From an optimization exercise on the open Yosys and OpenROAD flow, aimed at small area; shortcuts taken in it are not production practice.
At most, simulation tests tie the RTL to the original design; equivalence was not proved.
Not every run is shown, and edits may drop behaviour that the tests do not exercise.
Only the layout flow was run in run 8; the RTL was not checked for function there.
Power is estimated from default activity; no workload was simulated.

$ cat design/flow/run.sh
#!/bin/bash
# synth_recipe.tcl (not shown) runs the flow's synth.tcl, then flattens the netlist and writes it again
# the make line also repeats each setting of config.mk as NAME=value (left out here)
make -C /OpenROAD-flow-scripts/flow DESIGN_CONFIG=/design/flow/config.mk WORK_HOME=/design/flow/orfs CLKGATE_MAP_FILE= SYNTH_SCRIPT=/design/flow/synth_recipe.tcl finish
$ cat design/flow/config.mk
export PLATFORM = sky130hd
export DESIGN_NAME = case2mod_new
export DESIGN_NICKNAME = case2mod_new
export VERILOG_FILES = /design/flow/design.v
export SDC_FILE = /design/flow/constraint.sdc
export NUM_CORES = 4
export LEC_CHECK = 0
export CAP_MARGIN = 20
export CORE_MARGIN = 2
export CORE_UTILIZATION = 40
export SLEW_MARGIN = 20
$ cat design/flow/constraint.sdc
create_clock -name core_clock -period 10.0 [get_ports {clk}]
set_input_delay 2.0000 -clock core_clock [delete_from_list [all_inputs] [get_ports {clk}]]
set_output_delay 2.0000 -clock core_clock [all_outputs]
set_load 0.01 [all_outputs]
$ cat design/flow/design.v
`timescale 1 ns / 1 ns
module node_aut
          (
           clk,
           reset,
           enb,
           inActive,
           Trest_def,
           Active,
           state,
           path_timer
          );
  input   clk;
  input   reset;
  input   enb;
  input   inActive;
  input   [15:0] Trest_def;   
  output  Active;
  output  [7:0] state;   
  output  [15:0] path_timer;   
  parameter [15:0] TRRP_def = 100;   
  parameter [15:0] TERP_defs = 200;   
  parameter [15:0] TERP_s = 200;   
  parameter [15:0] TRRP_s = 100;   
  parameter [15:0] Trest_s = 300;   
  parameter [15:0] Terp_min = 200;   
  parameter [15:0] Terp_max = 200;   
  parameter is_NodeAutomaton_IN_ERP = 2'd0, is_NodeAutomaton_IN_RRP = 2'd1, is_NodeAutomaton_IN_Rest = 2'd2;
  reg [1:0] is_NodeAutomaton;   
  reg [15:0] TERP_cur;   
  reg [15:0] TRRP_cur;   
  reg [15:0] Trest_cur;   
  reg [15:0] TERP_def;   
  reg  Active_reg;
  reg [7:0] state_reg;   
  reg [15:0] path_timer_reg;   
  reg [1:0] is_NodeAutomaton_next;   
  reg [15:0] TERP_cur_next;   
  reg [15:0] TRRP_cur_next;   
  reg [15:0] Trest_cur_next;   
  reg [15:0] TERP_def_next;   
  reg  Active_reg_next;
  reg [7:0] state_reg_next;   
  reg [15:0] path_timer_reg_next;   
  always @(posedge clk or posedge reset)
    begin : SimpleModeling_c4_suxpossEf4V4iz8hNpPGGHH_node_aut_process
      if (reset == 1'b1) begin
        state_reg <= 8'd0;
        Active_reg <= 1'b0;
        Trest_cur <= Trest_s;
        TERP_def <= TERP_defs;
        TERP_cur <= TERP_s;
        TRRP_cur <= TRRP_s;
        path_timer_reg <= 16'd0;
        is_NodeAutomaton <= is_NodeAutomaton_IN_Rest;
      end
      else begin
        if (enb) begin
          is_NodeAutomaton <= is_NodeAutomaton_next;
          TERP_cur <= TERP_cur_next;
          TRRP_cur <= TRRP_cur_next;
          Trest_cur <= Trest_cur_next;
          TERP_def <= TERP_def_next;
          Active_reg <= Active_reg_next;
          state_reg <= state_reg_next;
          path_timer_reg <= path_timer_reg_next;
        end
      end
    end
  always @(is_NodeAutomaton, TERP_cur, TRRP_cur, Trest_cur, inActive, Trest_def, TERP_def,
       Active_reg, state_reg, path_timer_reg) begin
    TERP_def_next = TERP_def;
    Active_reg_next = Active_reg;
    state_reg_next = state_reg;
    path_timer_reg_next = path_timer_reg;
    is_NodeAutomaton_next = is_NodeAutomaton;
    TERP_cur_next = TERP_cur;
    TRRP_cur_next = TRRP_cur;
    Trest_cur_next = Trest_cur;
    case ( is_NodeAutomaton)
      is_NodeAutomaton_IN_ERP :
        begin
          if (inActive) begin
            TERP_cur_next = Terp_min;
            TERP_def_next = Terp_min;
            path_timer_reg_next = 16'd3;
            Active_reg_next = 1'b0;
            is_NodeAutomaton_next = is_NodeAutomaton_IN_ERP;
          end
          else if ( ! inActive && (TERP_cur == 16'b0000000000000000)) begin
            TERP_cur_next = TERP_def;
            path_timer_reg_next = 16'd0;
            Active_reg_next = 1'b0;
            is_NodeAutomaton_next = is_NodeAutomaton_IN_RRP;
          end
          else begin
            TERP_cur_next = TERP_cur - 16'd1;
            path_timer_reg_next = 16'd0;
            Active_reg_next = 1'b0;
            state_reg_next = 8'd2;
          end
        end
      is_NodeAutomaton_IN_RRP :
        begin
          if (inActive) begin
            TERP_def_next = Terp_min;
            path_timer_reg_next = 16'd3;
            TERP_cur_next = Terp_min;
            TRRP_cur_next = TRRP_def;
            is_NodeAutomaton_next = is_NodeAutomaton_IN_ERP;
          end
          else if ( ! inActive && (TRRP_cur == 16'b0000000000000000)) begin
            TRRP_cur_next = TRRP_def;
            path_timer_reg_next = 16'd0;
            is_NodeAutomaton_next = is_NodeAutomaton_IN_Rest;
          end
          else begin
            TRRP_cur_next = TRRP_cur - 16'd1;
            state_reg_next = 8'd3;
          end
        end
      default :
        begin
          if ( ! inActive && (Trest_cur == 16'b0000000000000000)) begin
            Trest_cur_next = Trest_def;
            Active_reg_next = 1'b1;
            path_timer_reg_next = 16'd0;
            is_NodeAutomaton_next = is_NodeAutomaton_IN_ERP;
          end
          else if (inActive) begin
            Trest_cur_next = Trest_def;
            TERP_def_next = Terp_max;
            TERP_cur_next = Terp_max;
            path_timer_reg_next = 16'd1;
            is_NodeAutomaton_next = is_NodeAutomaton_IN_ERP;
          end
          else begin
            Trest_cur_next = Trest_cur - 16'd1;
            state_reg_next = 8'd1;
          end
        end
    endcase
  end
  assign Active = Active_reg_next;
  assign state = state_reg_next;
  assign path_timer = path_timer_reg_next;
endmodule   
`timescale 1 ns / 1 ns
module node_aut_block
          (
           clk,
           reset,
           enb,
           inActive,
           Trest_def,
           Active,
           state,
           path_timer
          );
  input   clk;
  input   reset;
  input   enb;
  input   inActive;
  input   [15:0] Trest_def;   
  output  Active;
  output  [7:0] state;   
  output  [15:0] path_timer;   
  parameter [15:0] TRRP_def = 100;   
  parameter [15:0] TERP_defs = 200;   
  parameter [15:0] TERP_s = 200;   
  parameter [15:0] TRRP_s = 100;   
  parameter [15:0] Trest_s = 9999;   
  parameter [15:0] Terp_min = 200;   
  parameter [15:0] Terp_max = 200;   
  parameter is_NodeAutomaton1_IN_ERP = 2'd0, is_NodeAutomaton1_IN_RRP = 2'd1, is_NodeAutomaton1_IN_Rest = 2'd2;
  reg [1:0] is_NodeAutomaton;   
  reg [15:0] TERP_cur;   
  reg [15:0] TRRP_cur;   
  reg [15:0] Trest_cur;   
  reg [15:0] TERP_def;   
  reg  Active_reg;
  reg [7:0] state_reg;   
  reg [15:0] path_timer_reg;   
  reg [1:0] is_NodeAutomaton_next;   
  reg [15:0] TERP_cur_next;   
  reg [15:0] TRRP_cur_next;   
  reg [15:0] Trest_cur_next;   
  reg [15:0] TERP_def_next;   
  reg  Active_reg_next;
  reg [7:0] state_reg_next;   
  reg [15:0] path_timer_reg_next;   
  always @(posedge clk or posedge reset)
    begin : SimpleModeling_c4_s1xDqgOO5UWpFPid2aCOBUB_node_aut_process
      if (reset == 1'b1) begin
        state_reg <= 8'd0;
        Active_reg <= 1'b0;
        Trest_cur <= Trest_s;
        TERP_def <= TERP_defs;
        TERP_cur <= TERP_s;
        TRRP_cur <= TRRP_s;
        path_timer_reg <= 16'd0;
        is_NodeAutomaton <= is_NodeAutomaton1_IN_Rest;
      end
      else begin
        if (enb) begin
          is_NodeAutomaton <= is_NodeAutomaton_next;
          TERP_cur <= TERP_cur_next;
          TRRP_cur <= TRRP_cur_next;
          Trest_cur <= Trest_cur_next;
          TERP_def <= TERP_def_next;
          Active_reg <= Active_reg_next;
          state_reg <= state_reg_next;
          path_timer_reg <= path_timer_reg_next;
        end
      end
    end
  always @(is_NodeAutomaton, TERP_cur, TRRP_cur, Trest_cur, inActive, Trest_def, TERP_def,
       Active_reg, state_reg, path_timer_reg) begin
    TERP_def_next = TERP_def;
    Active_reg_next = Active_reg;
    state_reg_next = state_reg;
    path_timer_reg_next = path_timer_reg;
    is_NodeAutomaton_next = is_NodeAutomaton;
    TERP_cur_next = TERP_cur;
    TRRP_cur_next = TRRP_cur;
    Trest_cur_next = Trest_cur;
    case ( is_NodeAutomaton)
      is_NodeAutomaton1_IN_ERP :
        begin
          if (inActive) begin
            TERP_cur_next = Terp_min;
            TERP_def_next = Terp_min;
            path_timer_reg_next = 16'd3;
            Active_reg_next = 1'b0;
            is_NodeAutomaton_next = is_NodeAutomaton1_IN_ERP;
          end
          else if ( ! inActive && (TERP_cur == 16'b0000000000000000)) begin
            TERP_cur_next = TERP_def;
            path_timer_reg_next = 16'd0;
            Active_reg_next = 1'b0;
            is_NodeAutomaton_next = is_NodeAutomaton1_IN_RRP;
          end
          else begin
            TERP_cur_next = TERP_cur - 16'd1;
            path_timer_reg_next = 16'd0;
            Active_reg_next = 1'b0;
            state_reg_next = 8'd2;
          end
        end
      is_NodeAutomaton1_IN_RRP :
        begin
          if (inActive) begin
            TERP_def_next = Terp_min;
            path_timer_reg_next = 16'd3;
            TERP_cur_next = Terp_min;
            TRRP_cur_next = TRRP_def;
            is_NodeAutomaton_next = is_NodeAutomaton1_IN_ERP;
          end
          else if ( ! inActive && (TRRP_cur == 16'b0000000000000000)) begin
            TRRP_cur_next = TRRP_def;
            path_timer_reg_next = 16'd0;
            is_NodeAutomaton_next = is_NodeAutomaton1_IN_Rest;
          end
          else begin
            TRRP_cur_next = TRRP_cur - 16'd1;
            state_reg_next = 8'd3;
          end
        end
      default :
        begin
          if ( ! inActive && (Trest_cur == 16'b0000000000000000)) begin
            Trest_cur_next = Trest_def;
            Active_reg_next = 1'b1;
            path_timer_reg_next = 16'd0;
            is_NodeAutomaton_next = is_NodeAutomaton1_IN_ERP;
          end
          else if (inActive) begin
            Trest_cur_next = Trest_def;
            TERP_def_next = Terp_max;
            TERP_cur_next = Terp_max;
            path_timer_reg_next = 16'd1;
            is_NodeAutomaton_next = is_NodeAutomaton1_IN_ERP;
          end
          else begin
            Trest_cur_next = Trest_cur - 16'd1;
            state_reg_next = 8'd1;
          end
        end
    endcase
  end
  assign Active = Active_reg_next;
  assign state = state_reg_next;
  assign path_timer = path_timer_reg_next;
endmodule   
`timescale 1 ns / 1 ns
module node_aut_block1
          (
           clk,
           reset,
           enb,
           inActive,
           Trest_def,
           Active,
           state,
           path_timer
          );
  input   clk;
  input   reset;
  input   enb;
  input   inActive;
  input   [15:0] Trest_def;   
  output  Active;
  output  [7:0] state;   
  output  [15:0] path_timer;   
  parameter [15:0] TRRP_def = 100;   
  parameter [15:0] TERP_defs = 250;   
  parameter [15:0] TERP_s = 250;   
  parameter [15:0] TRRP_s = 100;   
  parameter [15:0] Trest_s = 9999;   
  parameter [15:0] Terp_min = 250;   
  parameter [15:0] Terp_max = 250;   
  parameter is_NodeAutomaton2_IN_ERP = 2'd0, is_NodeAutomaton2_IN_RRP = 2'd1, is_NodeAutomaton2_IN_Rest = 2'd2;
  reg [1:0] is_NodeAutomaton;   
  reg [15:0] TERP_cur;   
  reg [15:0] TRRP_cur;   
  reg [15:0] Trest_cur;   
  reg [15:0] TERP_def;   
  reg  Active_reg;
  reg [7:0] state_reg;   
  reg [15:0] path_timer_reg;   
  reg [1:0] is_NodeAutomaton_next;   
  reg [15:0] TERP_cur_next;   
  reg [15:0] TRRP_cur_next;   
  reg [15:0] Trest_cur_next;   
  reg [15:0] TERP_def_next;   
  reg  Active_reg_next;
  reg [7:0] state_reg_next;   
  reg [15:0] path_timer_reg_next;   
  always @(posedge clk or posedge reset)
    begin : SimpleModeling_c4_szWf5iSuTCoRpi5BMejntzB_node_aut_process
      if (reset == 1'b1) begin
        state_reg <= 8'd0;
        Active_reg <= 1'b0;
        Trest_cur <= Trest_s;
        TERP_def <= TERP_defs;
        TERP_cur <= TERP_s;
        TRRP_cur <= TRRP_s;
        path_timer_reg <= 16'd0;
        is_NodeAutomaton <= is_NodeAutomaton2_IN_Rest;
      end
      else begin
        if (enb) begin
          is_NodeAutomaton <= is_NodeAutomaton_next;
          TERP_cur <= TERP_cur_next;
          TRRP_cur <= TRRP_cur_next;
          Trest_cur <= Trest_cur_next;
          TERP_def <= TERP_def_next;
          Active_reg <= Active_reg_next;
          state_reg <= state_reg_next;
          path_timer_reg <= path_timer_reg_next;
        end
      end
    end
  always @(is_NodeAutomaton, TERP_cur, TRRP_cur, Trest_cur, inActive, Trest_def, TERP_def,
       Active_reg, state_reg, path_timer_reg) begin
    TERP_def_next = TERP_def;
    Active_reg_next = Active_reg;
    state_reg_next = state_reg;
    path_timer_reg_next = path_timer_reg;
    is_NodeAutomaton_next = is_NodeAutomaton;
    TERP_cur_next = TERP_cur;
    TRRP_cur_next = TRRP_cur;
    Trest_cur_next = Trest_cur;
    case ( is_NodeAutomaton)
      is_NodeAutomaton2_IN_ERP :
        begin
          if (inActive) begin
            TERP_cur_next = Terp_min;
            TERP_def_next = Terp_min;
            path_timer_reg_next = 16'd3;
            Active_reg_next = 1'b0;
            is_NodeAutomaton_next = is_NodeAutomaton2_IN_ERP;
          end
          else if ( ! inActive && (TERP_cur == 16'b0000000000000000)) begin
            TERP_cur_next = TERP_def;
            path_timer_reg_next = 16'd0;
            Active_reg_next = 1'b0;
            is_NodeAutomaton_next = is_NodeAutomaton2_IN_RRP;
          end
          else begin
            TERP_cur_next = TERP_cur - 16'd1;
            path_timer_reg_next = 16'd0;
            Active_reg_next = 1'b0;
            state_reg_next = 8'd2;
          end
        end
      is_NodeAutomaton2_IN_RRP :
        begin
          if (inActive) begin
            TERP_def_next = Terp_min;
            path_timer_reg_next = 16'd3;
            TERP_cur_next = Terp_min;
            TRRP_cur_next = TRRP_def;
            is_NodeAutomaton_next = is_NodeAutomaton2_IN_ERP;
          end
          else if ( ! inActive && (TRRP_cur == 16'b0000000000000000)) begin
            TRRP_cur_next = TRRP_def;
            path_timer_reg_next = 16'd0;
            is_NodeAutomaton_next = is_NodeAutomaton2_IN_Rest;
          end
          else begin
            TRRP_cur_next = TRRP_cur - 16'd1;
            state_reg_next = 8'd3;
          end
        end
      default :
        begin
          if ( ! inActive && (Trest_cur == 16'b0000000000000000)) begin
            Trest_cur_next = Trest_def;
            Active_reg_next = 1'b1;
            path_timer_reg_next = 16'd0;
            is_NodeAutomaton_next = is_NodeAutomaton2_IN_ERP;
          end
          else if (inActive) begin
            Trest_cur_next = Trest_def;
            TERP_def_next = Terp_max;
            TERP_cur_next = Terp_max;
            path_timer_reg_next = 16'd1;
            is_NodeAutomaton_next = is_NodeAutomaton2_IN_ERP;
          end
          else begin
            Trest_cur_next = Trest_cur - 16'd1;
            state_reg_next = 8'd1;
          end
        end
    endcase
  end
  assign Active = Active_reg_next;
  assign state = state_reg_next;
  assign path_timer = path_timer_reg_next;
endmodule   
`timescale 1 ns / 1 ns
module node_aut_block2
          (
           clk,
           reset,
           enb,
           inActive,
           Trest_def,
           Active,
           state,
           path_timer
          );
  input   clk;
  input   reset;
  input   enb;
  input   inActive;
  input   [15:0] Trest_def;   
  output  Active;
  output  [7:0] state;   
  output  [15:0] path_timer;   
  parameter [15:0] TRRP_def = 100;   
  parameter [15:0] TERP_defs = 150;   
  parameter [15:0] TERP_s = 150;   
  parameter [15:0] TRRP_s = 100;   
  parameter [15:0] Trest_s = 9999;   
  parameter [15:0] Terp_min = 150;   
  parameter [15:0] Terp_max = 150;   
  parameter is_NodeAutomaton3_IN_ERP = 2'd0, is_NodeAutomaton3_IN_RRP = 2'd1, is_NodeAutomaton3_IN_Rest = 2'd2;
  reg [1:0] is_NodeAutomaton;   
  reg [15:0] TERP_cur;   
  reg [15:0] TRRP_cur;   
  reg [15:0] Trest_cur;   
  reg [15:0] TERP_def;   
  reg  Active_reg;
  reg [7:0] state_reg;   
  reg [15:0] path_timer_reg;   
  reg [1:0] is_NodeAutomaton_next;   
  reg [15:0] TERP_cur_next;   
  reg [15:0] TRRP_cur_next;   
  reg [15:0] Trest_cur_next;   
  reg [15:0] TERP_def_next;   
  reg  Active_reg_next;
  reg [7:0] state_reg_next;   
  reg [15:0] path_timer_reg_next;   
  always @(posedge clk or posedge reset)
    begin : SimpleModeling_c4_sesaJgFT16oseWqniFKQeBD_node_aut_process
      if (reset == 1'b1) begin
        state_reg <= 8'd0;
        Active_reg <= 1'b0;
        Trest_cur <= Trest_s;
        TERP_def <= TERP_defs;
        TERP_cur <= TERP_s;
        TRRP_cur <= TRRP_s;
        path_timer_reg <= 16'd0;
        is_NodeAutomaton <= is_NodeAutomaton3_IN_Rest;
      end
      else begin
        if (enb) begin
          is_NodeAutomaton <= is_NodeAutomaton_next;
          TERP_cur <= TERP_cur_next;
          TRRP_cur <= TRRP_cur_next;
          Trest_cur <= Trest_cur_next;
          TERP_def <= TERP_def_next;
          Active_reg <= Active_reg_next;
          state_reg <= state_reg_next;
          path_timer_reg <= path_timer_reg_next;
        end
      end
    end
  always @(is_NodeAutomaton, TERP_cur, TRRP_cur, Trest_cur, inActive, Trest_def, TERP_def,
       Active_reg, state_reg, path_timer_reg) begin
    TERP_def_next = TERP_def;
    Active_reg_next = Active_reg;
    state_reg_next = state_reg;
    path_timer_reg_next = path_timer_reg;
    is_NodeAutomaton_next = is_NodeAutomaton;
    TERP_cur_next = TERP_cur;
    TRRP_cur_next = TRRP_cur;
    Trest_cur_next = Trest_cur;
    case ( is_NodeAutomaton)
      is_NodeAutomaton3_IN_ERP :
        begin
          if (inActive) begin
            TERP_cur_next = Terp_min;
            TERP_def_next = Terp_min;
            path_timer_reg_next = 16'd3;
            Active_reg_next = 1'b0;
            is_NodeAutomaton_next = is_NodeAutomaton3_IN_ERP;
          end
          else if ( ! inActive && (TERP_cur == 16'b0000000000000000)) begin
            TERP_cur_next = TERP_def;
            path_timer_reg_next = 16'd0;
            Active_reg_next = 1'b0;
            is_NodeAutomaton_next = is_NodeAutomaton3_IN_RRP;
          end
          else begin
            TERP_cur_next = TERP_cur - 16'd1;
            path_timer_reg_next = 16'd0;
            Active_reg_next = 1'b0;
            state_reg_next = 8'd2;
          end
        end
      is_NodeAutomaton3_IN_RRP :
        begin
          if (inActive) begin
            TERP_def_next = Terp_min;
            path_timer_reg_next = 16'd3;
            TERP_cur_next = Terp_min;
            TRRP_cur_next = TRRP_def;
            is_NodeAutomaton_next = is_NodeAutomaton3_IN_ERP;
          end
          else if ( ! inActive && (TRRP_cur == 16'b0000000000000000)) begin
            TRRP_cur_next = TRRP_def;
            path_timer_reg_next = 16'd0;
            is_NodeAutomaton_next = is_NodeAutomaton3_IN_Rest;
          end
          else begin
            TRRP_cur_next = TRRP_cur - 16'd1;
            state_reg_next = 8'd3;
          end
        end
      default :
        begin
          if ( ! inActive && (Trest_cur == 16'b0000000000000000)) begin
            Trest_cur_next = Trest_def;
            Active_reg_next = 1'b1;
            path_timer_reg_next = 16'd0;
            is_NodeAutomaton_next = is_NodeAutomaton3_IN_ERP;
          end
          else if (inActive) begin
            Trest_cur_next = Trest_def;
            TERP_def_next = Terp_max;
            TERP_cur_next = Terp_max;
            path_timer_reg_next = 16'd1;
            is_NodeAutomaton_next = is_NodeAutomaton3_IN_ERP;
          end
          else begin
            Trest_cur_next = Trest_cur - 16'd1;
            state_reg_next = 8'd1;
          end
        end
    endcase
  end
  assign Active = Active_reg_next;
  assign state = state_reg_next;
  assign path_timer = path_timer_reg_next;
endmodule   
`timescale 1 ns / 1 ns
module path_aut
          (
           clk,
           reset,
           enb,
           inActive1,
           inActive2,
           forw_param,
           pathTimerEn,
           pathTimerEx,
           outActive1,
           outActive2,
           state
          );
  input   clk;
  input   reset;
  input   enb;
  input   inActive1;
  input   inActive2;
  input   [15:0] forw_param;   
  input   [15:0] pathTimerEn;   
  input   [15:0] pathTimerEx;   
  output  outActive1;
  output  outActive2;
  output  [7:0] state;   
  parameter [15:0] bck_param = 132;   
  parameter is_PathAutomaton_IN_AntegradeConduction = 3'd0, is_PathAutomaton_IN_Conflict = 3'd1, is_PathAutomaton_IN_Double = 3'd2, is_PathAutomaton_IN_Idle = 3'd3, is_PathAutomaton_IN_RetrogradeConduction = 3'd4;
  reg [2:0] is_PathAutomaton;   
  reg [15:0] forw_timer_cur;   
  reg [15:0] bck_timer_cur;   
  reg [15:0] bck_timer_def;   
  reg [15:0] forw_timer_def;   
  reg  idle_st;
  reg  outActive1_reg;
  reg  outActive2_reg;
  reg [7:0] state_reg;   
  reg [2:0] is_PathAutomaton_next;   
  reg [15:0] forw_timer_cur_next;   
  reg [15:0] bck_timer_cur_next;   
  reg [15:0] bck_timer_def_next;   
  reg [15:0] forw_timer_def_next;   
  reg  idle_st_next;
  reg  outActive1_reg_next;
  reg  outActive2_reg_next;
  reg [7:0] state_reg_next;   
  reg [15:0] forw_timer_cur_temp;   
  reg [15:0] bck_timer_cur_temp;   
  reg [15:0] bck_timer_def_temp;   
  reg [15:0] forw_timer_def_temp;   
  reg [31:0] mul_temp;   
  reg signed [31:0] cast;   
  reg [31:0] mul_temp_0;   
  reg signed [31:0] cast_0;   
  reg [31:0] mul_temp_1;   
  reg [31:0] mul_temp_2;   
  always @(posedge clk or posedge reset)
    begin : SimpleModeling_c5_syHRalblCJibqLyxg4M5rt_path_aut_process
      if (reset == 1'b1) begin
        forw_timer_cur <= 16'd0;
        bck_timer_cur <= 16'd0;
        bck_timer_def <= 16'd0;
        forw_timer_def <= 16'd0;
        state_reg <= 8'd0;
        outActive1_reg <= 1'b0;
        outActive2_reg <= 1'b0;
        is_PathAutomaton <= is_PathAutomaton_IN_Idle;
        idle_st <= 1'b1;
      end
      else begin
        if (enb) begin
          is_PathAutomaton <= is_PathAutomaton_next;
          forw_timer_cur <= forw_timer_cur_next;
          bck_timer_cur <= bck_timer_cur_next;
          bck_timer_def <= bck_timer_def_next;
          forw_timer_def <= forw_timer_def_next;
          idle_st <= idle_st_next;
          outActive1_reg <= outActive1_reg_next;
          outActive2_reg <= outActive2_reg_next;
          state_reg <= state_reg_next;
        end
      end
    end
  always @(is_PathAutomaton, forw_timer_cur, bck_timer_cur, inActive1, inActive2,
       bck_timer_def, forw_timer_def, forw_param, idle_st, pathTimerEn,
       pathTimerEx, outActive1_reg, outActive2_reg, state_reg) begin
    forw_timer_cur_temp = forw_timer_cur;
    bck_timer_cur_temp = bck_timer_cur;
    bck_timer_def_temp = bck_timer_def;
    forw_timer_def_temp = forw_timer_def;
    outActive1_reg_next = outActive1_reg;
    outActive2_reg_next = outActive2_reg;
    state_reg_next = state_reg;
    is_PathAutomaton_next = is_PathAutomaton;
    idle_st_next = idle_st;
    if ((pathTimerEn > 16'b0000000000000000) && idle_st) begin
      mul_temp = forw_param * pathTimerEn;
      cast = mul_temp;
      forw_timer_def_temp = cast[15:0];
      forw_timer_cur_temp = forw_timer_def_temp;
    end
    else if ((pathTimerEn > 16'b0000000000000000) &&  ! idle_st) begin
      mul_temp_0 = forw_param * pathTimerEn;
      cast_0 = mul_temp_0;
      forw_timer_def_temp = cast_0[15:0];
    end
    if ((pathTimerEx > 16'b0000000000000000) && idle_st) begin
      mul_temp_1 = bck_param * pathTimerEx;
      bck_timer_def_temp = mul_temp_1[15:0];
      bck_timer_cur_temp = bck_timer_def_temp;
    end
    else if ((pathTimerEx > 16'b0000000000000000) &&  ! idle_st) begin
      mul_temp_2 = bck_param * pathTimerEx;
      bck_timer_def_temp = mul_temp_2[15:0];
    end
    case ( is_PathAutomaton)
      is_PathAutomaton_IN_AntegradeConduction :
        begin
          if (inActive2) begin
            is_PathAutomaton_next = is_PathAutomaton_IN_Double;
          end
          else if ((forw_timer_cur_temp == 16'b0000000000000000) &&  ! inActive2) begin
            forw_timer_cur_temp = forw_timer_def_temp;
            outActive2_reg_next = 1'b1;
            is_PathAutomaton_next = is_PathAutomaton_IN_Conflict;
          end
          else begin
            forw_timer_cur_temp = forw_timer_cur_temp - 16'd1;
            outActive1_reg_next = 1'b0;
            idle_st_next = 1'b0;
            state_reg_next = 8'd2;
          end
        end
      is_PathAutomaton_IN_Conflict :
        begin
          outActive2_reg_next = 1'b0;
          outActive1_reg_next = 1'b0;
          is_PathAutomaton_next = is_PathAutomaton_IN_Idle;
          idle_st_next = 1'b1;
        end
      is_PathAutomaton_IN_Double :
        begin
          if (bck_timer_cur_temp == 16'b0000000000000000) begin
            bck_timer_cur_temp = bck_timer_def_temp;
            outActive1_reg_next = 1'b1;
            is_PathAutomaton_next = is_PathAutomaton_IN_AntegradeConduction;
          end
          else if ((forw_timer_cur_temp != 16'b0000000000000000) && (bck_timer_cur_temp != 16'b0000000000000000)) begin
            forw_timer_cur_temp = forw_timer_def_temp;
            bck_timer_cur_temp = bck_timer_def_temp;
            is_PathAutomaton_next = is_PathAutomaton_IN_Conflict;
          end
          else if (forw_timer_cur_temp == 16'b0000000000000000) begin
            forw_timer_cur_temp = forw_timer_def_temp;
            outActive2_reg_next = 1'b1;
            is_PathAutomaton_next = is_PathAutomaton_IN_RetrogradeConduction;
          end
          else begin
            forw_timer_cur_temp = forw_timer_cur_temp - 16'b0000000000000001;
            bck_timer_cur_temp = bck_timer_cur_temp - 16'b0000000000000001;
            state_reg_next = 8'd5;
          end
        end
      is_PathAutomaton_IN_Idle :
        begin
          if (inActive1) begin
            is_PathAutomaton_next = is_PathAutomaton_IN_AntegradeConduction;
          end
          else if (( ! inActive1) && inActive2) begin
            is_PathAutomaton_next = is_PathAutomaton_IN_RetrogradeConduction;
          end
          else begin
            state_reg_next = 8'd1;
          end
        end
      default :
        begin
          if ((bck_timer_cur_temp == 16'b0000000000000000) &&  ! inActive1) begin
            bck_timer_cur_temp = bck_timer_def_temp;
            outActive1_reg_next = 1'b1;
            is_PathAutomaton_next = is_PathAutomaton_IN_Conflict;
          end
          else if (inActive1) begin
            is_PathAutomaton_next = is_PathAutomaton_IN_Double;
          end
          else begin
            bck_timer_cur_temp = bck_timer_cur_temp - 16'd1;
            outActive2_reg_next = 1'b0;
            state_reg_next = 8'd3;
          end
        end
    endcase
    forw_timer_cur_next = forw_timer_cur_temp;
    bck_timer_cur_next = bck_timer_cur_temp;
    bck_timer_def_next = bck_timer_def_temp;
    forw_timer_def_next = forw_timer_def_temp;
  end
  assign outActive1 = outActive1_reg_next;
  assign outActive2 = outActive2_reg_next;
  assign state = state_reg_next;
endmodule   
`timescale 1 ns / 1 ns
module path_aut_block
          (
           clk,
           reset,
           enb,
           inActive1,
           inActive2,
           forw_param,
           pathTimerEn,
           pathTimerEx,
           outActive1,
           outActive2,
           state
          );
  input   clk;
  input   reset;
  input   enb;
  input   inActive1;
  input   inActive2;
  input   [15:0] forw_param;   
  input   [15:0] pathTimerEn;   
  input   [15:0] pathTimerEx;   
  output  outActive1;
  output  outActive2;
  output  [7:0] state;   
  parameter [15:0] bck_param = 144;   
  parameter is_PathAutomaton1_IN_AntegradeConduction = 3'd0, is_PathAutomaton1_IN_Conflict = 3'd1, is_PathAutomaton1_IN_Double = 3'd2, is_PathAutomaton1_IN_Idle = 3'd3, is_PathAutomaton1_IN_RetrogradeConduction = 3'd4;
  reg [2:0] is_PathAutomaton;   
  reg [15:0] forw_timer_cur;   
  reg [15:0] bck_timer_cur;   
  reg [15:0] bck_timer_def;   
  reg [15:0] forw_timer_def;   
  reg  idle_st;
  reg  outActive1_reg;
  reg  outActive2_reg;
  reg [7:0] state_reg;   
  reg [2:0] is_PathAutomaton_next;   
  reg [15:0] forw_timer_cur_next;   
  reg [15:0] bck_timer_cur_next;   
  reg [15:0] bck_timer_def_next;   
  reg [15:0] forw_timer_def_next;   
  reg  idle_st_next;
  reg  outActive1_reg_next;
  reg  outActive2_reg_next;
  reg [7:0] state_reg_next;   
  reg [15:0] forw_timer_cur_temp;   
  reg [15:0] bck_timer_cur_temp;   
  reg [15:0] bck_timer_def_temp;   
  reg [15:0] forw_timer_def_temp;   
  reg [31:0] mul_temp;   
  reg signed [31:0] cast;   
  reg [31:0] mul_temp_0;   
  reg signed [31:0] cast_0;   
  reg [31:0] mul_temp_1;   
  reg [31:0] mul_temp_2;   
  always @(posedge clk or posedge reset)
    begin : SimpleModeling_c5_slkWgeU7GiIrmZhMENsvtbC_path_aut_process
      if (reset == 1'b1) begin
        forw_timer_cur <= 16'd0;
        bck_timer_cur <= 16'd0;
        bck_timer_def <= 16'd0;
        forw_timer_def <= 16'd0;
        state_reg <= 8'd0;
        outActive1_reg <= 1'b0;
        outActive2_reg <= 1'b0;
        is_PathAutomaton <= is_PathAutomaton1_IN_Idle;
        idle_st <= 1'b1;
      end
      else begin
        if (enb) begin
          is_PathAutomaton <= is_PathAutomaton_next;
          forw_timer_cur <= forw_timer_cur_next;
          bck_timer_cur <= bck_timer_cur_next;
          bck_timer_def <= bck_timer_def_next;
          forw_timer_def <= forw_timer_def_next;
          idle_st <= idle_st_next;
          outActive1_reg <= outActive1_reg_next;
          outActive2_reg <= outActive2_reg_next;
          state_reg <= state_reg_next;
        end
      end
    end
  always @(is_PathAutomaton, forw_timer_cur, bck_timer_cur, inActive1, inActive2,
       bck_timer_def, forw_timer_def, forw_param, idle_st, pathTimerEn,
       pathTimerEx, outActive1_reg, outActive2_reg, state_reg) begin
    forw_timer_cur_temp = forw_timer_cur;
    bck_timer_cur_temp = bck_timer_cur;
    bck_timer_def_temp = bck_timer_def;
    forw_timer_def_temp = forw_timer_def;
    outActive1_reg_next = outActive1_reg;
    outActive2_reg_next = outActive2_reg;
    state_reg_next = state_reg;
    is_PathAutomaton_next = is_PathAutomaton;
    idle_st_next = idle_st;
    if ((pathTimerEn > 16'b0000000000000000) && idle_st) begin
      mul_temp = forw_param * pathTimerEn;
      cast = mul_temp;
      forw_timer_def_temp = cast[15:0];
      forw_timer_cur_temp = forw_timer_def_temp;
    end
    else if ((pathTimerEn > 16'b0000000000000000) &&  ! idle_st) begin
      mul_temp_0 = forw_param * pathTimerEn;
      cast_0 = mul_temp_0;
      forw_timer_def_temp = cast_0[15:0];
    end
    if ((pathTimerEx > 16'b0000000000000000) && idle_st) begin
      mul_temp_1 = bck_param * pathTimerEx;
      bck_timer_def_temp = mul_temp_1[15:0];
      bck_timer_cur_temp = bck_timer_def_temp;
    end
    else if ((pathTimerEx > 16'b0000000000000000) &&  ! idle_st) begin
      mul_temp_2 = bck_param * pathTimerEx;
      bck_timer_def_temp = mul_temp_2[15:0];
    end
    case ( is_PathAutomaton)
      is_PathAutomaton1_IN_AntegradeConduction :
        begin
          if (inActive2) begin
            is_PathAutomaton_next = is_PathAutomaton1_IN_Double;
          end
          else if ((forw_timer_cur_temp == 16'b0000000000000000) &&  ! inActive2) begin
            forw_timer_cur_temp = forw_timer_def_temp;
            outActive2_reg_next = 1'b1;
            is_PathAutomaton_next = is_PathAutomaton1_IN_Conflict;
          end
          else begin
            forw_timer_cur_temp = forw_timer_cur_temp - 16'd1;
            outActive1_reg_next = 1'b0;
            idle_st_next = 1'b0;
            state_reg_next = 8'd2;
          end
        end
      is_PathAutomaton1_IN_Conflict :
        begin
          outActive2_reg_next = 1'b0;
          outActive1_reg_next = 1'b0;
          is_PathAutomaton_next = is_PathAutomaton1_IN_Idle;
          idle_st_next = 1'b1;
        end
      is_PathAutomaton1_IN_Double :
        begin
          if (bck_timer_cur_temp == 16'b0000000000000000) begin
            bck_timer_cur_temp = bck_timer_def_temp;
            outActive1_reg_next = 1'b1;
            is_PathAutomaton_next = is_PathAutomaton1_IN_AntegradeConduction;
          end
          else if ((forw_timer_cur_temp != 16'b0000000000000000) && (bck_timer_cur_temp != 16'b0000000000000000)) begin
            forw_timer_cur_temp = forw_timer_def_temp;
            bck_timer_cur_temp = bck_timer_def_temp;
            is_PathAutomaton_next = is_PathAutomaton1_IN_Conflict;
          end
          else if (forw_timer_cur_temp == 16'b0000000000000000) begin
            forw_timer_cur_temp = forw_timer_def_temp;
            outActive2_reg_next = 1'b1;
            is_PathAutomaton_next = is_PathAutomaton1_IN_RetrogradeConduction;
          end
          else begin
            forw_timer_cur_temp = forw_timer_cur_temp - 16'b0000000000000001;
            bck_timer_cur_temp = bck_timer_cur_temp - 16'b0000000000000001;
            state_reg_next = 8'd5;
          end
        end
      is_PathAutomaton1_IN_Idle :
        begin
          if (inActive1) begin
            is_PathAutomaton_next = is_PathAutomaton1_IN_AntegradeConduction;
          end
          else if (( ! inActive1) && inActive2) begin
            is_PathAutomaton_next = is_PathAutomaton1_IN_RetrogradeConduction;
          end
          else begin
            state_reg_next = 8'd1;
          end
        end
      default :
        begin
          if ((bck_timer_cur_temp == 16'b0000000000000000) &&  ! inActive1) begin
            bck_timer_cur_temp = bck_timer_def_temp;
            outActive1_reg_next = 1'b1;
            is_PathAutomaton_next = is_PathAutomaton1_IN_Conflict;
          end
          else if (inActive1) begin
            is_PathAutomaton_next = is_PathAutomaton1_IN_Double;
          end
          else begin
            bck_timer_cur_temp = bck_timer_cur_temp - 16'd1;
            outActive2_reg_next = 1'b0;
            state_reg_next = 8'd3;
          end
        end
    endcase
    forw_timer_cur_next = forw_timer_cur_temp;
    bck_timer_cur_next = bck_timer_cur_temp;
    bck_timer_def_next = bck_timer_def_temp;
    forw_timer_def_next = forw_timer_def_temp;
  end
  assign outActive1 = outActive1_reg_next;
  assign outActive2 = outActive2_reg_next;
  assign state = state_reg_next;
endmodule   
`timescale 1 ns / 1 ns
module path_aut_block1
          (
           clk,
           reset,
           enb,
           inActive1,
           inActive2,
           forw_param,
           pathTimerEn,
           pathTimerEx,
           outActive1,
           outActive2,
           state
          );
  input   clk;
  input   reset;
  input   enb;
  input   inActive1;
  input   inActive2;
  input   [15:0] forw_param;   
  input   [15:0] pathTimerEn;   
  input   [15:0] pathTimerEx;   
  output  outActive1;
  output  outActive2;
  output  [7:0] state;   
  parameter [15:0] bck_param = 32767;   
  parameter is_PathAutomaton2_IN_AntegradeConduction = 3'd0, is_PathAutomaton2_IN_Conflict = 3'd1, is_PathAutomaton2_IN_Double = 3'd2, is_PathAutomaton2_IN_Idle = 3'd3, is_PathAutomaton2_IN_RetrogradeConduction = 3'd4;
  reg [2:0] is_PathAutomaton;   
  reg [15:0] forw_timer_cur;   
  reg [15:0] bck_timer_cur;   
  reg [15:0] bck_timer_def;   
  reg [15:0] forw_timer_def;   
  reg  idle_st;
  reg  outActive1_reg;
  reg  outActive2_reg;
  reg [7:0] state_reg;   
  reg [2:0] is_PathAutomaton_next;   
  reg [15:0] forw_timer_cur_next;   
  reg [15:0] bck_timer_cur_next;   
  reg [15:0] bck_timer_def_next;   
  reg [15:0] forw_timer_def_next;   
  reg  idle_st_next;
  reg  outActive1_reg_next;
  reg  outActive2_reg_next;
  reg [7:0] state_reg_next;   
  reg [15:0] forw_timer_cur_temp;   
  reg [15:0] bck_timer_cur_temp;   
  reg [15:0] bck_timer_def_temp;   
  reg [15:0] forw_timer_def_temp;   
  reg [31:0] mul_temp;   
  reg signed [31:0] cast;   
  reg [31:0] mul_temp_0;   
  reg signed [31:0] cast_0;   
  reg [31:0] mul_temp_1;   
  reg [31:0] mul_temp_2;   
  always @(posedge clk or posedge reset)
    begin : SimpleModeling_c5_sfdxFIRurZ8Vejj6LPq2lUG_path_aut_process
      if (reset == 1'b1) begin
        forw_timer_cur <= 16'd0;
        bck_timer_cur <= 16'd0;
        bck_timer_def <= 16'd0;
        forw_timer_def <= 16'd0;
        state_reg <= 8'd0;
        outActive1_reg <= 1'b0;
        outActive2_reg <= 1'b0;
        is_PathAutomaton <= is_PathAutomaton2_IN_Idle;
        idle_st <= 1'b1;
      end
      else begin
        if (enb) begin
          is_PathAutomaton <= is_PathAutomaton_next;
          forw_timer_cur <= forw_timer_cur_next;
          bck_timer_cur <= bck_timer_cur_next;
          bck_timer_def <= bck_timer_def_next;
          forw_timer_def <= forw_timer_def_next;
          idle_st <= idle_st_next;
          outActive1_reg <= outActive1_reg_next;
          outActive2_reg <= outActive2_reg_next;
          state_reg <= state_reg_next;
        end
      end
    end
  always @(is_PathAutomaton, forw_timer_cur, bck_timer_cur, inActive1, inActive2,
       bck_timer_def, forw_timer_def, forw_param, idle_st, pathTimerEn,
       pathTimerEx, outActive1_reg, outActive2_reg, state_reg) begin
    forw_timer_cur_temp = forw_timer_cur;
    bck_timer_cur_temp = bck_timer_cur;
    bck_timer_def_temp = bck_timer_def;
    forw_timer_def_temp = forw_timer_def;
    outActive1_reg_next = outActive1_reg;
    outActive2_reg_next = outActive2_reg;
    state_reg_next = state_reg;
    is_PathAutomaton_next = is_PathAutomaton;
    idle_st_next = idle_st;
    if ((pathTimerEn > 16'b0000000000000000) && idle_st) begin
      mul_temp = forw_param * pathTimerEn;
      cast = mul_temp;
      forw_timer_def_temp = cast[15:0];
      forw_timer_cur_temp = forw_timer_def_temp;
    end
    else if ((pathTimerEn > 16'b0000000000000000) &&  ! idle_st) begin
      mul_temp_0 = forw_param * pathTimerEn;
      cast_0 = mul_temp_0;
      forw_timer_def_temp = cast_0[15:0];
    end
    if ((pathTimerEx > 16'b0000000000000000) && idle_st) begin
      mul_temp_1 = bck_param * pathTimerEx;
      bck_timer_def_temp = mul_temp_1[15:0];
      bck_timer_cur_temp = bck_timer_def_temp;
    end
    else if ((pathTimerEx > 16'b0000000000000000) &&  ! idle_st) begin
      mul_temp_2 = bck_param * pathTimerEx;
      bck_timer_def_temp = mul_temp_2[15:0];
    end
    case ( is_PathAutomaton)
      is_PathAutomaton2_IN_AntegradeConduction :
        begin
          if (inActive2) begin
            is_PathAutomaton_next = is_PathAutomaton2_IN_Double;
          end
          else if ((forw_timer_cur_temp == 16'b0000000000000000) &&  ! inActive2) begin
            forw_timer_cur_temp = forw_timer_def_temp;
            outActive2_reg_next = 1'b1;
            is_PathAutomaton_next = is_PathAutomaton2_IN_Conflict;
          end
          else begin
            forw_timer_cur_temp = forw_timer_cur_temp - 16'd1;
            outActive1_reg_next = 1'b0;
            idle_st_next = 1'b0;
            state_reg_next = 8'd2;
          end
        end
      is_PathAutomaton2_IN_Conflict :
        begin
          outActive2_reg_next = 1'b0;
          outActive1_reg_next = 1'b0;
          is_PathAutomaton_next = is_PathAutomaton2_IN_Idle;
          idle_st_next = 1'b1;
        end
      is_PathAutomaton2_IN_Double :
        begin
          if (bck_timer_cur_temp == 16'b0000000000000000) begin
            bck_timer_cur_temp = bck_timer_def_temp;
            outActive1_reg_next = 1'b1;
            is_PathAutomaton_next = is_PathAutomaton2_IN_AntegradeConduction;
          end
          else if ((forw_timer_cur_temp != 16'b0000000000000000) && (bck_timer_cur_temp != 16'b0000000000000000)) begin
            forw_timer_cur_temp = forw_timer_def_temp;
            bck_timer_cur_temp = bck_timer_def_temp;
            is_PathAutomaton_next = is_PathAutomaton2_IN_Conflict;
          end
          else if (forw_timer_cur_temp == 16'b0000000000000000) begin
            forw_timer_cur_temp = forw_timer_def_temp;
            outActive2_reg_next = 1'b1;
            is_PathAutomaton_next = is_PathAutomaton2_IN_RetrogradeConduction;
          end
          else begin
            forw_timer_cur_temp = forw_timer_cur_temp - 16'b0000000000000001;
            bck_timer_cur_temp = bck_timer_cur_temp - 16'b0000000000000001;
            state_reg_next = 8'd5;
          end
        end
      is_PathAutomaton2_IN_Idle :
        begin
          if (inActive1) begin
            is_PathAutomaton_next = is_PathAutomaton2_IN_AntegradeConduction;
          end
          else if (( ! inActive1) && inActive2) begin
            is_PathAutomaton_next = is_PathAutomaton2_IN_RetrogradeConduction;
          end
          else begin
            state_reg_next = 8'd1;
          end
        end
      default :
        begin
          if ((bck_timer_cur_temp == 16'b0000000000000000) &&  ! inActive1) begin
            bck_timer_cur_temp = bck_timer_def_temp;
            outActive1_reg_next = 1'b1;
            is_PathAutomaton_next = is_PathAutomaton2_IN_Conflict;
          end
          else if (inActive1) begin
            is_PathAutomaton_next = is_PathAutomaton2_IN_Double;
          end
          else begin
            bck_timer_cur_temp = bck_timer_cur_temp - 16'd1;
            outActive2_reg_next = 1'b0;
            state_reg_next = 8'd3;
          end
        end
    endcase
    forw_timer_cur_next = forw_timer_cur_temp;
    bck_timer_cur_next = bck_timer_cur_temp;
    bck_timer_def_next = bck_timer_def_temp;
    forw_timer_def_next = forw_timer_def_temp;
  end
  assign outActive1 = outActive1_reg_next;
  assign outActive2 = outActive2_reg_next;
  assign state = state_reg_next;
endmodule   
`timescale 1 ns / 1 ns
module path_aut_block2
          (
           clk,
           reset,
           enb,
           inActive1,
           inActive2,
           forw_param,
           pathTimerEn,
           pathTimerEx,
           outActive1,
           outActive2,
           state
          );
  input   clk;
  input   reset;
  input   enb;
  input   inActive1;
  input   inActive2;
  input   [15:0] forw_param;   
  input   [15:0] pathTimerEn;   
  input   [15:0] pathTimerEx;   
  output  outActive1;
  output  outActive2;
  output  [7:0] state;   
  parameter is_PathAutomaton3_IN_AntegradeConduction = 3'd0, is_PathAutomaton3_IN_Conflict = 3'd1, is_PathAutomaton3_IN_Double = 3'd2, is_PathAutomaton3_IN_Idle = 3'd3, is_PathAutomaton3_IN_RetrogradeConduction = 3'd4;
  reg [2:0] is_PathAutomaton;   
  reg [15:0] forw_timer_cur;   
  reg [15:0] bck_timer_cur;   
  reg [15:0] bck_timer_def;   
  reg [15:0] forw_timer_def;   
  reg  idle_st;
  reg  outActive1_reg;
  reg  outActive2_reg;
  reg [7:0] state_reg;   
  reg [2:0] is_PathAutomaton_next;   
  reg [15:0] forw_timer_cur_next;   
  reg [15:0] bck_timer_cur_next;   
  reg [15:0] bck_timer_def_next;   
  reg [15:0] forw_timer_def_next;   
  reg  idle_st_next;
  reg  outActive1_reg_next;
  reg  outActive2_reg_next;
  reg [7:0] state_reg_next;   
  reg [15:0] forw_timer_cur_temp;   
  reg [15:0] bck_timer_cur_temp;   
  reg [15:0] bck_timer_def_temp;   
  reg [15:0] forw_timer_def_temp;   
  reg [31:0] mul_temp;   
  reg signed [31:0] cast;   
  reg [31:0] mul_temp_0;   
  reg signed [31:0] cast_0;   
  reg [31:0] cast_1;   
  reg [31:0] cast_2;   
  always @(posedge clk or posedge reset)
    begin : SimpleModeling_c5_sXXf9G8yBl4H718z1OLmKvG_path_aut_process
      if (reset == 1'b1) begin
        forw_timer_cur <= 16'd0;
        bck_timer_cur <= 16'd0;
        bck_timer_def <= 16'd0;
        forw_timer_def <= 16'd0;
        state_reg <= 8'd0;
        outActive1_reg <= 1'b0;
        outActive2_reg <= 1'b0;
        is_PathAutomaton <= is_PathAutomaton3_IN_Idle;
        idle_st <= 1'b1;
      end
      else begin
        if (enb) begin
          is_PathAutomaton <= is_PathAutomaton_next;
          forw_timer_cur <= forw_timer_cur_next;
          bck_timer_cur <= bck_timer_cur_next;
          bck_timer_def <= bck_timer_def_next;
          forw_timer_def <= forw_timer_def_next;
          idle_st <= idle_st_next;
          outActive1_reg <= outActive1_reg_next;
          outActive2_reg <= outActive2_reg_next;
          state_reg <= state_reg_next;
        end
      end
    end
  always @(is_PathAutomaton, forw_timer_cur, bck_timer_cur, inActive1, inActive2,
       bck_timer_def, forw_timer_def, forw_param, idle_st, pathTimerEn,
       pathTimerEx, outActive1_reg, outActive2_reg, state_reg) begin
    forw_timer_cur_temp = forw_timer_cur;
    bck_timer_cur_temp = bck_timer_cur;
    bck_timer_def_temp = bck_timer_def;
    forw_timer_def_temp = forw_timer_def;
    outActive1_reg_next = outActive1_reg;
    outActive2_reg_next = outActive2_reg;
    state_reg_next = state_reg;
    is_PathAutomaton_next = is_PathAutomaton;
    idle_st_next = idle_st;
    if ((pathTimerEn > 16'b0000000000000000) && idle_st) begin
      mul_temp = forw_param * pathTimerEn;
      cast = mul_temp;
      forw_timer_def_temp = cast[15:0];
      forw_timer_cur_temp = forw_timer_def_temp;
    end
    else if ((pathTimerEn > 16'b0000000000000000) &&  ! idle_st) begin
      mul_temp_0 = forw_param * pathTimerEn;
      cast_0 = mul_temp_0;
      forw_timer_def_temp = cast_0[15:0];
    end
    if ((pathTimerEx > 16'b0000000000000000) && idle_st) begin
      cast_1 = {12'b0, {pathTimerEx, 4'b0000}};
      bck_timer_def_temp = cast_1[15:0];
      bck_timer_cur_temp = bck_timer_def_temp;
    end
    else if ((pathTimerEx > 16'b0000000000000000) &&  ! idle_st) begin
      cast_2 = {12'b0, {pathTimerEx, 4'b0000}};
      bck_timer_def_temp = cast_2[15:0];
    end
    case ( is_PathAutomaton)
      is_PathAutomaton3_IN_AntegradeConduction :
        begin
          if (inActive2) begin
            is_PathAutomaton_next = is_PathAutomaton3_IN_Double;
          end
          else if ((forw_timer_cur_temp == 16'b0000000000000000) &&  ! inActive2) begin
            forw_timer_cur_temp = forw_timer_def_temp;
            outActive2_reg_next = 1'b1;
            is_PathAutomaton_next = is_PathAutomaton3_IN_Conflict;
          end
          else begin
            forw_timer_cur_temp = forw_timer_cur_temp - 16'd1;
            outActive1_reg_next = 1'b0;
            idle_st_next = 1'b0;
            state_reg_next = 8'd2;
          end
        end
      is_PathAutomaton3_IN_Conflict :
        begin
          outActive2_reg_next = 1'b0;
          outActive1_reg_next = 1'b0;
          is_PathAutomaton_next = is_PathAutomaton3_IN_Idle;
          idle_st_next = 1'b1;
        end
      is_PathAutomaton3_IN_Double :
        begin
          if (bck_timer_cur_temp == 16'b0000000000000000) begin
            bck_timer_cur_temp = bck_timer_def_temp;
            outActive1_reg_next = 1'b1;
            is_PathAutomaton_next = is_PathAutomaton3_IN_AntegradeConduction;
          end
          else if ((forw_timer_cur_temp != 16'b0000000000000000) && (bck_timer_cur_temp != 16'b0000000000000000)) begin
            forw_timer_cur_temp = forw_timer_def_temp;
            bck_timer_cur_temp = bck_timer_def_temp;
            is_PathAutomaton_next = is_PathAutomaton3_IN_Conflict;
          end
          else if (forw_timer_cur_temp == 16'b0000000000000000) begin
            forw_timer_cur_temp = forw_timer_def_temp;
            outActive2_reg_next = 1'b1;
            is_PathAutomaton_next = is_PathAutomaton3_IN_RetrogradeConduction;
          end
          else begin
            forw_timer_cur_temp = forw_timer_cur_temp - 16'b0000000000000001;
            bck_timer_cur_temp = bck_timer_cur_temp - 16'b0000000000000001;
            state_reg_next = 8'd5;
          end
        end
      is_PathAutomaton3_IN_Idle :
        begin
          if (inActive1) begin
            is_PathAutomaton_next = is_PathAutomaton3_IN_AntegradeConduction;
          end
          else if (( ! inActive1) && inActive2) begin
            is_PathAutomaton_next = is_PathAutomaton3_IN_RetrogradeConduction;
          end
          else begin
            state_reg_next = 8'd1;
          end
        end
      default :
        begin
          if ((bck_timer_cur_temp == 16'b0000000000000000) &&  ! inActive1) begin
            bck_timer_cur_temp = bck_timer_def_temp;
            outActive1_reg_next = 1'b1;
            is_PathAutomaton_next = is_PathAutomaton3_IN_Conflict;
          end
          else if (inActive1) begin
            is_PathAutomaton_next = is_PathAutomaton3_IN_Double;
          end
          else begin
            bck_timer_cur_temp = bck_timer_cur_temp - 16'd1;
            outActive2_reg_next = 1'b0;
            state_reg_next = 8'd3;
          end
        end
    endcase
    forw_timer_cur_next = forw_timer_cur_temp;
    bck_timer_cur_next = bck_timer_cur_temp;
    bck_timer_def_next = bck_timer_def_temp;
    forw_timer_def_next = forw_timer_def_temp;
  end
  assign outActive1 = outActive1_reg_next;
  assign outActive2 = outActive2_reg_next;
  assign state = state_reg_next;
endmodule   
`timescale 1 ns / 1 ns
module path_aut_block3
          (
           clk,
           reset,
           enb,
           inActive1,
           inActive2,
           forw_param,
           pathTimerEn,
           pathTimerEx,
           outActive1,
           outActive2,
           state
          );
  input   clk;
  input   reset;
  input   enb;
  input   inActive1;
  input   inActive2;
  input   [15:0] forw_param;   
  input   [15:0] pathTimerEn;   
  input   [15:0] pathTimerEx;   
  output  outActive1;
  output  outActive2;
  output  [7:0] state;   
  parameter [15:0] bck_param = 20;   
  parameter is_PathAutomaton4_IN_AntegradeConduction = 3'd0, is_PathAutomaton4_IN_Conflict = 3'd1, is_PathAutomaton4_IN_Double = 3'd2, is_PathAutomaton4_IN_Idle = 3'd3, is_PathAutomaton4_IN_RetrogradeConduction = 3'd4;
  reg [2:0] is_PathAutomaton;   
  reg [15:0] forw_timer_cur;   
  reg [15:0] bck_timer_cur;   
  reg [15:0] bck_timer_def;   
  reg [15:0] forw_timer_def;   
  reg  idle_st;
  reg  outActive1_reg;
  reg  outActive2_reg;
  reg [7:0] state_reg;   
  reg [2:0] is_PathAutomaton_next;   
  reg [15:0] forw_timer_cur_next;   
  reg [15:0] bck_timer_cur_next;   
  reg [15:0] bck_timer_def_next;   
  reg [15:0] forw_timer_def_next;   
  reg  idle_st_next;
  reg  outActive1_reg_next;
  reg  outActive2_reg_next;
  reg [7:0] state_reg_next;   
  reg [15:0] forw_timer_cur_temp;   
  reg [15:0] bck_timer_cur_temp;   
  reg [15:0] bck_timer_def_temp;   
  reg [15:0] forw_timer_def_temp;   
  reg [31:0] mul_temp;   
  reg signed [31:0] cast;   
  reg [31:0] mul_temp_0;   
  reg signed [31:0] cast_0;   
  reg [31:0] mul_temp_1;   
  reg [31:0] mul_temp_2;   
  always @(posedge clk or posedge reset)
    begin : SimpleModeling_c5_s8JQpq20GP7s0xCFAG0H17G_path_aut_process
      if (reset == 1'b1) begin
        forw_timer_cur <= 16'd0;
        bck_timer_cur <= 16'd0;
        bck_timer_def <= 16'd0;
        forw_timer_def <= 16'd0;
        state_reg <= 8'd0;
        outActive1_reg <= 1'b0;
        outActive2_reg <= 1'b0;
        is_PathAutomaton <= is_PathAutomaton4_IN_Idle;
        idle_st <= 1'b1;
      end
      else begin
        if (enb) begin
          is_PathAutomaton <= is_PathAutomaton_next;
          forw_timer_cur <= forw_timer_cur_next;
          bck_timer_cur <= bck_timer_cur_next;
          bck_timer_def <= bck_timer_def_next;
          forw_timer_def <= forw_timer_def_next;
          idle_st <= idle_st_next;
          outActive1_reg <= outActive1_reg_next;
          outActive2_reg <= outActive2_reg_next;
          state_reg <= state_reg_next;
        end
      end
    end
  always @(is_PathAutomaton, forw_timer_cur, bck_timer_cur, inActive1, inActive2,
       bck_timer_def, forw_timer_def, forw_param, idle_st, pathTimerEn,
       pathTimerEx, outActive1_reg, outActive2_reg, state_reg) begin
    forw_timer_cur_temp = forw_timer_cur;
    bck_timer_cur_temp = bck_timer_cur;
    bck_timer_def_temp = bck_timer_def;
    forw_timer_def_temp = forw_timer_def;
    outActive1_reg_next = outActive1_reg;
    outActive2_reg_next = outActive2_reg;
    state_reg_next = state_reg;
    is_PathAutomaton_next = is_PathAutomaton;
    idle_st_next = idle_st;
    if ((pathTimerEn > 16'b0000000000000000) && idle_st) begin
      mul_temp = forw_param * pathTimerEn;
      cast = mul_temp;
      forw_timer_def_temp = cast[15:0];
      forw_timer_cur_temp = forw_timer_def_temp;
    end
    else if ((pathTimerEn > 16'b0000000000000000) &&  ! idle_st) begin
      mul_temp_0 = forw_param * pathTimerEn;
      cast_0 = mul_temp_0;
      forw_timer_def_temp = cast_0[15:0];
    end
    if ((pathTimerEx > 16'b0000000000000000) && idle_st) begin
      mul_temp_1 = bck_param * pathTimerEx;
      bck_timer_def_temp = mul_temp_1[15:0];
      bck_timer_cur_temp = bck_timer_def_temp;
    end
    else if ((pathTimerEx > 16'b0000000000000000) &&  ! idle_st) begin
      mul_temp_2 = bck_param * pathTimerEx;
      bck_timer_def_temp = mul_temp_2[15:0];
    end
    case ( is_PathAutomaton)
      is_PathAutomaton4_IN_AntegradeConduction :
        begin
          if (inActive2) begin
            is_PathAutomaton_next = is_PathAutomaton4_IN_Double;
          end
          else if ((forw_timer_cur_temp == 16'b0000000000000000) &&  ! inActive2) begin
            forw_timer_cur_temp = forw_timer_def_temp;
            outActive2_reg_next = 1'b1;
            is_PathAutomaton_next = is_PathAutomaton4_IN_Conflict;
          end
          else begin
            forw_timer_cur_temp = forw_timer_cur_temp - 16'd1;
            outActive1_reg_next = 1'b0;
            idle_st_next = 1'b0;
            state_reg_next = 8'd2;
          end
        end
      is_PathAutomaton4_IN_Conflict :
        begin
          outActive2_reg_next = 1'b0;
          outActive1_reg_next = 1'b0;
          is_PathAutomaton_next = is_PathAutomaton4_IN_Idle;
          idle_st_next = 1'b1;
        end
      is_PathAutomaton4_IN_Double :
        begin
          if (bck_timer_cur_temp == 16'b0000000000000000) begin
            bck_timer_cur_temp = bck_timer_def_temp;
            outActive1_reg_next = 1'b1;
            is_PathAutomaton_next = is_PathAutomaton4_IN_AntegradeConduction;
          end
          else if ((forw_timer_cur_temp != 16'b0000000000000000) && (bck_timer_cur_temp != 16'b0000000000000000)) begin
            forw_timer_cur_temp = forw_timer_def_temp;
            bck_timer_cur_temp = bck_timer_def_temp;
            is_PathAutomaton_next = is_PathAutomaton4_IN_Conflict;
          end
          else if (forw_timer_cur_temp == 16'b0000000000000000) begin
            forw_timer_cur_temp = forw_timer_def_temp;
            outActive2_reg_next = 1'b1;
            is_PathAutomaton_next = is_PathAutomaton4_IN_RetrogradeConduction;
          end
          else begin
            forw_timer_cur_temp = forw_timer_cur_temp - 16'b0000000000000001;
            bck_timer_cur_temp = bck_timer_cur_temp - 16'b0000000000000001;
            state_reg_next = 8'd5;
          end
        end
      is_PathAutomaton4_IN_Idle :
        begin
          if (inActive1) begin
            is_PathAutomaton_next = is_PathAutomaton4_IN_AntegradeConduction;
          end
          else if (( ! inActive1) && inActive2) begin
            is_PathAutomaton_next = is_PathAutomaton4_IN_RetrogradeConduction;
          end
          else begin
            state_reg_next = 8'd1;
          end
        end
      default :
        begin
          if ((bck_timer_cur_temp == 16'b0000000000000000) &&  ! inActive1) begin
            bck_timer_cur_temp = bck_timer_def_temp;
            outActive1_reg_next = 1'b1;
            is_PathAutomaton_next = is_PathAutomaton4_IN_Conflict;
          end
          else if (inActive1) begin
            is_PathAutomaton_next = is_PathAutomaton4_IN_Double;
          end
          else begin
            bck_timer_cur_temp = bck_timer_cur_temp - 16'd1;
            outActive2_reg_next = 1'b0;
            state_reg_next = 8'd3;
          end
        end
    endcase
    forw_timer_cur_next = forw_timer_cur_temp;
    bck_timer_cur_next = bck_timer_cur_temp;
    bck_timer_def_next = bck_timer_def_temp;
    forw_timer_def_next = forw_timer_def_temp;
  end
  assign outActive1 = outActive1_reg_next;
  assign outActive2 = outActive2_reg_next;
  assign state = state_reg_next;
endmodule   
`timescale 1 ns / 1 ns
module path_aut_block4
          (
           clk,
           reset,
           enb,
           inActive1,
           inActive2,
           forw_param,
           pathTimerEn,
           pathTimerEx,
           outActive1,
           outActive2,
           state
          );
  input   clk;
  input   reset;
  input   enb;
  input   inActive1;
  input   inActive2;
  input   [15:0] forw_param;   
  input   [15:0] pathTimerEn;   
  input   [15:0] pathTimerEx;   
  output  outActive1;
  output  outActive2;
  output  [7:0] state;   
  parameter [15:0] bck_param = 36;   
  parameter is_PathAutomaton5_IN_AntegradeConduction = 3'd0, is_PathAutomaton5_IN_Conflict = 3'd1, is_PathAutomaton5_IN_Double = 3'd2, is_PathAutomaton5_IN_Idle = 3'd3, is_PathAutomaton5_IN_RetrogradeConduction = 3'd4;
  reg [2:0] is_PathAutomaton;   
  reg [15:0] forw_timer_cur;   
  reg [15:0] bck_timer_cur;   
  reg [15:0] bck_timer_def;   
  reg [15:0] forw_timer_def;   
  reg  idle_st;
  reg  outActive1_reg;
  reg  outActive2_reg;
  reg [7:0] state_reg;   
  reg [2:0] is_PathAutomaton_next;   
  reg [15:0] forw_timer_cur_next;   
  reg [15:0] bck_timer_cur_next;   
  reg [15:0] bck_timer_def_next;   
  reg [15:0] forw_timer_def_next;   
  reg  idle_st_next;
  reg  outActive1_reg_next;
  reg  outActive2_reg_next;
  reg [7:0] state_reg_next;   
  reg [15:0] forw_timer_cur_temp;   
  reg [15:0] bck_timer_cur_temp;   
  reg [15:0] bck_timer_def_temp;   
  reg [15:0] forw_timer_def_temp;   
  reg [31:0] mul_temp;   
  reg signed [31:0] cast;   
  reg [31:0] mul_temp_0;   
  reg signed [31:0] cast_0;   
  reg [31:0] mul_temp_1;   
  reg [31:0] mul_temp_2;   
  always @(posedge clk or posedge reset)
    begin : SimpleModeling_c5_sJoVFldQ2OZoACM6qDrrS6E_path_aut_process
      if (reset == 1'b1) begin
        forw_timer_cur <= 16'd0;
        bck_timer_cur <= 16'd0;
        bck_timer_def <= 16'd0;
        forw_timer_def <= 16'd0;
        state_reg <= 8'd0;
        outActive1_reg <= 1'b0;
        outActive2_reg <= 1'b0;
        is_PathAutomaton <= is_PathAutomaton5_IN_Idle;
        idle_st <= 1'b1;
      end
      else begin
        if (enb) begin
          is_PathAutomaton <= is_PathAutomaton_next;
          forw_timer_cur <= forw_timer_cur_next;
          bck_timer_cur <= bck_timer_cur_next;
          bck_timer_def <= bck_timer_def_next;
          forw_timer_def <= forw_timer_def_next;
          idle_st <= idle_st_next;
          outActive1_reg <= outActive1_reg_next;
          outActive2_reg <= outActive2_reg_next;
          state_reg <= state_reg_next;
        end
      end
    end
  always @(is_PathAutomaton, forw_timer_cur, bck_timer_cur, inActive1, inActive2,
       bck_timer_def, forw_timer_def, forw_param, idle_st, pathTimerEn,
       pathTimerEx, outActive1_reg, outActive2_reg, state_reg) begin
    forw_timer_cur_temp = forw_timer_cur;
    bck_timer_cur_temp = bck_timer_cur;
    bck_timer_def_temp = bck_timer_def;
    forw_timer_def_temp = forw_timer_def;
    outActive1_reg_next = outActive1_reg;
    outActive2_reg_next = outActive2_reg;
    state_reg_next = state_reg;
    is_PathAutomaton_next = is_PathAutomaton;
    idle_st_next = idle_st;
    if ((pathTimerEn > 16'b0000000000000000) && idle_st) begin
      mul_temp = forw_param * pathTimerEn;
      cast = mul_temp;
      forw_timer_def_temp = cast[15:0];
      forw_timer_cur_temp = forw_timer_def_temp;
    end
    else if ((pathTimerEn > 16'b0000000000000000) &&  ! idle_st) begin
      mul_temp_0 = forw_param * pathTimerEn;
      cast_0 = mul_temp_0;
      forw_timer_def_temp = cast_0[15:0];
    end
    if ((pathTimerEx > 16'b0000000000000000) && idle_st) begin
      mul_temp_1 = bck_param * pathTimerEx;
      bck_timer_def_temp = mul_temp_1[15:0];
      bck_timer_cur_temp = bck_timer_def_temp;
    end
    else if ((pathTimerEx > 16'b0000000000000000) &&  ! idle_st) begin
      mul_temp_2 = bck_param * pathTimerEx;
      bck_timer_def_temp = mul_temp_2[15:0];
    end
    case ( is_PathAutomaton)
      is_PathAutomaton5_IN_AntegradeConduction :
        begin
          if (inActive2) begin
            is_PathAutomaton_next = is_PathAutomaton5_IN_Double;
          end
          else if ((forw_timer_cur_temp == 16'b0000000000000000) &&  ! inActive2) begin
            forw_timer_cur_temp = forw_timer_def_temp;
            outActive2_reg_next = 1'b1;
            is_PathAutomaton_next = is_PathAutomaton5_IN_Conflict;
          end
          else begin
            forw_timer_cur_temp = forw_timer_cur_temp - 16'd1;
            outActive1_reg_next = 1'b0;
            idle_st_next = 1'b0;
            state_reg_next = 8'd2;
          end
        end
      is_PathAutomaton5_IN_Conflict :
        begin
          outActive2_reg_next = 1'b0;
          outActive1_reg_next = 1'b0;
          is_PathAutomaton_next = is_PathAutomaton5_IN_Idle;
          idle_st_next = 1'b1;
        end
      is_PathAutomaton5_IN_Double :
        begin
          if (bck_timer_cur_temp == 16'b0000000000000000) begin
            bck_timer_cur_temp = bck_timer_def_temp;
            outActive1_reg_next = 1'b1;
            is_PathAutomaton_next = is_PathAutomaton5_IN_AntegradeConduction;
          end
          else if ((forw_timer_cur_temp != 16'b0000000000000000) && (bck_timer_cur_temp != 16'b0000000000000000)) begin
            forw_timer_cur_temp = forw_timer_def_temp;
            bck_timer_cur_temp = bck_timer_def_temp;
            is_PathAutomaton_next = is_PathAutomaton5_IN_Conflict;
          end
          else if (forw_timer_cur_temp == 16'b0000000000000000) begin
            forw_timer_cur_temp = forw_timer_def_temp;
            outActive2_reg_next = 1'b1;
            is_PathAutomaton_next = is_PathAutomaton5_IN_RetrogradeConduction;
          end
          else begin
            forw_timer_cur_temp = forw_timer_cur_temp - 16'b0000000000000001;
            bck_timer_cur_temp = bck_timer_cur_temp - 16'b0000000000000001;
            state_reg_next = 8'd5;
          end
        end
      is_PathAutomaton5_IN_Idle :
        begin
          if (inActive1) begin
            is_PathAutomaton_next = is_PathAutomaton5_IN_AntegradeConduction;
          end
          else if (( ! inActive1) && inActive2) begin
            is_PathAutomaton_next = is_PathAutomaton5_IN_RetrogradeConduction;
          end
          else begin
            state_reg_next = 8'd1;
          end
        end
      default :
        begin
          if ((bck_timer_cur_temp == 16'b0000000000000000) &&  ! inActive1) begin
            bck_timer_cur_temp = bck_timer_def_temp;
            outActive1_reg_next = 1'b1;
            is_PathAutomaton_next = is_PathAutomaton5_IN_Conflict;
          end
          else if (inActive1) begin
            is_PathAutomaton_next = is_PathAutomaton5_IN_Double;
          end
          else begin
            bck_timer_cur_temp = bck_timer_cur_temp - 16'd1;
            outActive2_reg_next = 1'b0;
            state_reg_next = 8'd3;
          end
        end
    endcase
    forw_timer_cur_next = forw_timer_cur_temp;
    bck_timer_cur_next = bck_timer_cur_temp;
    bck_timer_def_next = bck_timer_def_temp;
    forw_timer_def_next = forw_timer_def_temp;
  end
  assign outActive1 = outActive1_reg_next;
  assign outActive2 = outActive2_reg_next;
  assign state = state_reg_next;
endmodule   
`timescale 1 ns / 1 ns
module path_aut_block5
          (
           clk,
           reset,
           enb,
           inActive1,
           inActive2,
           forw_param,
           pathTimerEn,
           pathTimerEx,
           outActive1,
           outActive2,
           state
          );
  input   clk;
  input   reset;
  input   enb;
  input   inActive1;
  input   inActive2;
  input   [15:0] forw_param;   
  input   [15:0] pathTimerEn;   
  input   [15:0] pathTimerEx;   
  output  outActive1;
  output  outActive2;
  output  [7:0] state;   
  parameter [15:0] bck_param = 38;   
  parameter is_PathAutomaton6_IN_AntegradeConduction = 3'd0, is_PathAutomaton6_IN_Conflict = 3'd1, is_PathAutomaton6_IN_Double = 3'd2, is_PathAutomaton6_IN_Idle = 3'd3, is_PathAutomaton6_IN_RetrogradeConduction = 3'd4;
  reg [2:0] is_PathAutomaton;   
  reg [15:0] forw_timer_cur;   
  reg [15:0] bck_timer_cur;   
  reg [15:0] bck_timer_def;   
  reg [15:0] forw_timer_def;   
  reg  idle_st;
  reg  outActive1_reg;
  reg  outActive2_reg;
  reg [7:0] state_reg;   
  reg [2:0] is_PathAutomaton_next;   
  reg [15:0] forw_timer_cur_next;   
  reg [15:0] bck_timer_cur_next;   
  reg [15:0] bck_timer_def_next;   
  reg [15:0] forw_timer_def_next;   
  reg  idle_st_next;
  reg  outActive1_reg_next;
  reg  outActive2_reg_next;
  reg [7:0] state_reg_next;   
  reg [15:0] forw_timer_cur_temp;   
  reg [15:0] bck_timer_cur_temp;   
  reg [15:0] bck_timer_def_temp;   
  reg [15:0] forw_timer_def_temp;   
  reg [31:0] mul_temp;   
  reg signed [31:0] cast;   
  reg [31:0] mul_temp_0;   
  reg signed [31:0] cast_0;   
  reg [31:0] mul_temp_1;   
  reg [31:0] mul_temp_2;   
  always @(posedge clk or posedge reset)
    begin : SimpleModeling_c5_sgWaDJNI37SeTljw87P4QPF_path_aut_process
      if (reset == 1'b1) begin
        forw_timer_cur <= 16'd0;
        bck_timer_cur <= 16'd0;
        bck_timer_def <= 16'd0;
        forw_timer_def <= 16'd0;
        state_reg <= 8'd0;
        outActive1_reg <= 1'b0;
        outActive2_reg <= 1'b0;
        is_PathAutomaton <= is_PathAutomaton6_IN_Idle;
        idle_st <= 1'b1;
      end
      else begin
        if (enb) begin
          is_PathAutomaton <= is_PathAutomaton_next;
          forw_timer_cur <= forw_timer_cur_next;
          bck_timer_cur <= bck_timer_cur_next;
          bck_timer_def <= bck_timer_def_next;
          forw_timer_def <= forw_timer_def_next;
          idle_st <= idle_st_next;
          outActive1_reg <= outActive1_reg_next;
          outActive2_reg <= outActive2_reg_next;
          state_reg <= state_reg_next;
        end
      end
    end
  always @(is_PathAutomaton, forw_timer_cur, bck_timer_cur, inActive1, inActive2,
       bck_timer_def, forw_timer_def, forw_param, idle_st, pathTimerEn,
       pathTimerEx, outActive1_reg, outActive2_reg, state_reg) begin
    forw_timer_cur_temp = forw_timer_cur;
    bck_timer_cur_temp = bck_timer_cur;
    bck_timer_def_temp = bck_timer_def;
    forw_timer_def_temp = forw_timer_def;
    outActive1_reg_next = outActive1_reg;
    outActive2_reg_next = outActive2_reg;
    state_reg_next = state_reg;
    is_PathAutomaton_next = is_PathAutomaton;
    idle_st_next = idle_st;
    if ((pathTimerEn > 16'b0000000000000000) && idle_st) begin
      mul_temp = forw_param * pathTimerEn;
      cast = mul_temp;
      forw_timer_def_temp = cast[15:0];
      forw_timer_cur_temp = forw_timer_def_temp;
    end
    else if ((pathTimerEn > 16'b0000000000000000) &&  ! idle_st) begin
      mul_temp_0 = forw_param * pathTimerEn;
      cast_0 = mul_temp_0;
      forw_timer_def_temp = cast_0[15:0];
    end
    if ((pathTimerEx > 16'b0000000000000000) && idle_st) begin
      mul_temp_1 = bck_param * pathTimerEx;
      bck_timer_def_temp = mul_temp_1[15:0];
      bck_timer_cur_temp = bck_timer_def_temp;
    end
    else if ((pathTimerEx > 16'b0000000000000000) &&  ! idle_st) begin
      mul_temp_2 = bck_param * pathTimerEx;
      bck_timer_def_temp = mul_temp_2[15:0];
    end
    case ( is_PathAutomaton)
      is_PathAutomaton6_IN_AntegradeConduction :
        begin
          if (inActive2) begin
            is_PathAutomaton_next = is_PathAutomaton6_IN_Double;
          end
          else if ((forw_timer_cur_temp == 16'b0000000000000000) &&  ! inActive2) begin
            forw_timer_cur_temp = forw_timer_def_temp;
            outActive2_reg_next = 1'b1;
            is_PathAutomaton_next = is_PathAutomaton6_IN_Conflict;
          end
          else begin
            forw_timer_cur_temp = forw_timer_cur_temp - 16'd1;
            outActive1_reg_next = 1'b0;
            idle_st_next = 1'b0;
            state_reg_next = 8'd2;
          end
        end
      is_PathAutomaton6_IN_Conflict :
        begin
          outActive2_reg_next = 1'b0;
          outActive1_reg_next = 1'b0;
          is_PathAutomaton_next = is_PathAutomaton6_IN_Idle;
          idle_st_next = 1'b1;
        end
      is_PathAutomaton6_IN_Double :
        begin
          if (bck_timer_cur_temp == 16'b0000000000000000) begin
            bck_timer_cur_temp = bck_timer_def_temp;
            outActive1_reg_next = 1'b1;
            is_PathAutomaton_next = is_PathAutomaton6_IN_AntegradeConduction;
          end
          else if ((forw_timer_cur_temp != 16'b0000000000000000) && (bck_timer_cur_temp != 16'b0000000000000000)) begin
            forw_timer_cur_temp = forw_timer_def_temp;
            bck_timer_cur_temp = bck_timer_def_temp;
            is_PathAutomaton_next = is_PathAutomaton6_IN_Conflict;
          end
          else if (forw_timer_cur_temp == 16'b0000000000000000) begin
            forw_timer_cur_temp = forw_timer_def_temp;
            outActive2_reg_next = 1'b1;
            is_PathAutomaton_next = is_PathAutomaton6_IN_RetrogradeConduction;
          end
          else begin
            forw_timer_cur_temp = forw_timer_cur_temp - 16'b0000000000000001;
            bck_timer_cur_temp = bck_timer_cur_temp - 16'b0000000000000001;
            state_reg_next = 8'd5;
          end
        end
      is_PathAutomaton6_IN_Idle :
        begin
          if (inActive1) begin
            is_PathAutomaton_next = is_PathAutomaton6_IN_AntegradeConduction;
          end
          else if (( ! inActive1) && inActive2) begin
            is_PathAutomaton_next = is_PathAutomaton6_IN_RetrogradeConduction;
          end
          else begin
            state_reg_next = 8'd1;
          end
        end
      default :
        begin
          if ((bck_timer_cur_temp == 16'b0000000000000000) &&  ! inActive1) begin
            bck_timer_cur_temp = bck_timer_def_temp;
            outActive1_reg_next = 1'b1;
            is_PathAutomaton_next = is_PathAutomaton6_IN_Conflict;
          end
          else if (inActive1) begin
            is_PathAutomaton_next = is_PathAutomaton6_IN_Double;
          end
          else begin
            bck_timer_cur_temp = bck_timer_cur_temp - 16'd1;
            outActive2_reg_next = 1'b0;
            state_reg_next = 8'd3;
          end
        end
    endcase
    forw_timer_cur_next = forw_timer_cur_temp;
    bck_timer_cur_next = bck_timer_cur_temp;
    bck_timer_def_next = bck_timer_def_temp;
    forw_timer_def_next = forw_timer_def_temp;
  end
  assign outActive1 = outActive1_reg_next;
  assign outActive2 = outActive2_reg_next;
  assign state = state_reg_next;
endmodule   
`timescale 1 ns / 1 ns
module NA1_SA
          (
           clk,
           reset,
           enb,
           inActive,
           Trest_def,
           Active,
           State,
           path_timer
          );
  input   clk;
  input   reset;
  input   enb;
  input   inActive;
  input   [15:0] Trest_def;   
  output  Active;
  output  [7:0] State;   
  output  [15:0] path_timer;   
  reg  activeMem_out1;
  wire Logical_Operator1_out1;
  wire Active_1;
  wire [7:0] state_1;   
  wire [15:0] path_timer_1;   
  reg  inActiveMem_out1;
  reg [15:0] path_timer_2;   
  assign Logical_Operator1_out1 = activeMem_out1 | inActive;
  node_aut   u_node_aut   (.clk(clk),
                           .reset(reset),
                           .enb(enb),
                           .inActive(Logical_Operator1_out1),
                           .Trest_def(Trest_def),   
                           .Active(Active_1),
                           .state(state_1),   
                           .path_timer(path_timer_1)   
                           );
  always @(posedge clk or posedge reset)
    begin : activeMem_process
      if (reset == 1'b1) begin
        activeMem_out1 <= 1'b0;
      end
      else begin
        if (enb) begin
          activeMem_out1 <= Active_1;
        end
      end
    end
  always @(posedge clk or posedge reset)
    begin : inActiveMem_process
      if (reset == 1'b1) begin
        inActiveMem_out1 <= 1'b0;
      end
      else begin
        if (enb) begin
          inActiveMem_out1 <= inActive;
        end
      end
    end
  assign Active = activeMem_out1 | inActiveMem_out1;
  assign State = state_1;
  always @(posedge clk or posedge reset)
    begin : pathMem_process
      if (reset == 1'b1) begin
        path_timer_2 <= 16'b0000000000000000;
      end
      else begin
        if (enb) begin
          path_timer_2 <= path_timer_1;
        end
      end
    end
  assign path_timer = path_timer_2;
endmodule   
`timescale 1 ns / 1 ns
module NA2_AV
          (
           clk,
           reset,
           enb,
           inActive,
           Trest_def,
           Active,
           State,
           path_timer
          );
  input   clk;
  input   reset;
  input   enb;
  input   inActive;
  input   [15:0] Trest_def;   
  output  Active;
  output  [7:0] State;   
  output  [15:0] path_timer;   
  reg  activeMem_out1;
  wire Logical_Operator1_out1;
  wire Active_1;
  wire [7:0] state_1;   
  wire [15:0] path_timer_1;   
  reg  inActiveMem_out1;
  reg [15:0] path_timer_2;   
  assign Logical_Operator1_out1 = activeMem_out1 | inActive;
  node_aut_block   u_node_aut   (.clk(clk),
                                 .reset(reset),
                                 .enb(enb),
                                 .inActive(Logical_Operator1_out1),
                                 .Trest_def(Trest_def),   
                                 .Active(Active_1),
                                 .state(state_1),   
                                 .path_timer(path_timer_1)   
                                 );
  always @(posedge clk or posedge reset)
    begin : activeMem_process
      if (reset == 1'b1) begin
        activeMem_out1 <= 1'b0;
      end
      else begin
        if (enb) begin
          activeMem_out1 <= Active_1;
        end
      end
    end
  always @(posedge clk or posedge reset)
    begin : inActiveMem_process
      if (reset == 1'b1) begin
        inActiveMem_out1 <= 1'b0;
      end
      else begin
        if (enb) begin
          inActiveMem_out1 <= inActive;
        end
      end
    end
  assign Active = activeMem_out1 | inActiveMem_out1;
  assign State = state_1;
  always @(posedge clk or posedge reset)
    begin : pathMem_process
      if (reset == 1'b1) begin
        path_timer_2 <= 16'b0000000000000000;
      end
      else begin
        if (enb) begin
          path_timer_2 <= path_timer_1;
        end
      end
    end
  assign path_timer = path_timer_2;
endmodule   
`timescale 1 ns / 1 ns
module NA3_RV
          (
           clk,
           reset,
           enb,
           inActive,
           Trest_def,
           Active,
           State,
           path_timer
          );
  input   clk;
  input   reset;
  input   enb;
  input   inActive;
  input   [15:0] Trest_def;   
  output  Active;
  output  [7:0] State;   
  output  [15:0] path_timer;   
  reg  activeMem_out1;
  wire Logical_Operator1_out1;
  wire Active_1;
  wire [7:0] state_1;   
  wire [15:0] path_timer_1;   
  reg  inActiveMem_out1;
  reg [15:0] path_timer_2;   
  assign Logical_Operator1_out1 = activeMem_out1 | inActive;
  node_aut_block1   u_node_aut   (.clk(clk),
                                  .reset(reset),
                                  .enb(enb),
                                  .inActive(Logical_Operator1_out1),
                                  .Trest_def(Trest_def),   
                                  .Active(Active_1),
                                  .state(state_1),   
                                  .path_timer(path_timer_1)   
                                  );
  always @(posedge clk or posedge reset)
    begin : activeMem_process
      if (reset == 1'b1) begin
        activeMem_out1 <= 1'b0;
      end
      else begin
        if (enb) begin
          activeMem_out1 <= Active_1;
        end
      end
    end
  always @(posedge clk or posedge reset)
    begin : inActiveMem_process
      if (reset == 1'b1) begin
        inActiveMem_out1 <= 1'b0;
      end
      else begin
        if (enb) begin
          inActiveMem_out1 <= inActive;
        end
      end
    end
  assign Active = activeMem_out1 | inActiveMem_out1;
  assign State = state_1;
  always @(posedge clk or posedge reset)
    begin : pathMem_process
      if (reset == 1'b1) begin
        path_timer_2 <= 16'b0000000000000000;
      end
      else begin
        if (enb) begin
          path_timer_2 <= path_timer_1;
        end
      end
    end
  assign path_timer = path_timer_2;
endmodule   
`timescale 1 ns / 1 ns
module NA4_F1
          (
           clk,
           reset,
           enb,
           inActive,
           Trest_def,
           Active,
           State,
           path_timer
          );
  input   clk;
  input   reset;
  input   enb;
  input   inActive;
  input   [15:0] Trest_def;   
  output  Active;
  output  [7:0] State;   
  output  [15:0] path_timer;   
  reg  activeMem_out1;
  wire Logical_Operator1_out1;
  wire node_aut_out1;
  wire [7:0] node_aut_out2;   
  wire [15:0] node_aut_out3;   
  reg  inActiveMem_out1;
  reg [15:0] path_timer_1;   
  assign Logical_Operator1_out1 = activeMem_out1 | inActive;
  node_aut_block1   u_node_aut   (.clk(clk),
                                  .reset(reset),
                                  .enb(enb),
                                  .inActive(Logical_Operator1_out1),
                                  .Trest_def(Trest_def),   
                                  .Active(node_aut_out1),
                                  .state(node_aut_out2),   
                                  .path_timer(node_aut_out3)   
                                  );
  always @(posedge clk or posedge reset)
    begin : activeMem_process
      if (reset == 1'b1) begin
        activeMem_out1 <= 1'b0;
      end
      else begin
        if (enb) begin
          activeMem_out1 <= node_aut_out1;
        end
      end
    end
  always @(posedge clk or posedge reset)
    begin : inActiveMem_process
      if (reset == 1'b1) begin
        inActiveMem_out1 <= 1'b0;
      end
      else begin
        if (enb) begin
          inActiveMem_out1 <= inActive;
        end
      end
    end
  assign Active = activeMem_out1 | inActiveMem_out1;
  assign State = node_aut_out2;
  always @(posedge clk or posedge reset)
    begin : pathMem_process
      if (reset == 1'b1) begin
        path_timer_1 <= 16'b0000000000000000;
      end
      else begin
        if (enb) begin
          path_timer_1 <= node_aut_out3;
        end
      end
    end
  assign path_timer = path_timer_1;
endmodule   
`timescale 1 ns / 1 ns
module NA5_F2
          (
           clk,
           reset,
           enb,
           inActive,
           Trest_def,
           Active,
           State,
           path_timer
          );
  input   clk;
  input   reset;
  input   enb;
  input   inActive;
  input   [15:0] Trest_def;   
  output  Active;
  output  [7:0] State;   
  output  [15:0] path_timer;   
  reg  activeMem_out1;
  wire Logical_Operator1_out1;
  wire node_aut_out1;
  wire [7:0] node_aut_out2;   
  wire [15:0] node_aut_out3;   
  reg  inActiveMem_out1;
  reg [15:0] path_timer_1;   
  assign Logical_Operator1_out1 = activeMem_out1 | inActive;
  node_aut_block1   u_node_aut   (.clk(clk),
                                  .reset(reset),
                                  .enb(enb),
                                  .inActive(Logical_Operator1_out1),
                                  .Trest_def(Trest_def),   
                                  .Active(node_aut_out1),
                                  .state(node_aut_out2),   
                                  .path_timer(node_aut_out3)   
                                  );
  always @(posedge clk or posedge reset)
    begin : activeMem_process
      if (reset == 1'b1) begin
        activeMem_out1 <= 1'b0;
      end
      else begin
        if (enb) begin
          activeMem_out1 <= node_aut_out1;
        end
      end
    end
  always @(posedge clk or posedge reset)
    begin : inActiveMem_process
      if (reset == 1'b1) begin
        inActiveMem_out1 <= 1'b0;
      end
      else begin
        if (enb) begin
          inActiveMem_out1 <= inActive;
        end
      end
    end
  assign Active = activeMem_out1 | inActiveMem_out1;
  assign State = node_aut_out2;
  always @(posedge clk or posedge reset)
    begin : pathMem_process
      if (reset == 1'b1) begin
        path_timer_1 <= 16'b0000000000000000;
      end
      else begin
        if (enb) begin
          path_timer_1 <= node_aut_out3;
        end
      end
    end
  assign path_timer = path_timer_1;
endmodule   
`timescale 1 ns / 1 ns
module NA6_S1
          (
           clk,
           reset,
           enb,
           inActive,
           Trest_def,
           Active,
           State,
           path_timer
          );
  input   clk;
  input   reset;
  input   enb;
  input   inActive;
  input   [15:0] Trest_def;   
  output  Active;
  output  [7:0] State;   
  output  [15:0] path_timer;   
  reg  activeMem_out1;
  wire Logical_Operator1_out1;
  wire Active_1;
  wire [7:0] state_1;   
  wire [15:0] path_timer_1;   
  reg  inActiveMem_out1;
  reg [15:0] path_timer_2;   
  assign Logical_Operator1_out1 = activeMem_out1 | inActive;
  node_aut_block2   u_node_aut   (.clk(clk),
                                  .reset(reset),
                                  .enb(enb),
                                  .inActive(Logical_Operator1_out1),
                                  .Trest_def(Trest_def),   
                                  .Active(Active_1),
                                  .state(state_1),   
                                  .path_timer(path_timer_1)   
                                  );
  always @(posedge clk or posedge reset)
    begin : activeMem_process
      if (reset == 1'b1) begin
        activeMem_out1 <= 1'b0;
      end
      else begin
        if (enb) begin
          activeMem_out1 <= Active_1;
        end
      end
    end
  always @(posedge clk or posedge reset)
    begin : inActiveMem_process
      if (reset == 1'b1) begin
        inActiveMem_out1 <= 1'b0;
      end
      else begin
        if (enb) begin
          inActiveMem_out1 <= inActive;
        end
      end
    end
  assign Active = activeMem_out1 | inActiveMem_out1;
  assign State = state_1;
  always @(posedge clk or posedge reset)
    begin : pathMem_process
      if (reset == 1'b1) begin
        path_timer_2 <= 16'b0000000000000000;
      end
      else begin
        if (enb) begin
          path_timer_2 <= path_timer_1;
        end
      end
    end
  assign path_timer = path_timer_2;
endmodule   
`timescale 1 ns / 1 ns
module NA7_S2
          (
           clk,
           reset,
           enb,
           inActive,
           Trest_def,
           Active,
           State,
           path_timer
          );
  input   clk;
  input   reset;
  input   enb;
  input   inActive;
  input   [15:0] Trest_def;   
  output  Active;
  output  [7:0] State;   
  output  [15:0] path_timer;   
  reg  activeMem_out1;
  wire Logical_Operator1_out1;
  wire node_aut_out1;
  wire [7:0] node_aut_out2;   
  wire [15:0] node_aut_out3;   
  reg  inActiveMem_out1;
  reg [15:0] path_timer_1;   
  assign Logical_Operator1_out1 = activeMem_out1 | inActive;
  node_aut_block2   u_node_aut   (.clk(clk),
                                  .reset(reset),
                                  .enb(enb),
                                  .inActive(Logical_Operator1_out1),
                                  .Trest_def(Trest_def),   
                                  .Active(node_aut_out1),
                                  .state(node_aut_out2),   
                                  .path_timer(node_aut_out3)   
                                  );
  always @(posedge clk or posedge reset)
    begin : activeMem_process
      if (reset == 1'b1) begin
        activeMem_out1 <= 1'b0;
      end
      else begin
        if (enb) begin
          activeMem_out1 <= node_aut_out1;
        end
      end
    end
  always @(posedge clk or posedge reset)
    begin : inActiveMem_process
      if (reset == 1'b1) begin
        inActiveMem_out1 <= 1'b0;
      end
      else begin
        if (enb) begin
          inActiveMem_out1 <= inActive;
        end
      end
    end
  assign Active = activeMem_out1 | inActiveMem_out1;
  assign State = node_aut_out2;
  always @(posedge clk or posedge reset)
    begin : pathMem_process
      if (reset == 1'b1) begin
        path_timer_1 <= 16'b0000000000000000;
      end
      else begin
        if (enb) begin
          path_timer_1 <= node_aut_out3;
        end
      end
    end
  assign path_timer = path_timer_1;
endmodule   
`timescale 1 ns / 1 ns
module PA1_1to2
          (
           clk,
           reset,
           enb,
           inActive1,
           inActive2,
           pathTimerEn,
           pathTimerEx,
           forw_param,
           outActive1,
           outActive2,
           state
          );
  input   clk;
  input   reset;
  input   enb;
  input   inActive1;
  input   inActive2;
  input   [15:0] pathTimerEn;   
  input   [15:0] pathTimerEx;   
  input   [15:0] forw_param;   
  output  outActive1;
  output  outActive2;
  output  [7:0] state;   
  path_aut   u_path_aut   (.clk(clk),
                           .reset(reset),
                           .enb(enb),
                           .inActive1(inActive1),
                           .inActive2(inActive2),
                           .forw_param(forw_param),   
                           .pathTimerEn(pathTimerEn),   
                           .pathTimerEx(pathTimerEx),   
                           .outActive1(outActive1),
                           .outActive2(outActive2),
                           .state(state)   
                           );
endmodule   
`timescale 1 ns / 1 ns
module PA2_2to3
          (
           clk,
           reset,
           enb,
           inActive1,
           inActive2,
           pathTimerEn,
           pathTimerEx,
           forw_param,
           outActive1,
           outActive2,
           state
          );
  input   clk;
  input   reset;
  input   enb;
  input   inActive1;
  input   inActive2;
  input   [15:0] pathTimerEn;   
  input   [15:0] pathTimerEx;   
  input   [15:0] forw_param;   
  output  outActive1;
  output  outActive2;
  output  [7:0] state;   
  path_aut_block   u_path_aut   (.clk(clk),
                                 .reset(reset),
                                 .enb(enb),
                                 .inActive1(inActive1),
                                 .inActive2(inActive2),
                                 .forw_param(forw_param),   
                                 .pathTimerEn(pathTimerEn),   
                                 .pathTimerEx(pathTimerEx),   
                                 .outActive1(outActive1),
                                 .outActive2(outActive2),
                                 .state(state)   
                                 );
endmodule   
`timescale 1 ns / 1 ns
module PA3_1to4
          (
           clk,
           reset,
           enb,
           inActive1,
           inActive2,
           pathTimerEn,
           pathTimerEx,
           forw_param,
           outActive1,
           outActive2,
           state
          );
  input   clk;
  input   reset;
  input   enb;
  input   inActive1;
  input   inActive2;
  input   [15:0] pathTimerEn;   
  input   [15:0] pathTimerEx;   
  input   [15:0] forw_param;   
  output  outActive1;
  output  outActive2;
  output  [7:0] state;   
  path_aut_block1   u_path_aut   (.clk(clk),
                                  .reset(reset),
                                  .enb(enb),
                                  .inActive1(inActive1),
                                  .inActive2(inActive2),
                                  .forw_param(forw_param),   
                                  .pathTimerEn(pathTimerEn),   
                                  .pathTimerEx(pathTimerEx),   
                                  .outActive1(outActive1),
                                  .outActive2(outActive2),
                                  .state(state)   
                                  );
endmodule   
`timescale 1 ns / 1 ns
module PA4_1to6
          (
           clk,
           reset,
           enb,
           inActive1,
           inActive2,
           pathTimerEn,
           pathTimerEx,
           forw_param,
           outActive1,
           outActive2,
           state
          );
  input   clk;
  input   reset;
  input   enb;
  input   inActive1;
  input   inActive2;
  input   [15:0] pathTimerEn;   
  input   [15:0] pathTimerEx;   
  input   [15:0] forw_param;   
  output  outActive1;
  output  outActive2;
  output  [7:0] state;   
  path_aut_block2   u_path_aut   (.clk(clk),
                                  .reset(reset),
                                  .enb(enb),
                                  .inActive1(inActive1),
                                  .inActive2(inActive2),
                                  .forw_param(forw_param),   
                                  .pathTimerEn(pathTimerEn),   
                                  .pathTimerEx(pathTimerEx),   
                                  .outActive1(outActive1),
                                  .outActive2(outActive2),
                                  .state(state)   
                                  );
endmodule   
`timescale 1 ns / 1 ns
module PA5_4to5
          (
           clk,
           reset,
           enb,
           inActive1,
           inActive2,
           pathTimerEn,
           pathTimerEx,
           forw_param,
           outActive1,
           outActive2,
           state
          );
  input   clk;
  input   reset;
  input   enb;
  input   inActive1;
  input   inActive2;
  input   [15:0] pathTimerEn;   
  input   [15:0] pathTimerEx;   
  input   [15:0] forw_param;   
  output  outActive1;
  output  outActive2;
  output  [7:0] state;   
  path_aut_block3   u_path_aut   (.clk(clk),
                                  .reset(reset),
                                  .enb(enb),
                                  .inActive1(inActive1),
                                  .inActive2(inActive2),
                                  .forw_param(forw_param),   
                                  .pathTimerEn(pathTimerEn),   
                                  .pathTimerEx(pathTimerEx),   
                                  .outActive1(outActive1),
                                  .outActive2(outActive2),
                                  .state(state)   
                                  );
endmodule   
`timescale 1 ns / 1 ns
module PA6_6to7
          (
           clk,
           reset,
           enb,
           inActive1,
           inActive2,
           pathTimerEn,
           pathTimerEx,
           forw_param,
           outActive1,
           outActive2,
           state
          );
  input   clk;
  input   reset;
  input   enb;
  input   inActive1;
  input   inActive2;
  input   [15:0] pathTimerEn;   
  input   [15:0] pathTimerEx;   
  input   [15:0] forw_param;   
  output  outActive1;
  output  outActive2;
  output  [7:0] state;   
  path_aut_block4   u_path_aut   (.clk(clk),
                                  .reset(reset),
                                  .enb(enb),
                                  .inActive1(inActive1),
                                  .inActive2(inActive2),
                                  .forw_param(forw_param),   
                                  .pathTimerEn(pathTimerEn),   
                                  .pathTimerEx(pathTimerEx),   
                                  .outActive1(outActive1),
                                  .outActive2(outActive2),
                                  .state(state)   
                                  );
endmodule   
`timescale 1 ns / 1 ns
module PA7_5to7
          (
           clk,
           reset,
           enb,
           inActive1,
           inActive2,
           pathTimerEn,
           pathTimerEx,
           forw_param,
           outActive1,
           outActive2,
           state
          );
  input   clk;
  input   reset;
  input   enb;
  input   inActive1;
  input   inActive2;
  input   [15:0] pathTimerEn;   
  input   [15:0] pathTimerEx;   
  input   [15:0] forw_param;   
  output  outActive1;
  output  outActive2;
  output  [7:0] state;   
  path_aut_block5   u_path_aut   (.clk(clk),
                                  .reset(reset),
                                  .enb(enb),
                                  .inActive1(inActive1),
                                  .inActive2(inActive2),
                                  .forw_param(forw_param),   
                                  .pathTimerEn(pathTimerEn),   
                                  .pathTimerEx(pathTimerEx),   
                                  .outActive1(outActive1),
                                  .outActive2(outActive2),
                                  .state(state)   
                                  );
endmodule   
`timescale 1 ns / 1 ns
module PAC
          (
           clk,
           reset,
           enb,
           st_en,
           count_def,
           act,
           PVC
          );
  input   clk;
  input   reset;
  input   enb;
  input   st_en;
  input   [15:0] count_def;   
  input   act;
  output  PVC;
  parameter is_SimpleModeling_c8_PVC_IN_Count = 2'd0, is_SimpleModeling_c8_PVC_IN_Wait = 2'd1, is_SimpleModeling_c8_PVC_IN_start = 2'd2;
  reg [1:0] is_SimpleModeling_c8_PVC;   
  reg [15:0] count;   
  reg  PVC_reg;
  reg [1:0] is_SimpleModeling_c8_PVC_next;   
  reg [15:0] count_next;   
  reg  PVC_reg_next;
  always @(posedge clk or posedge reset)
    begin : SimpleModeling_c8_PVC_process
      if (reset == 1'b1) begin
        count <= 16'd0;
        PVC_reg <= 1'b0;
        is_SimpleModeling_c8_PVC <= is_SimpleModeling_c8_PVC_IN_Wait;
      end
      else begin
        if (enb) begin
          is_SimpleModeling_c8_PVC <= is_SimpleModeling_c8_PVC_next;
          count <= count_next;
          PVC_reg <= PVC_reg_next;
        end
      end
    end
  always @(is_SimpleModeling_c8_PVC, st_en, count_def, act, count, PVC_reg) begin
    PVC_reg_next = PVC_reg;
    is_SimpleModeling_c8_PVC_next = is_SimpleModeling_c8_PVC;
    count_next = count;
    case ( is_SimpleModeling_c8_PVC)
      is_SimpleModeling_c8_PVC_IN_Count :
        begin
          if (count == 16'b0000000000000000) begin
            PVC_reg_next = 1'b1;
            is_SimpleModeling_c8_PVC_next = is_SimpleModeling_c8_PVC_IN_Wait;
          end
          else begin
            PVC_reg_next = 1'b0;
            count_next = count - 16'd1;
          end
        end
      is_SimpleModeling_c8_PVC_IN_Wait :
        begin
          if (st_en) begin
            is_SimpleModeling_c8_PVC_next = is_SimpleModeling_c8_PVC_IN_start;
          end
          else begin
            PVC_reg_next = 1'b0;
          end
        end
      default :
        begin
          if (act) begin
            count_next = count_def;
            is_SimpleModeling_c8_PVC_next = is_SimpleModeling_c8_PVC_IN_Count;
          end
          else begin
            PVC_reg_next = 1'b0;
          end
        end
    endcase
  end
  assign PVC = PVC_reg_next;
endmodule   
`timescale 1 ns / 1 ns
module case2mod_new
          (
           clk,
           reset,
           clk_enable,
           AP,
           VP,
           SArest,
           AVforw,
           PAC_en,
           PVC_en,
           ce_out,
           NA1Out,
           NA2Out,
           NA3Out,
           NA4Out,
           NA5Out,
           NA6Out,
           NA7Out
          );
  input   clk;
  input   reset;
  input   clk_enable;
  input   AP;
  input   VP;
  input   [15:0] SArest;   
  input   [15:0] AVforw;   
  input   PAC_en;
  input   PVC_en;
  output  ce_out;
  output  NA1Out;
  output  NA2Out;
  output  NA3Out;
  output  NA4Out;
  output  NA5Out;
  output  NA6Out;
  output  NA7Out;
  wire [15:0] PVC_count_out1;   
  wire [15:0] NA3_tRest_out1;   
  wire [15:0] NA2_tRest_out1;   
  wire [15:0] PA1_forw_out1;   
  wire [15:0] PA4_forw_out1;   
  wire [15:0] NA6_tRest_out1;   
  wire [15:0] PA6_forw_out1;   
  wire [15:0] NA7_tRest_out1;   
  wire [15:0] PA7_forw_out1;   
  wire [15:0] NA5_tRest_out1;   
  wire [15:0] PA5_forw_out1;   
  wire [15:0] NA4_tRest_out1;   
  wire [15:0] PA3_forw_out1;   
  wire [15:0] PAC_count_out1;   
  wire Active;
  wire Active_1;
  wire PVC;
  wire PVC_1;
  wire outActive1;
  wire outActive1_1;
  wire [15:0] path_timer;   
  wire [15:0] path_timer_1;   
  wire [15:0] path_timer_2;   
  wire [15:0] path_timer_3;   
  wire outActive2;
  wire outActive2_1;
  wire [15:0] path_timer_4;   
  wire [15:0] path_timer_5;   
  wire [15:0] path_timer_6;   
  wire outActive2_2;
  wire outActive2_3;
  wire [15:0] path_timer_7;   
  wire [15:0] path_timer_8;   
  wire [15:0] path_timer_9;   
  wire outActive2_4;
  wire outActive2_5;
  wire [15:0] path_timer_10;   
  wire [15:0] path_timer_11;   
  wire [15:0] path_timer_12;   
  wire Active_2;
  wire Active_3;
  wire [15:0] path_timer_13;   
  wire [15:0] path_timer_14;   
  wire Active_4;
  wire Active_5;
  wire Active_6;
  wire outActive2_6;
  wire [7:0] state;   
  wire outActive2_7;
  wire outActive1_2;
  wire outActive1_3;
  wire NA6_OR_out1;
  wire [7:0] state_1;   
  wire Active_7;
  wire outActive2_8;
  wire [7:0] state_2;   
  wire outActive2_9;
  wire NA7_OR_out1;
  wire [7:0] state_3;   
  wire Active_8;
  wire Active_9;
  wire Active_10;
  wire outActive1_4;
  wire [7:0] state_4;   
  wire outActive1_5;
  wire NA5_OR_out1;
  wire [7:0] state_5;   
  wire Active_11;
  wire Active_12;
  wire Active_13;
  wire outActive1_6;
  wire [7:0] state_6;   
  wire outActive1_7;
  wire NA4_OR_out1;
  wire [7:0] state_7;   
  wire Active_14;
  wire Active_15;
  wire outActive1_8;
  wire [7:0] state_8;   
  wire outActive1_9;
  wire [15:0] path_timer_15;   
  wire [15:0] path_timer_16;   
  wire [15:0] path_timer_17;   
  wire outActive2_10;
  wire outActive2_11;
  wire [15:0] path_timer_18;   
  wire [15:0] path_timer_19;   
  wire [15:0] path_timer_20;   
  wire Active_16;
  wire Active_17;
  wire PVC_out1;
  wire PVC_2;
  wire outActive2_12;
  wire outActive2_13;
  wire NA3_OR_out1;
  wire [7:0] state_9;   
  wire Active_18;
  wire Active_19;
  wire Active_20;
  wire outActive1_10;
  wire [7:0] state_10;   
  wire outActive1_11;
  wire NA2_OR_out1;
  wire [7:0] state_11;   
  wire Active_21;
  wire Active_22;
  wire outActive1_12;
  wire [7:0] state_12;   
  wire outActive1_13;
  wire NA1_OR_out1;
  wire [7:0] state_13;   
  wire Active_23;
  wire Active_24;
  wire Active_25;
  wire Active_26;
  wire Active_27;
  wire Active_28;
  wire Active_29;
  assign PVC_count_out1 = 16'b0000000110010000;
  assign NA3_tRest_out1 = 16'b0010011100001111;
  assign NA2_tRest_out1 = 16'b0010011100001111;
  assign PA1_forw_out1 = 16'b0000000000010110;
  assign PA4_forw_out1 = 16'b0000000000010000;
  assign NA6_tRest_out1 = 16'b0010011100001111;
  assign PA6_forw_out1 = 16'b0000000000100100;
  assign NA7_tRest_out1 = 16'b0010011100001111;
  assign PA7_forw_out1 = 16'b0000000000100110;
  assign NA5_tRest_out1 = 16'b0010011100001111;
  assign PA5_forw_out1 = 16'b0000000000010100;
  assign NA4_tRest_out1 = 16'b0010011100001111;
  assign PA3_forw_out1 = 16'b0000000000101111;
  assign PAC_count_out1 = 16'b0000000011010010;
  assign Active_1 = Active;
  PAC   u_PAC   (.clk(clk),
                 .reset(reset),
                 .enb(clk_enable),
                 .st_en(PAC_en),
                 .count_def(PAC_count_out1),   
                 .act(Active_1),
                 .PVC(PVC)
                 );
  assign PVC_1 = PVC;
  assign outActive1_1 = outActive1;
  assign path_timer_1 = path_timer;
  assign path_timer_3 = path_timer_2;
  assign outActive2_1 = outActive2;
  assign path_timer_5 = path_timer_4;
  assign path_timer_6 = path_timer;
  assign outActive2_3 = outActive2_2;
  assign path_timer_8 = path_timer_7;
  assign path_timer_9 = path_timer_4;
  assign outActive2_5 = outActive2_4;
  assign path_timer_10 = path_timer_7;
  assign path_timer_12 = path_timer_11;
  assign Active_3 = Active_2;
  assign path_timer_13 = path_timer_11;
  assign path_timer_14 = path_timer_2;
  assign Active_5 = Active_4;
  assign Active_6 = Active;
  PA4_1to6   u_PA4_1to6   (.clk(clk),
                           .reset(reset),
                           .enb(clk_enable),
                           .inActive1(Active_6),
                           .inActive2(Active_5),
                           .pathTimerEn(path_timer_14),   
                           .pathTimerEx(path_timer_13),   
                           .forw_param(PA4_forw_out1),   
                           .outActive1(outActive1),
                           .outActive2(outActive2_6),
                           .state(state)   
                           );
  assign outActive2_7 = outActive2_6;
  assign outActive1_3 = outActive1_2;
  assign NA6_OR_out1 = outActive1_3 | outActive2_7;
  NA6_S1   u_NA6_S1   (.clk(clk),
                       .reset(reset),
                       .enb(clk_enable),
                       .inActive(NA6_OR_out1),
                       .Trest_def(NA6_tRest_out1),   
                       .Active(Active_4),
                       .State(state_1),   
                       .path_timer(path_timer_11)   
                       );
  assign Active_7 = Active_4;
  PA6_6to7   u_PA6_6to7   (.clk(clk),
                           .reset(reset),
                           .enb(clk_enable),
                           .inActive1(Active_7),
                           .inActive2(Active_3),
                           .pathTimerEn(path_timer_12),   
                           .pathTimerEx(path_timer_10),   
                           .forw_param(PA6_forw_out1),   
                           .outActive1(outActive1_2),
                           .outActive2(outActive2_8),
                           .state(state_2)   
                           );
  assign outActive2_9 = outActive2_8;
  assign NA7_OR_out1 = outActive2_9 | outActive2_5;
  NA7_S2   u_NA7_S2   (.clk(clk),
                       .reset(reset),
                       .enb(clk_enable),
                       .inActive(NA7_OR_out1),
                       .Trest_def(NA7_tRest_out1),   
                       .Active(Active_2),
                       .State(state_3),   
                       .path_timer(path_timer_7)   
                       );
  assign Active_8 = Active_2;
  assign Active_10 = Active_9;
  PA7_5to7   u_PA7_5to7   (.clk(clk),
                           .reset(reset),
                           .enb(clk_enable),
                           .inActive1(Active_10),
                           .inActive2(Active_8),
                           .pathTimerEn(path_timer_9),   
                           .pathTimerEx(path_timer_8),   
                           .forw_param(PA7_forw_out1),   
                           .outActive1(outActive1_4),
                           .outActive2(outActive2_4),
                           .state(state_4)   
                           );
  assign outActive1_5 = outActive1_4;
  assign NA5_OR_out1 = outActive1_5 | outActive2_3;
  NA5_F2   u_NA5_F2   (.clk(clk),
                       .reset(reset),
                       .enb(clk_enable),
                       .inActive(NA5_OR_out1),
                       .Trest_def(NA5_tRest_out1),   
                       .Active(Active_9),
                       .State(state_5),   
                       .path_timer(path_timer_4)   
                       );
  assign Active_11 = Active_9;
  assign Active_13 = Active_12;
  PA5_4to5   u_PA5_4to5   (.clk(clk),
                           .reset(reset),
                           .enb(clk_enable),
                           .inActive1(Active_13),
                           .inActive2(Active_11),
                           .pathTimerEn(path_timer_6),   
                           .pathTimerEx(path_timer_5),   
                           .forw_param(PA5_forw_out1),   
                           .outActive1(outActive1_6),
                           .outActive2(outActive2_2),
                           .state(state_6)   
                           );
  assign outActive1_7 = outActive1_6;
  assign NA4_OR_out1 = outActive1_7 | outActive2_1;
  NA4_F1   u_NA4_F1   (.clk(clk),
                       .reset(reset),
                       .enb(clk_enable),
                       .inActive(NA4_OR_out1),
                       .Trest_def(NA4_tRest_out1),   
                       .Active(Active_12),
                       .State(state_7),   
                       .path_timer(path_timer)   
                       );
  assign Active_14 = Active_12;
  assign Active_15 = Active;
  PA3_1to4   u_PA3_1to4   (.clk(clk),
                           .reset(reset),
                           .enb(clk_enable),
                           .inActive1(Active_15),
                           .inActive2(Active_14),
                           .pathTimerEn(path_timer_3),   
                           .pathTimerEx(path_timer_1),   
                           .forw_param(PA3_forw_out1),   
                           .outActive1(outActive1_8),
                           .outActive2(outActive2),
                           .state(state_8)   
                           );
  assign outActive1_9 = outActive1_8;
  assign path_timer_16 = path_timer_15;
  assign path_timer_17 = path_timer_2;
  assign outActive2_11 = outActive2_10;
  assign path_timer_19 = path_timer_18;
  assign path_timer_20 = path_timer_15;
  assign Active_17 = Active_16;
  PAC   u_PVC   (.clk(clk),
                 .reset(reset),
                 .enb(clk_enable),
                 .st_en(PVC_en),
                 .count_def(PVC_count_out1),   
                 .act(Active_17),
                 .PVC(PVC_out1)
                 );
  assign PVC_2 = PVC_out1;
  assign outActive2_13 = outActive2_12;
  assign NA3_OR_out1 = PVC_2 | (outActive2_13 | VP);
  NA3_RV   u_NA3_RV   (.clk(clk),
                       .reset(reset),
                       .enb(clk_enable),
                       .inActive(NA3_OR_out1),
                       .Trest_def(NA3_tRest_out1),   
                       .Active(Active_16),
                       .State(state_9),   
                       .path_timer(path_timer_18)   
                       );
  assign Active_18 = Active_16;
  assign Active_20 = Active_19;
  PA2_2to3   u_PA2_2to3   (.clk(clk),
                           .reset(reset),
                           .enb(clk_enable),
                           .inActive1(Active_20),
                           .inActive2(Active_18),
                           .pathTimerEn(path_timer_20),   
                           .pathTimerEx(path_timer_19),   
                           .forw_param(AVforw),   
                           .outActive1(outActive1_10),
                           .outActive2(outActive2_12),
                           .state(state_10)   
                           );
  assign outActive1_11 = outActive1_10;
  assign NA2_OR_out1 = outActive1_11 | outActive2_11;
  NA2_AV   u_NA2_AV   (.clk(clk),
                       .reset(reset),
                       .enb(clk_enable),
                       .inActive(NA2_OR_out1),
                       .Trest_def(NA2_tRest_out1),   
                       .Active(Active_19),
                       .State(state_11),   
                       .path_timer(path_timer_15)   
                       );
  assign Active_21 = Active_19;
  assign Active_22 = Active;
  PA1_1to2   u_PA1_1to2   (.clk(clk),
                           .reset(reset),
                           .enb(clk_enable),
                           .inActive1(Active_22),
                           .inActive2(Active_21),
                           .pathTimerEn(path_timer_17),   
                           .pathTimerEx(path_timer_16),   
                           .forw_param(PA1_forw_out1),   
                           .outActive1(outActive1_12),
                           .outActive2(outActive2_10),
                           .state(state_12)   
                           );
  assign outActive1_13 = outActive1_12;
  assign NA1_OR_out1 = PVC_1 | (AP | (outActive1_1 | (outActive1_13 | outActive1_9)));
  NA1_SA   u_NA1_SA   (.clk(clk),
                       .reset(reset),
                       .enb(clk_enable),
                       .inActive(NA1_OR_out1),
                       .Trest_def(SArest),   
                       .Active(Active),
                       .State(state_13),   
                       .path_timer(path_timer_2)   
                       );
  assign Active_23 = Active;
  assign NA1Out = Active_23;
  assign Active_24 = Active_19;
  assign NA2Out = Active_24;
  assign Active_25 = Active_16;
  assign NA3Out = Active_25;
  assign Active_26 = Active_12;
  assign NA4Out = Active_26;
  assign Active_27 = Active_9;
  assign NA5Out = Active_27;
  assign Active_28 = Active_4;
  assign NA6Out = Active_28;
  assign Active_29 = Active_2;
  assign NA7Out = Active_29;
  assign ce_out = clk_enable;
endmodule   
### Met1 routing, run 1

Bar = 100 um.
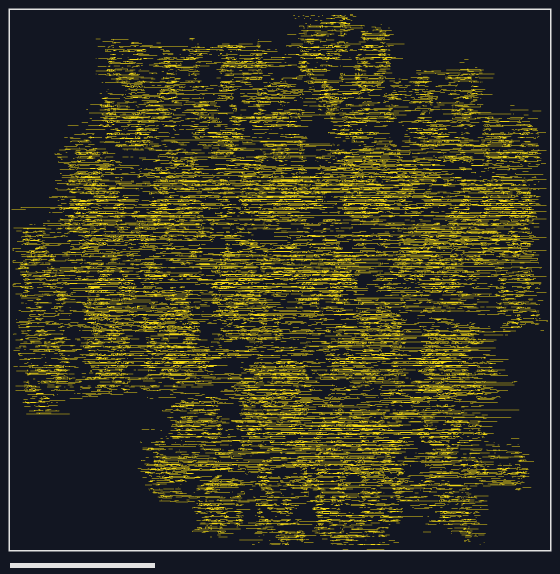
nets with wire on the layer: 6,290
longest straight run: 75.0 um
main direction: horizontal
wire length on this layer: 68.6 mm
share of all routed wire: 48%

### Cells coloured by class, run 1

Fill, decap, tap and diode cells in grey.
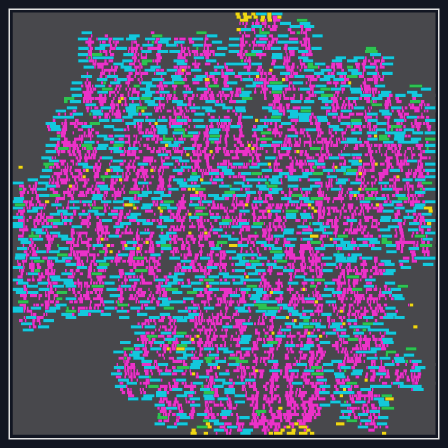
legend:
  yellow:
    class: other buffers and delay cells
    cells: 128
    share_of_their_area: 2.0%
  magenta:
    class: all other logic
    cells: 5,367
    share_of_their_area: 52%
  cyan:
    class: flip-flops
    cells: 906
    share_of_their_area: 39%
  green:
    class: clock drivers and dummy loads
    cells: 200
    share_of_their_area: 6.6%

### I/O nets highlighted, run 1

Bar = 100 um.
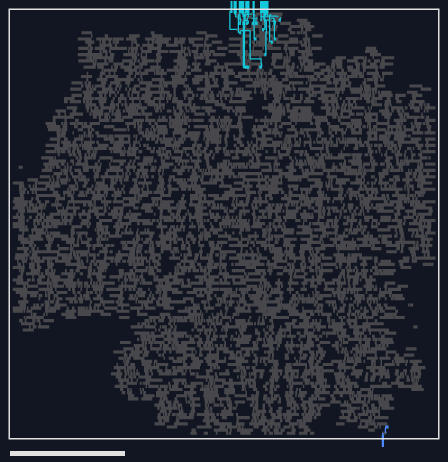
legend:
  blue:
    port: reset
    bits: 1
    direction: input
    end_cells: 1
    wire: 8.60 um
  cyan:
    port: SArest
    bits: 16
    direction: input
    end_cells: 16
    wire: 451 um

==> flow_metrics.env, run 1 <==
export IMPL_final_cell_mix="nand2_1, nor2_1, dfrtp_1"
export IMPL_nonClkBufAreaFrac_pct=1.93
export IMPL_post_layout_nonfiller_instances=8382
export IMPL_ys_ff_latch=906
export IMPL_synth_common_cells="nand2_1, nor2_1, dfrtp_1, o21ai_0, a21oi_1"
export IMPL_synth_xor_area_share_pct=3.61
export IMPL_synthArstFlopShare_pct=100
export IMPL_via_per_inst=5.81
export IMPL_critPathLaunchType="input port"
export IMPL_antenna_left=0
export IMPL_area_delta_synth_final_pct=11.1
export IMPL_stdcell_area_um2=60200
export IMPL_fmax_ghz=0.147
export IMPL_ys_warn_count=19
export IMPL_seq_area_frac_synth_pct=42.2
export IMPL_grt_usage_pct=20.7
export IMPL_vias=48700
export IMPL_drc=0
export IMPL_die_h_um=372
export IMPL_yosysTopAreaCell="dfrtp_1"
export IMPL_drv_slew=0
export IMPL_cts_tree="built"
export IMPL_relSlewSlack_pct=21.9
export IMPL_start_util_pct=40.1
export IMPL_power_leader="combinational logic"
export IMPL_cp_max_fo=14
export IMPL_synth_area_um2=54200
export IMPL_period_needed_ns=6.81
export IMPL_status="complete, no violations"
export IMPL_synthSimpleGateAreaFrac_pct=25.0
export IMPL_ys_flop_type="dfrtp_1"
export IMPL_top_layer_used="met4"
export IMPL_regToRegSetupSlack_ns=3.66
export IMPL_dp_final_hpwl_um=94600
export IMPL_nFillCells=13200
export IMPL_io_buffers=46
export IMPL_ctsResizeCount=0
### The whole layout, all layers, run 1

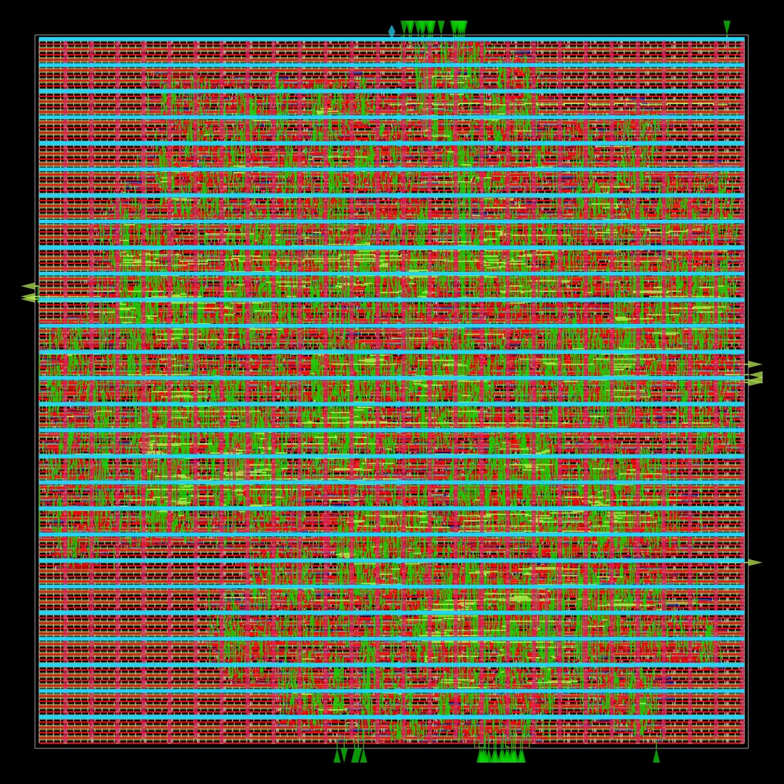

==> run 2: a larger rewrite; changed files in full <==
==> design/flow/design.v <==
module node_fix
  #(parameter W = 14,
    parameter [W-1:0] TERP = 200,
    parameter [W-1:0] TRRP = 100,
    parameter [W-1:0] TREST = 9999)
  (input  clk,
   input  reset,
   input  enb,
   input  inExt,
   output Active,
   output pt_nz,
   output pt_3);
  localparam [1:0] S_REST = 2'd0, S_ERP = 2'd1, S_RRP = 2'd2;
  reg activeMem, inActiveMem, pm_nz, pm_3;
  reg [1:0] st;
  reg [W-1:0] c;
  wire node_in = activeMem | inExt;
  wire rest = (st == S_REST);
  wire cz = (c == {W{1'b0}});
  wire fire = rest & ~node_in & cz;
  always @(posedge clk or posedge reset)
    if (reset) begin
      activeMem   <= 1'b0;
      inActiveMem <= 1'b0;
      pm_nz       <= 1'b0;
      pm_3        <= 1'b0;
      st          <= S_REST;
      c           <= TREST;
    end else if (enb) begin
      activeMem   <= fire;
      inActiveMem <= inExt;
      pm_nz       <= node_in;
      pm_3        <= node_in & ~rest;
      if (node_in) begin
        st <= S_ERP;
        c  <= TERP;
      end else if (cz) begin
        case (st)
          S_ERP:   begin st <= S_RRP;  c <= TRRP;  end
          S_RRP:   begin st <= S_REST; c <= TREST; end
          default: begin st <= S_ERP;  c <= TERP;  end
        endcase
      end else begin
        c <= c - 1'b1;
      end
    end
  assign Active = activeMem | inActiveMem;
  assign pt_nz  = pm_nz;
  assign pt_3   = pm_3;
endmodule
module node_sa
  #(parameter [7:0] TERP = 200,
    parameter [7:0] TRRP = 100,
    parameter [15:0] TREST_INIT = 300)
  (input  clk,
   input  reset,
   input  enb,
   input  inExt,
   input  [15:0] Trest_def,
   output Active,
   output pt_nz,
   output pt_3);
  localparam [1:0] S_REST = 2'd0, S_ERP = 2'd1, S_RRP = 2'd2;
  reg activeMem, inActiveMem, pm_nz, pm_3;
  reg [1:0] st;
  reg [15:0] r;
  reg [7:0] e;
  wire node_in = activeMem | inExt;
  wire rest = (st == S_REST);
  wire rz = (r == 16'd0);
  wire ez = (e == 8'd0);
  wire fire = rest & ~node_in & rz;
  always @(posedge clk or posedge reset)
    if (reset) begin
      activeMem   <= 1'b0;
      inActiveMem <= 1'b0;
      pm_nz       <= 1'b0;
      pm_3        <= 1'b0;
      st          <= S_REST;
      r           <= TREST_INIT;
      e           <= TERP;
    end else if (enb) begin
      activeMem   <= fire;
      inActiveMem <= inExt;
      pm_nz       <= node_in;
      pm_3        <= node_in & ~rest;
      case (st)
        S_ERP: begin
          if (node_in) e <= TERP;
          else if (ez) begin st <= S_RRP; e <= TRRP; end
          else e <= e - 1'b1;
        end
        S_RRP: begin
          if (node_in) begin st <= S_ERP; e <= TERP; end
          else if (ez) st <= S_REST;
          else e <= e - 1'b1;
        end
        default: begin
          if (node_in | rz) begin
            st <= S_ERP;
            e  <= TERP;
            r  <= Trest_def;
          end else begin
            r <= r - 1'b1;
          end
        end
      endcase
    end
  assign Active = activeMem | inActiveMem;
  assign pt_nz  = pm_nz;
  assign pt_3   = pm_3;
endmodule
module path_aut
  #(parameter VARF = 0,
    parameter FW = 16,
    parameter [FW-1:0] F1 = 0,    
    parameter [FW-1:0] F3 = 0,    
    parameter BW = 16,
    parameter [BW-1:0] B1 = 0,
    parameter [BW-1:0] B3 = 0)
  (input  clk,
   input  reset,
   input  enb,
   input  in1,
   input  in2,
   input  en_nz,
   input  en_3,
   input  ex_nz,
   input  ex_3,
   input  [15:0] forw,
   output out1,
   output out2);
  localparam [2:0] S_ANTE = 3'd0, S_CONF = 3'd1, S_DBL = 3'd2, S_IDLE = 3'd3, S_RETRO = 3'd4;
  reg [2:0] st;
  reg idle, o1, o2;
  reg [FW-1:0] fcur;
  reg [BW-1:0] bcur;
  reg [1:0] bdef_c;
  reg [2:0] st_n;
  reg idle_n, o1_n, o2_n;
  reg [FW-1:0] fcur_n;
  reg [BW-1:0] bcur_n;
  wire [FW-1:0] fnew;
  wire [FW-1:0] fdef;
  generate
    if (VARF) begin : g_varf
      reg [FW-1:0] fdef_r;
      wire [FW-1:0] f1 = forw[FW-1:0];
      assign fnew = en_3 ? (f1 + {f1[FW-2:0], 1'b0}) : f1;
      always @(posedge clk or posedge reset)
        if (reset) fdef_r <= {FW{1'b0}};
        else if (enb & en_nz) fdef_r <= fnew;
      assign fdef = fdef_r;
    end else begin : g_constf
      reg [1:0] fdef_c;
      assign fnew = en_3 ? F3 : F1;
      always @(posedge clk or posedge reset)
        if (reset) fdef_c <= 2'b00;
        else if (enb & en_nz) fdef_c <= {1'b1, en_3};
      assign fdef = fdef_c[1] ? (fdef_c[0] ? F3 : F1) : {FW{1'b0}};
    end
  endgenerate
  wire [BW-1:0] bnew = ex_3 ? B3 : B1;
  wire [BW-1:0] bdef = bdef_c[1] ? (bdef_c[0] ? B3 : B1) : {BW{1'b0}};
  wire [FW-1:0] fdef_t = en_nz ? fnew : fdef;
  wire [FW-1:0] fcur_t = (en_nz & idle) ? fnew : fcur;
  wire [BW-1:0] bdef_t = ex_nz ? bnew : bdef;
  wire [BW-1:0] bcur_t = (ex_nz & idle) ? bnew : bcur;
  wire fz = (fcur_t == {FW{1'b0}});
  wire bz = (bcur_t == {BW{1'b0}});
  always @* begin
    st_n   = st;
    idle_n = idle;
    o1_n   = o1;
    o2_n   = o2;
    fcur_n = fcur_t;
    bcur_n = bcur_t;
    case (st)
      S_ANTE: begin
        if (in2) st_n = S_DBL;
        else if (fz) begin
          fcur_n = fdef_t;
          o2_n   = 1'b1;
          st_n   = S_CONF;
        end else begin
          fcur_n = fcur_t - 1'b1;
          o1_n   = 1'b0;
          idle_n = 1'b0;
        end
      end
      S_CONF: begin
        o1_n   = 1'b0;
        o2_n   = 1'b0;
        st_n   = S_IDLE;
        idle_n = 1'b1;
      end
      S_DBL: begin
        if (bz) begin
          bcur_n = bdef_t;
          o1_n   = 1'b1;
          st_n   = S_ANTE;
        end else if (!fz) begin
          fcur_n = fdef_t;
          bcur_n = bdef_t;
          st_n   = S_CONF;
        end else begin
          fcur_n = fdef_t;
          o2_n   = 1'b1;
          st_n   = S_RETRO;
        end
      end
      S_IDLE: begin
        if (in1) st_n = S_ANTE;
        else if (in2) st_n = S_RETRO;
      end
      default: begin
        if (bz & !in1) begin
          bcur_n = bdef_t;
          o1_n   = 1'b1;
          st_n   = S_CONF;
        end else if (in1) st_n = S_DBL;
        else begin
          bcur_n = bcur_t - 1'b1;
          o2_n   = 1'b0;
        end
      end
    endcase
  end
  always @(posedge clk or posedge reset)
    if (reset) begin
      st     <= S_IDLE;
      idle   <= 1'b1;
      o1     <= 1'b0;
      o2     <= 1'b0;
      fcur   <= {FW{1'b0}};
      bcur   <= {BW{1'b0}};
      bdef_c <= 2'b00;
    end else if (enb) begin
      st     <= st_n;
      idle   <= idle_n;
      o1     <= o1_n;
      o2     <= o2_n;
      fcur   <= fcur_n;
      bcur   <= bcur_n;
      if (ex_nz) bdef_c <= {1'b1, ex_3};
    end
  assign out1 = o1_n;
  assign out2 = o2_n;
endmodule
module PAC
  #(parameter W = 9,
    parameter [W-1:0] DEF = 210)
  (input  clk,
   input  reset,
   input  enb,
   input  st_en,
   input  act,
   output PVC);
  localparam [1:0] S_COUNT = 2'd0, S_WAIT = 2'd1, S_START = 2'd2;
  reg [1:0] st;
  reg [W-1:0] count;
  reg pvc;
  reg pvc_n;
  always @* begin
    pvc_n = pvc;
    case (st)
      S_COUNT: pvc_n = (count == {W{1'b0}});
      S_WAIT:  if (!st_en) pvc_n = 1'b0;
      default: if (!act) pvc_n = 1'b0;
    endcase
  end
  always @(posedge clk or posedge reset)
    if (reset) begin
      st    <= S_WAIT;
      count <= {W{1'b0}};
      pvc   <= 1'b0;
    end else if (enb) begin
      pvc <= pvc_n;
      case (st)
        S_COUNT:
          if (count == {W{1'b0}}) st <= S_WAIT;
          else count <= count - 1'b1;
        S_WAIT:
          if (st_en) st <= S_START;
        default:
          if (act) begin
            count <= DEF;
            st    <= S_COUNT;
          end
      endcase
    end
  assign PVC = pvc_n;
endmodule
`timescale 1 ns / 1 ns
module case2mod_new
  (input  clk,
   input  reset,
   input  clk_enable,
   input  AP,
   input  VP,
   input  [15:0] SArest,
   input  [15:0] AVforw,
   input  PAC_en,
   input  PVC_en,
   output ce_out,
   output NA1Out,
   output NA2Out,
   output NA3Out,
   output NA4Out,
   output NA5Out,
   output NA6Out,
   output NA7Out);
  wire enb = clk_enable;
  wire a1, a2, a3, a4, a5, a6, a7;                  
  wire n1, n2, n3, n4, n5, n6, n7;                  
  wire t1, t2, t3, t4, t5, t6, t7;                  
  wire p1o1, p1o2, p2o1, p2o2, p3o1, p3o2, p4o1, p4o2;
  wire p5o1, p5o2, p6o1, p6o2, p7o1, p7o2;
  wire pac, pvc;
  PAC #(.W(8), .DEF(8'd210)) u_PAC
    (.clk(clk), .reset(reset), .enb(enb), .st_en(PAC_en), .act(a1), .PVC(pac));
  PAC #(.W(9), .DEF(9'd400)) u_PVC
    (.clk(clk), .reset(reset), .enb(enb), .st_en(PVC_en), .act(a3), .PVC(pvc));
  node_sa #(.TERP(8'd200), .TRRP(8'd100), .TREST_INIT(16'd300)) u_NA1
    (.clk(clk), .reset(reset), .enb(enb),
     .inExt(pac | AP | p4o1 | p1o1 | p3o1), .Trest_def(SArest),
     .Active(a1), .pt_nz(n1), .pt_3(t1));
  node_fix #(.W(14), .TERP(14'd200), .TRRP(14'd100), .TREST(14'd9999)) u_NA2
    (.clk(clk), .reset(reset), .enb(enb), .inExt(p2o1 | p1o2),
     .Active(a2), .pt_nz(n2), .pt_3(t2));
  node_fix #(.W(14), .TERP(14'd250), .TRRP(14'd100), .TREST(14'd9999)) u_NA3
    (.clk(clk), .reset(reset), .enb(enb), .inExt(pvc | p2o2 | VP),
     .Active(a3), .pt_nz(n3), .pt_3(t3));
  node_fix #(.W(14), .TERP(14'd250), .TRRP(14'd100), .TREST(14'd9999)) u_NA4
    (.clk(clk), .reset(reset), .enb(enb), .inExt(p5o1 | p3o2),
     .Active(a4), .pt_nz(n4), .pt_3(t4));
  node_fix #(.W(14), .TERP(14'd250), .TRRP(14'd100), .TREST(14'd9999)) u_NA5
    (.clk(clk), .reset(reset), .enb(enb), .inExt(p7o1 | p5o2),
     .Active(a5), .pt_nz(n5), .pt_3(t5));
  node_fix #(.W(14), .TERP(14'd150), .TRRP(14'd100), .TREST(14'd9999)) u_NA6
    (.clk(clk), .reset(reset), .enb(enb), .inExt(p6o1 | p4o2),
     .Active(a6), .pt_nz(n6), .pt_3(t6));
  node_fix #(.W(14), .TERP(14'd150), .TRRP(14'd100), .TREST(14'd9999)) u_NA7
    (.clk(clk), .reset(reset), .enb(enb), .inExt(p6o2 | p7o2),
     .Active(a7), .pt_nz(n7), .pt_3(t7));
  path_aut #(.FW(7), .F1(7'd22), .F3(7'd66), .BW(9), .B1(9'd132), .B3(9'd396)) u_PA1
    (.clk(clk), .reset(reset), .enb(enb), .in1(a1), .in2(a2),
     .en_nz(n1), .en_3(t1), .ex_nz(n2), .ex_3(t2), .forw(16'd0),
     .out1(p1o1), .out2(p1o2));
  path_aut #(.VARF(1), .FW(16), .BW(9), .B1(9'd144), .B3(9'd432)) u_PA2
    (.clk(clk), .reset(reset), .enb(enb), .in1(a2), .in2(a3),
     .en_nz(n2), .en_3(t2), .ex_nz(n3), .ex_3(t3), .forw(AVforw),
     .out1(p2o1), .out2(p2o2));
  path_aut #(.FW(8), .F1(8'd47), .F3(8'd141), .BW(15), .B1(15'd32767), .B3(15'd32765)) u_PA3
    (.clk(clk), .reset(reset), .enb(enb), .in1(a1), .in2(a4),
     .en_nz(n1), .en_3(t1), .ex_nz(n4), .ex_3(t4), .forw(16'd0),
     .out1(p3o1), .out2(p3o2));
  path_aut #(.FW(6), .F1(6'd16), .F3(6'd48), .BW(6), .B1(6'd16), .B3(6'd48)) u_PA4
    (.clk(clk), .reset(reset), .enb(enb), .in1(a1), .in2(a6),
     .en_nz(n1), .en_3(t1), .ex_nz(n6), .ex_3(t6), .forw(16'd0),
     .out1(p4o1), .out2(p4o2));
  path_aut #(.FW(6), .F1(6'd20), .F3(6'd60), .BW(6), .B1(6'd20), .B3(6'd60)) u_PA5
    (.clk(clk), .reset(reset), .enb(enb), .in1(a4), .in2(a5),
     .en_nz(n4), .en_3(t4), .ex_nz(n5), .ex_3(t5), .forw(16'd0),
     .out1(p5o1), .out2(p5o2));
  path_aut #(.FW(7), .F1(7'd36), .F3(7'd108), .BW(7), .B1(7'd36), .B3(7'd108)) u_PA6
    (.clk(clk), .reset(reset), .enb(enb), .in1(a6), .in2(a7),
     .en_nz(n6), .en_3(t6), .ex_nz(n7), .ex_3(t7), .forw(16'd0),
     .out1(p6o1), .out2(p6o2));
  path_aut #(.FW(7), .F1(7'd38), .F3(7'd114), .BW(7), .B1(7'd38), .B3(7'd114)) u_PA7
    (.clk(clk), .reset(reset), .enb(enb), .in1(a5), .in2(a7),
     .en_nz(n5), .en_3(t5), .ex_nz(n7), .ex_3(t7), .forw(16'd0),
     .out1(p7o1), .out2(p7o2));
  assign NA1Out = a1;
  assign NA2Out = a2;
  assign NA3Out = a3;
  assign NA4Out = a4;
  assign NA5Out = a5;
  assign NA6Out = a6;
  assign NA7Out = a7;
  assign ce_out = clk_enable;
endmodule
### The whole layout, all layers, run 2

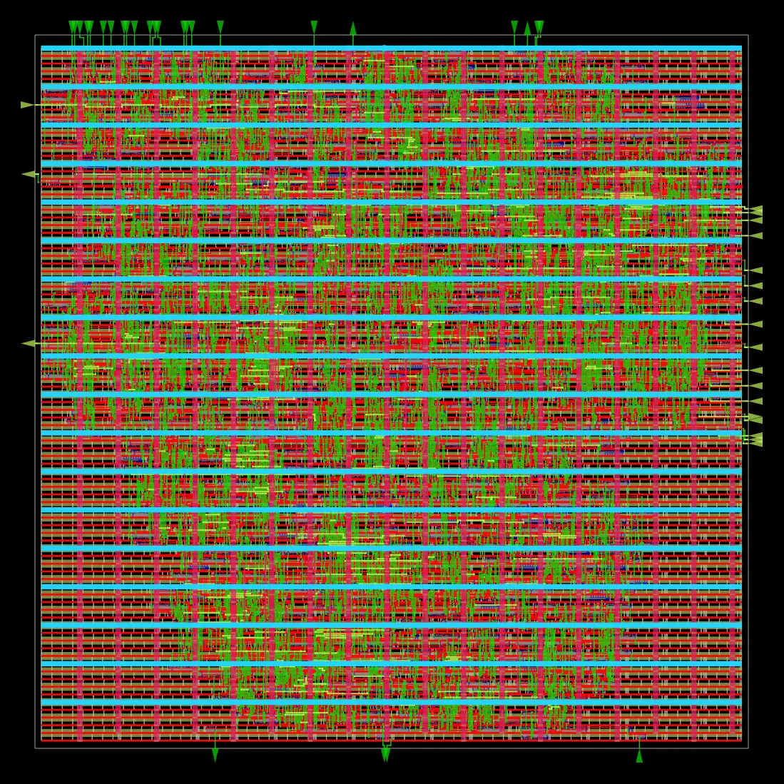
Cell Count, Final, Fillers Out: 3,884
die height: 252 um
I/O pins: 47

### Flops by top-level scope, run 2

Other sequential cells in the stronger grey, the rest of the logic in the fainter grey.
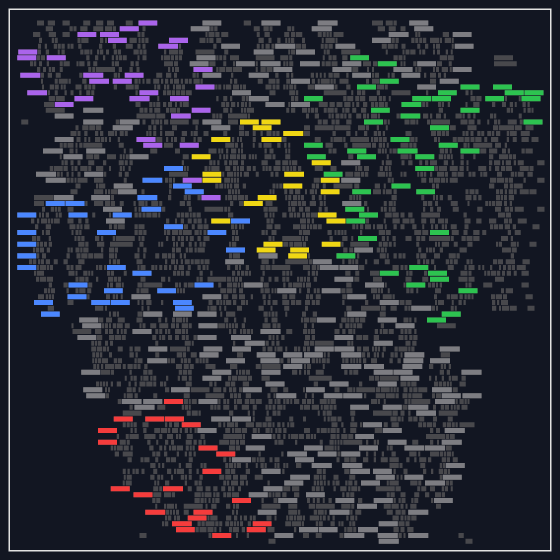
legend:
  blue:
    scope: u_PA3
    sequential_cells: 33
    where: west
  red:
    scope: u_PA7
    sequential_cells: 22
  green:
    scope: u_PA2
    sequential_cells: 49
  yellow:
    scope: u_PA1
    sequential_cells: 24
  purple:
    scope: u_NA1
    sequential_cells: 30
    where: north-west
not coloured: 203

### Met1 routing, run 2

Bar = 100 um.
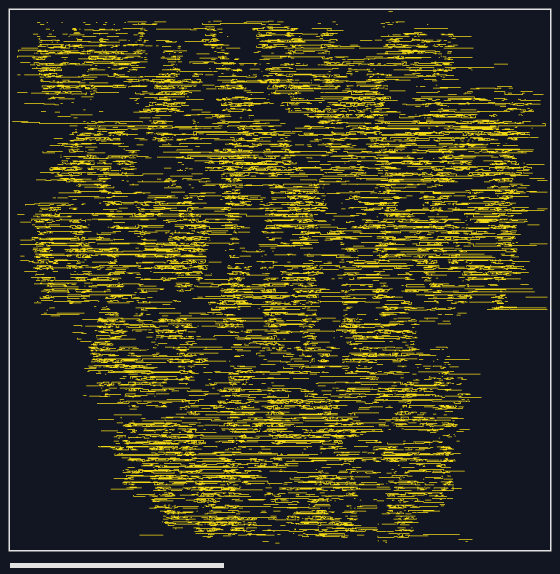
wire length on this layer: 31.6 mm
share of all routed wire: 47%
main direction: horizontal

==> run 2 against run 1 <==
Total power down 53%. Worst setup slack better by 0.71 ns. Critical path depth down 3. Clock-buffer cell count down 66. Clock skew down 0.014 ns. Utilization up 0.39 points.
==> flow_metrics.env, run 2 <==
export IMPL_status="complete, no violations"
export IMPL_top_regs="u_NA1.r: 16 flops, u_PA2.fcur: 16 flops, u_PA2.g_varf.fdef_r: 16 flops"
export IMPL_relSlewSlack_pct=31.6
export IMPL_cp_max_fo=14
export IMPL_stdcell_area_um2=27200
export IMPL_antenna_left=0
export IMPL_grt_usage_pct=21.1
export IMPL_synthSimpleGateAreaFrac_pct=23.7
export IMPL_seq_area_frac_synth_pct=37.1
export IMPL_critPathLaunchType="input port"
export IMPL_ctsResizeCount=0
export IMPL_use_met2_pct=35.1
export IMPL_drv_slew=0
export IMPL_synth_xor_area_share_pct=2.20
export IMPL_final_cell_mix="nand2_1, nor2_1, o21ai_0"
export IMPL_ys_warn_count=13
export IMPL_ys_flop_type="dfrtp_1"
export IMPL_drc=0
export IMPL_start_util_pct=40.7
export IMPL_grt_pass1_vias=22700
export IMPL_synthArstFlopShare_pct=100
export IMPL_vias=23400
export IMPL_fmax_ghz=0.164
export IMPL_syn_num_nets=3219
export IMPL_top_layer_used="met4"
export IMPL_area_delta_synth_final_pct=10.6
export IMPL_power_leader="combinational logic"
export IMPL_synth_top_family_by_area="compound AO/OA/AOI/OAI gates"
export IMPL_hold_depth=2
export IMPL_nonClkBufAreaFrac_pct=2.64
export IMPL_io_buffers=46
export IMPL_cts_tree="built"
export IMPL_sequentialPower_uw=2680
export IMPL_synth_common_cells="nand2_1, nor2_1, o21ai_0, a21oi_1, dfrtp_1"
export IMPL_drive_gt1_share_pct=8.28
export IMPL_ys_ff_latch=361
export IMPL_period_needed_ns=6.10
### Cells coloured by class, run 2

Fill, decap, tap and diode cells in grey.
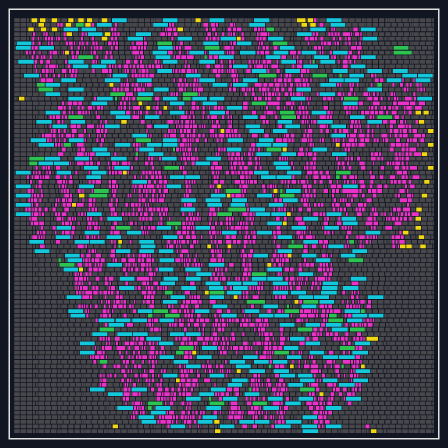

--- run 3 (changed files replaced; the others as in run 2) ---
==> design/flow/design.v <==
module node_fix
  #(parameter W = 14,
    parameter [W-1:0] TAP = 0,
    parameter [W-1:0] SZ = 0,
    parameter [W-1:0] SERP = 0,
    parameter [W-1:0] SRRP = 0,
    parameter [W-1:0] SREST = 0)
  (input  clk,
   input  reset,
   input  enb,
   input  inExt,
   output Active,
   output pt_nz,
   output pt_3);
  localparam [2:0] S_REST = 3'b000, S_RRP = 3'b010, S_ERP = 3'b001,
                   S_FIRE = 3'b011, S_ERPS = 3'b101, S_ERP1 = 3'b111;
  reg inActiveMem;
  reg [2:0] st;
  reg [W-1:0] c;
  wire activeMem = (st == S_FIRE);
  wire node_in = activeMem | inExt;
  wire rest = (st == S_REST);
  wire cz = (c == SZ);
  always @(posedge clk or posedge reset)
    if (reset) begin
      inActiveMem <= 1'b0;
      st          <= S_REST;
      c           <= SREST;
    end else if (enb) begin
      inActiveMem <= inExt;
      if (node_in) begin
        st <= rest ? S_ERPS : S_ERP1;
        c  <= SERP;
      end else if (cz) begin
        if (st[0]) begin
          st <= S_RRP;
          c  <= SRRP;
        end else if (st[1]) begin
          st <= S_REST;
          c  <= SREST;
        end else begin
          st <= S_FIRE;
          c  <= SERP;
        end
      end else begin
        if (st[0]) st <= S_ERP;
        c <= {c[W-2:0], ^(c & TAP)};
      end
    end
  assign Active = activeMem | inActiveMem;
  assign pt_nz  = st[2];
  assign pt_3   = st[1];
endmodule
module node_sa
  #(parameter [7:0] TAP = 0,
    parameter [7:0] SZ = 0,
    parameter [7:0] SERP = 0,
    parameter [7:0] SRRP = 0,
    parameter [15:0] TREST_INIT = 300)
  (input  clk,
   input  reset,
   input  enb,
   input  inExt,
   input  [15:0] Trest_def,
   output Active,
   output pt_nz,
   output pt_3);
  localparam [2:0] S_REST = 3'b000, S_RRP = 3'b010, S_ERP = 3'b001,
                   S_FIRE = 3'b011, S_ERPS = 3'b101, S_ERP1 = 3'b111;
  reg inActiveMem;
  reg [2:0] st;
  reg [15:0] r;
  reg [7:0] e;
  wire activeMem = (st == S_FIRE);
  wire node_in = activeMem | inExt;
  wire rest = (st == S_REST);
  wire rz = (r == 16'd0);
  wire ez = (e == SZ);
  always @(posedge clk or posedge reset)
    if (reset) begin
      inActiveMem <= 1'b0;
      st          <= S_REST;
      r           <= TREST_INIT;
      e           <= SERP;
    end else if (enb) begin
      inActiveMem <= inExt;
      if (rest) begin
        if (node_in | rz) begin
          st <= node_in ? S_ERPS : S_FIRE;
          e  <= SERP;
          r  <= Trest_def;
        end else begin
          r <= r - 1'b1;
        end
      end else if (node_in) begin
        st <= S_ERP1;
        e  <= SERP;
      end else if (ez) begin
        st <= st[0] ? S_RRP : S_REST;
        e  <= SRRP;
      end else begin
        if (st[0]) st <= S_ERP;
        e <= {e[6:0], ^(e & TAP)};
      end
    end
  assign Active = activeMem | inActiveMem;
  assign pt_nz  = st[2];
  assign pt_3   = st[1];
endmodule
module path_aut
  #(parameter VARF = 0,
    parameter FW = 16,
    parameter [FW-1:0] FTAP = 0,
    parameter [FW-1:0] FZ = 0,
    parameter [FW-1:0] F1 = 0,
    parameter [FW-1:0] F3 = 0,
    parameter BW = 16,
    parameter [BW-1:0] BTAP = 0,
    parameter [BW-1:0] BZ = 0,
    parameter [BW-1:0] B1 = 0,
    parameter [BW-1:0] B3 = 0)
  (input  clk,
   input  reset,
   input  enb,
   input  in1,
   input  in2,
   input  en_nz,
   input  en_3,
   input  ex_nz,
   input  ex_3,
   input  [15:0] forw,
   output out1,
   output out2);
  localparam [2:0] S_ANTE = 3'd0, S_CONF = 3'd1, S_DBL = 3'd2, S_IDLE = 3'd3, S_RETRO = 3'd4;
  reg [2:0] st;
  reg idle, o1, o2;
  reg [FW-1:0] fcur;
  reg [BW-1:0] bcur;
  reg [1:0] bdef_c;
  reg [2:0] st_n;
  reg idle_n, o1_n, o2_n;
  reg [FW-1:0] fcur_n;
  reg [BW-1:0] bcur_n;
  wire [FW-1:0] fnew;
  wire [FW-1:0] fdef;
  generate
    if (VARF) begin : g_varf
      reg [FW-1:0] fdef_r;
      wire [FW-1:0] f1 = forw[FW-1:0];
      assign fnew = en_3 ? (f1 + {f1[FW-2:0], 1'b0}) : f1;
      always @(posedge clk or posedge reset)
        if (reset) fdef_r <= {FW{1'b0}};
        else if (enb & en_nz) fdef_r <= fnew;
      assign fdef = fdef_r;
    end else begin : g_constf
      reg [1:0] fdef_c;
      assign fnew = en_3 ? F3 : F1;
      always @(posedge clk or posedge reset)
        if (reset) fdef_c <= 2'b00;
        else if (enb & en_nz) fdef_c <= {1'b1, en_3};
      assign fdef = fdef_c[1] ? (fdef_c[0] ? F3 : F1) : FZ;
    end
  endgenerate
  wire [BW-1:0] bnew = ex_3 ? B3 : B1;
  wire [BW-1:0] bdef = bdef_c[1] ? (bdef_c[0] ? B3 : B1) : BZ;
  wire [FW-1:0] fdef_t = en_nz ? fnew : fdef;
  wire [FW-1:0] fcur_t = (en_nz & idle) ? fnew : fcur;
  wire [BW-1:0] bdef_t = ex_nz ? bnew : bdef;
  wire [BW-1:0] bcur_t = (ex_nz & idle) ? bnew : bcur;
  wire fz = (fcur_t == FZ);
  wire bz = (bcur_t == BZ);
  wire [FW-1:0] fcur_dec = VARF ? fcur_t - 1'b1 : {fcur_t[FW-2:0], ^(fcur_t & FTAP)};
  wire [BW-1:0] bcur_dec = {bcur_t[BW-2:0], ^(bcur_t & BTAP)};
  always @* begin
    st_n   = st;
    idle_n = idle;
    o1_n   = o1;
    o2_n   = o2;
    fcur_n = fcur_t;
    bcur_n = bcur_t;
    case (st)
      S_ANTE: begin
        if (in2) st_n = S_DBL;
        else if (fz) begin
          fcur_n = fdef_t;
          o2_n   = 1'b1;
          st_n   = S_CONF;
        end else begin
          fcur_n = fcur_dec;
          o1_n   = 1'b0;
          idle_n = 1'b0;
        end
      end
      S_CONF: begin
        o1_n   = 1'b0;
        o2_n   = 1'b0;
        st_n   = S_IDLE;
        idle_n = 1'b1;
      end
      S_DBL: begin
        if (bz) begin
          bcur_n = bdef_t;
          o1_n   = 1'b1;
          st_n   = S_ANTE;
        end else if (!fz) begin
          fcur_n = fdef_t;
          bcur_n = bdef_t;
          st_n   = S_CONF;
        end else begin
          fcur_n = fdef_t;
          o2_n   = 1'b1;
          st_n   = S_RETRO;
        end
      end
      S_IDLE: begin
        if (in1) st_n = S_ANTE;
        else if (in2) st_n = S_RETRO;
      end
      default: begin
        if (bz & !in1) begin
          bcur_n = bdef_t;
          o1_n   = 1'b1;
          st_n   = S_CONF;
        end else if (in1) st_n = S_DBL;
        else begin
          bcur_n = bcur_dec;
          o2_n   = 1'b0;
        end
      end
    endcase
  end
  always @(posedge clk or posedge reset)
    if (reset) begin
      st     <= S_IDLE;
      idle   <= 1'b1;
      o1     <= 1'b0;
      o2     <= 1'b0;
      fcur   <= FZ;
      bcur   <= BZ;
      bdef_c <= 2'b00;
    end else if (enb) begin
      st     <= st_n;
      idle   <= idle_n;
      o1     <= o1_n;
      o2     <= o2_n;
      fcur   <= fcur_n;
      bcur   <= bcur_n;
      if (ex_nz) bdef_c <= {1'b1, ex_3};
    end
  assign out1 = o1_n;
  assign out2 = o2_n;
endmodule
module PAC
  #(parameter W = 9,
    parameter [W-1:0] TAP = 0,
    parameter [W-1:0] SZ = 0,
    parameter [W-1:0] SDEF = 0)
  (input  clk,
   input  reset,
   input  enb,
   input  st_en,
   input  act,
   output PVC);
  localparam [1:0] S_COUNT = 2'd0, S_WAIT = 2'd1, S_START = 2'd2;
  reg [1:0] st;
  reg [W-1:0] count;
  reg pvc;
  reg pvc_n;
  wire cz = (count == SZ);
  always @* begin
    pvc_n = pvc;
    case (st)
      S_COUNT: pvc_n = cz;
      S_WAIT:  if (!st_en) pvc_n = 1'b0;
      default: if (!act) pvc_n = 1'b0;
    endcase
  end
  always @(posedge clk or posedge reset)
    if (reset) begin
      st    <= S_WAIT;
      count <= SZ;
      pvc   <= 1'b0;
    end else if (enb) begin
      pvc <= pvc_n;
      case (st)
        S_COUNT:
          if (cz) st <= S_WAIT;
          else count <= {count[W-2:0], ^(count & TAP)};
        S_WAIT:
          if (st_en) st <= S_START;
        default:
          if (act) begin
            count <= SDEF;
            st    <= S_COUNT;
          end
      endcase
    end
  assign PVC = pvc_n;
endmodule
`timescale 1 ns / 1 ns
module case2mod_new
  (input  clk,
   input  reset,
   input  clk_enable,
   input  AP,
   input  VP,
   input  [15:0] SArest,
   input  [15:0] AVforw,
   input  PAC_en,
   input  PVC_en,
   output ce_out,
   output NA1Out,
   output NA2Out,
   output NA3Out,
   output NA4Out,
   output NA5Out,
   output NA6Out,
   output NA7Out);
  wire enb = clk_enable;
  wire a1, a2, a3, a4, a5, a6, a7;                  
  wire n1, n2, n3, n4, n5, n6, n7;                  
  wire t1, t2, t3, t4, t5, t6, t7;                  
  wire p1o1, p1o2, p2o1, p2o2, p3o1, p3o2, p4o1, p4o2;
  wire p5o1, p5o2, p6o1, p6o2, p7o1, p7o2;
  wire pac, pvc;
  PAC #(.W(8), .TAP(8'b10111000), .SZ(8'b11111111), .SDEF(8'b10111000)) u_PAC
    (.clk(clk), .reset(reset), .enb(enb), .st_en(PAC_en), .act(a1), .PVC(pac));
  PAC #(.W(9), .TAP(9'b100010000), .SZ(9'b111111111), .SDEF(9'b111000100)) u_PVC
    (.clk(clk), .reset(reset), .enb(enb), .st_en(PVC_en), .act(a3), .PVC(pvc));
  node_sa #(.TAP(8'b10111000), .SZ(8'b11111111), .SERP(8'b01100100), .SRRP(8'b00101101),
            .TREST_INIT(16'd300)) u_NA1
    (.clk(clk), .reset(reset), .enb(enb),
     .inExt(pac | AP | p4o1 | p1o1 | p3o1), .Trest_def(SArest),
     .Active(a1), .pt_nz(n1), .pt_3(t1));
  node_fix #(.W(14), .TAP(14'b10000000010101), .SZ(14'b11111111111111),
             .SERP(14'b10011010001000), .SRRP(14'b00001110001011), .SREST(14'b11011000010011)) u_NA2
    (.clk(clk), .reset(reset), .enb(enb), .inExt(p2o1 | p1o2),
     .Active(a2), .pt_nz(n2), .pt_3(t2));
  node_fix #(.W(14), .TAP(14'b10000000010101), .SZ(14'b11111111111111),
             .SERP(14'b01101110110011), .SRRP(14'b00001110001011), .SREST(14'b11011000010011)) u_NA3
    (.clk(clk), .reset(reset), .enb(enb), .inExt(pvc | p2o2 | VP),
     .Active(a3), .pt_nz(n3), .pt_3(t3));
  node_fix #(.W(14), .TAP(14'b10000000010101), .SZ(14'b11111111111111),
             .SERP(14'b01101110110011), .SRRP(14'b00001110001011), .SREST(14'b11011000010011)) u_NA4
    (.clk(clk), .reset(reset), .enb(enb), .inExt(p5o1 | p3o2),
     .Active(a4), .pt_nz(n4), .pt_3(t4));
  node_fix #(.W(14), .TAP(14'b10000000010101), .SZ(14'b11111111111111),
             .SERP(14'b01101110110011), .SRRP(14'b00001110001011), .SREST(14'b11011000010011)) u_NA5
    (.clk(clk), .reset(reset), .enb(enb), .inExt(p7o1 | p5o2),
     .Active(a5), .pt_nz(n5), .pt_3(t5));
  node_fix #(.W(14), .TAP(14'b10000000010101), .SZ(14'b11111111111111),
             .SERP(14'b11001111110001), .SRRP(14'b00001110001011), .SREST(14'b11011000010011)) u_NA6
    (.clk(clk), .reset(reset), .enb(enb), .inExt(p6o1 | p4o2),
     .Active(a6), .pt_nz(n6), .pt_3(t6));
  node_fix #(.W(14), .TAP(14'b10000000010101), .SZ(14'b11111111111111),
             .SERP(14'b11001111110001), .SRRP(14'b00001110001011), .SREST(14'b11011000010011)) u_NA7
    (.clk(clk), .reset(reset), .enb(enb), .inExt(p6o2 | p7o2),
     .Active(a7), .pt_nz(n7), .pt_3(t7));
  path_aut #(.FW(7), .FTAP(7'b1100000), .FZ(7'b1111111), .F1(7'b0101110), .F3(7'b0100001),
             .BW(9), .BTAP(9'b100010000), .BZ(9'b111111111), .B1(9'b111010101), .B3(9'b001001100)) u_PA1
    (.clk(clk), .reset(reset), .enb(enb), .in1(a1), .in2(a2),
     .en_nz(n1), .en_3(t1), .ex_nz(n2), .ex_3(t2), .forw(16'd0),
     .out1(p1o1), .out2(p1o2));
  path_aut #(.VARF(1), .FW(16), .FZ(16'd0),
             .BW(9), .BTAP(9'b100010000), .BZ(9'b111111111), .B1(9'b000101101), .B3(9'b110001010)) u_PA2
    (.clk(clk), .reset(reset), .enb(enb), .in1(a2), .in2(a3),
     .en_nz(n2), .en_3(t2), .ex_nz(n3), .ex_3(t3), .forw(AVforw),
     .out1(p2o1), .out2(p2o2));
  path_aut #(.FW(8), .FTAP(8'b10111000), .FZ(8'b11111111), .F1(8'b11001101), .F3(8'b11101011),
             .BW(16), .BTAP(16'b1101000000001000), .BZ(16'b1111111111111111), .B1(16'b0101010100010001), .B3(16'b0101010001000101)) u_PA3
    (.clk(clk), .reset(reset), .enb(enb), .in1(a1), .in2(a4),
     .en_nz(n1), .en_3(t1), .ex_nz(n4), .ex_3(t4), .forw(16'd0),
     .out1(p3o1), .out2(p3o2));
  path_aut #(.FW(6), .FTAP(6'b110000), .FZ(6'b111111), .F1(6'b011101), .F3(6'b011000),
             .BW(6), .BTAP(6'b110000), .BZ(6'b111111), .B1(6'b011101), .B3(6'b011000)) u_PA4
    (.clk(clk), .reset(reset), .enb(enb), .in1(a1), .in2(a6),
     .en_nz(n1), .en_3(t1), .ex_nz(n6), .ex_3(t6), .forw(16'd0),
     .out1(p4o1), .out2(p4o2));
  path_aut #(.FW(6), .FTAP(6'b110000), .FZ(6'b111111), .F1(6'b101101), .F3(6'b111000),
             .BW(6), .BTAP(6'b110000), .BZ(6'b111111), .B1(6'b101101), .B3(6'b111000)) u_PA5
    (.clk(clk), .reset(reset), .enb(enb), .in1(a4), .in2(a5),
     .en_nz(n4), .en_3(t4), .ex_nz(n5), .ex_3(t5), .forw(16'd0),
     .out1(p5o1), .out2(p5o2));
  path_aut #(.FW(7), .FTAP(7'b1100000), .FZ(7'b1111111), .F1(7'b1110110), .F3(7'b1100001),
             .BW(7), .BTAP(7'b1100000), .BZ(7'b1111111), .B1(7'b1110110), .B3(7'b1100001)) u_PA6
    (.clk(clk), .reset(reset), .enb(enb), .in1(a6), .in2(a7),
     .en_nz(n6), .en_3(t6), .ex_nz(n7), .ex_3(t7), .forw(16'd0),
     .out1(p6o1), .out2(p6o2));
  path_aut #(.FW(7), .FTAP(7'b1100000), .FZ(7'b1111111), .F1(7'b0111101), .F3(7'b1000001),
             .BW(7), .BTAP(7'b1100000), .BZ(7'b1111111), .B1(7'b0111101), .B3(7'b1000001)) u_PA7
    (.clk(clk), .reset(reset), .enb(enb), .in1(a5), .in2(a7),
     .en_nz(n5), .en_3(t5), .ex_nz(n7), .ex_3(t7), .forw(16'd0),
     .out1(p7o1), .out2(p7o2));
  assign NA1Out = a1;
  assign NA2Out = a2;
  assign NA3Out = a3;
  assign NA4Out = a4;
  assign NA5Out = a5;
  assign NA6Out = a6;
  assign NA7Out = a7;
  assign ce_out = clk_enable;
endmodule
==> design/flow/config.mk <==
export PLATFORM = sky130hd
export DESIGN_NAME = case2mod_new
export DESIGN_NICKNAME = case2mod_new
export VERILOG_FILES = /design/flow/design.v
export SDC_FILE = /design/flow/constraint.sdc
export NUM_CORES = 4
export LEC_CHECK = 0
export CAP_MARGIN = 20
export CORE_MARGIN = 2
export CORE_UTILIZATION = 40
export CTS_BUF_LIST = sky130_fd_sc_hd__clkbuf_4
export SLEW_MARGIN = 20
### Cells coloured by class, run 3

Fill, decap, tap and diode cells in grey.
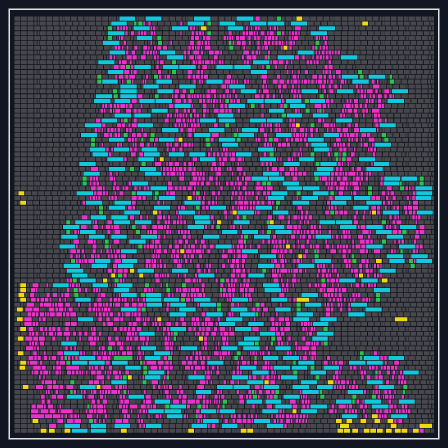
legend:
  magenta:
    class: all other logic
    cells: 2,249
    share_of_their_area: 54%
  cyan:
    class: flip-flops
    cells: 348
    share_of_their_area: 38%
  green:
    class: clock drivers and dummy loads
    cells: 185
    share_of_their_area: 5.4%
  yellow:
    class: other buffers and delay cells
    cells: 73
    share_of_their_area: 3.0%

### I/O nets highlighted, run 3

Bar = 50 um.
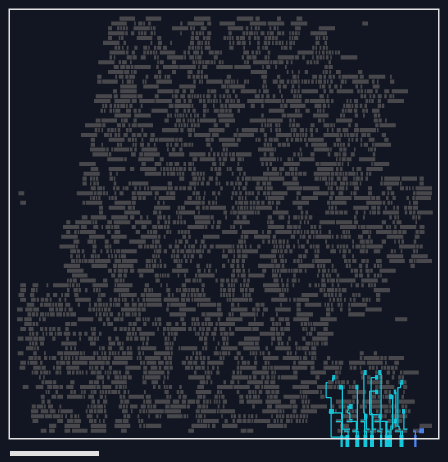
legend:
  cyan:
    port: SArest
    bits: 16
    direction: input
    end_cells: 16
    wire: 465 um
  blue:
    port: reset
    bits: 1
    direction: input
    end_cells: 1
    wire: 5.40 um

==> run 3 against run 2 <==
Sequential share of layout area grew 3.0 points. Clock-buffer cell count grew 82. Die area shrank 9.3%. Clock skew grew 0.016 ns. Non-clock buffer count shrank 5. Flip-flop and latch count shrank 13. Worst hold slack lost 0.022 ns. Critical path depth grew 2. Synthesized cell count shrank 11%. Total power grew 1.1%. Clock power shrank 23%. Highest routed layer unchanged. Still clean. Sequential power grew 6%.
==> flow_metrics.env, run 3 <==
export IMPL_period_needed_ns=6.23
export IMPL_critPathLaunchType="input port"
export IMPL_ys_flop_type="dfstp_2"
export IMPL_vias=21200
export IMPL_synthArstFlopShare_pct=100
export IMPL_yosysTopAreaCell="dfstp_2"
export IMPL_syn_num_nets=2852
export IMPL_drive_gt1_share_pct=14.9
export IMPL_drt_pass1_iter_count=6
export IMPL_final_cell_mix="nand2_1, a21oi_1, nor2_1"
export IMPL_top_layer_used="met4"
export IMPL_met2_length_um=26700
export IMPL_synthSimpleGateAreaFrac_pct=21.8
export IMPL_regToRegSetupSlack_ns=5.03
export IMPL_synth_common_cells="nand2_1, a21oi_1, nor2_1, o21ai_0, dfstp_2"
export IMPL_relSlewSlack_pct=26.8
export IMPL_ios=47
export IMPL_cts_tree="built"
export IMPL_io_buffers=46
export IMPL_status="complete, no violations"
export IMPL_grt_pass1_vias=20100
export IMPL_via_per_inst=5.89
export IMPL_numCtsBuffers=99
export IMPL_ys_warn_count=13
export IMPL_sequentialPower_uw=2830
export IMPL_ctsResizeCount=0
export IMPL_synth_area_um2=22300
export IMPL_hold_depth=2
export IMPL_grt_usage_pct=20.4
export IMPL_use_met2_pct=32.2
export IMPL_drv_slew=0
export IMPL_ys_ff_latch=348
export IMPL_synth_xor_area_share_pct=1.53
export IMPL_synth_top_family_by_area="compound AO/OA/AOI/OAI gates"
export IMPL_drc=0
### The whole layout, all layers, run 3

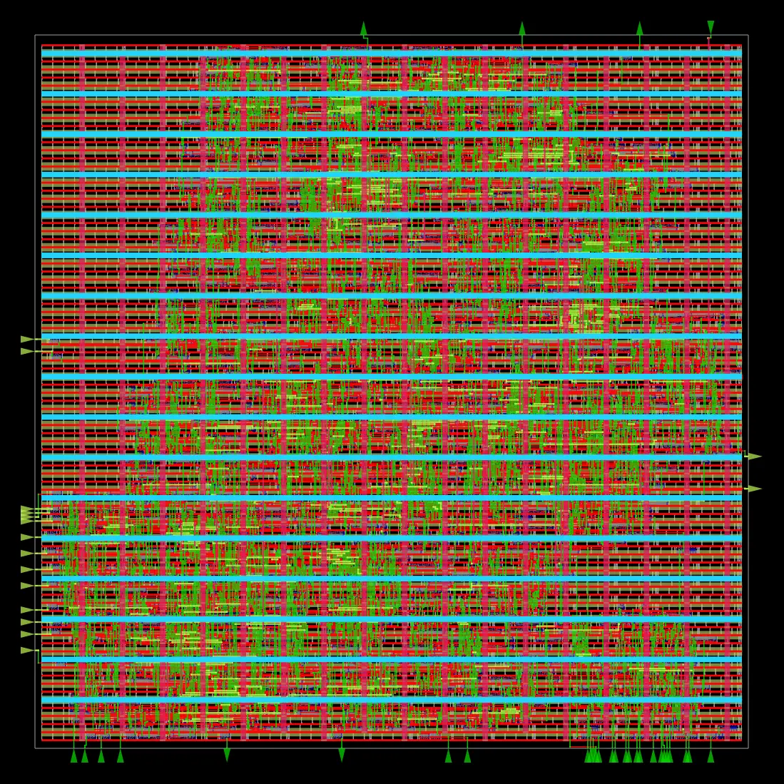
die height: 240 um
Placement Rows: 86
Total Wirelength: 58,900 um
die area: 57,700 um2
Cell Count, Final, Fillers Out: 3,604

### Flops by top-level scope, run 3

Other sequential cells in the stronger grey, the rest of the logic in the fainter grey.
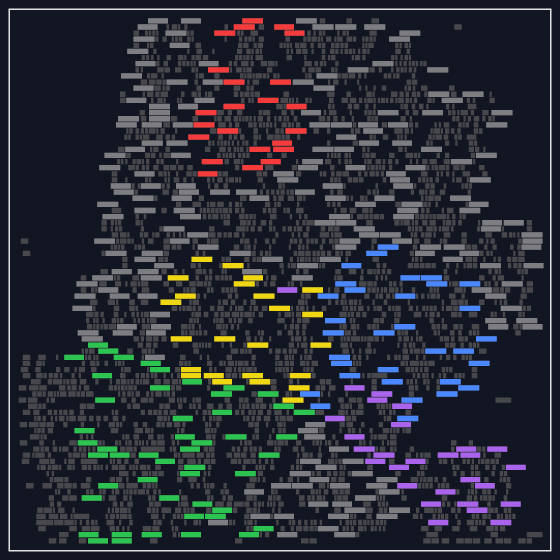

==> run 4, diff against run 3 <==
--- a/design/flow/config.mk
+++ b/design/flow/config.mk
@@ -10,3 +10,2 @@
 export CORE_UTILIZATION = 40
-export CTS_BUF_LIST = sky130_fd_sc_hd__clkbuf_4
 export SLEW_MARGIN = 20
### Flops by top-level scope, run 4

Other sequential cells in the stronger grey, the rest of the logic in the fainter grey.
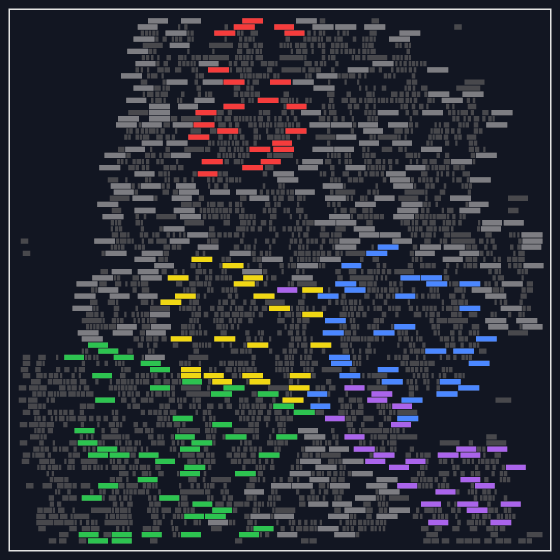
legend:
  green:
    scope: u_PA2
    sequential_cells: 49
  purple:
    scope: u_NA1
    sequential_cells: 28
    where: south-east
  red:
    scope: u_PA6
    sequential_cells: 23
    where: north
  yellow:
    scope: u_PA1
    sequential_cells: 24
    where: centre
  blue:
    scope: u_PA3
    sequential_cells: 32

### Cells coloured by class, run 4

Fill, decap, tap and diode cells in grey.
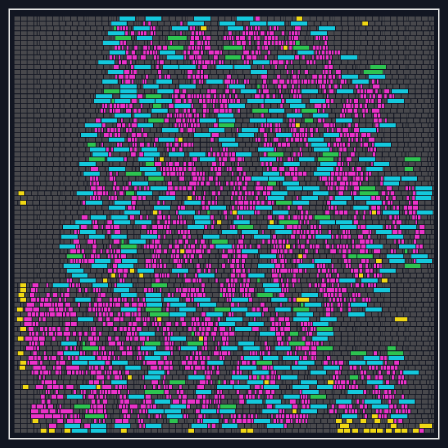
legend:
  magenta:
    class: all other logic
    cells: 2,249
    share_of_their_area: 53%
  green:
    class: clock drivers and dummy loads
    cells: 79
    share_of_their_area: 6.7%
  yellow:
    class: other buffers and delay cells
    cells: 73
    share_of_their_area: 3.0%
  cyan:
    class: flip-flops
    cells: 348
    share_of_their_area: 38%

### Met1 routing, run 4

Bar = 50 um.
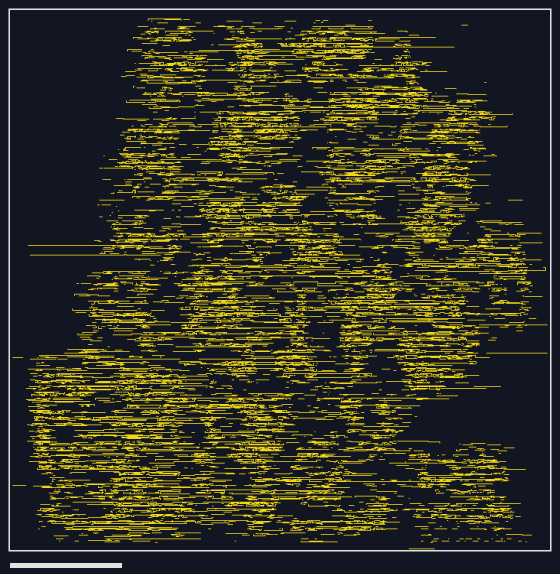
longest straight run: 51.1 um
nets with wire on the layer: 2,635

==> run 4 against run 3 <==
Worst setup slack lost 0.27 ns. First-iteration DRC count up 4.3%. Flip-flop and latch count unchanged. Clock power increased by 31%. Worst hold slack worse by 0.0012 ns. Clock-buffer cell count is 84 lower. Sequential share of layout area decreased by 0.46 points. Cell area grew 1.3%. Global-route usage fell by 0.32 points. Total power rose by 5.1%.
==> flow_metrics.env, run 4 <==
export IMPL_power_leader="combinational logic"
export IMPL_nFillCells=5443
export IMPL_synth_area_um2=22300
export IMPL_ctsResizeCount=0
export IMPL_die_h_um=240
export IMPL_relSlewSlack_pct=32.0
export IMPL_via_per_inst=5.94
export IMPL_period_needed_ns=6.50
export IMPL_top_layer_used="met4"
export IMPL_fmax_ghz=0.154
export IMPL_status="complete, no violations"
export IMPL_ios=47
export IMPL_antenna_left=0
export IMPL_vias=20800
export IMPL_critPathLaunchType="input port"
export IMPL_fp_row_count=86
export IMPL_dieArea_um2=57700
export IMPL_nonClkBufAreaFrac_pct=2.85
export IMPL_drv_slew=0
export IMPL_synth_xor_area_share_pct=1.53
export IMPL_hold_depth=2
export IMPL_final_cell_mix="nand2_1, a21oi_1, nor2_1"
export IMPL_synthSimpleGateAreaFrac_pct=21.8
export IMPL_met2_length_um=26600
export IMPL_yosysTopAreaCell="dfstp_2"
export IMPL_drc=0
export IMPL_seq_area_frac_synth_pct=40.1
export IMPL_ys_warn_count=13
### The worst timing path, run 4

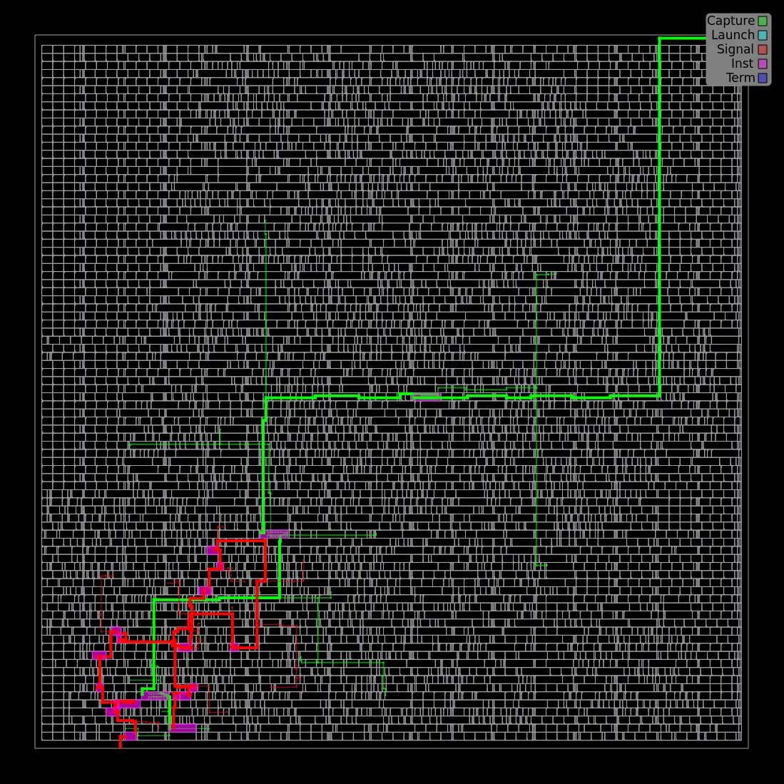

## Run 5: files that changed since run 4, shown whole
removed: design/flow/run.sh
==> design/flow/design.v <==
module node_fix
  #(parameter W = 14,
    parameter [W-1:0] TAP = 0,
    parameter [W-1:0] SZ = 0,
    parameter [W-1:0] SERP = 0,
    parameter [W-1:0] SRRP = 0,
    parameter [W-1:0] SREST = 0)
  (input  clk,
   input  reset,
   input  enb,
   input  inExt,
   output Active,
   output pt_nz,
   output pt_3);
  localparam [2:0] S_REST = 3'b000, S_RRP = 3'b010, S_ERP = 3'b001,
                   S_FIRE = 3'b011, S_ERPS = 3'b101, S_ERP1 = 3'b111;
  reg inActiveMem;
  reg [2:0] st;
  reg [W-1:0] c;
  wire activeMem = (st == S_FIRE);
  wire node_in = activeMem | inExt;
  wire rest = (st == S_REST);
  wire cz = (c == SZ);
  always @(posedge clk or posedge reset)
    if (reset) begin
      inActiveMem <= 1'b0;
      st          <= S_REST;
      c           <= SREST;
    end else if (enb) begin
      inActiveMem <= inExt;
      if (node_in) begin
        st <= rest ? S_ERPS : S_ERP1;
        c  <= SERP;
      end else if (cz) begin
        if (st[0]) begin
          st <= S_RRP;
          c  <= SRRP;
        end else if (st[1]) begin
          st <= S_REST;
          c  <= SREST;
        end else begin
          st <= S_FIRE;
          c  <= SERP;
        end
      end else begin
        if (st[0]) st <= S_ERP;
        c <= {c[W-2:0], ^(c & TAP)};
      end
    end
  assign Active = activeMem | inActiveMem;
  assign pt_nz  = st[2];
  assign pt_3   = st[1];
endmodule
module node_sa
  #(parameter [7:0] TAP = 0,
    parameter [7:0] SZ = 0,
    parameter [7:0] SERP = 0,
    parameter [7:0] SRRP = 0,
    parameter [15:0] TREST_INIT = 300)
  (input  clk,
   input  reset,
   input  enb,
   input  inExt,
   input  [15:0] Trest_def,
   output Active,
   output pt_nz,
   output pt_3);
  localparam [2:0] S_REST = 3'b000, S_RRP = 3'b010, S_ERP = 3'b001,
                   S_FIRE = 3'b011, S_ERPS = 3'b101, S_ERP1 = 3'b111;
  reg inActiveMem;
  reg [2:0] st;
  reg [15:0] r;
  reg [7:0] e;
  wire activeMem = (st == S_FIRE);
  wire node_in = activeMem | inExt;
  wire rest = (st == S_REST);
  wire rz = (r == 16'd0);
  wire ez = (e == SZ);
  always @(posedge clk or posedge reset)
    if (reset) begin
      inActiveMem <= 1'b0;
      st          <= S_REST;
      r           <= TREST_INIT;
    end else if (enb) begin
      inActiveMem <= inExt;
      if (rest) begin
        if (node_in | rz) begin
          st <= node_in ? S_ERPS : S_FIRE;
          r  <= Trest_def;
        end else begin
          r <= r - 1'b1;
        end
      end else if (node_in) begin
        st <= S_ERP1;
      end else if (ez) begin
        st <= st[0] ? S_RRP : S_REST;
      end else begin
        if (st[0]) st <= S_ERP;
      end
    end
  always @(posedge clk)
    if (enb) begin
      if (rest | node_in) e <= SERP;
      else if (ez) e <= SRRP;
      else e <= {e[6:0], ^(e & TAP)};
    end
  assign Active = activeMem | inActiveMem;
  assign pt_nz  = st[2];
  assign pt_3   = st[1];
endmodule
module path_aut
  #(parameter VARF = 0,
    parameter FW = 16,
    parameter [FW-1:0] FTAP = 0,
    parameter [FW-1:0] FZ = 0,
    parameter [FW-1:0] F1 = 0,
    parameter [FW-1:0] F3 = 0,
    parameter BW = 16,
    parameter [BW-1:0] BTAP = 0,
    parameter [BW-1:0] BZ = 0,
    parameter [BW-1:0] B1 = 0,
    parameter [BW-1:0] B3 = 0)
  (input  clk,
   input  reset,
   input  enb,
   input  in1,
   input  in2,
   input  en_nz,
   input  en_3,
   input  ex_nz,
   input  ex_3,
   input  [15:0] forw,
   output out1,
   output out2);
  reg sA, sC, sD, sR;
  reg idle, o1, o2;
  reg [FW-1:0] fcur;
  reg [BW-1:0] bcur;
  reg bdef3;
  wire sI = ~(sA | sC | sD | sR);
  wire [FW-1:0] fnew;
  wire [FW-1:0] fdef;
  generate
    if (VARF) begin : g_varf
      reg [FW-1:0] fdef_r;
      wire [FW-1:0] f1 = forw[FW-1:0];
      assign fnew = en_3 ? (f1 + {f1[FW-2:0], 1'b0}) : f1;
      always @(posedge clk)
        if (enb & en_nz) fdef_r <= fnew;
      assign fdef = fdef_r;
    end else begin : g_constf
      reg fdef3;
      assign fnew = en_3 ? F3 : F1;
      always @(posedge clk)
        if (enb & en_nz) fdef3 <= en_3;
      assign fdef = fdef3 ? F3 : F1;
    end
  endgenerate
  wire [BW-1:0] bnew = ex_3 ? B3 : B1;
  wire [BW-1:0] bdef = bdef3 ? B3 : B1;
  wire [FW-1:0] fdef_t = en_nz ? fnew : fdef;
  wire [FW-1:0] fcur_t = (en_nz & idle) ? fnew : fcur;
  wire [BW-1:0] bdef_t = ex_nz ? bnew : bdef;
  wire [BW-1:0] bcur_t = (ex_nz & idle) ? bnew : bcur;
  wire fz = (fcur_t == FZ);
  wire bz = (bcur_t == BZ);
  wire [FW-1:0] fcur_dec = VARF ? fcur_t - 1'b1 : {fcur_t[FW-2:0], ^(fcur_t & FTAP)};
  wire [BW-1:0] bcur_dec = {bcur_t[BW-2:0], ^(bcur_t & BTAP)};
  wire a_run  = sA & ~in2 & ~fz;        
  wire a_out  = sA & ~in2 & fz;         
  wire a_dbl  = sA & in2;
  wire d_ante = sD & bz;                
  wire d_conf = sD & ~bz & ~fz;
  wire d_ret  = sD & ~bz & fz;          
  wire r_out  = sR & bz & ~in1;         
  wire r_dbl  = sR & in1;
  wire r_run  = sR & ~in1 & ~bz;        
  wire i_ante = sI & in1;
  wire i_ret  = sI & ~in1 & in2;
  wire sA_n = a_run | d_ante | i_ante;
  wire sC_n = a_out | d_conf | r_out;
  wire sD_n = a_dbl | r_dbl;
  wire sR_n = d_ret | i_ret | r_run;
  wire idle_n = sC | (idle & ~a_run);
  wire o1_n = d_ante | r_out | (o1 & ~sC & ~a_run);
  wire o2_n = a_out | d_ret | (o2 & ~sC & ~r_run);
  wire [FW-1:0] fcur_n = (sD & ~bz) ? fdef_t : ((sA & ~in2) ? fcur_dec : fcur_t);
  wire [BW-1:0] bcur_n = (d_ante | d_conf | r_out) ? bdef_t : (r_run ? bcur_dec : bcur_t);
  always @(posedge clk or posedge reset)
    if (reset) begin
      sA   <= 1'b0;
      sC   <= 1'b0;
      sD   <= 1'b0;
      sR   <= 1'b0;
      idle <= 1'b1;
      o1   <= 1'b0;
      o2   <= 1'b0;
      bcur <= BZ;
    end else if (enb) begin
      sA   <= sA_n;
      sC   <= sC_n;
      sD   <= sD_n;
      sR   <= sR_n;
      idle <= idle_n;
      o1   <= o1_n;
      o2   <= o2_n;
      bcur <= bcur_n;
    end
  always @(posedge clk)
    if (enb) begin
      fcur <= fcur_n;
      if (ex_nz) bdef3 <= ex_3;
    end
  assign out1 = o1_n;
  assign out2 = o2_n;
endmodule
module PAC
  #(parameter W = 9,
    parameter [W-1:0] TAP = 0,
    parameter [W-1:0] SZ = 0,
    parameter [W-1:0] SDEF = 0)
  (input  clk,
   input  reset,
   input  enb,
   input  st_en,
   input  act,
   output PVC);
  localparam [1:0] S_COUNT = 2'd0, S_WAIT = 2'd1, S_START = 2'd2;
  reg [1:0] st;
  reg [W-1:0] count;
  reg pvc;
  reg pvc_n;
  wire cz = (count == SZ);
  always @* begin
    pvc_n = pvc;
    case (st)
      S_COUNT: pvc_n = cz;
      S_WAIT:  if (!st_en) pvc_n = 1'b0;
      default: if (!act) pvc_n = 1'b0;
    endcase
  end
  always @(posedge clk or posedge reset)
    if (reset) begin
      st    <= S_WAIT;
      pvc   <= 1'b0;
    end else if (enb) begin
      pvc <= pvc_n;
      case (st)
        S_COUNT: if (cz) st <= S_WAIT;
        S_WAIT:  if (st_en) st <= S_START;
        default: if (act) st <= S_COUNT;
      endcase
    end
  always @(posedge clk)
    if (enb) begin
      if (st == S_COUNT) count <= {count[W-2:0], ^(count & TAP)};
      else count <= SDEF;
    end
  assign PVC = pvc_n;
endmodule
`timescale 1 ns / 1 ns
module case2mod_new
  (input  clk,
   input  reset,
   input  clk_enable,
   input  AP,
   input  VP,
   input  [15:0] SArest,
   input  [15:0] AVforw,
   input  PAC_en,
   input  PVC_en,
   output ce_out,
   output NA1Out,
   output NA2Out,
   output NA3Out,
   output NA4Out,
   output NA5Out,
   output NA6Out,
   output NA7Out);
  wire enb = clk_enable;
  wire a1, a2, a3, a4, a5, a6, a7;                  
  wire n1, n2, n3, n4, n5, n6, n7;                  
  wire t1, t2, t3, t4, t5, t6, t7;                  
  wire p1o1, p1o2, p2o1, p2o2, p3o1, p3o2, p4o1, p4o2;
  wire p5o1, p5o2, p6o1, p6o2, p7o1, p7o2;
  wire pac, pvc;
  PAC #(.W(8), .TAP(8'b10111000), .SZ(8'b11111111), .SDEF(8'b10111000)) u_PAC
    (.clk(clk), .reset(reset), .enb(enb), .st_en(PAC_en), .act(a1), .PVC(pac));
  PAC #(.W(9), .TAP(9'b100010000), .SZ(9'b111111111), .SDEF(9'b111000100)) u_PVC
    (.clk(clk), .reset(reset), .enb(enb), .st_en(PVC_en), .act(a3), .PVC(pvc));
  node_sa #(.TAP(8'b10111000), .SZ(8'b00000111), .SERP(8'b01000000), .SRRP(8'b01000100),
            .TREST_INIT(16'd300)) u_NA1
    (.clk(clk), .reset(reset), .enb(enb),
     .inExt(pac | AP | p4o1 | p1o1 | p3o1), .Trest_def(SArest),
     .Active(a1), .pt_nz(n1), .pt_3(t1));
  node_fix #(.W(14), .TAP(14'b10000000010101), .SZ(14'b00110110000110),
             .SERP(14'b11110111001100), .SRRP(14'b11110110101100), .SREST(14'b11100111011100)) u_NA2
    (.clk(clk), .reset(reset), .enb(enb), .inExt(p2o1 | p1o2),
     .Active(a2), .pt_nz(n2), .pt_3(t2));
  node_fix #(.W(14), .TAP(14'b10000000010101), .SZ(14'b10100010110111),
             .SERP(14'b00001101011010), .SRRP(14'b00001010011000), .SREST(14'b00001110011000)) u_NA3
    (.clk(clk), .reset(reset), .enb(enb), .inExt(pvc | p2o2 | VP),
     .Active(a3), .pt_nz(n3), .pt_3(t3));
  node_fix #(.W(14), .TAP(14'b10000000010101), .SZ(14'b10100010110111),
             .SERP(14'b00001101011010), .SRRP(14'b00001010011000), .SREST(14'b00001110011000)) u_NA4
    (.clk(clk), .reset(reset), .enb(enb), .inExt(p5o1 | p3o2),
     .Active(a4), .pt_nz(n4), .pt_3(t4));
  node_fix #(.W(14), .TAP(14'b10000000010101), .SZ(14'b10100010110111),
             .SERP(14'b00001101011010), .SRRP(14'b00001010011000), .SREST(14'b00001110011000)) u_NA5
    (.clk(clk), .reset(reset), .enb(enb), .inExt(p7o1 | p5o2),
     .Active(a5), .pt_nz(n5), .pt_3(t5));
  node_fix #(.W(14), .TAP(14'b10000000010101), .SZ(14'b11011001111111),
             .SERP(14'b01110010001011), .SRRP(14'b11110010000011), .SREST(14'b01100010001001)) u_NA6
    (.clk(clk), .reset(reset), .enb(enb), .inExt(p6o1 | p4o2),
     .Active(a6), .pt_nz(n6), .pt_3(t6));
  node_fix #(.W(14), .TAP(14'b10000000010101), .SZ(14'b11011001111111),
             .SERP(14'b01110010001011), .SRRP(14'b11110010000011), .SREST(14'b01100010001001)) u_NA7
    (.clk(clk), .reset(reset), .enb(enb), .inExt(p6o2 | p7o2),
     .Active(a7), .pt_nz(n7), .pt_3(t7));
  path_aut #(.FW(7), .FTAP(7'b1100000), .FZ(7'b0101110), .F1(7'b1010110), .F3(7'b0010110),
             .BW(9), .BTAP(9'b100010000), .BZ(9'b000110110), .B1(9'b101111011), .B3(9'b111111011)) u_PA1
    (.clk(clk), .reset(reset), .enb(enb), .in1(a1), .in2(a2),
     .en_nz(n1), .en_3(t1), .ex_nz(n2), .ex_3(t2), .forw(16'd0),
     .out1(p1o1), .out2(p1o2));
  path_aut #(.VARF(1), .FW(16), .FZ(16'd0),
             .BW(9), .BTAP(9'b100010000), .BZ(9'b010010011), .B1(9'b111111101), .B3(9'b111111100)) u_PA2
    (.clk(clk), .reset(reset), .enb(enb), .in1(a2), .in2(a3),
     .en_nz(n2), .en_3(t2), .ex_nz(n3), .ex_3(t3), .forw(AVforw),
     .out1(p2o1), .out2(p2o2));
  path_aut #(.FW(8), .FTAP(8'b10111000), .FZ(8'b00011000), .F1(8'b10010101), .F3(8'b00010101),
             .BW(16), .BTAP(16'b1101000000001000), .BZ(16'b0000010000000101), .B1(16'b0000000000011111), .B3(16'b0000000001111111)) u_PA3
    (.clk(clk), .reset(reset), .enb(enb), .in1(a1), .in2(a4),
     .en_nz(n1), .en_3(t1), .ex_nz(n4), .ex_3(t4), .forw(16'd0),
     .out1(p3o1), .out2(p3o2));
  path_aut #(.FW(6), .FTAP(6'b110000), .FZ(6'b001101), .F1(6'b001001), .F3(6'b000001),
             .BW(6), .BTAP(6'b110000), .BZ(6'b001101), .B1(6'b001001), .B3(6'b000001)) u_PA4
    (.clk(clk), .reset(reset), .enb(enb), .in1(a1), .in2(a6),
     .en_nz(n1), .en_3(t1), .ex_nz(n6), .ex_3(t6), .forw(16'd0),
     .out1(p4o1), .out2(p4o2));
  path_aut #(.FW(6), .FTAP(6'b110000), .FZ(6'b000011), .F1(6'b011010), .F3(6'b011000),
             .BW(6), .BTAP(6'b110000), .BZ(6'b010000), .B1(6'b100110), .B3(6'b000110)) u_PA5
    (.clk(clk), .reset(reset), .enb(enb), .in1(a4), .in2(a5),
     .en_nz(n4), .en_3(t4), .ex_nz(n5), .ex_3(t5), .forw(16'd0),
     .out1(p5o1), .out2(p5o2));
  path_aut #(.FW(7), .FTAP(7'b1100000), .FZ(7'b0010001), .F1(7'b0111111), .F3(7'b0011111),
             .BW(7), .BTAP(7'b1100000), .BZ(7'b0010001), .B1(7'b0111111), .B3(7'b0011111)) u_PA6
    (.clk(clk), .reset(reset), .enb(enb), .in1(a6), .in2(a7),
     .en_nz(n6), .en_3(t6), .ex_nz(n7), .ex_3(t7), .forw(16'd0),
     .out1(p6o1), .out2(p6o2));
  path_aut #(.FW(7), .FTAP(7'b1100000), .FZ(7'b0000001), .F1(7'b1000110), .F3(7'b1000010),
             .BW(7), .BTAP(7'b1100000), .BZ(7'b0000001), .B1(7'b1000110), .B3(7'b1000010)) u_PA7
    (.clk(clk), .reset(reset), .enb(enb), .in1(a5), .in2(a7),
     .en_nz(n5), .en_3(t5), .ex_nz(n7), .ex_3(t7), .forw(16'd0),
     .out1(p7o1), .out2(p7o2));
  assign NA1Out = a1;
  assign NA2Out = a2;
  assign NA3Out = a3;
  assign NA4Out = a4;
  assign NA5Out = a5;
  assign NA6Out = a6;
  assign NA7Out = a7;
  assign ce_out = clk_enable;
endmodule
==> design/flow/flow/run.sh <==
#!/bin/bash
# The standard layout, with clock tree synthesis given its own sink clustering
# and buffer, and no dummy loads.
set -euo pipefail
export CTS_ARGS="-sink_clustering_enable -repair_clock_nets -dont_use_dummy_load -buf_list sky130_fd_sc_hd__clkbuf_16 -sink_clustering_size 30 -sink_clustering_max_diameter 100"
bash standard.sh > standard.log 2>&1
==> design/flow/standard.sh <==
#!/bin/bash
# synth_recipe.tcl (not shown) runs the flow's synth.tcl, then flattens the netlist and writes it again
# the make line also repeats each setting of config.mk as NAME=value (left out here)
make -C /OpenROAD-flow-scripts/flow DESIGN_CONFIG=/design/flow/config.mk WORK_HOME=/design/flow/orfs CLKGATE_MAP_FILE= SYNTH_SCRIPT=/design/flow/synth_recipe.tcl "${@:-finish}"
### The worst timing path, run 5

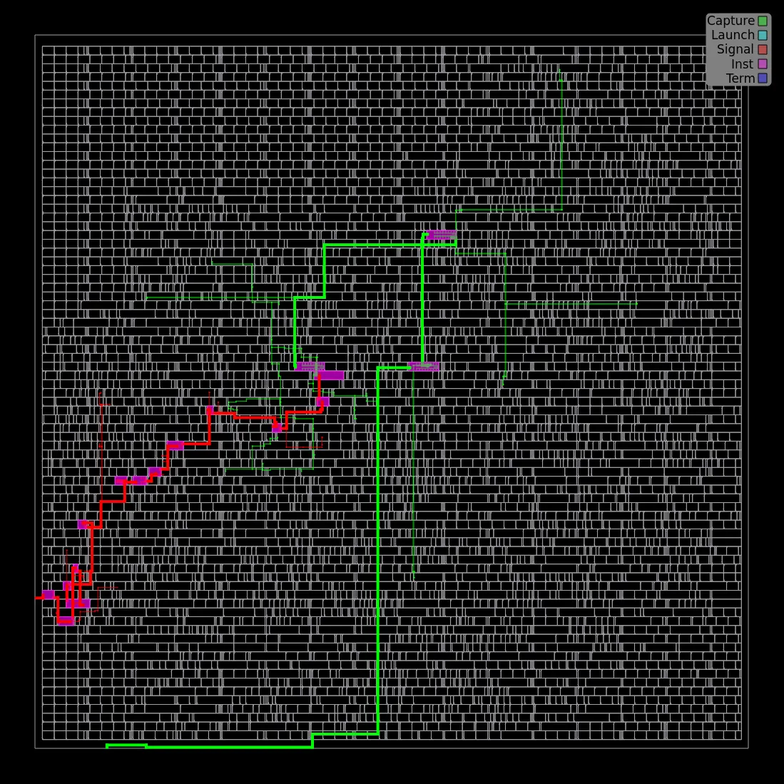
worst setup margin: 3.89 ns
post-route setup TNS: 0 ns
Period minus WS final: 6.11 ns
Cell Count, Final, Fillers Out: 2,595
utilization after layout: 43.6%

### I/O nets highlighted, run 5

Bar = 50 um.
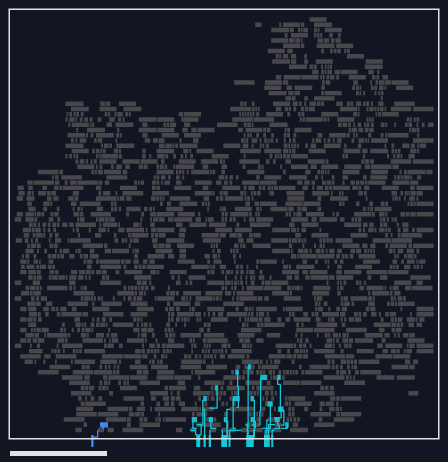
legend:
  cyan:
    port: SArest
    bits: 16
    direction: input
    end_cells: 16
    wire: 356 um
  blue:
    port: reset
    bits: 1
    direction: input
    end_cells: 1
    wire: 8.80 um

### The whole layout, all layers, run 5

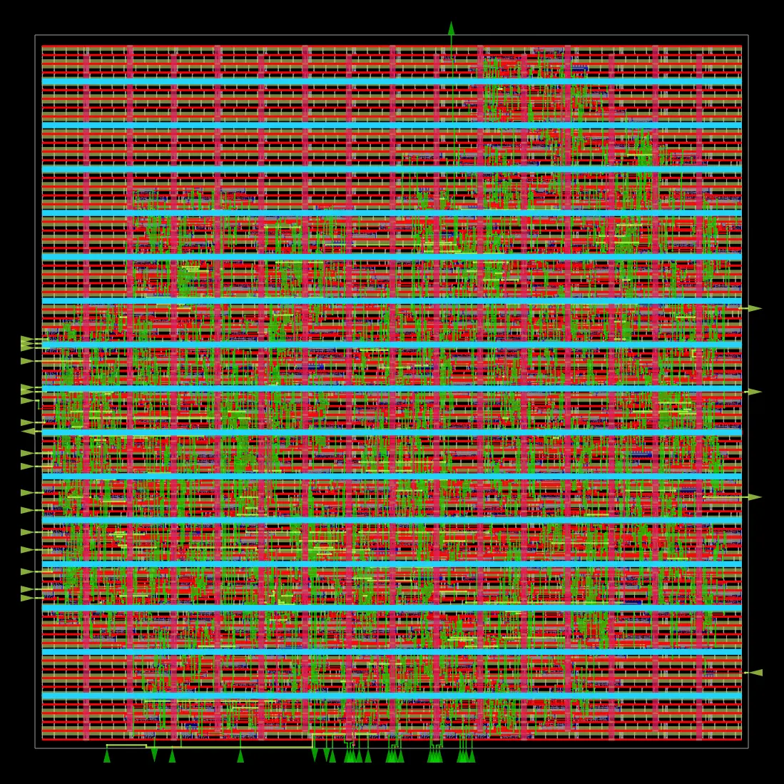
die height: 221 um
die area: 48,900 um2

==> run 5 against run 4 <==
Utilization fell by 1.4 points. Worst setup slack improved by 0.39 ns. Non-clock buffer count fell by 10. Cell area fell by 18%.
==> flow_metrics.env, run 5 <==
export IMPL_status="complete, no violations"
export IMPL_area_delta_synth_final_pct=7.57
export IMPL_relSlewSlack_pct=35.7
export IMPL_fmax_ghz=0.164
export IMPL_sequentialPower_uw=2140
export IMPL_synth_top_family_by_area="compound AO/OA/AOI/OAI gates"
export IMPL_cts_tree="built"
export IMPL_syn_num_nets=2073
export IMPL_drive_gt1_share_pct=6.59
export IMPL_ios=47
export IMPL_dp_final_hpwl_um=27700
export IMPL_ctsResizeCount=0
export IMPL_regToRegSetupSlack_ns=5.68
export IMPL_yosysTopAreaCell="dfrtp_1"
export IMPL_vias=15000
export IMPL_ys_ff_latch=348
export IMPL_critPathLaunchType="input port"
export IMPL_numCtsBuffers=18
export IMPL_hold_depth=2
export IMPL_power_leader="sequential cells"
export IMPL_final_cell_mix="nand2_1, a21oi_1, nor2_1"
export IMPL_drc=0
export IMPL_synth_common_cells="nand2_1, a21oi_1, nor2_1, dfrtp_1, o21ai_0"
export IMPL_met2_length_um=20000
export IMPL_via_per_inst=5.78
export IMPL_synth_xor_area_share_pct=2.14
export IMPL_fp_row_count=79
export IMPL_use_met2_pct=28.7
export IMPL_antenna_left=0
export IMPL_switching_power_uw=1570
export IMPL_drt_total_wl_um=41700
export IMPL_grt_pass1_vias=14500
export IMPL_synthSimpleGateAreaFrac_pct=19.5
export IMPL_top_layer_used="met4"
export IMPL_stdcell_area_um2=20300
export IMPL_grt_usage_pct=16.8
export IMPL_start_util_pct=40.5
export IMPL_nonClkBufAreaFrac_pct=2.99
export IMPL_ys_warn_count=13
export IMPL_nFillCells=4439
export IMPL_drt_pass1_iter_count=5
export IMPL_cp_max_fo=7
export IMPL_ys_flop_type="dfrtp_1"
export IMPL_drv_slew=0
### Flops by top-level scope, run 5

Other sequential cells in the stronger grey, the rest of the logic in the fainter grey.
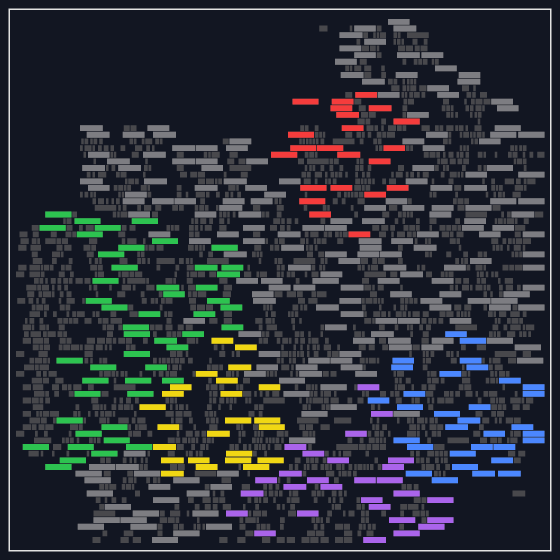

==> run 6, diff against run 5 <==
==> design/flow/flow/run.sh (replaced) <==
#!/bin/bash
# The standard layout, with clock tree synthesis given its own sink clustering
# and buffer, and no dummy loads.
set -euo pipefail
export CTS_ARGS="-sink_clustering_enable -repair_clock_nets -dont_use_dummy_load -buf_list sky130_fd_sc_hd__clkbuf_8 -sink_clustering_size 16 -sink_clustering_max_diameter 80"
bash standard.sh > standard.log 2>&1
### Flops by top-level scope, run 6

Other sequential cells in the stronger grey, the rest of the logic in the fainter grey.
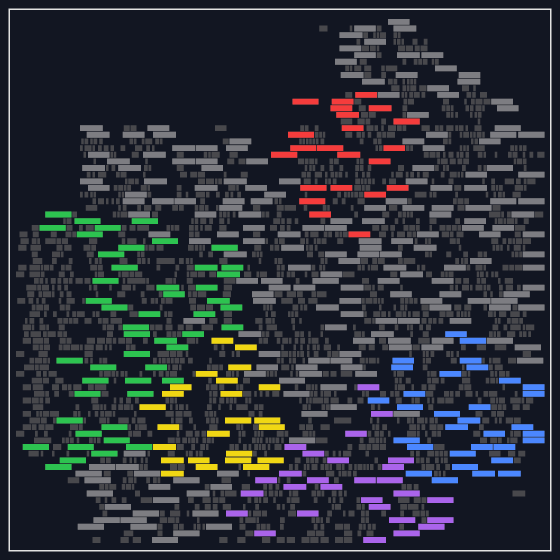
legend:
  blue:
    scope: u_PA3
    sequential_cells: 32
    where: south-east
  red:
    scope: u_PA6
    sequential_cells: 22
  yellow:
    scope: u_PA1
    sequential_cells: 24
    where: south
  green:
    scope: u_PA2
    sequential_cells: 49
  purple:
    scope: u_NA1
    sequential_cells: 28

### The whole layout, all layers, run 6

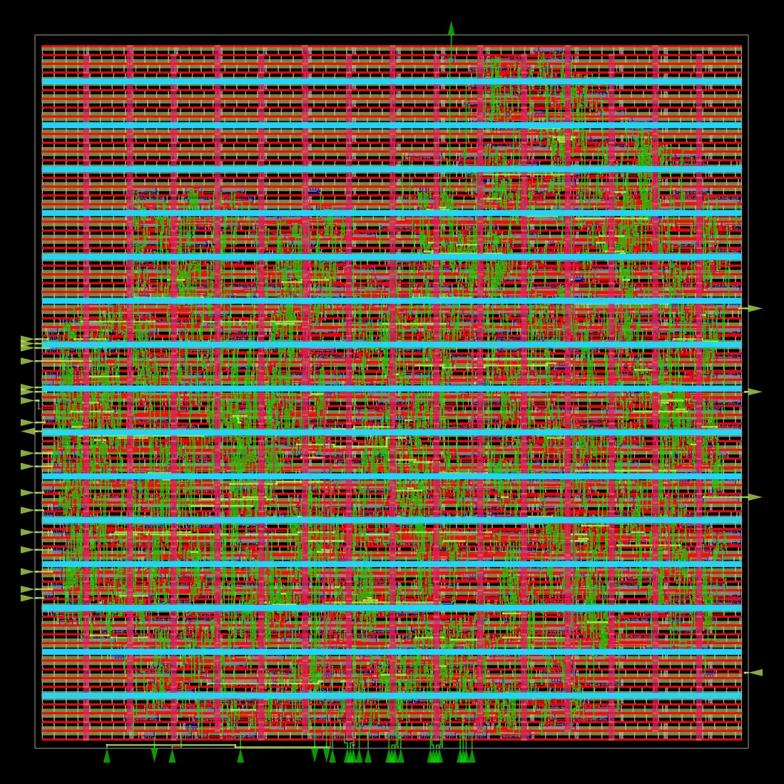
utilization after layout: 43.4%
Total Wirelength: 41,900 um
die width: 221 um
Cell Count, Final, Fillers Out: 2,603

### Cells coloured by class, run 6

Fill, decap, tap and diode cells in grey.
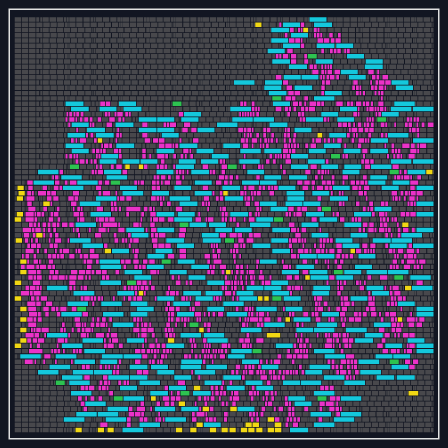
legend:
  magenta:
    class: all other logic
    cells: 1,559
    share_of_their_area: 47%
  yellow:
    class: other buffers and delay cells
    cells: 63
    share_of_their_area: 3.1%
  cyan:
    class: flip-flops
    cells: 348
    share_of_their_area: 48%
  green:
    class: cells driving clock nets
    cells: 26
    share_of_their_area: 1.8%

==> run 6 against run 5 <==
Still clean on timing, DRC and antenna. Cell area decreased by 0.46%. Via count about the same. Synthesized cell count unchanged.
==> flow_metrics.env, run 6 <==
export IMPL_place_gp_congestion=0.842
export IMPL_seq_area_frac_synth_pct=49.4
export IMPL_ys_ff_latch=348
export IMPL_power_leader="sequential cells"
export IMPL_cp_max_fo=7
export IMPL_timing_final_ws_setup_ns=3.97
export IMPL_synthArstFlopShare_pct=69.8
export IMPL_synthSimpleGateAreaFrac_pct=19.5
export IMPL_start_util_pct=40.5
export IMPL_status="complete, no violations"
export IMPL_ctsResizeCount=0
export IMPL_antenna_left=0
export IMPL_r2r_cells=10
export IMPL_period_needed_ns=6.03
export IMPL_area_delta_synth_final_pct=7.08
export IMPL_stdcell_area_um2=20200
export IMPL_cp_arrival_ns=6.53
export IMPL_grt_usage_pct=17.0
export IMPL_comb_power_share_pct=33.2
export IMPL_via_per_inst=5.77
export IMPL_drv_slew=0
export IMPL_synth_top_family_by_area="compound AO/OA/AOI/OAI gates"
export IMPL_critPathLaunchType="input port"
export IMPL_drt_pass1_iter_count=5
export IMPL_sequentialPower_uw=2140
export IMPL_synth_common_cells="nand2_1, a21oi_1, nor2_1, dfrtp_1, o21ai_0"
export IMPL_fmax_ghz=0.166
export IMPL_io_buffers=46
export IMPL_cts_tree="built"
export IMPL_ys_warn_count=13
export IMPL_syn_num_nets=2073
export IMPL_dp_final_hpwl_um=27700
export IMPL_hold_depth=2
export IMPL_final_cell_mix="nand2_1, a21oi_1, nor2_1"
export IMPL_nonClkBufAreaFrac_pct=3.00
export IMPL_antenna_found_initial=1
export IMPL_switching_power_uw=1570
export IMPL_met2_length_um=20000
export IMPL_dieArea_um2=48900
export IMPL_yosysTopAreaCell="dfrtp_1"
export IMPL_synth_area_um2=18900
export IMPL_use_met2_pct=28.7
export IMPL_relSlewSlack_pct=35.6
export IMPL_synth_xor_area_share_pct=2.14
export IMPL_fp_row_count=79
export IMPL_vias=15000
export IMPL_grt_pass1_vias=14500
export IMPL_max_cap_violations=0
export IMPL_regToRegSetupSlack_ns=5.68
export IMPL_numCtsBuffers=26
export IMPL_drc=0
export IMPL_nFillCells=4448
export IMPL_ios=47
export IMPL_seqPwrFrac_pct=50.6
export IMPL_coreArea_um2=46600
export IMPL_drive_gt1_share_pct=6.96
### Met1 routing, run 6

Bar = 50 um.
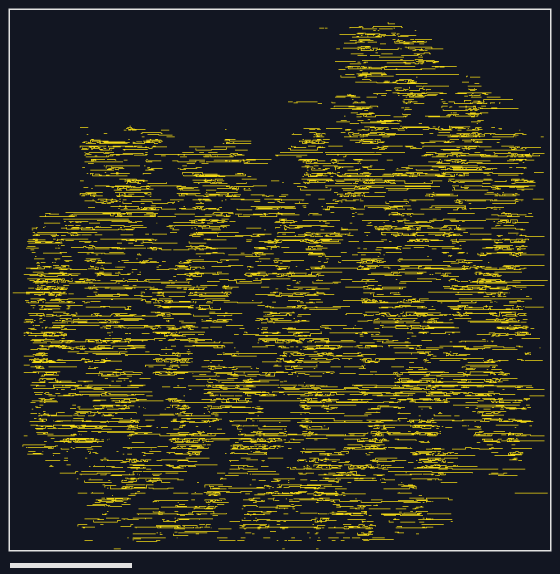

==> run 7, diff against run 6 <==
==> design/flow/run.sh (new file) <==
#!/bin/bash
# synth_recipe.tcl (not shown) runs the flow's synth.tcl, then flattens the netlist and writes it again
# the make line also repeats each setting of config.mk as NAME=value (left out here)
make -C /OpenROAD-flow-scripts/flow DESIGN_CONFIG=/design/flow/config.mk WORK_HOME=/design/flow/orfs CLKGATE_MAP_FILE= SYNTH_SCRIPT=/design/flow/synth_recipe.tcl finish
--- a/design/flow/config.mk
+++ b/design/flow/config.mk
@@ -10,2 +10,5 @@
 export CORE_UTILIZATION = 40
+export CTS_BUF_LIST = sky130_fd_sc_hd__clkbuf_8
+export CTS_CLUSTER_DIAMETER = 80
+export CTS_CLUSTER_SIZE = 16
 export SLEW_MARGIN = 20
removed: design/flow/flow/run.sh
removed: design/flow/standard.sh
### Met1 routing, run 7

Bar = 50 um.
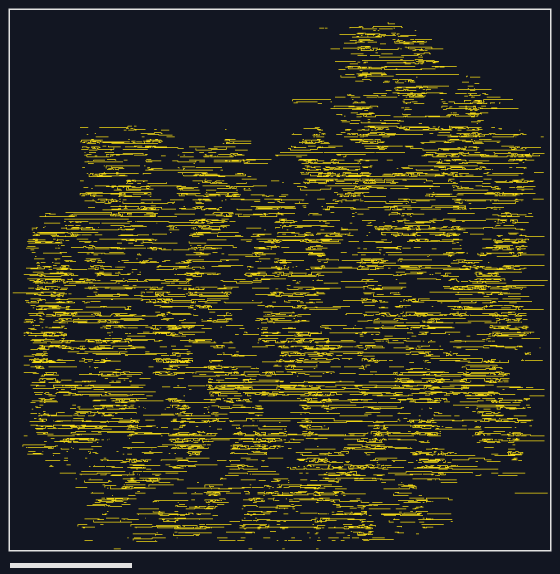
longest straight run: 35.9 um
nets with wire on the layer: 1,931
main direction: horizontal
wire length on this layer: 19,800 um

### The whole layout, all layers, run 7

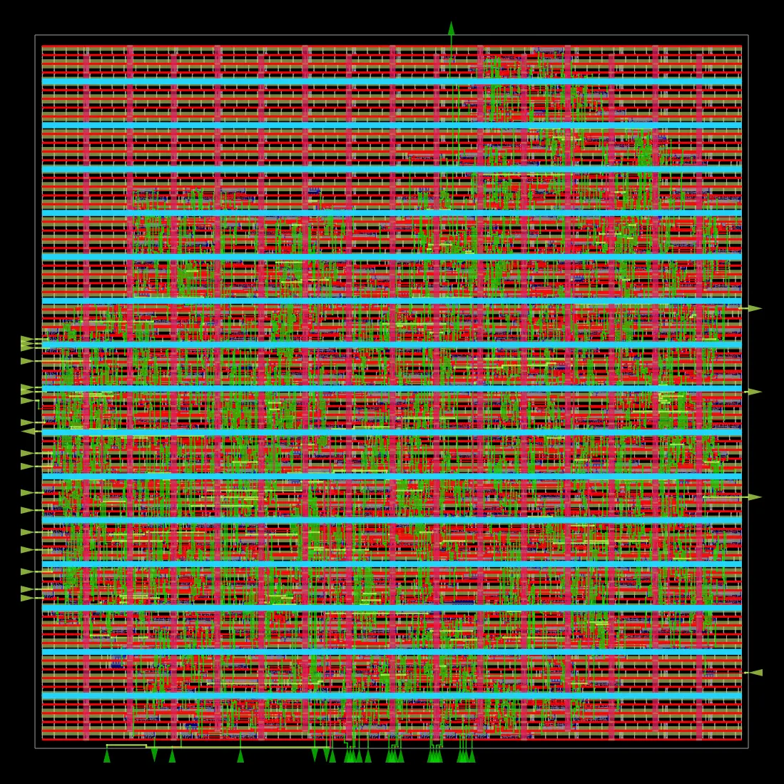
Design Area, Final: 20,300 um2
utilization after layout: 43.6%
Total Wirelength: 42,000 um
Cell Count, Final, Fillers Out: 2,624
Placement Rows: 79

==> run 7 against run 6 <==
Total power is 2.0% higher. Highest routed layer unchanged. Worst setup slack better by 0.0041 ns. Sequential share of layout area is 0.30 points lower. Wire length is 0.17% higher. Maximum frequency hardly changed. Global-route usage hardly changed. Via count is 0.13% higher. Area after synthesis stayed put. Flip-flop and latch count stayed put. Clock-buffer cell count is 2 higher.
==> flow_metrics.env, run 7 <==
export IMPL_status="complete, no violations"
export IMPL_top_layer_used="met4"
export IMPL_final_cell_mix="nand2_1, a21oi_1, nor2_1"
export IMPL_max_cap_violations=0
export IMPL_use_met2_pct=28.7
export IMPL_power_leader="sequential cells"
export IMPL_drc=0
export IMPL_nonClkBufAreaFrac_pct=2.98
export IMPL_cp_max_fo=7
export IMPL_io_buffers=46
export IMPL_synth_area_um2=18900
export IMPL_seq_area_frac_synth_pct=49.4
export IMPL_cp_arrival_ns=6.52
export IMPL_coreArea_um2=46600
export IMPL_ys_flop_type="dfrtp_1"
export IMPL_synth_xor_area_share_pct=2.14
export IMPL_final_setup_tns_ns=0
export IMPL_via_per_inst=5.73
export IMPL_drv_slew=0
export IMPL_dp_final_hpwl_um=27700
export IMPL_drive_gt1_share_pct=7.14
export IMPL_ys_ff_latch=348
export IMPL_sequentialPower_uw=2140
export IMPL_ys_warn_count=13
export IMPL_relSlewSlack_pct=35.1
export IMPL_met2_length_um=20100
export IMPL_yosysTopAreaCell="dfrtp_1"
export IMPL_switching_power_uw=1600
export IMPL_antenna_found_initial=1
export IMPL_critPathLaunchType="input port"
export IMPL_place_gp_congestion=0.842
export IMPL_dieWidth_um=221
export IMPL_comb_power_share_pct=32.5
### I/O nets highlighted, run 7

Bar = 50 um.
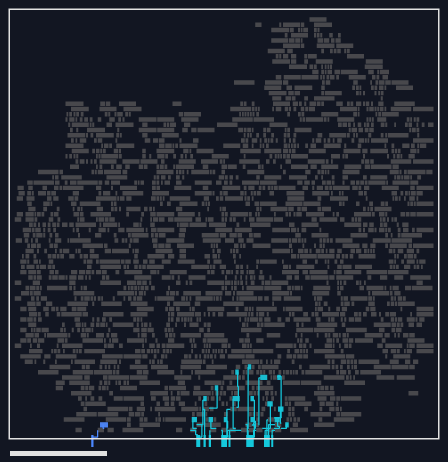
legend:
  blue:
    port: reset
    bits: 1
    direction: input
    end_cells: 1
    wire: 8.80 um
  cyan:
    port: SArest
    bits: 16
    direction: input
    end_cells: 16
    wire: 356 um

### The worst timing path, run 7

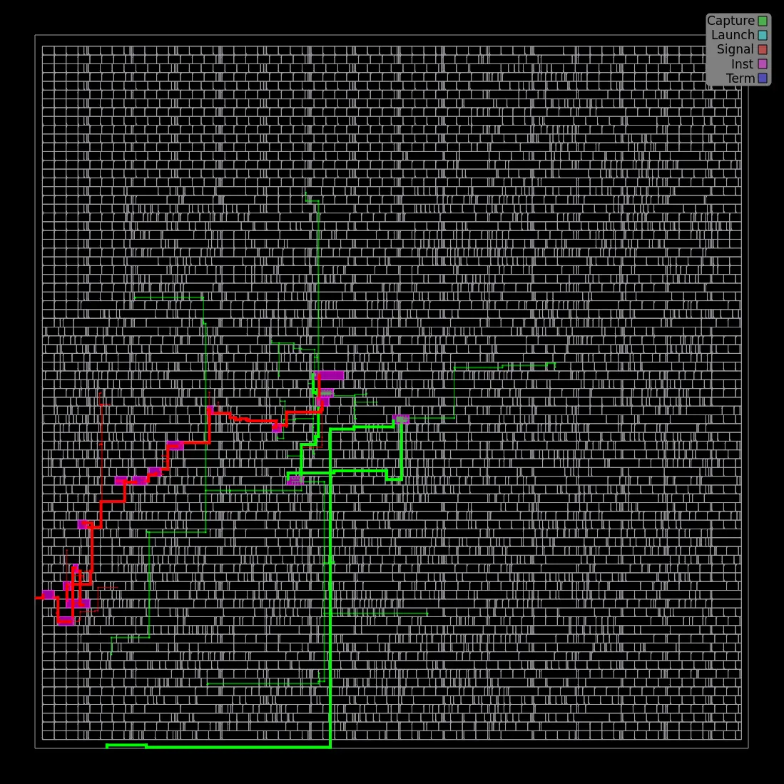

==> run 8, diff against run 7 <==
--- a/design/flow/design.v
+++ b/design/flow/design.v
@@ -135,3 +135,3 @@
   reg sA, sC, sD, sR;
-  reg idle, o1, o2;
+  reg nidle, o1, o2;        
   reg [FW-1:0] fcur;
@@ -140,2 +140,3 @@
   wire sI = ~(sA | sC | sD | sR);
+  wire idle = ~nidle;
   wire [FW-1:0] fnew;
@@ -183,3 +184,3 @@
   wire sR_n = d_ret | i_ret | r_run;
-  wire idle_n = sC | (idle & ~a_run);
+  wire nidle_n = ~sC & (nidle | a_run);
   wire o1_n = d_ante | r_out | (o1 & ~sC & ~a_run);
@@ -194,3 +195,3 @@
       sR   <= 1'b0;
-      idle <= 1'b1;
+      nidle <= 1'b0;
       o1   <= 1'b0;
@@ -203,3 +204,3 @@
       sR   <= sR_n;
-      idle <= idle_n;
+      nidle <= nidle_n;
       o1   <= o1_n;
@@ -227,3 +228,3 @@
    output PVC);
-  localparam [1:0] S_COUNT = 2'd0, S_WAIT = 2'd1, S_START = 2'd2;
+  localparam [1:0] S_WAIT = 2'd0, S_COUNT = 2'd1, S_START = 2'd2;
   reg [1:0] st;
==> design/flow/flow/run.sh (new file) <==
#!/bin/bash
# Own layout flow: the standard flow (standard.sh), with three changes:
#  1. after the standard synthesis, its combinational logic is mapped again
#     by ABC for area (flow/remap.abc); the flip-flops are kept as they are
#     (same instances, names and cells), and the new netlist is proved
#     equivalent to the standard one before it is used (else the standard
#     netlist is kept);
#  2. clock tree synthesis uses clkbuf_8 sink clusters and no dummy loads;
#  3. ports are buffered with buf_1 (every port still gets its own buffer).
# Each tool's output goes to a log file of its own in this folder.
set -euo pipefail
W=$(pwd)
K=$W/flow
R=$W/orfs/results/${FLOW_PLATFORM}/case2mod_new/base
LIB=$FLOW_HOME/platforms/${FLOW_PLATFORM}/lib/sky130_fd_sc_hd__tt_025C_1v80.lib
YOSYS=$(command -v yosys || echo "$FLOW_HOME/../tools/install/yosys/bin/yosys")

export CTS_ARGS="-sink_clustering_enable -repair_clock_nets -dont_use_dummy_load -buf_list sky130_fd_sc_hd__clkbuf_8 -sink_clustering_size 16 -sink_clustering_max_diameter 80"
export BUFFER_PORTS_ARGS="-buffer_cell sky130_fd_sc_hd__buf_1"

bash standard.sh synth > standard_synth.log 2>&1
cp "$R/1_2_yosys.v" "$W/std_netlist.v"

SEQ=$(tr '\n' ' ' < "$K/seq.txt")
DU=$(sed 's/^/-dont_use /' "$K/dont_use.txt" | tr '\n' ' ')
TOP=${FLOW_TOP}

cat > "$W/remap.ys" <<EOS
read_liberty -ignore_miss_func $LIB
blackbox $SEQ
read_verilog $W/std_netlist.v
hierarchy -check -top $TOP
flatten
opt_clean
abc -liberty $LIB -script $K/remap.abc $DU
opt_clean -purge
hilomap -singleton -hicell sky130_fd_sc_hd__conb_1 HI -locell sky130_fd_sc_hd__conb_1 LO
splitnets
opt_clean -purge
insbuf -buf sky130_fd_sc_hd__buf_4 A X
opt_clean -purge
stat -liberty $LIB
select -assert-none t:\$_*
write_verilog -noattr -nohex -nodec $W/remapped.v
EOS

# Equivalence of the two netlists: both read with the flip-flops as black
# boxes, every flip-flop instance turned into ports named after it (so the
# proof pairs flip-flops by instance name), then a SAT proof of the miter.
for x in gold gate; do
  if [[ $x == gold ]]; then f=$W/std_netlist.v; else f=$W/remapped.v; fi
  cat > "$W/eq_$x.ys" <<EOS
read_liberty -ignore_miss_func $LIB
blackbox $SEQ
read_verilog $f
hierarchy -check -top $TOP
flatten
delete t:\$scopeinfo
expose -evert -sep __ t:sky130_fd_sc_hd__*
opt_clean -purge
rename $TOP $x
write_verilog -noattr $W/eq_$x.v
EOS
done
cat > "$W/eq_miter.ys" <<EOS
read_liberty -ignore_miss_func $LIB
read_verilog $W/eq_gold.v $W/eq_gate.v
flatten
miter -equiv -flatten -make_assert gold gate miter
hierarchy -top miter
sat -verify -prove-asserts miter
EOS

use_remap=0
if timeout 1200 "$YOSYS" -s "$W/remap.ys" > "$W/remap.log" 2>&1; then
  if timeout 600 "$YOSYS" -s "$W/eq_gold.ys" > "$W/eq_gold.log" 2>&1 &&
     timeout 600 "$YOSYS" -s "$W/eq_gate.ys" > "$W/eq_gate.log" 2>&1 &&
     timeout 1200 "$YOSYS" -s "$W/eq_miter.ys" > "$W/eq_miter.log" 2>&1; then
    use_remap=1
  fi
fi
echo "use_remap=$use_remap" > "$W/remap_result.txt"
if [[ $use_remap == 1 ]]; then
  cp "$W/remapped.v" "$R/1_2_yosys.v"
  rm -f "$R/1_synth.odb" "$R/1_synth.sdc"
fi

bash standard.sh > standard.log 2>&1
==> design/flow/flow/dont_use.txt (new file) <==
sky130_fd_sc_hd__fill_1
sky130_fd_sc_hd__fill_2
sky130_fd_sc_hd__fill_4
sky130_fd_sc_hd__fill_8
sky130_fd_sc_hd__lpflow_bleeder_1
sky130_fd_sc_hd__lpflow_clkbufkapwr_1
sky130_fd_sc_hd__lpflow_clkbufkapwr_16
sky130_fd_sc_hd__lpflow_clkbufkapwr_2
sky130_fd_sc_hd__lpflow_clkbufkapwr_4
sky130_fd_sc_hd__lpflow_clkbufkapwr_8
sky130_fd_sc_hd__lpflow_clkinvkapwr_1
sky130_fd_sc_hd__lpflow_clkinvkapwr_16
sky130_fd_sc_hd__lpflow_clkinvkapwr_2
sky130_fd_sc_hd__lpflow_clkinvkapwr_4
sky130_fd_sc_hd__lpflow_clkinvkapwr_8
sky130_fd_sc_hd__lpflow_decapkapwr_12
sky130_fd_sc_hd__lpflow_decapkapwr_3
sky130_fd_sc_hd__lpflow_decapkapwr_4
sky130_fd_sc_hd__lpflow_decapkapwr_6
sky130_fd_sc_hd__lpflow_decapkapwr_8
sky130_fd_sc_hd__lpflow_inputiso0n_1
sky130_fd_sc_hd__lpflow_inputiso0p_1
sky130_fd_sc_hd__lpflow_inputiso1n_1
sky130_fd_sc_hd__lpflow_inputiso1p_1
sky130_fd_sc_hd__lpflow_inputisolatch_1
sky130_fd_sc_hd__lpflow_isobufsrc_1
sky130_fd_sc_hd__lpflow_isobufsrc_16
sky130_fd_sc_hd__lpflow_isobufsrc_2
sky130_fd_sc_hd__lpflow_isobufsrc_4
sky130_fd_sc_hd__lpflow_isobufsrc_8
sky130_fd_sc_hd__lpflow_isobufsrckapwr_16
sky130_fd_sc_hd__lpflow_lsbuf_lh_hl_isowell_tap_1
sky130_fd_sc_hd__lpflow_lsbuf_lh_hl_isowell_tap_2
sky130_fd_sc_hd__lpflow_lsbuf_lh_hl_isowell_tap_4
sky130_fd_sc_hd__lpflow_lsbuf_lh_isowell_4
sky130_fd_sc_hd__lpflow_lsbuf_lh_isowell_tap_1
sky130_fd_sc_hd__lpflow_lsbuf_lh_isowell_tap_2
sky130_fd_sc_hd__lpflow_lsbuf_lh_isowell_tap_4
sky130_fd_sc_hd__probe_p_8
sky130_fd_sc_hd__probec_p_8
==> design/flow/flow/remap.abc (new file) <==
strash
&get -n
&deepsyn -T 60
&put
dch -f
amap
topo
==> design/flow/flow/seq.txt (new file) <==
sky130_fd_sc_hd__dfbbn_1
sky130_fd_sc_hd__dfbbn_2
sky130_fd_sc_hd__dfbbp_1
sky130_fd_sc_hd__dfrbp_1
sky130_fd_sc_hd__dfrbp_2
sky130_fd_sc_hd__dfrtn_1
sky130_fd_sc_hd__dfrtp_1
sky130_fd_sc_hd__dfrtp_2
sky130_fd_sc_hd__dfrtp_4
sky130_fd_sc_hd__dfsbp_1
sky130_fd_sc_hd__dfsbp_2
sky130_fd_sc_hd__dfstp_1
sky130_fd_sc_hd__dfstp_2
sky130_fd_sc_hd__dfstp_4
sky130_fd_sc_hd__dfxbp_1
sky130_fd_sc_hd__dfxbp_2
sky130_fd_sc_hd__dfxtp_1
sky130_fd_sc_hd__dfxtp_2
sky130_fd_sc_hd__dfxtp_4
sky130_fd_sc_hd__dlclkp_1
sky130_fd_sc_hd__dlclkp_2
sky130_fd_sc_hd__dlclkp_4
sky130_fd_sc_hd__dlrbn_1
sky130_fd_sc_hd__dlrbn_2
sky130_fd_sc_hd__dlrbp_1
sky130_fd_sc_hd__dlrbp_2
sky130_fd_sc_hd__dlrtn_1
sky130_fd_sc_hd__dlrtn_2
sky130_fd_sc_hd__dlrtn_4
sky130_fd_sc_hd__dlrtp_1
sky130_fd_sc_hd__dlrtp_2
sky130_fd_sc_hd__dlrtp_4
sky130_fd_sc_hd__dlxbn_1
sky130_fd_sc_hd__dlxbn_2
sky130_fd_sc_hd__dlxbp_1
sky130_fd_sc_hd__dlxtn_1
sky130_fd_sc_hd__dlxtn_2
sky130_fd_sc_hd__dlxtn_4
sky130_fd_sc_hd__dlxtp_1
sky130_fd_sc_hd__edfxbp_1
sky130_fd_sc_hd__edfxtp_1
sky130_fd_sc_hd__lpflow_inputisolatch_1
sky130_fd_sc_hd__sdfbbn_1
sky130_fd_sc_hd__sdfbbn_2
sky130_fd_sc_hd__sdfbbp_1
sky130_fd_sc_hd__sdfrbp_1
sky130_fd_sc_hd__sdfrbp_2
sky130_fd_sc_hd__sdfrtn_1
sky130_fd_sc_hd__sdfrtp_1
sky130_fd_sc_hd__sdfrtp_2
sky130_fd_sc_hd__sdfrtp_4
sky130_fd_sc_hd__sdfsbp_1
sky130_fd_sc_hd__sdfsbp_2
sky130_fd_sc_hd__sdfstp_1
sky130_fd_sc_hd__sdfstp_2
sky130_fd_sc_hd__sdfstp_4
sky130_fd_sc_hd__sdfxbp_1
sky130_fd_sc_hd__sdfxbp_2
sky130_fd_sc_hd__sdfxtp_1
sky130_fd_sc_hd__sdfxtp_2
sky130_fd_sc_hd__sdfxtp_4
sky130_fd_sc_hd__sdlclkp_1
sky130_fd_sc_hd__sdlclkp_2
sky130_fd_sc_hd__sdlclkp_4
sky130_fd_sc_hd__sedfxbp_1
sky130_fd_sc_hd__sedfxbp_2
sky130_fd_sc_hd__sedfxtp_1
sky130_fd_sc_hd__sedfxtp_2
sky130_fd_sc_hd__sedfxtp_4
==> design/flow/standard.sh (new file) <==
#!/bin/bash
# synth_recipe.tcl (not shown) runs the flow's synth.tcl, then flattens the netlist and writes it again
# the make line also repeats each setting of config.mk as NAME=value (left out here)
make -C /OpenROAD-flow-scripts/flow DESIGN_CONFIG=/design/flow/config.mk WORK_HOME=/design/flow/orfs CLKGATE_MAP_FILE= SYNTH_SCRIPT=/design/flow/synth_recipe.tcl "${@:-finish}"
--- a/design/flow/config.mk
+++ b/design/flow/config.mk
@@ -10,5 +10,2 @@
 export CORE_UTILIZATION = 40
-export CTS_BUF_LIST = sky130_fd_sc_hd__clkbuf_8
-export CTS_CLUSTER_DIAMETER = 80
-export CTS_CLUSTER_SIZE = 16
 export SLEW_MARGIN = 20
removed: design/flow/run.sh
### The worst timing path, run 8

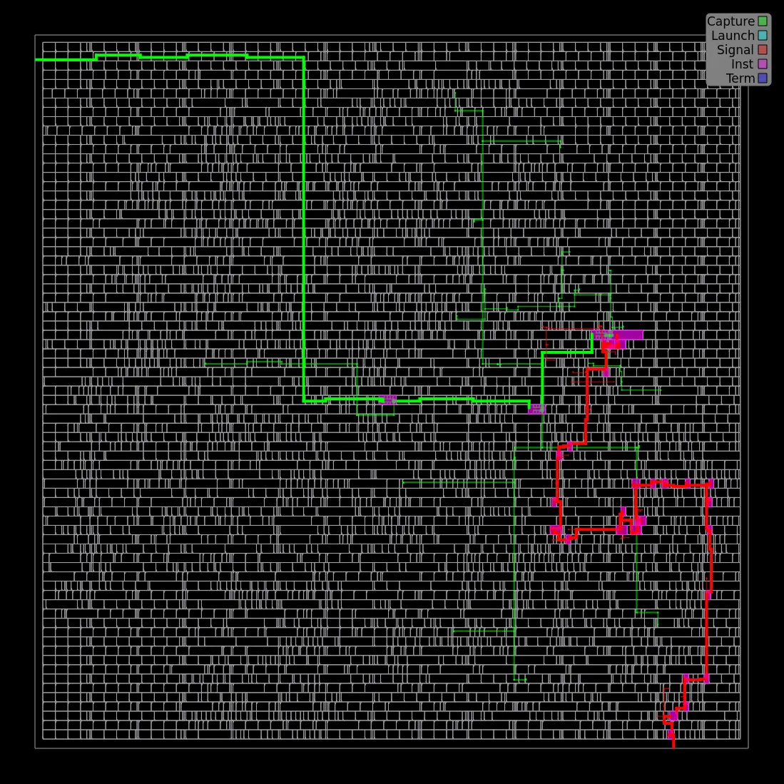
worst setup margin: 4.07 ns
Period minus WS final: 5.93 ns
Cell Count, Final, Fillers Out: 2,435
utilization after layout: 43.4%

### Cells coloured by class, run 8

Fill, decap, tap and diode cells in grey.
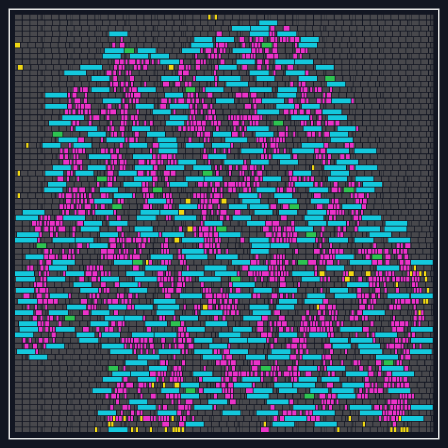
legend:
  green:
    class: cells driving clock nets
    cells: 26
    share_of_their_area: 2.1%
  yellow:
    class: other buffers and delay cells
    cells: 59
    share_of_their_area: 1.6%
  cyan:
    class: flip-flops
    cells: 348
    share_of_their_area: 53%
  magenta:
    class: all other logic
    cells: 1,462
    share_of_their_area: 43%

==> run 8 against run 7 <==
Area after synthesis down 11%. Wire length down 13%. Sequential share of layout area up 5.6 points. Utilization down 0.21 points. Clock power down 12%. Synthesized cell count down 9.9%. Critical path depth up 15. Flip-flop and latch count unchanged. Clock skew up 0.025 ns. Non-clock buffer count down 4.
==> flow_metrics.env, run 8 <==
export IMPL_antenna_found_initial=1
export IMPL_drt_pass1_iter_count=5
export IMPL_final_setup_tns_ns=0
export IMPL_nFillCells=4100
export IMPL_ctsResizeCount=0
export IMPL_numCtsBuffers=26
export IMPL_status="complete, no violations"
export IMPL_drc=0
export IMPL_relSlewSlack_pct=35.3
export IMPL_final_cell_mix="nor2_1, clkinv_1, dfrtp_1"
export IMPL_cts_tree="built"
export IMPL_hold_depth=1
export IMPL_sequentialPower_uw=2170
export IMPL_grt_usage_pct=17.0
export IMPL_coreArea_um2=41700
export IMPL_regToRegSetupSlack_ns=4.58
export IMPL_grt_pass1_vias=13200
export IMPL_drv_slew=0
export IMPL_dieWidth_um=209
export IMPL_io_buffers=46
export IMPL_die_h_um=209
export IMPL_stdcell_area_um2=18100
export IMPL_critPathLaunchType="input port"
export IMPL_via_per_inst=5.51
export IMPL_use_met2_pct=27.5
export IMPL_power_leader="sequential cells"
### Met1 routing, run 8

Bar = 50 um.
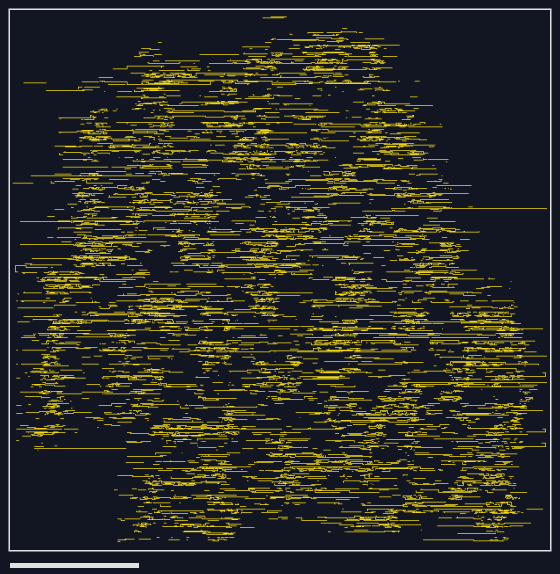
longest straight run: 60.3 um
main direction: horizontal
nets with wire on the layer: 1,841
wire length on this layer: 17,700 um

### Flops by top-level scope, run 8

Other sequential cells in the stronger grey, the rest of the logic in the fainter grey.
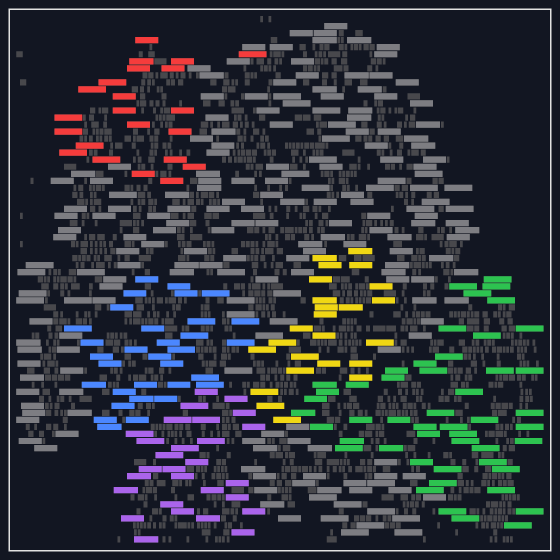

==> run 9, diff against run 8 <==
--- a/design/flow/design.v
+++ b/design/flow/design.v
@@ -11,2 +11,3 @@
    input  inExt,
+   input  inMem,
    output Active,
@@ -16,3 +17,2 @@
                    S_FIRE = 3'b011, S_ERPS = 3'b101, S_ERP1 = 3'b111;
-  reg inActiveMem;
   reg [2:0] st;
@@ -25,3 +25,2 @@
     if (reset) begin
-      inActiveMem <= 1'b0;
       st          <= S_REST;
@@ -29,3 +28,2 @@
     end else if (enb) begin
-      inActiveMem <= inExt;
       if (node_in) begin
@@ -49,3 +47,3 @@
     end
-  assign Active = activeMem | inActiveMem;
+  assign Active = activeMem | inMem;
   assign pt_nz  = st[2];
@@ -63,2 +61,3 @@
    input  inExt,
+   input  inMem,
    input  [15:0] Trest_def,
@@ -69,3 +68,2 @@
                    S_FIRE = 3'b011, S_ERPS = 3'b101, S_ERP1 = 3'b111;
-  reg inActiveMem;
   reg [2:0] st;
@@ -80,3 +78,2 @@
     if (reset) begin
-      inActiveMem <= 1'b0;
       st          <= S_REST;
@@ -84,3 +81,2 @@
     end else if (enb) begin
-      inActiveMem <= inExt;
       if (rest) begin
@@ -106,3 +102,3 @@
     end
-  assign Active = activeMem | inActiveMem;
+  assign Active = activeMem | inMem;
   assign pt_nz  = st[2];
@@ -133,3 +129,5 @@
    output out1,
-   output out2);
+   output out2,
+   output out1_q,    
+   output out2_q);
   reg sA, sC, sD, sR;
@@ -216,2 +214,4 @@
   assign out2 = o2_n;
+  assign out1_q = o1;
+  assign out2_q = o2;
 endmodule
@@ -227,3 +227,4 @@
    input  act,
-   output PVC);
+   output PVC,
+   output PVC_q);
   localparam [1:0] S_WAIT = 2'd0, S_COUNT = 2'd1, S_START = 2'd2;
@@ -260,2 +261,3 @@
   assign PVC = pvc_n;
+  assign PVC_q = pvc;
 endmodule
@@ -287,6 +289,18 @@
   wire pac, pvc;
+  wire p1q1, p1q2, p2q1, p2q2, p3q1, p3q2, p4q1, p4q2;    
+  wire p5q1, p5q2, p6q1, p6q2, p7q1, p7q2;
+  wire pacq, pvcq;
+  reg APq, VPq;
+  always @(posedge clk or posedge reset)
+    if (reset) begin
+      APq <= 1'b0;
+      VPq <= 1'b0;
+    end else if (enb) begin
+      APq <= AP;
+      VPq <= VP;
+    end
   PAC #(.W(8), .TAP(8'b10111000), .SZ(8'b11111111), .SDEF(8'b10111000)) u_PAC
-    (.clk(clk), .reset(reset), .enb(enb), .st_en(PAC_en), .act(a1), .PVC(pac));
+    (.clk(clk), .reset(reset), .enb(enb), .st_en(PAC_en), .act(a1), .PVC(pac), .PVC_q(pacq));
   PAC #(.W(9), .TAP(9'b100010000), .SZ(9'b111111111), .SDEF(9'b111000100)) u_PVC
-    (.clk(clk), .reset(reset), .enb(enb), .st_en(PVC_en), .act(a3), .PVC(pvc));
+    (.clk(clk), .reset(reset), .enb(enb), .st_en(PVC_en), .act(a3), .PVC(pvc), .PVC_q(pvcq));
   node_sa #(.TAP(8'b10111000), .SZ(8'b00000111), .SERP(8'b01000000), .SRRP(8'b01000100),
@@ -294,3 +308,3 @@
     (.clk(clk), .reset(reset), .enb(enb),
-     .inExt(pac | AP | p4o1 | p1o1 | p3o1), .Trest_def(SArest),
+     .inExt(pac | AP | p4o1 | p1o1 | p3o1), .inMem(pacq | APq | p4q1 | p1q1 | p3q1), .Trest_def(SArest),
      .Active(a1), .pt_nz(n1), .pt_3(t1));
@@ -298,3 +312,3 @@
              .SERP(14'b11110111001100), .SRRP(14'b11110110101100), .SREST(14'b11100111011100)) u_NA2
-    (.clk(clk), .reset(reset), .enb(enb), .inExt(p2o1 | p1o2),
+    (.clk(clk), .reset(reset), .enb(enb), .inExt(p2o1 | p1o2), .inMem(p2q1 | p1q2),
      .Active(a2), .pt_nz(n2), .pt_3(t2));
@@ -302,3 +316,3 @@
              .SERP(14'b00001101011010), .SRRP(14'b00001010011000), .SREST(14'b00001110011000)) u_NA3
-    (.clk(clk), .reset(reset), .enb(enb), .inExt(pvc | p2o2 | VP),
+    (.clk(clk), .reset(reset), .enb(enb), .inExt(pvc | p2o2 | VP), .inMem(pvcq | p2q2 | VPq),
      .Active(a3), .pt_nz(n3), .pt_3(t3));
@@ -306,3 +320,3 @@
              .SERP(14'b00001101011010), .SRRP(14'b00001010011000), .SREST(14'b00001110011000)) u_NA4
-    (.clk(clk), .reset(reset), .enb(enb), .inExt(p5o1 | p3o2),
+    (.clk(clk), .reset(reset), .enb(enb), .inExt(p5o1 | p3o2), .inMem(p5q1 | p3q2),
      .Active(a4), .pt_nz(n4), .pt_3(t4));
@@ -310,3 +324,3 @@
              .SERP(14'b00001101011010), .SRRP(14'b00001010011000), .SREST(14'b00001110011000)) u_NA5
-    (.clk(clk), .reset(reset), .enb(enb), .inExt(p7o1 | p5o2),
+    (.clk(clk), .reset(reset), .enb(enb), .inExt(p7o1 | p5o2), .inMem(p7q1 | p5q2),
      .Active(a5), .pt_nz(n5), .pt_3(t5));
@@ -314,3 +328,3 @@
              .SERP(14'b01110010001011), .SRRP(14'b11110010000011), .SREST(14'b01100010001001)) u_NA6
-    (.clk(clk), .reset(reset), .enb(enb), .inExt(p6o1 | p4o2),
+    (.clk(clk), .reset(reset), .enb(enb), .inExt(p6o1 | p4o2), .inMem(p6q1 | p4q2),
      .Active(a6), .pt_nz(n6), .pt_3(t6));
@@ -318,3 +332,3 @@
              .SERP(14'b01110010001011), .SRRP(14'b11110010000011), .SREST(14'b01100010001001)) u_NA7
-    (.clk(clk), .reset(reset), .enb(enb), .inExt(p6o2 | p7o2),
+    (.clk(clk), .reset(reset), .enb(enb), .inExt(p6o2 | p7o2), .inMem(p6q2 | p7q2),
      .Active(a7), .pt_nz(n7), .pt_3(t7));
@@ -324,3 +338,3 @@
      .en_nz(n1), .en_3(t1), .ex_nz(n2), .ex_3(t2), .forw(16'd0),
-     .out1(p1o1), .out2(p1o2));
+     .out1(p1o1), .out2(p1o2), .out1_q(p1q1), .out2_q(p1q2));
   path_aut #(.VARF(1), .FW(16), .FZ(16'd0),
@@ -329,3 +343,3 @@
      .en_nz(n2), .en_3(t2), .ex_nz(n3), .ex_3(t3), .forw(AVforw),
-     .out1(p2o1), .out2(p2o2));
+     .out1(p2o1), .out2(p2o2), .out1_q(p2q1), .out2_q(p2q2));
   path_aut #(.FW(8), .FTAP(8'b10111000), .FZ(8'b00011000), .F1(8'b10010101), .F3(8'b00010101),
@@ -334,3 +348,3 @@
      .en_nz(n1), .en_3(t1), .ex_nz(n4), .ex_3(t4), .forw(16'd0),
-     .out1(p3o1), .out2(p3o2));
+     .out1(p3o1), .out2(p3o2), .out1_q(p3q1), .out2_q(p3q2));
   path_aut #(.FW(6), .FTAP(6'b110000), .FZ(6'b001101), .F1(6'b001001), .F3(6'b000001),
@@ -339,3 +353,3 @@
      .en_nz(n1), .en_3(t1), .ex_nz(n6), .ex_3(t6), .forw(16'd0),
-     .out1(p4o1), .out2(p4o2));
+     .out1(p4o1), .out2(p4o2), .out1_q(p4q1), .out2_q(p4q2));
   path_aut #(.FW(6), .FTAP(6'b110000), .FZ(6'b000011), .F1(6'b011010), .F3(6'b011000),
@@ -344,3 +358,3 @@
      .en_nz(n4), .en_3(t4), .ex_nz(n5), .ex_3(t5), .forw(16'd0),
-     .out1(p5o1), .out2(p5o2));
+     .out1(p5o1), .out2(p5o2), .out1_q(p5q1), .out2_q(p5q2));
   path_aut #(.FW(7), .FTAP(7'b1100000), .FZ(7'b0010001), .F1(7'b0111111), .F3(7'b0011111),
@@ -349,3 +363,3 @@
      .en_nz(n6), .en_3(t6), .ex_nz(n7), .ex_3(t7), .forw(16'd0),
-     .out1(p6o1), .out2(p6o2));
+     .out1(p6o1), .out2(p6o2), .out1_q(p6q1), .out2_q(p6q2));
   path_aut #(.FW(7), .FTAP(7'b1100000), .FZ(7'b0000001), .F1(7'b1000110), .F3(7'b1000010),
@@ -354,3 +368,3 @@
      .en_nz(n5), .en_3(t5), .ex_nz(n7), .ex_3(t7), .forw(16'd0),
-     .out1(p7o1), .out2(p7o2));
+     .out1(p7o1), .out2(p7o2), .out1_q(p7q1), .out2_q(p7q2));
   assign NA1Out = a1;
==> design/flow/flow/remap.abc (replaced) <==
strash
&get -n
&deepsyn -T 60
&put
dch -f
amap -F 5 -A 5
topo
### Flops by top-level scope, run 9

Other sequential cells in the stronger grey, the rest of the logic in the fainter grey.
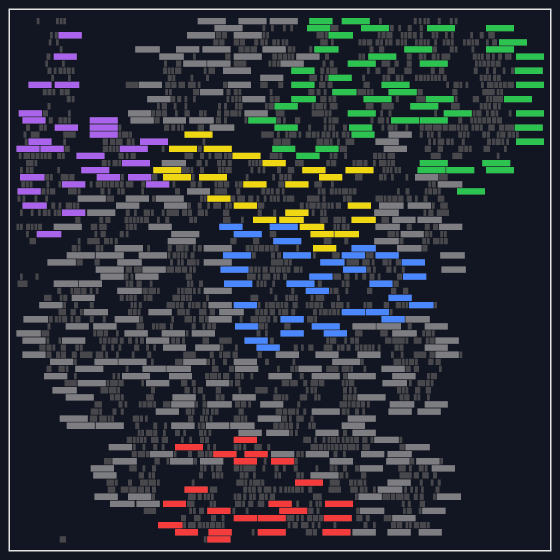
legend:
  yellow:
    scope: u_PA1
    sequential_cells: 24
  red:
    scope: u_PA7
    sequential_cells: 22
    where: south
  blue:
    scope: u_PA3
    sequential_cells: 32
    where: centre
  green:
    scope: u_PA2
    sequential_cells: 49
  purple:
    scope: u_NA1
    sequential_cells: 27
    where: north-west

### Cells coloured by class, run 9

Fill, decap, tap and diode cells in grey.
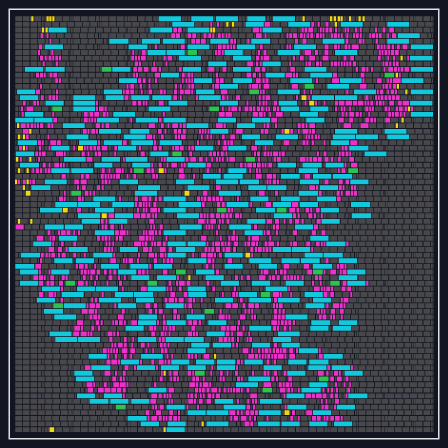
legend:
  green:
    class: cells driving clock nets
    cells: 26
    share_of_their_area: 2.1%
  cyan:
    class: flip-flops
    cells: 343
    share_of_their_area: 54%
  magenta:
    class: all other logic
    cells: 1,427
    share_of_their_area: 43%
  yellow:
    class: other buffers and delay cells
    cells: 57
    share_of_their_area: 1.5%

==> run 9 against run 8 <==
Non-clock buffer count down 2. Cell area down 1.9%. Clock power down 1%. Area after synthesis down 1.9%. Die area down 1.9%. Largest power group unchanged. Clock skew up 0.029 ns. Largest cell class unchanged. Critical path type unchanged. Combinational power up 9%. Still clean. Maximum frequency down 7.2%. Total power up 2.8%. Worst setup slack worse by 0.46 ns.
==> flow_metrics.env, run 9 <==
export IMPL_r2r_cells=17
export IMPL_drc=0
export IMPL_cp_arrival_ns=6.89
export IMPL_sequentialPower_uw=2170
export IMPL_start_util_pct=40.4
export IMPL_nonClkBufAreaFrac_pct=1.46
export IMPL_ys_warn_count=14
export IMPL_antenna_left=0
export IMPL_period_needed_ns=6.39
export IMPL_die_h_um=207
export IMPL_regToRegSetupSlack_ns=4.21
export IMPL_met2_length_um=16400
export IMPL_synth_area_um2=16500
export IMPL_status="complete, no violations"
export IMPL_coreArea_um2=40700
export IMPL_timing_final_ws_setup_ns=3.61
export IMPL_switching_power_uw=1650
export IMPL_fp_row_count=74
export IMPL_final_cell_mix="clkinv_1, nor2_1, dfrtp_1"
export IMPL_via_per_inst=5.53
export IMPL_io_buffers=46
export IMPL_syn_num_nets=1810
export IMPL_drt_total_wl_um=35800
export IMPL_vias=13200
export IMPL_final_setup_tns_ns=0
export IMPL_nFillCells=3988
export IMPL_numCtsBuffers=26
export IMPL_use_met2_pct=27.3
export IMPL_synth_avg_cell_area_um2=9.30
export IMPL_grt_pass1_vias=12700
export IMPL_fmax_ghz=0.157
export IMPL_power_leader="sequential cells"
export IMPL_ios=47
export IMPL_drive_gt1_share_pct=5.18
export IMPL_comb_power_share_pct=34.5
export IMPL_drv_slew=0
export IMPL_place_gp_congestion=0.822
export IMPL_seqPwrFrac_pct=50.1
export IMPL_cp_max_fo=10
export IMPL_post_layout_nonfiller_instances=2385
export IMPL_critPathLaunchType="input port"
export IMPL_drt_pass1_iter_count=5
export IMPL_dp_final_hpwl_um=24300
export IMPL_hold_depth=2
export IMPL_cts_tree="built"
### The whole layout, all layers, run 9

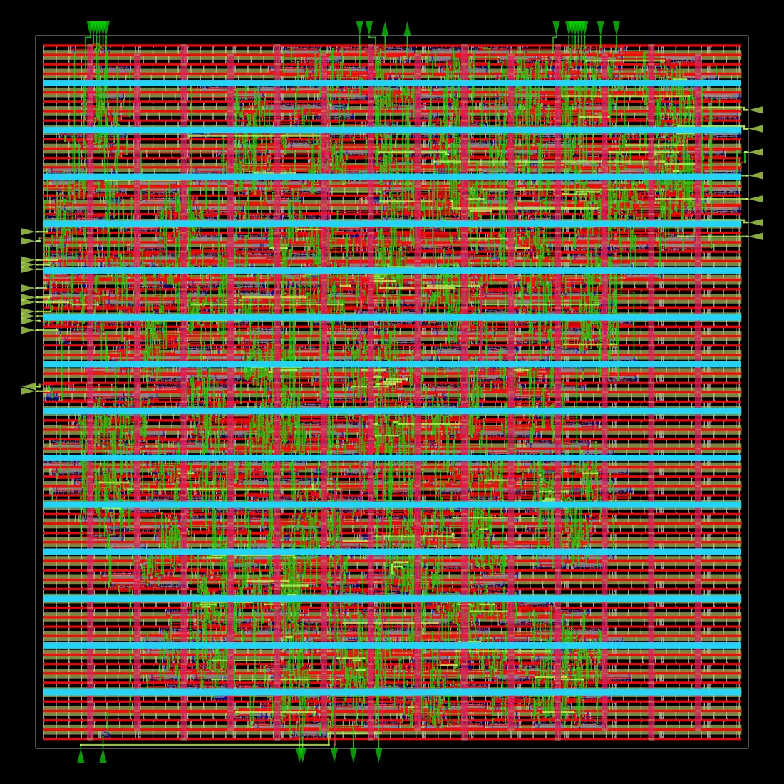
Design Area, Final: 17,700 um2
die area: 42,800 um2

### I/O nets highlighted, run 9

Bar = 50 um.
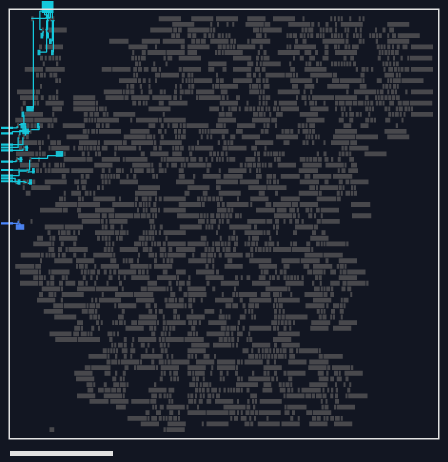

==> run 10, diff against run 9 <==
--- a/design/flow/design.v
+++ b/design/flow/design.v
@@ -6,3 +6,4 @@
     parameter [W-1:0] SRRP = 0,
-    parameter [W-1:0] SREST = 0)
+    parameter [W-1:0] SREST = 0,
+    parameter [W-1:0] MASK = 0)    
   (input  clk,
@@ -18,3 +19,5 @@
   reg [2:0] st;
-  reg [W-1:0] c;
+  reg [W-1:0] cm;                   
+  wire [W-1:0] c = cm ^ MASK;
+  reg [W-1:0] c_n;
   wire activeMem = (st == S_FIRE);
@@ -26,23 +29,23 @@
       st          <= S_REST;
-      c           <= SREST;
+      cm          <= SREST ^ MASK;
     end else if (enb) begin
+      cm <= c_n ^ MASK;
       if (node_in) begin
         st <= rest ? S_ERPS : S_ERP1;
-        c  <= SERP;
       end else if (cz) begin
-        if (st[0]) begin
-          st <= S_RRP;
-          c  <= SRRP;
-        end else if (st[1]) begin
-          st <= S_REST;
-          c  <= SREST;
-        end else begin
-          st <= S_FIRE;
-          c  <= SERP;
-        end
+        if (st[0]) st <= S_RRP;
+        else if (st[1]) st <= S_REST;
+        else st <= S_FIRE;
       end else begin
         if (st[0]) st <= S_ERP;
-        c <= {c[W-2:0], ^(c & TAP)};
       end
     end
+  always @* begin
+    if (node_in) c_n = SERP;
+    else if (cz) begin
+      if (st[0]) c_n = SRRP;
+      else if (st[1]) c_n = SREST;
+      else c_n = SERP;
+    end else c_n = {c[W-2:0], ^(c & TAP)};
+  end
   assign Active = activeMem | inMem;
@@ -96,8 +99,6 @@
     end
-  always @(posedge clk)
-    if (enb) begin
-      if (rest | node_in) e <= SERP;
-      else if (ez) e <= SRRP;
-      else e <= {e[6:0], ^(e & TAP)};
-    end
+  wire [7:0] e_n = (rest | node_in) ? SERP : (ez ? SRRP : {e[6:0], ^(e & TAP)});
+  always @(posedge clk or posedge reset)
+    if (reset) e <= 8'd0;
+    else e <= e ^ ((e ^ e_n) & {8{enb}});
   assign Active = activeMem | inMem;
@@ -146,4 +147,6 @@
       assign fnew = en_3 ? (f1 + {f1[FW-2:0], 1'b0}) : f1;
-      always @(posedge clk)
-        if (enb & en_nz) fdef_r <= fnew;
+      wire we = enb & en_nz;
+      always @(posedge clk or posedge reset)
+        if (reset) fdef_r <= {FW{1'b0}};
+        else fdef_r <= fdef_r ^ ((fdef_r ^ fnew) & {FW{we}});
       assign fdef = fdef_r;
@@ -152,4 +155,6 @@
       assign fnew = en_3 ? F3 : F1;
-      always @(posedge clk)
-        if (enb & en_nz) fdef3 <= en_3;
+      wire we = enb & en_nz;
+      always @(posedge clk or posedge reset)
+        if (reset) fdef3 <= 1'b0;
+        else fdef3 <= fdef3 ^ ((fdef3 ^ en_3) & we);
       assign fdef = fdef3 ? F3 : F1;
@@ -207,7 +212,11 @@
     end
-  always @(posedge clk)
-    if (enb) begin
-      fcur <= fcur_n;
-      if (ex_nz) bdef3 <= ex_3;
-    end
+  wire bwe = enb & ex_nz;
+  always @(posedge clk or posedge reset)
+    if (reset) begin
+      fcur <= {FW{1'b0}};
+      bdef3 <= 1'b0;
+    end else begin
+    fcur  <= fcur ^ ((fcur ^ fcur_n) & {FW{enb}});
+    bdef3 <= bdef3 ^ ((bdef3 ^ ex_3) & bwe);
+  end
   assign out1 = o1_n;
@@ -255,7 +264,6 @@
     end
-  always @(posedge clk)
-    if (enb) begin
-      if (st == S_COUNT) count <= {count[W-2:0], ^(count & TAP)};
-      else count <= SDEF;
-    end
+  wire [W-1:0] count_n = (st == S_COUNT) ? {count[W-2:0], ^(count & TAP)} : SDEF;
+  always @(posedge clk or posedge reset)
+    if (reset) count <= {W{1'b0}};
+    else count <= count ^ ((count ^ count_n) & {W{enb}});
   assign PVC = pvc_n;
@@ -311,3 +319,4 @@
   node_fix #(.W(14), .TAP(14'b10000000010101), .SZ(14'b00110110000110),
-             .SERP(14'b11110111001100), .SRRP(14'b11110110101100), .SREST(14'b11100111011100)) u_NA2
+             .SERP(14'b11110111001100), .SRRP(14'b11110110101100), .SREST(14'b11100111011100),
+             .MASK(14'b10101010101010)) u_NA2
     (.clk(clk), .reset(reset), .enb(enb), .inExt(p2o1 | p1o2), .inMem(p2q1 | p1q2),
@@ -315,3 +324,4 @@
   node_fix #(.W(14), .TAP(14'b10000000010101), .SZ(14'b10100010110111),
-             .SERP(14'b00001101011010), .SRRP(14'b00001010011000), .SREST(14'b00001110011000)) u_NA3
+             .SERP(14'b00001101011010), .SRRP(14'b00001010011000), .SREST(14'b00001110011000),
+             .MASK(14'b10101010101010)) u_NA3
     (.clk(clk), .reset(reset), .enb(enb), .inExt(pvc | p2o2 | VP), .inMem(pvcq | p2q2 | VPq),
@@ -319,3 +329,4 @@
   node_fix #(.W(14), .TAP(14'b10000000010101), .SZ(14'b10100010110111),
-             .SERP(14'b00001101011010), .SRRP(14'b00001010011000), .SREST(14'b00001110011000)) u_NA4
+             .SERP(14'b00001101011010), .SRRP(14'b00001010011000), .SREST(14'b00001110011000),
+             .MASK(14'b10101010101010)) u_NA4
     (.clk(clk), .reset(reset), .enb(enb), .inExt(p5o1 | p3o2), .inMem(p5q1 | p3q2),
@@ -323,3 +334,4 @@
   node_fix #(.W(14), .TAP(14'b10000000010101), .SZ(14'b10100010110111),
-             .SERP(14'b00001101011010), .SRRP(14'b00001010011000), .SREST(14'b00001110011000)) u_NA5
+             .SERP(14'b00001101011010), .SRRP(14'b00001010011000), .SREST(14'b00001110011000),
+             .MASK(14'b10101010101010)) u_NA5
     (.clk(clk), .reset(reset), .enb(enb), .inExt(p7o1 | p5o2), .inMem(p7q1 | p5q2),
@@ -327,3 +339,4 @@
   node_fix #(.W(14), .TAP(14'b10000000010101), .SZ(14'b11011001111111),
-             .SERP(14'b01110010001011), .SRRP(14'b11110010000011), .SREST(14'b01100010001001)) u_NA6
+             .SERP(14'b01110010001011), .SRRP(14'b11110010000011), .SREST(14'b01100010001001),
+             .MASK(14'b10101010101010)) u_NA6
     (.clk(clk), .reset(reset), .enb(enb), .inExt(p6o1 | p4o2), .inMem(p6q1 | p4q2),
@@ -331,3 +344,4 @@
   node_fix #(.W(14), .TAP(14'b10000000010101), .SZ(14'b11011001111111),
-             .SERP(14'b01110010001011), .SRRP(14'b11110010000011), .SREST(14'b01100010001001)) u_NA7
+             .SERP(14'b01110010001011), .SRRP(14'b11110010000011), .SREST(14'b01100010001001),
+             .MASK(14'b10101010101010)) u_NA7
     (.clk(clk), .reset(reset), .enb(enb), .inExt(p6o2 | p7o2), .inMem(p6q2 | p7q2),
--- a/design/flow/flow/run.sh
+++ b/design/flow/flow/run.sh
@@ -17,3 +17,3 @@
 
-export CTS_ARGS="-sink_clustering_enable -repair_clock_nets -dont_use_dummy_load -buf_list sky130_fd_sc_hd__clkbuf_8 -sink_clustering_size 16 -sink_clustering_max_diameter 80"
+export CTS_ARGS="-sink_clustering_enable -repair_clock_nets -dont_use_dummy_load -buf_list sky130_fd_sc_hd__clkbuf_8 -sink_clustering_size 24 -sink_clustering_max_diameter 60"
 export BUFFER_PORTS_ARGS="-buffer_cell sky130_fd_sc_hd__buf_1"
### I/O nets highlighted, run 10

Bar = 50 um.
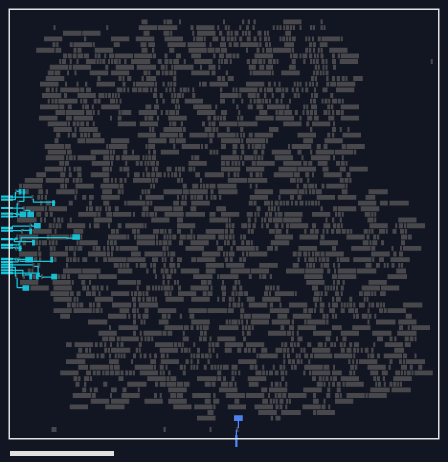
legend:
  cyan:
    port: SArest
    bits: 16
    direction: input
    end_cells: 16
    wire: 240 um
  blue:
    port: reset
    bits: 1
    direction: input
    end_cells: 1
    wire: 8.00 um

### Met1 routing, run 10

Bar = 50 um.
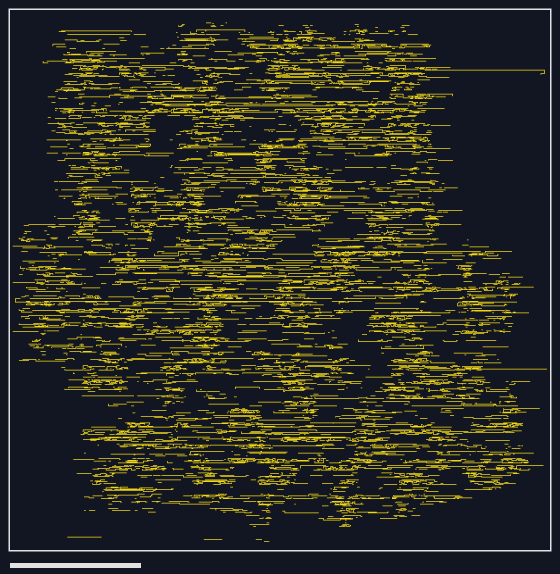
share of all routed wire: 49%
nets with wire on the layer: 1,856

==> run 10 against run 9 <==
Still clean. Worst hold slack worse by 0.040 ns. Combinational power rose by 5%. Global-route usage is 1.0 points higher. Die area down 1.2%. Cell count rose by 1.7%. Worst setup slack better by 0.52 ns. Clock skew down 0.023 ns. Register-to-register slack improved by 0.69 ns. Largest power group unchanged. Highest routed layer unchanged.
==> flow_metrics.env, run 10 <==
export IMPL_status="complete, no violations"
export IMPL_grt_usage_pct=18.1
export IMPL_hold_depth=1
export IMPL_syn_num_nets=1846
export IMPL_antenna_left=0
export IMPL_ys_warn_count=14
export IMPL_met2_length_um=16700
export IMPL_top_layer_used="met4"
export IMPL_numCtsBuffers=34
export IMPL_final_setup_tns_ns=0
export IMPL_post_layout_nonfiller_instances=2426
export IMPL_timing_final_ws_setup_ns=4.13
export IMPL_sequentialPower_uw=2180
export IMPL_drt_total_wl_um=36800
export IMPL_final_cell_mix="clkinv_1, dfrtp_1, nor2_1"
export IMPL_area_delta_synth_final_pct=8.79
export IMPL_dieArea_um2=42300
export IMPL_dieWidth_um=206
export IMPL_drc=0
export IMPL_drive_gt1_share_pct=5.89
export IMPL_power_leader="sequential cells"
export IMPL_switching_power_uw=1740
export IMPL_nFillCells=3923
export IMPL_ios=47
export IMPL_dp_final_hpwl_um=25200
export IMPL_io_buffers=46
export IMPL_cp_arrival_ns=6.33
export IMPL_relSlewSlack_pct=30.9
export IMPL_place_gp_congestion=0.844
export IMPL_cp_max_fo=9
export IMPL_die_h_um=206
export IMPL_vias=13600
export IMPL_max_cap_violations=0
export IMPL_fmax_ghz=0.170
export IMPL_drt_pass1_iter_count=6
export IMPL_critPathLaunchType="input port"
export IMPL_cts_tree="built"
export IMPL_seqPwrFrac_pct=48.4
export IMPL_start_util_pct=40.7
export IMPL_nonClkBufAreaFrac_pct=1.70
export IMPL_comb_power_share_pct=34.8
export IMPL_antenna_found_initial=0
export IMPL_period_needed_ns=5.87
export IMPL_drv_slew=0
export IMPL_use_met2_pct=28.6
export IMPL_via_per_inst=5.60
### The whole layout, all layers, run 10

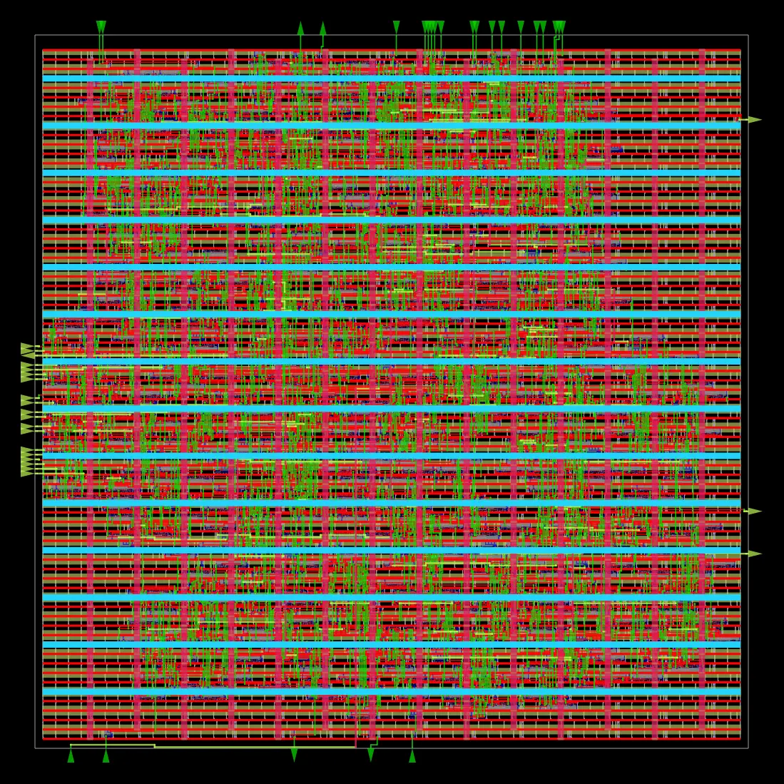
Placement Rows: 73
Design Area, Final: 17,700 um2

### The worst timing path, run 10

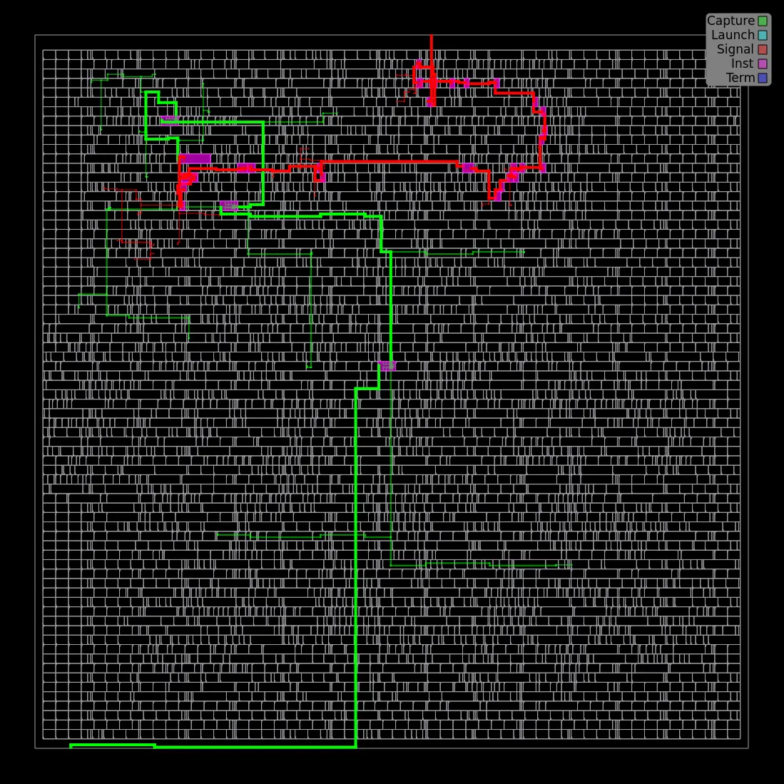

==> run 11, diff against run 10 <==
--- a/design/flow/flow/run.sh
+++ b/design/flow/flow/run.sh
@@ -17,3 +17,3 @@
 
-export CTS_ARGS="-sink_clustering_enable -repair_clock_nets -dont_use_dummy_load -buf_list sky130_fd_sc_hd__clkbuf_8 -sink_clustering_size 24 -sink_clustering_max_diameter 60"
+export CTS_ARGS="-sink_clustering_enable -repair_clock_nets -dont_use_dummy_load -buf_list sky130_fd_sc_hd__clkbuf_8 -sink_clustering_size 16 -sink_clustering_max_diameter 80"
 export BUFFER_PORTS_ARGS="-buffer_cell sky130_fd_sc_hd__buf_1"
### The worst timing path, run 11

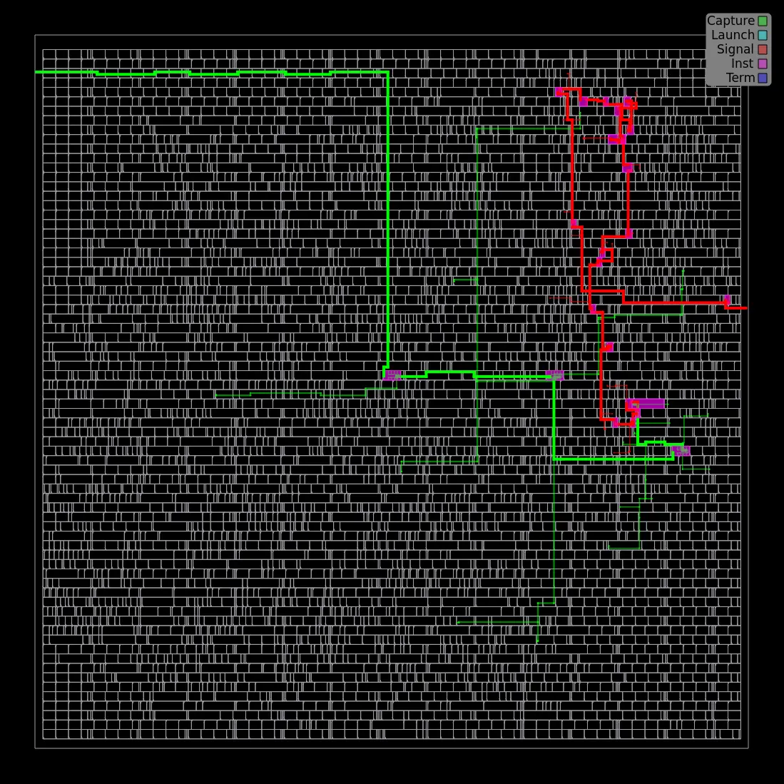
Period minus WS final: 5.71 ns
Cell Count, Final, Fillers Out: 2,400
worst setup margin: 4.29 ns
utilization after layout: 43.9%

### Met1 routing, run 11

Bar = 50 um.
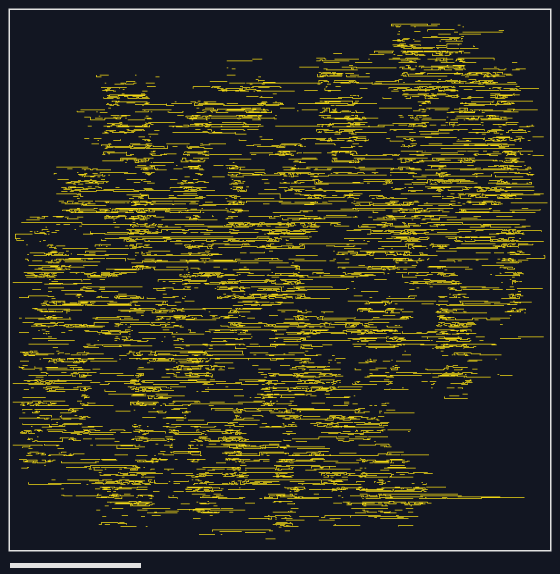
longest straight run: 43.7 um
main direction: horizontal
nets with wire on the layer: 1,808
share of all routed wire: 49%
wire length on this layer: 18,200 um

### The whole layout, all layers, run 11

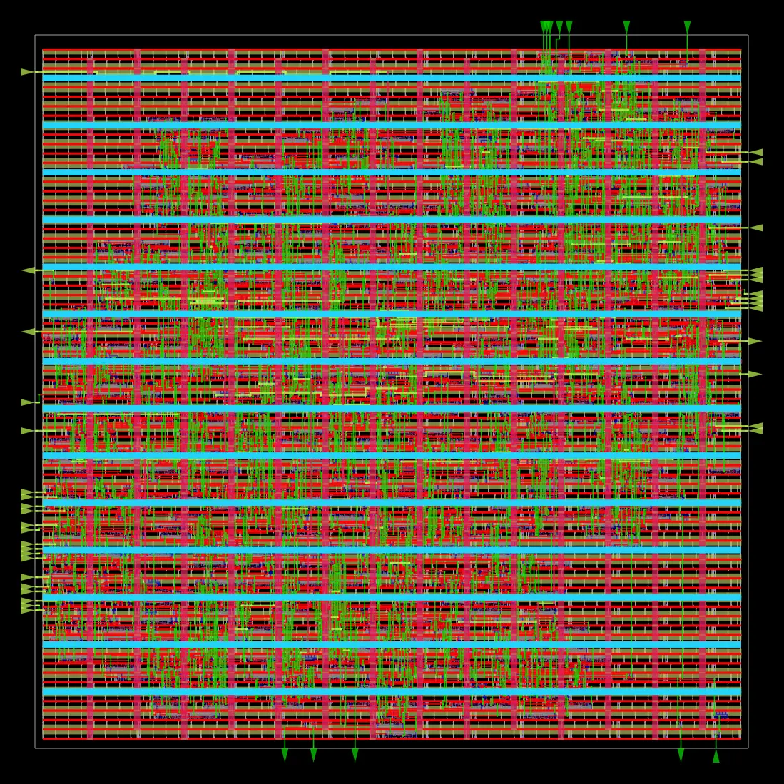
die height: 205 um
die width: 205 um

==> run 11 against run 10 <==
First-iteration DRC count is 0.64% lower. Utilization down 0.39 points. Clock power down 11%. Clock skew fell by 0.030 ns. Register-to-register slack worse by 0.20 ns. Cell area fell by 0.87%. Largest power group unchanged. Worst setup slack better by 0.16 ns.
==> flow_metrics.env, run 11 <==
export IMPL_status="complete, no violations"
export IMPL_final_setup_tns_ns=0
export IMPL_seqPwrFrac_pct=48.7
export IMPL_critPathLaunchType="input port"
export IMPL_ctsResizeCount=0
export IMPL_nonClkBufAreaFrac_pct=1.61
export IMPL_final_cell_mix="dfrtp_1, clkinv_1, nor2_1"
export IMPL_cp_max_fo=4
export IMPL_grt_usage_pct=18.2
export IMPL_relSlewSlack_pct=30.8
export IMPL_fp_row_count=73
export IMPL_vias=13500
export IMPL_syn_num_nets=1829
export IMPL_ios=47
export IMPL_area_delta_synth_final_pct=8.00
export IMPL_sequentialPower_uw=2190
export IMPL_dp_final_hpwl_um=25700
export IMPL_drv_slew=0
export IMPL_r2r_cells=22
export IMPL_comb_power_share_pct=36.3
export IMPL_io_buffers=46
export IMPL_switching_power_uw=1780
export IMPL_hold_depth=1
export IMPL_coreArea_um2=39900
export IMPL_via_per_inst=5.62
### Cells coloured by class, run 11

Fill, decap, tap and diode cells in grey.
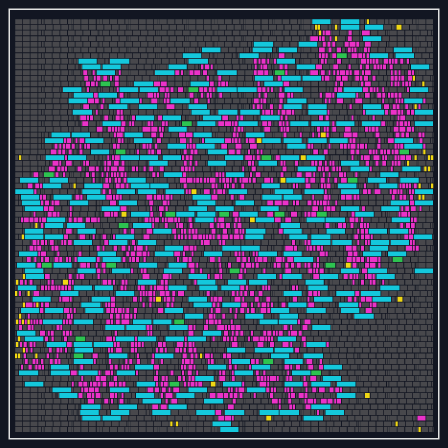

==> run 12, diff against run 11 <==
--- a/design/flow/flow/run.sh
+++ b/design/flow/flow/run.sh
@@ -17,3 +17,3 @@
 
-export CTS_ARGS="-sink_clustering_enable -repair_clock_nets -dont_use_dummy_load -buf_list sky130_fd_sc_hd__clkbuf_8 -sink_clustering_size 16 -sink_clustering_max_diameter 80"
+export CTS_ARGS="-sink_clustering_enable -repair_clock_nets -dont_use_dummy_load -buf_list sky130_fd_sc_hd__clkbuf_4 -sink_clustering_size 10 -sink_clustering_max_diameter 50"
 export BUFFER_PORTS_ARGS="-buffer_cell sky130_fd_sc_hd__buf_1"
@@ -27,3 +27,7 @@
 
-cat > "$W/remap.ys" <<EOS
+# The remap is run with four ABC random seeds in parallel; the smallest
+# result that is proved equivalent is used.
+for S in 0 1 2 3; do
+  sed "s/-S 0/-S $S/" "$K/remap.abc" > "$W/remap_$S.abc"
+  cat > "$W/remap_$S.ys" <<EOS
 read_liberty -ignore_miss_func $LIB
@@ -34,3 +38,3 @@
 opt_clean
-abc -liberty $LIB -script $K/remap.abc $DU
+abc -liberty $LIB -script $W/remap_$S.abc $DU
 opt_clean -purge
@@ -43,4 +47,15 @@
 select -assert-none t:\$_*
-write_verilog -noattr -nohex -nodec $W/remapped.v
+write_verilog -noattr -nohex -nodec $W/remapped_$S.v
 EOS
+  (timeout 1200 "$YOSYS" -s "$W/remap_$S.ys" > "$W/remap_$S.log" 2>&1 || rm -f "$W/remapped_$S.v") &
+done
+wait
+: > "$W/remap_areas.txt"
+for S in 0 1 2 3; do
+  if [[ -f "$W/remapped_$S.v" ]]; then
+    area=$(grep "Chip area" "$W/remap_$S.log" | tail -1 | awk '{print $NF}')
+    echo "$area $S" >> "$W/remap_areas.txt"
+  fi
+done
+sort -g "$W/remap_areas.txt" -o "$W/remap_areas.txt"
 
@@ -74,3 +89,4 @@
 use_remap=0
-if timeout 1200 "$YOSYS" -s "$W/remap.ys" > "$W/remap.log" 2>&1; then
+while read -r area S; do
+  cp "$W/remapped_$S.v" "$W/remapped.v"
   if timeout 600 "$YOSYS" -s "$W/eq_gold.ys" > "$W/eq_gold.log" 2>&1 &&
@@ -79,4 +95,6 @@
     use_remap=1
+    echo "seed=$S area=$area" > "$W/remap_choice.txt"
+    break
   fi
-fi
+done < "$W/remap_areas.txt"
 echo "use_remap=$use_remap" > "$W/remap_result.txt"
==> design/flow/flow/remap.abc (replaced) <==
strash
&get -n
&deepsyn -T 60 -S 0
&put
dch -f
amap -F 5 -A 5
topo
### Cells coloured by class, run 12

Fill, decap, tap and diode cells in grey.
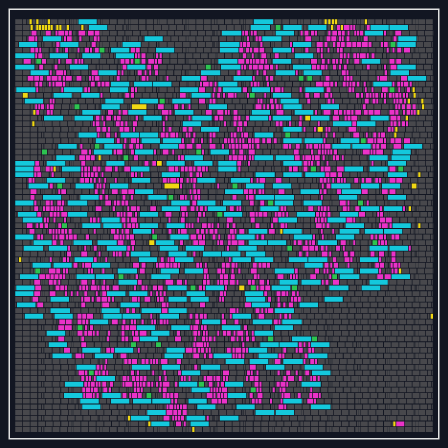
legend:
  magenta:
    class: all other logic
    cells: 1,441
    share_of_their_area: 45%
  green:
    class: cells driving clock nets
    cells: 45
    share_of_their_area: 2.0%
  yellow:
    class: other buffers and delay cells
    cells: 54
    share_of_their_area: 1.6%
  cyan:
    class: flip-flops
    cells: 343
    share_of_their_area: 51%

### The worst timing path, run 12

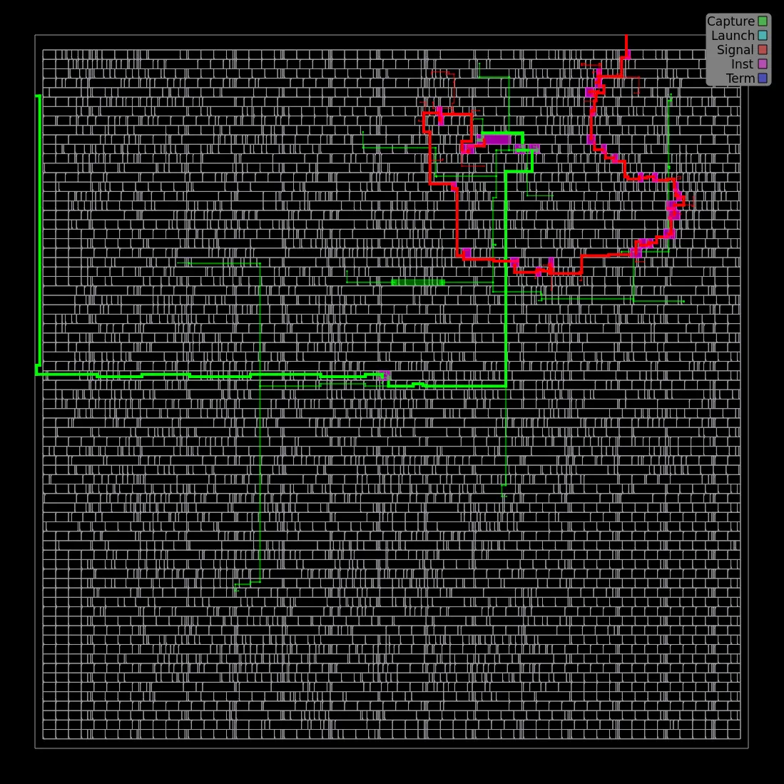
worst setup margin: 4.24 ns
Cell Count, Final, Fillers Out: 2,409
utilization after layout: 43.9%

### I/O nets highlighted, run 12

Bar = 50 um.
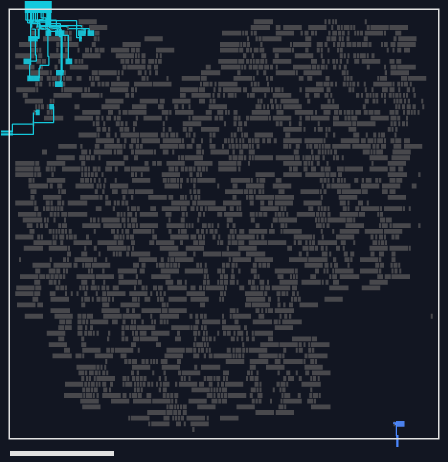
legend:
  cyan:
    port: SArest
    bits: 16
    direction: input
    end_cells: 16
    wire: 475 um
  blue:
    port: reset
    bits: 1
    direction: input
    end_cells: 1
    wire: 10.8 um

==> run 12 against run 11 <==
Still clean on timing, DRC and antenna. Area after synthesis is essentially flat. Cell count grew 0.38%. Global-route usage grew 0.56 points. First-iteration DRC count shrank 5.4%. Flip-flop and latch count is the same. Sequential power is essentially flat. Non-clock buffer count shrank 6. Worst setup slack lost 0.047 ns. Clock skew grew 0.011 ns. Clock power shrank 2%. Largest cell class unchanged.
==> flow_metrics.env, run 12 <==
export IMPL_vias=13600
export IMPL_dp_final_hpwl_um=25600
export IMPL_drc=0
export IMPL_drt_pass1_iter_count=5
export IMPL_via_per_inst=5.64
export IMPL_grt_pass1_vias=13600
export IMPL_final_cell_mix="dfrtp_1, clkinv_1, nor2_1"
export IMPL_fp_row_count=73
export IMPL_top_layer_used="met5"
export IMPL_period_needed_ns=5.76
export IMPL_ios=47
export IMPL_syn_num_nets=1824
export IMPL_start_util_pct=40.7
export IMPL_io_buffers=46
export IMPL_nonClkBufAreaFrac_pct=1.49
export IMPL_dieWidth_um=206
export IMPL_cp_max_fo=6
export IMPL_switching_power_uw=1750
export IMPL_cts_tree="built"
export IMPL_die_h_um=206
export IMPL_final_setup_tns_ns=0
export IMPL_critPathLaunchType="input port"
export IMPL_area_delta_synth_final_pct=7.76
export IMPL_synth_avg_cell_area_um2=9.11
export IMPL_cp_arrival_ns=6.43
export IMPL_synth_area_um2=16300
export IMPL_coreArea_um2=39900
export IMPL_nFillCells=3892
export IMPL_relSlewSlack_pct=33.5
export IMPL_fmax_ghz=0.174
export IMPL_dieArea_um2=42300
export IMPL_ctsResizeCount=0
export IMPL_power_leader="sequential cells"
export IMPL_numCtsBuffers=45
export IMPL_ys_warn_count=14
export IMPL_grt_usage_pct=18.8
export IMPL_seqPwrFrac_pct=50.0
export IMPL_antenna_left=0
export IMPL_sequentialPower_uw=2210
export IMPL_regToRegSetupSlack_ns=5.13
export IMPL_met2_length_um=17300
export IMPL_status="complete, no violations"
export IMPL_placed_area_um2=17200

==> layout pictures side by side <==
The worst timing path.
shot_01.png
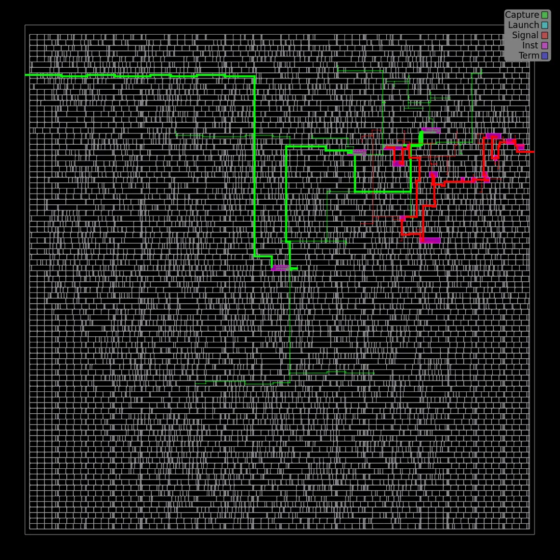
shot_02.png
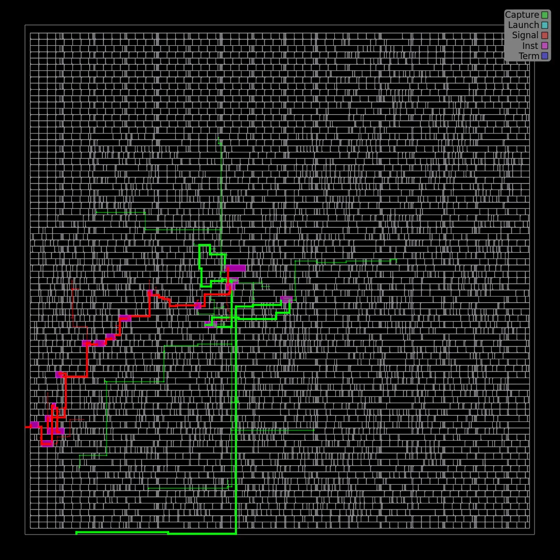
| picture | from |
|---|---|
| shot_02.png | run 6 |
| shot_01.png | run 2 |


==> layout pictures side by side <==
Cells coloured by class.
Fill, decap, tap and diode cells in grey.
(a)
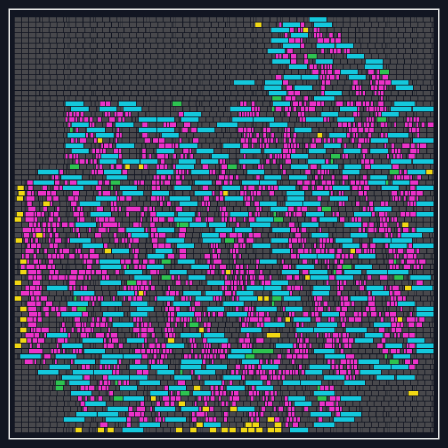
(b)
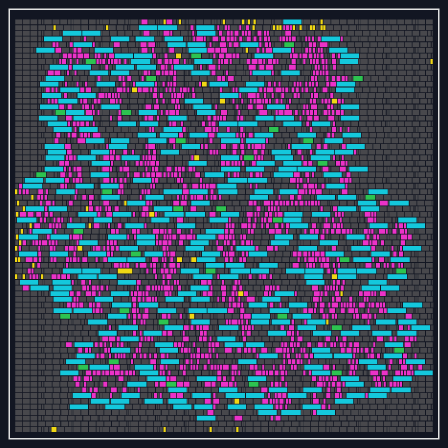
(a) comes from run 7.
(b) comes from run 10.

Key to (b):
legend:
  cyan:
    class: flip-flops
    cells: 343
    share_of_their_area: 51%
  yellow:
    class: other buffers and delay cells
    cells: 61
    share_of_their_area: 1.8%
  magenta:
    class: all other logic
    cells: 1,463
    share_of_their_area: 45%
  green:
    class: cells driving clock nets
    cells: 34
    share_of_their_area: 2.7%

static timing again, ports no longer ideal:
How much do the figures lean on ideal ports? The routed layouts below were timed once more, with nothing changed but the port constraints. Step 1: set_driving_cell puts a clkbuf_16 on clk and a buf_2 on each other input, an assumption about the parent block. Step 2 times the ports against the registers' clock, not the clock port: input delays grow and output delays shrink by t, the midpoint of the rising clock arrivals with the driver on. Slacks: no drivers / after step 1 / after step 2; pairs: no drivers / after step 1.
run	t, ns	setup WS [ns]	worst setup path after step 2	clock arrival spread, ns	worst register clock-pin slew, ns
run 1	0.794	3.193 / 3.248 / 2.453	input to register	0.051 / 0.051	0.07 / 0.07
run 2	0.631	3.902 / 3.935 / 3.303	input to register	0.030 / 0.029	0.06 / 0.06
run 3	0.855	3.771 / 3.801 / 2.946	input to register	0.049 / 0.048	0.07 / 0.07
run 4	0.614	3.503 / 3.539 / 2.925	input to register	0.024 / 0.024	0.06 / 0.06
run 5	0.574	3.891 / 3.925 / 3.351	input to register	0.045 / 0.045	0.11 / 0.11
run 6	0.645	3.973 / 4.000 / 3.354	input to register	0.055 / 0.055	0.11 / 0.11
run 7	0.665	3.977 / 4.003 / 3.339	input to register	0.041 / 0.041	0.11 / 0.11
run 8	0.641	4.074 / 4.103 / 3.462	input to register	0.060 / 0.061	0.11 / 0.11
run 9	0.619	3.613 / 3.638 / 3.019	input to register	0.091 / 0.091	0.11 / 0.11
run 10	0.617	4.132 / 4.144 / 3.528	input to register	0.067 / 0.067	0.11 / 0.11
run 11	0.632	4.292 / 4.315 / 3.683	input to register	0.036 / 0.036	0.11 / 0.11
run 12	0.784	4.245 / 4.268 / 3.484	input to register	0.058 / 0.058	0.12 / 0.12
After both steps every run listed still meets setup and hold. For run 3, which loses most, drivers alone change the setup slack by +0.030 ns; drivers and shift together by -0.825 ns.
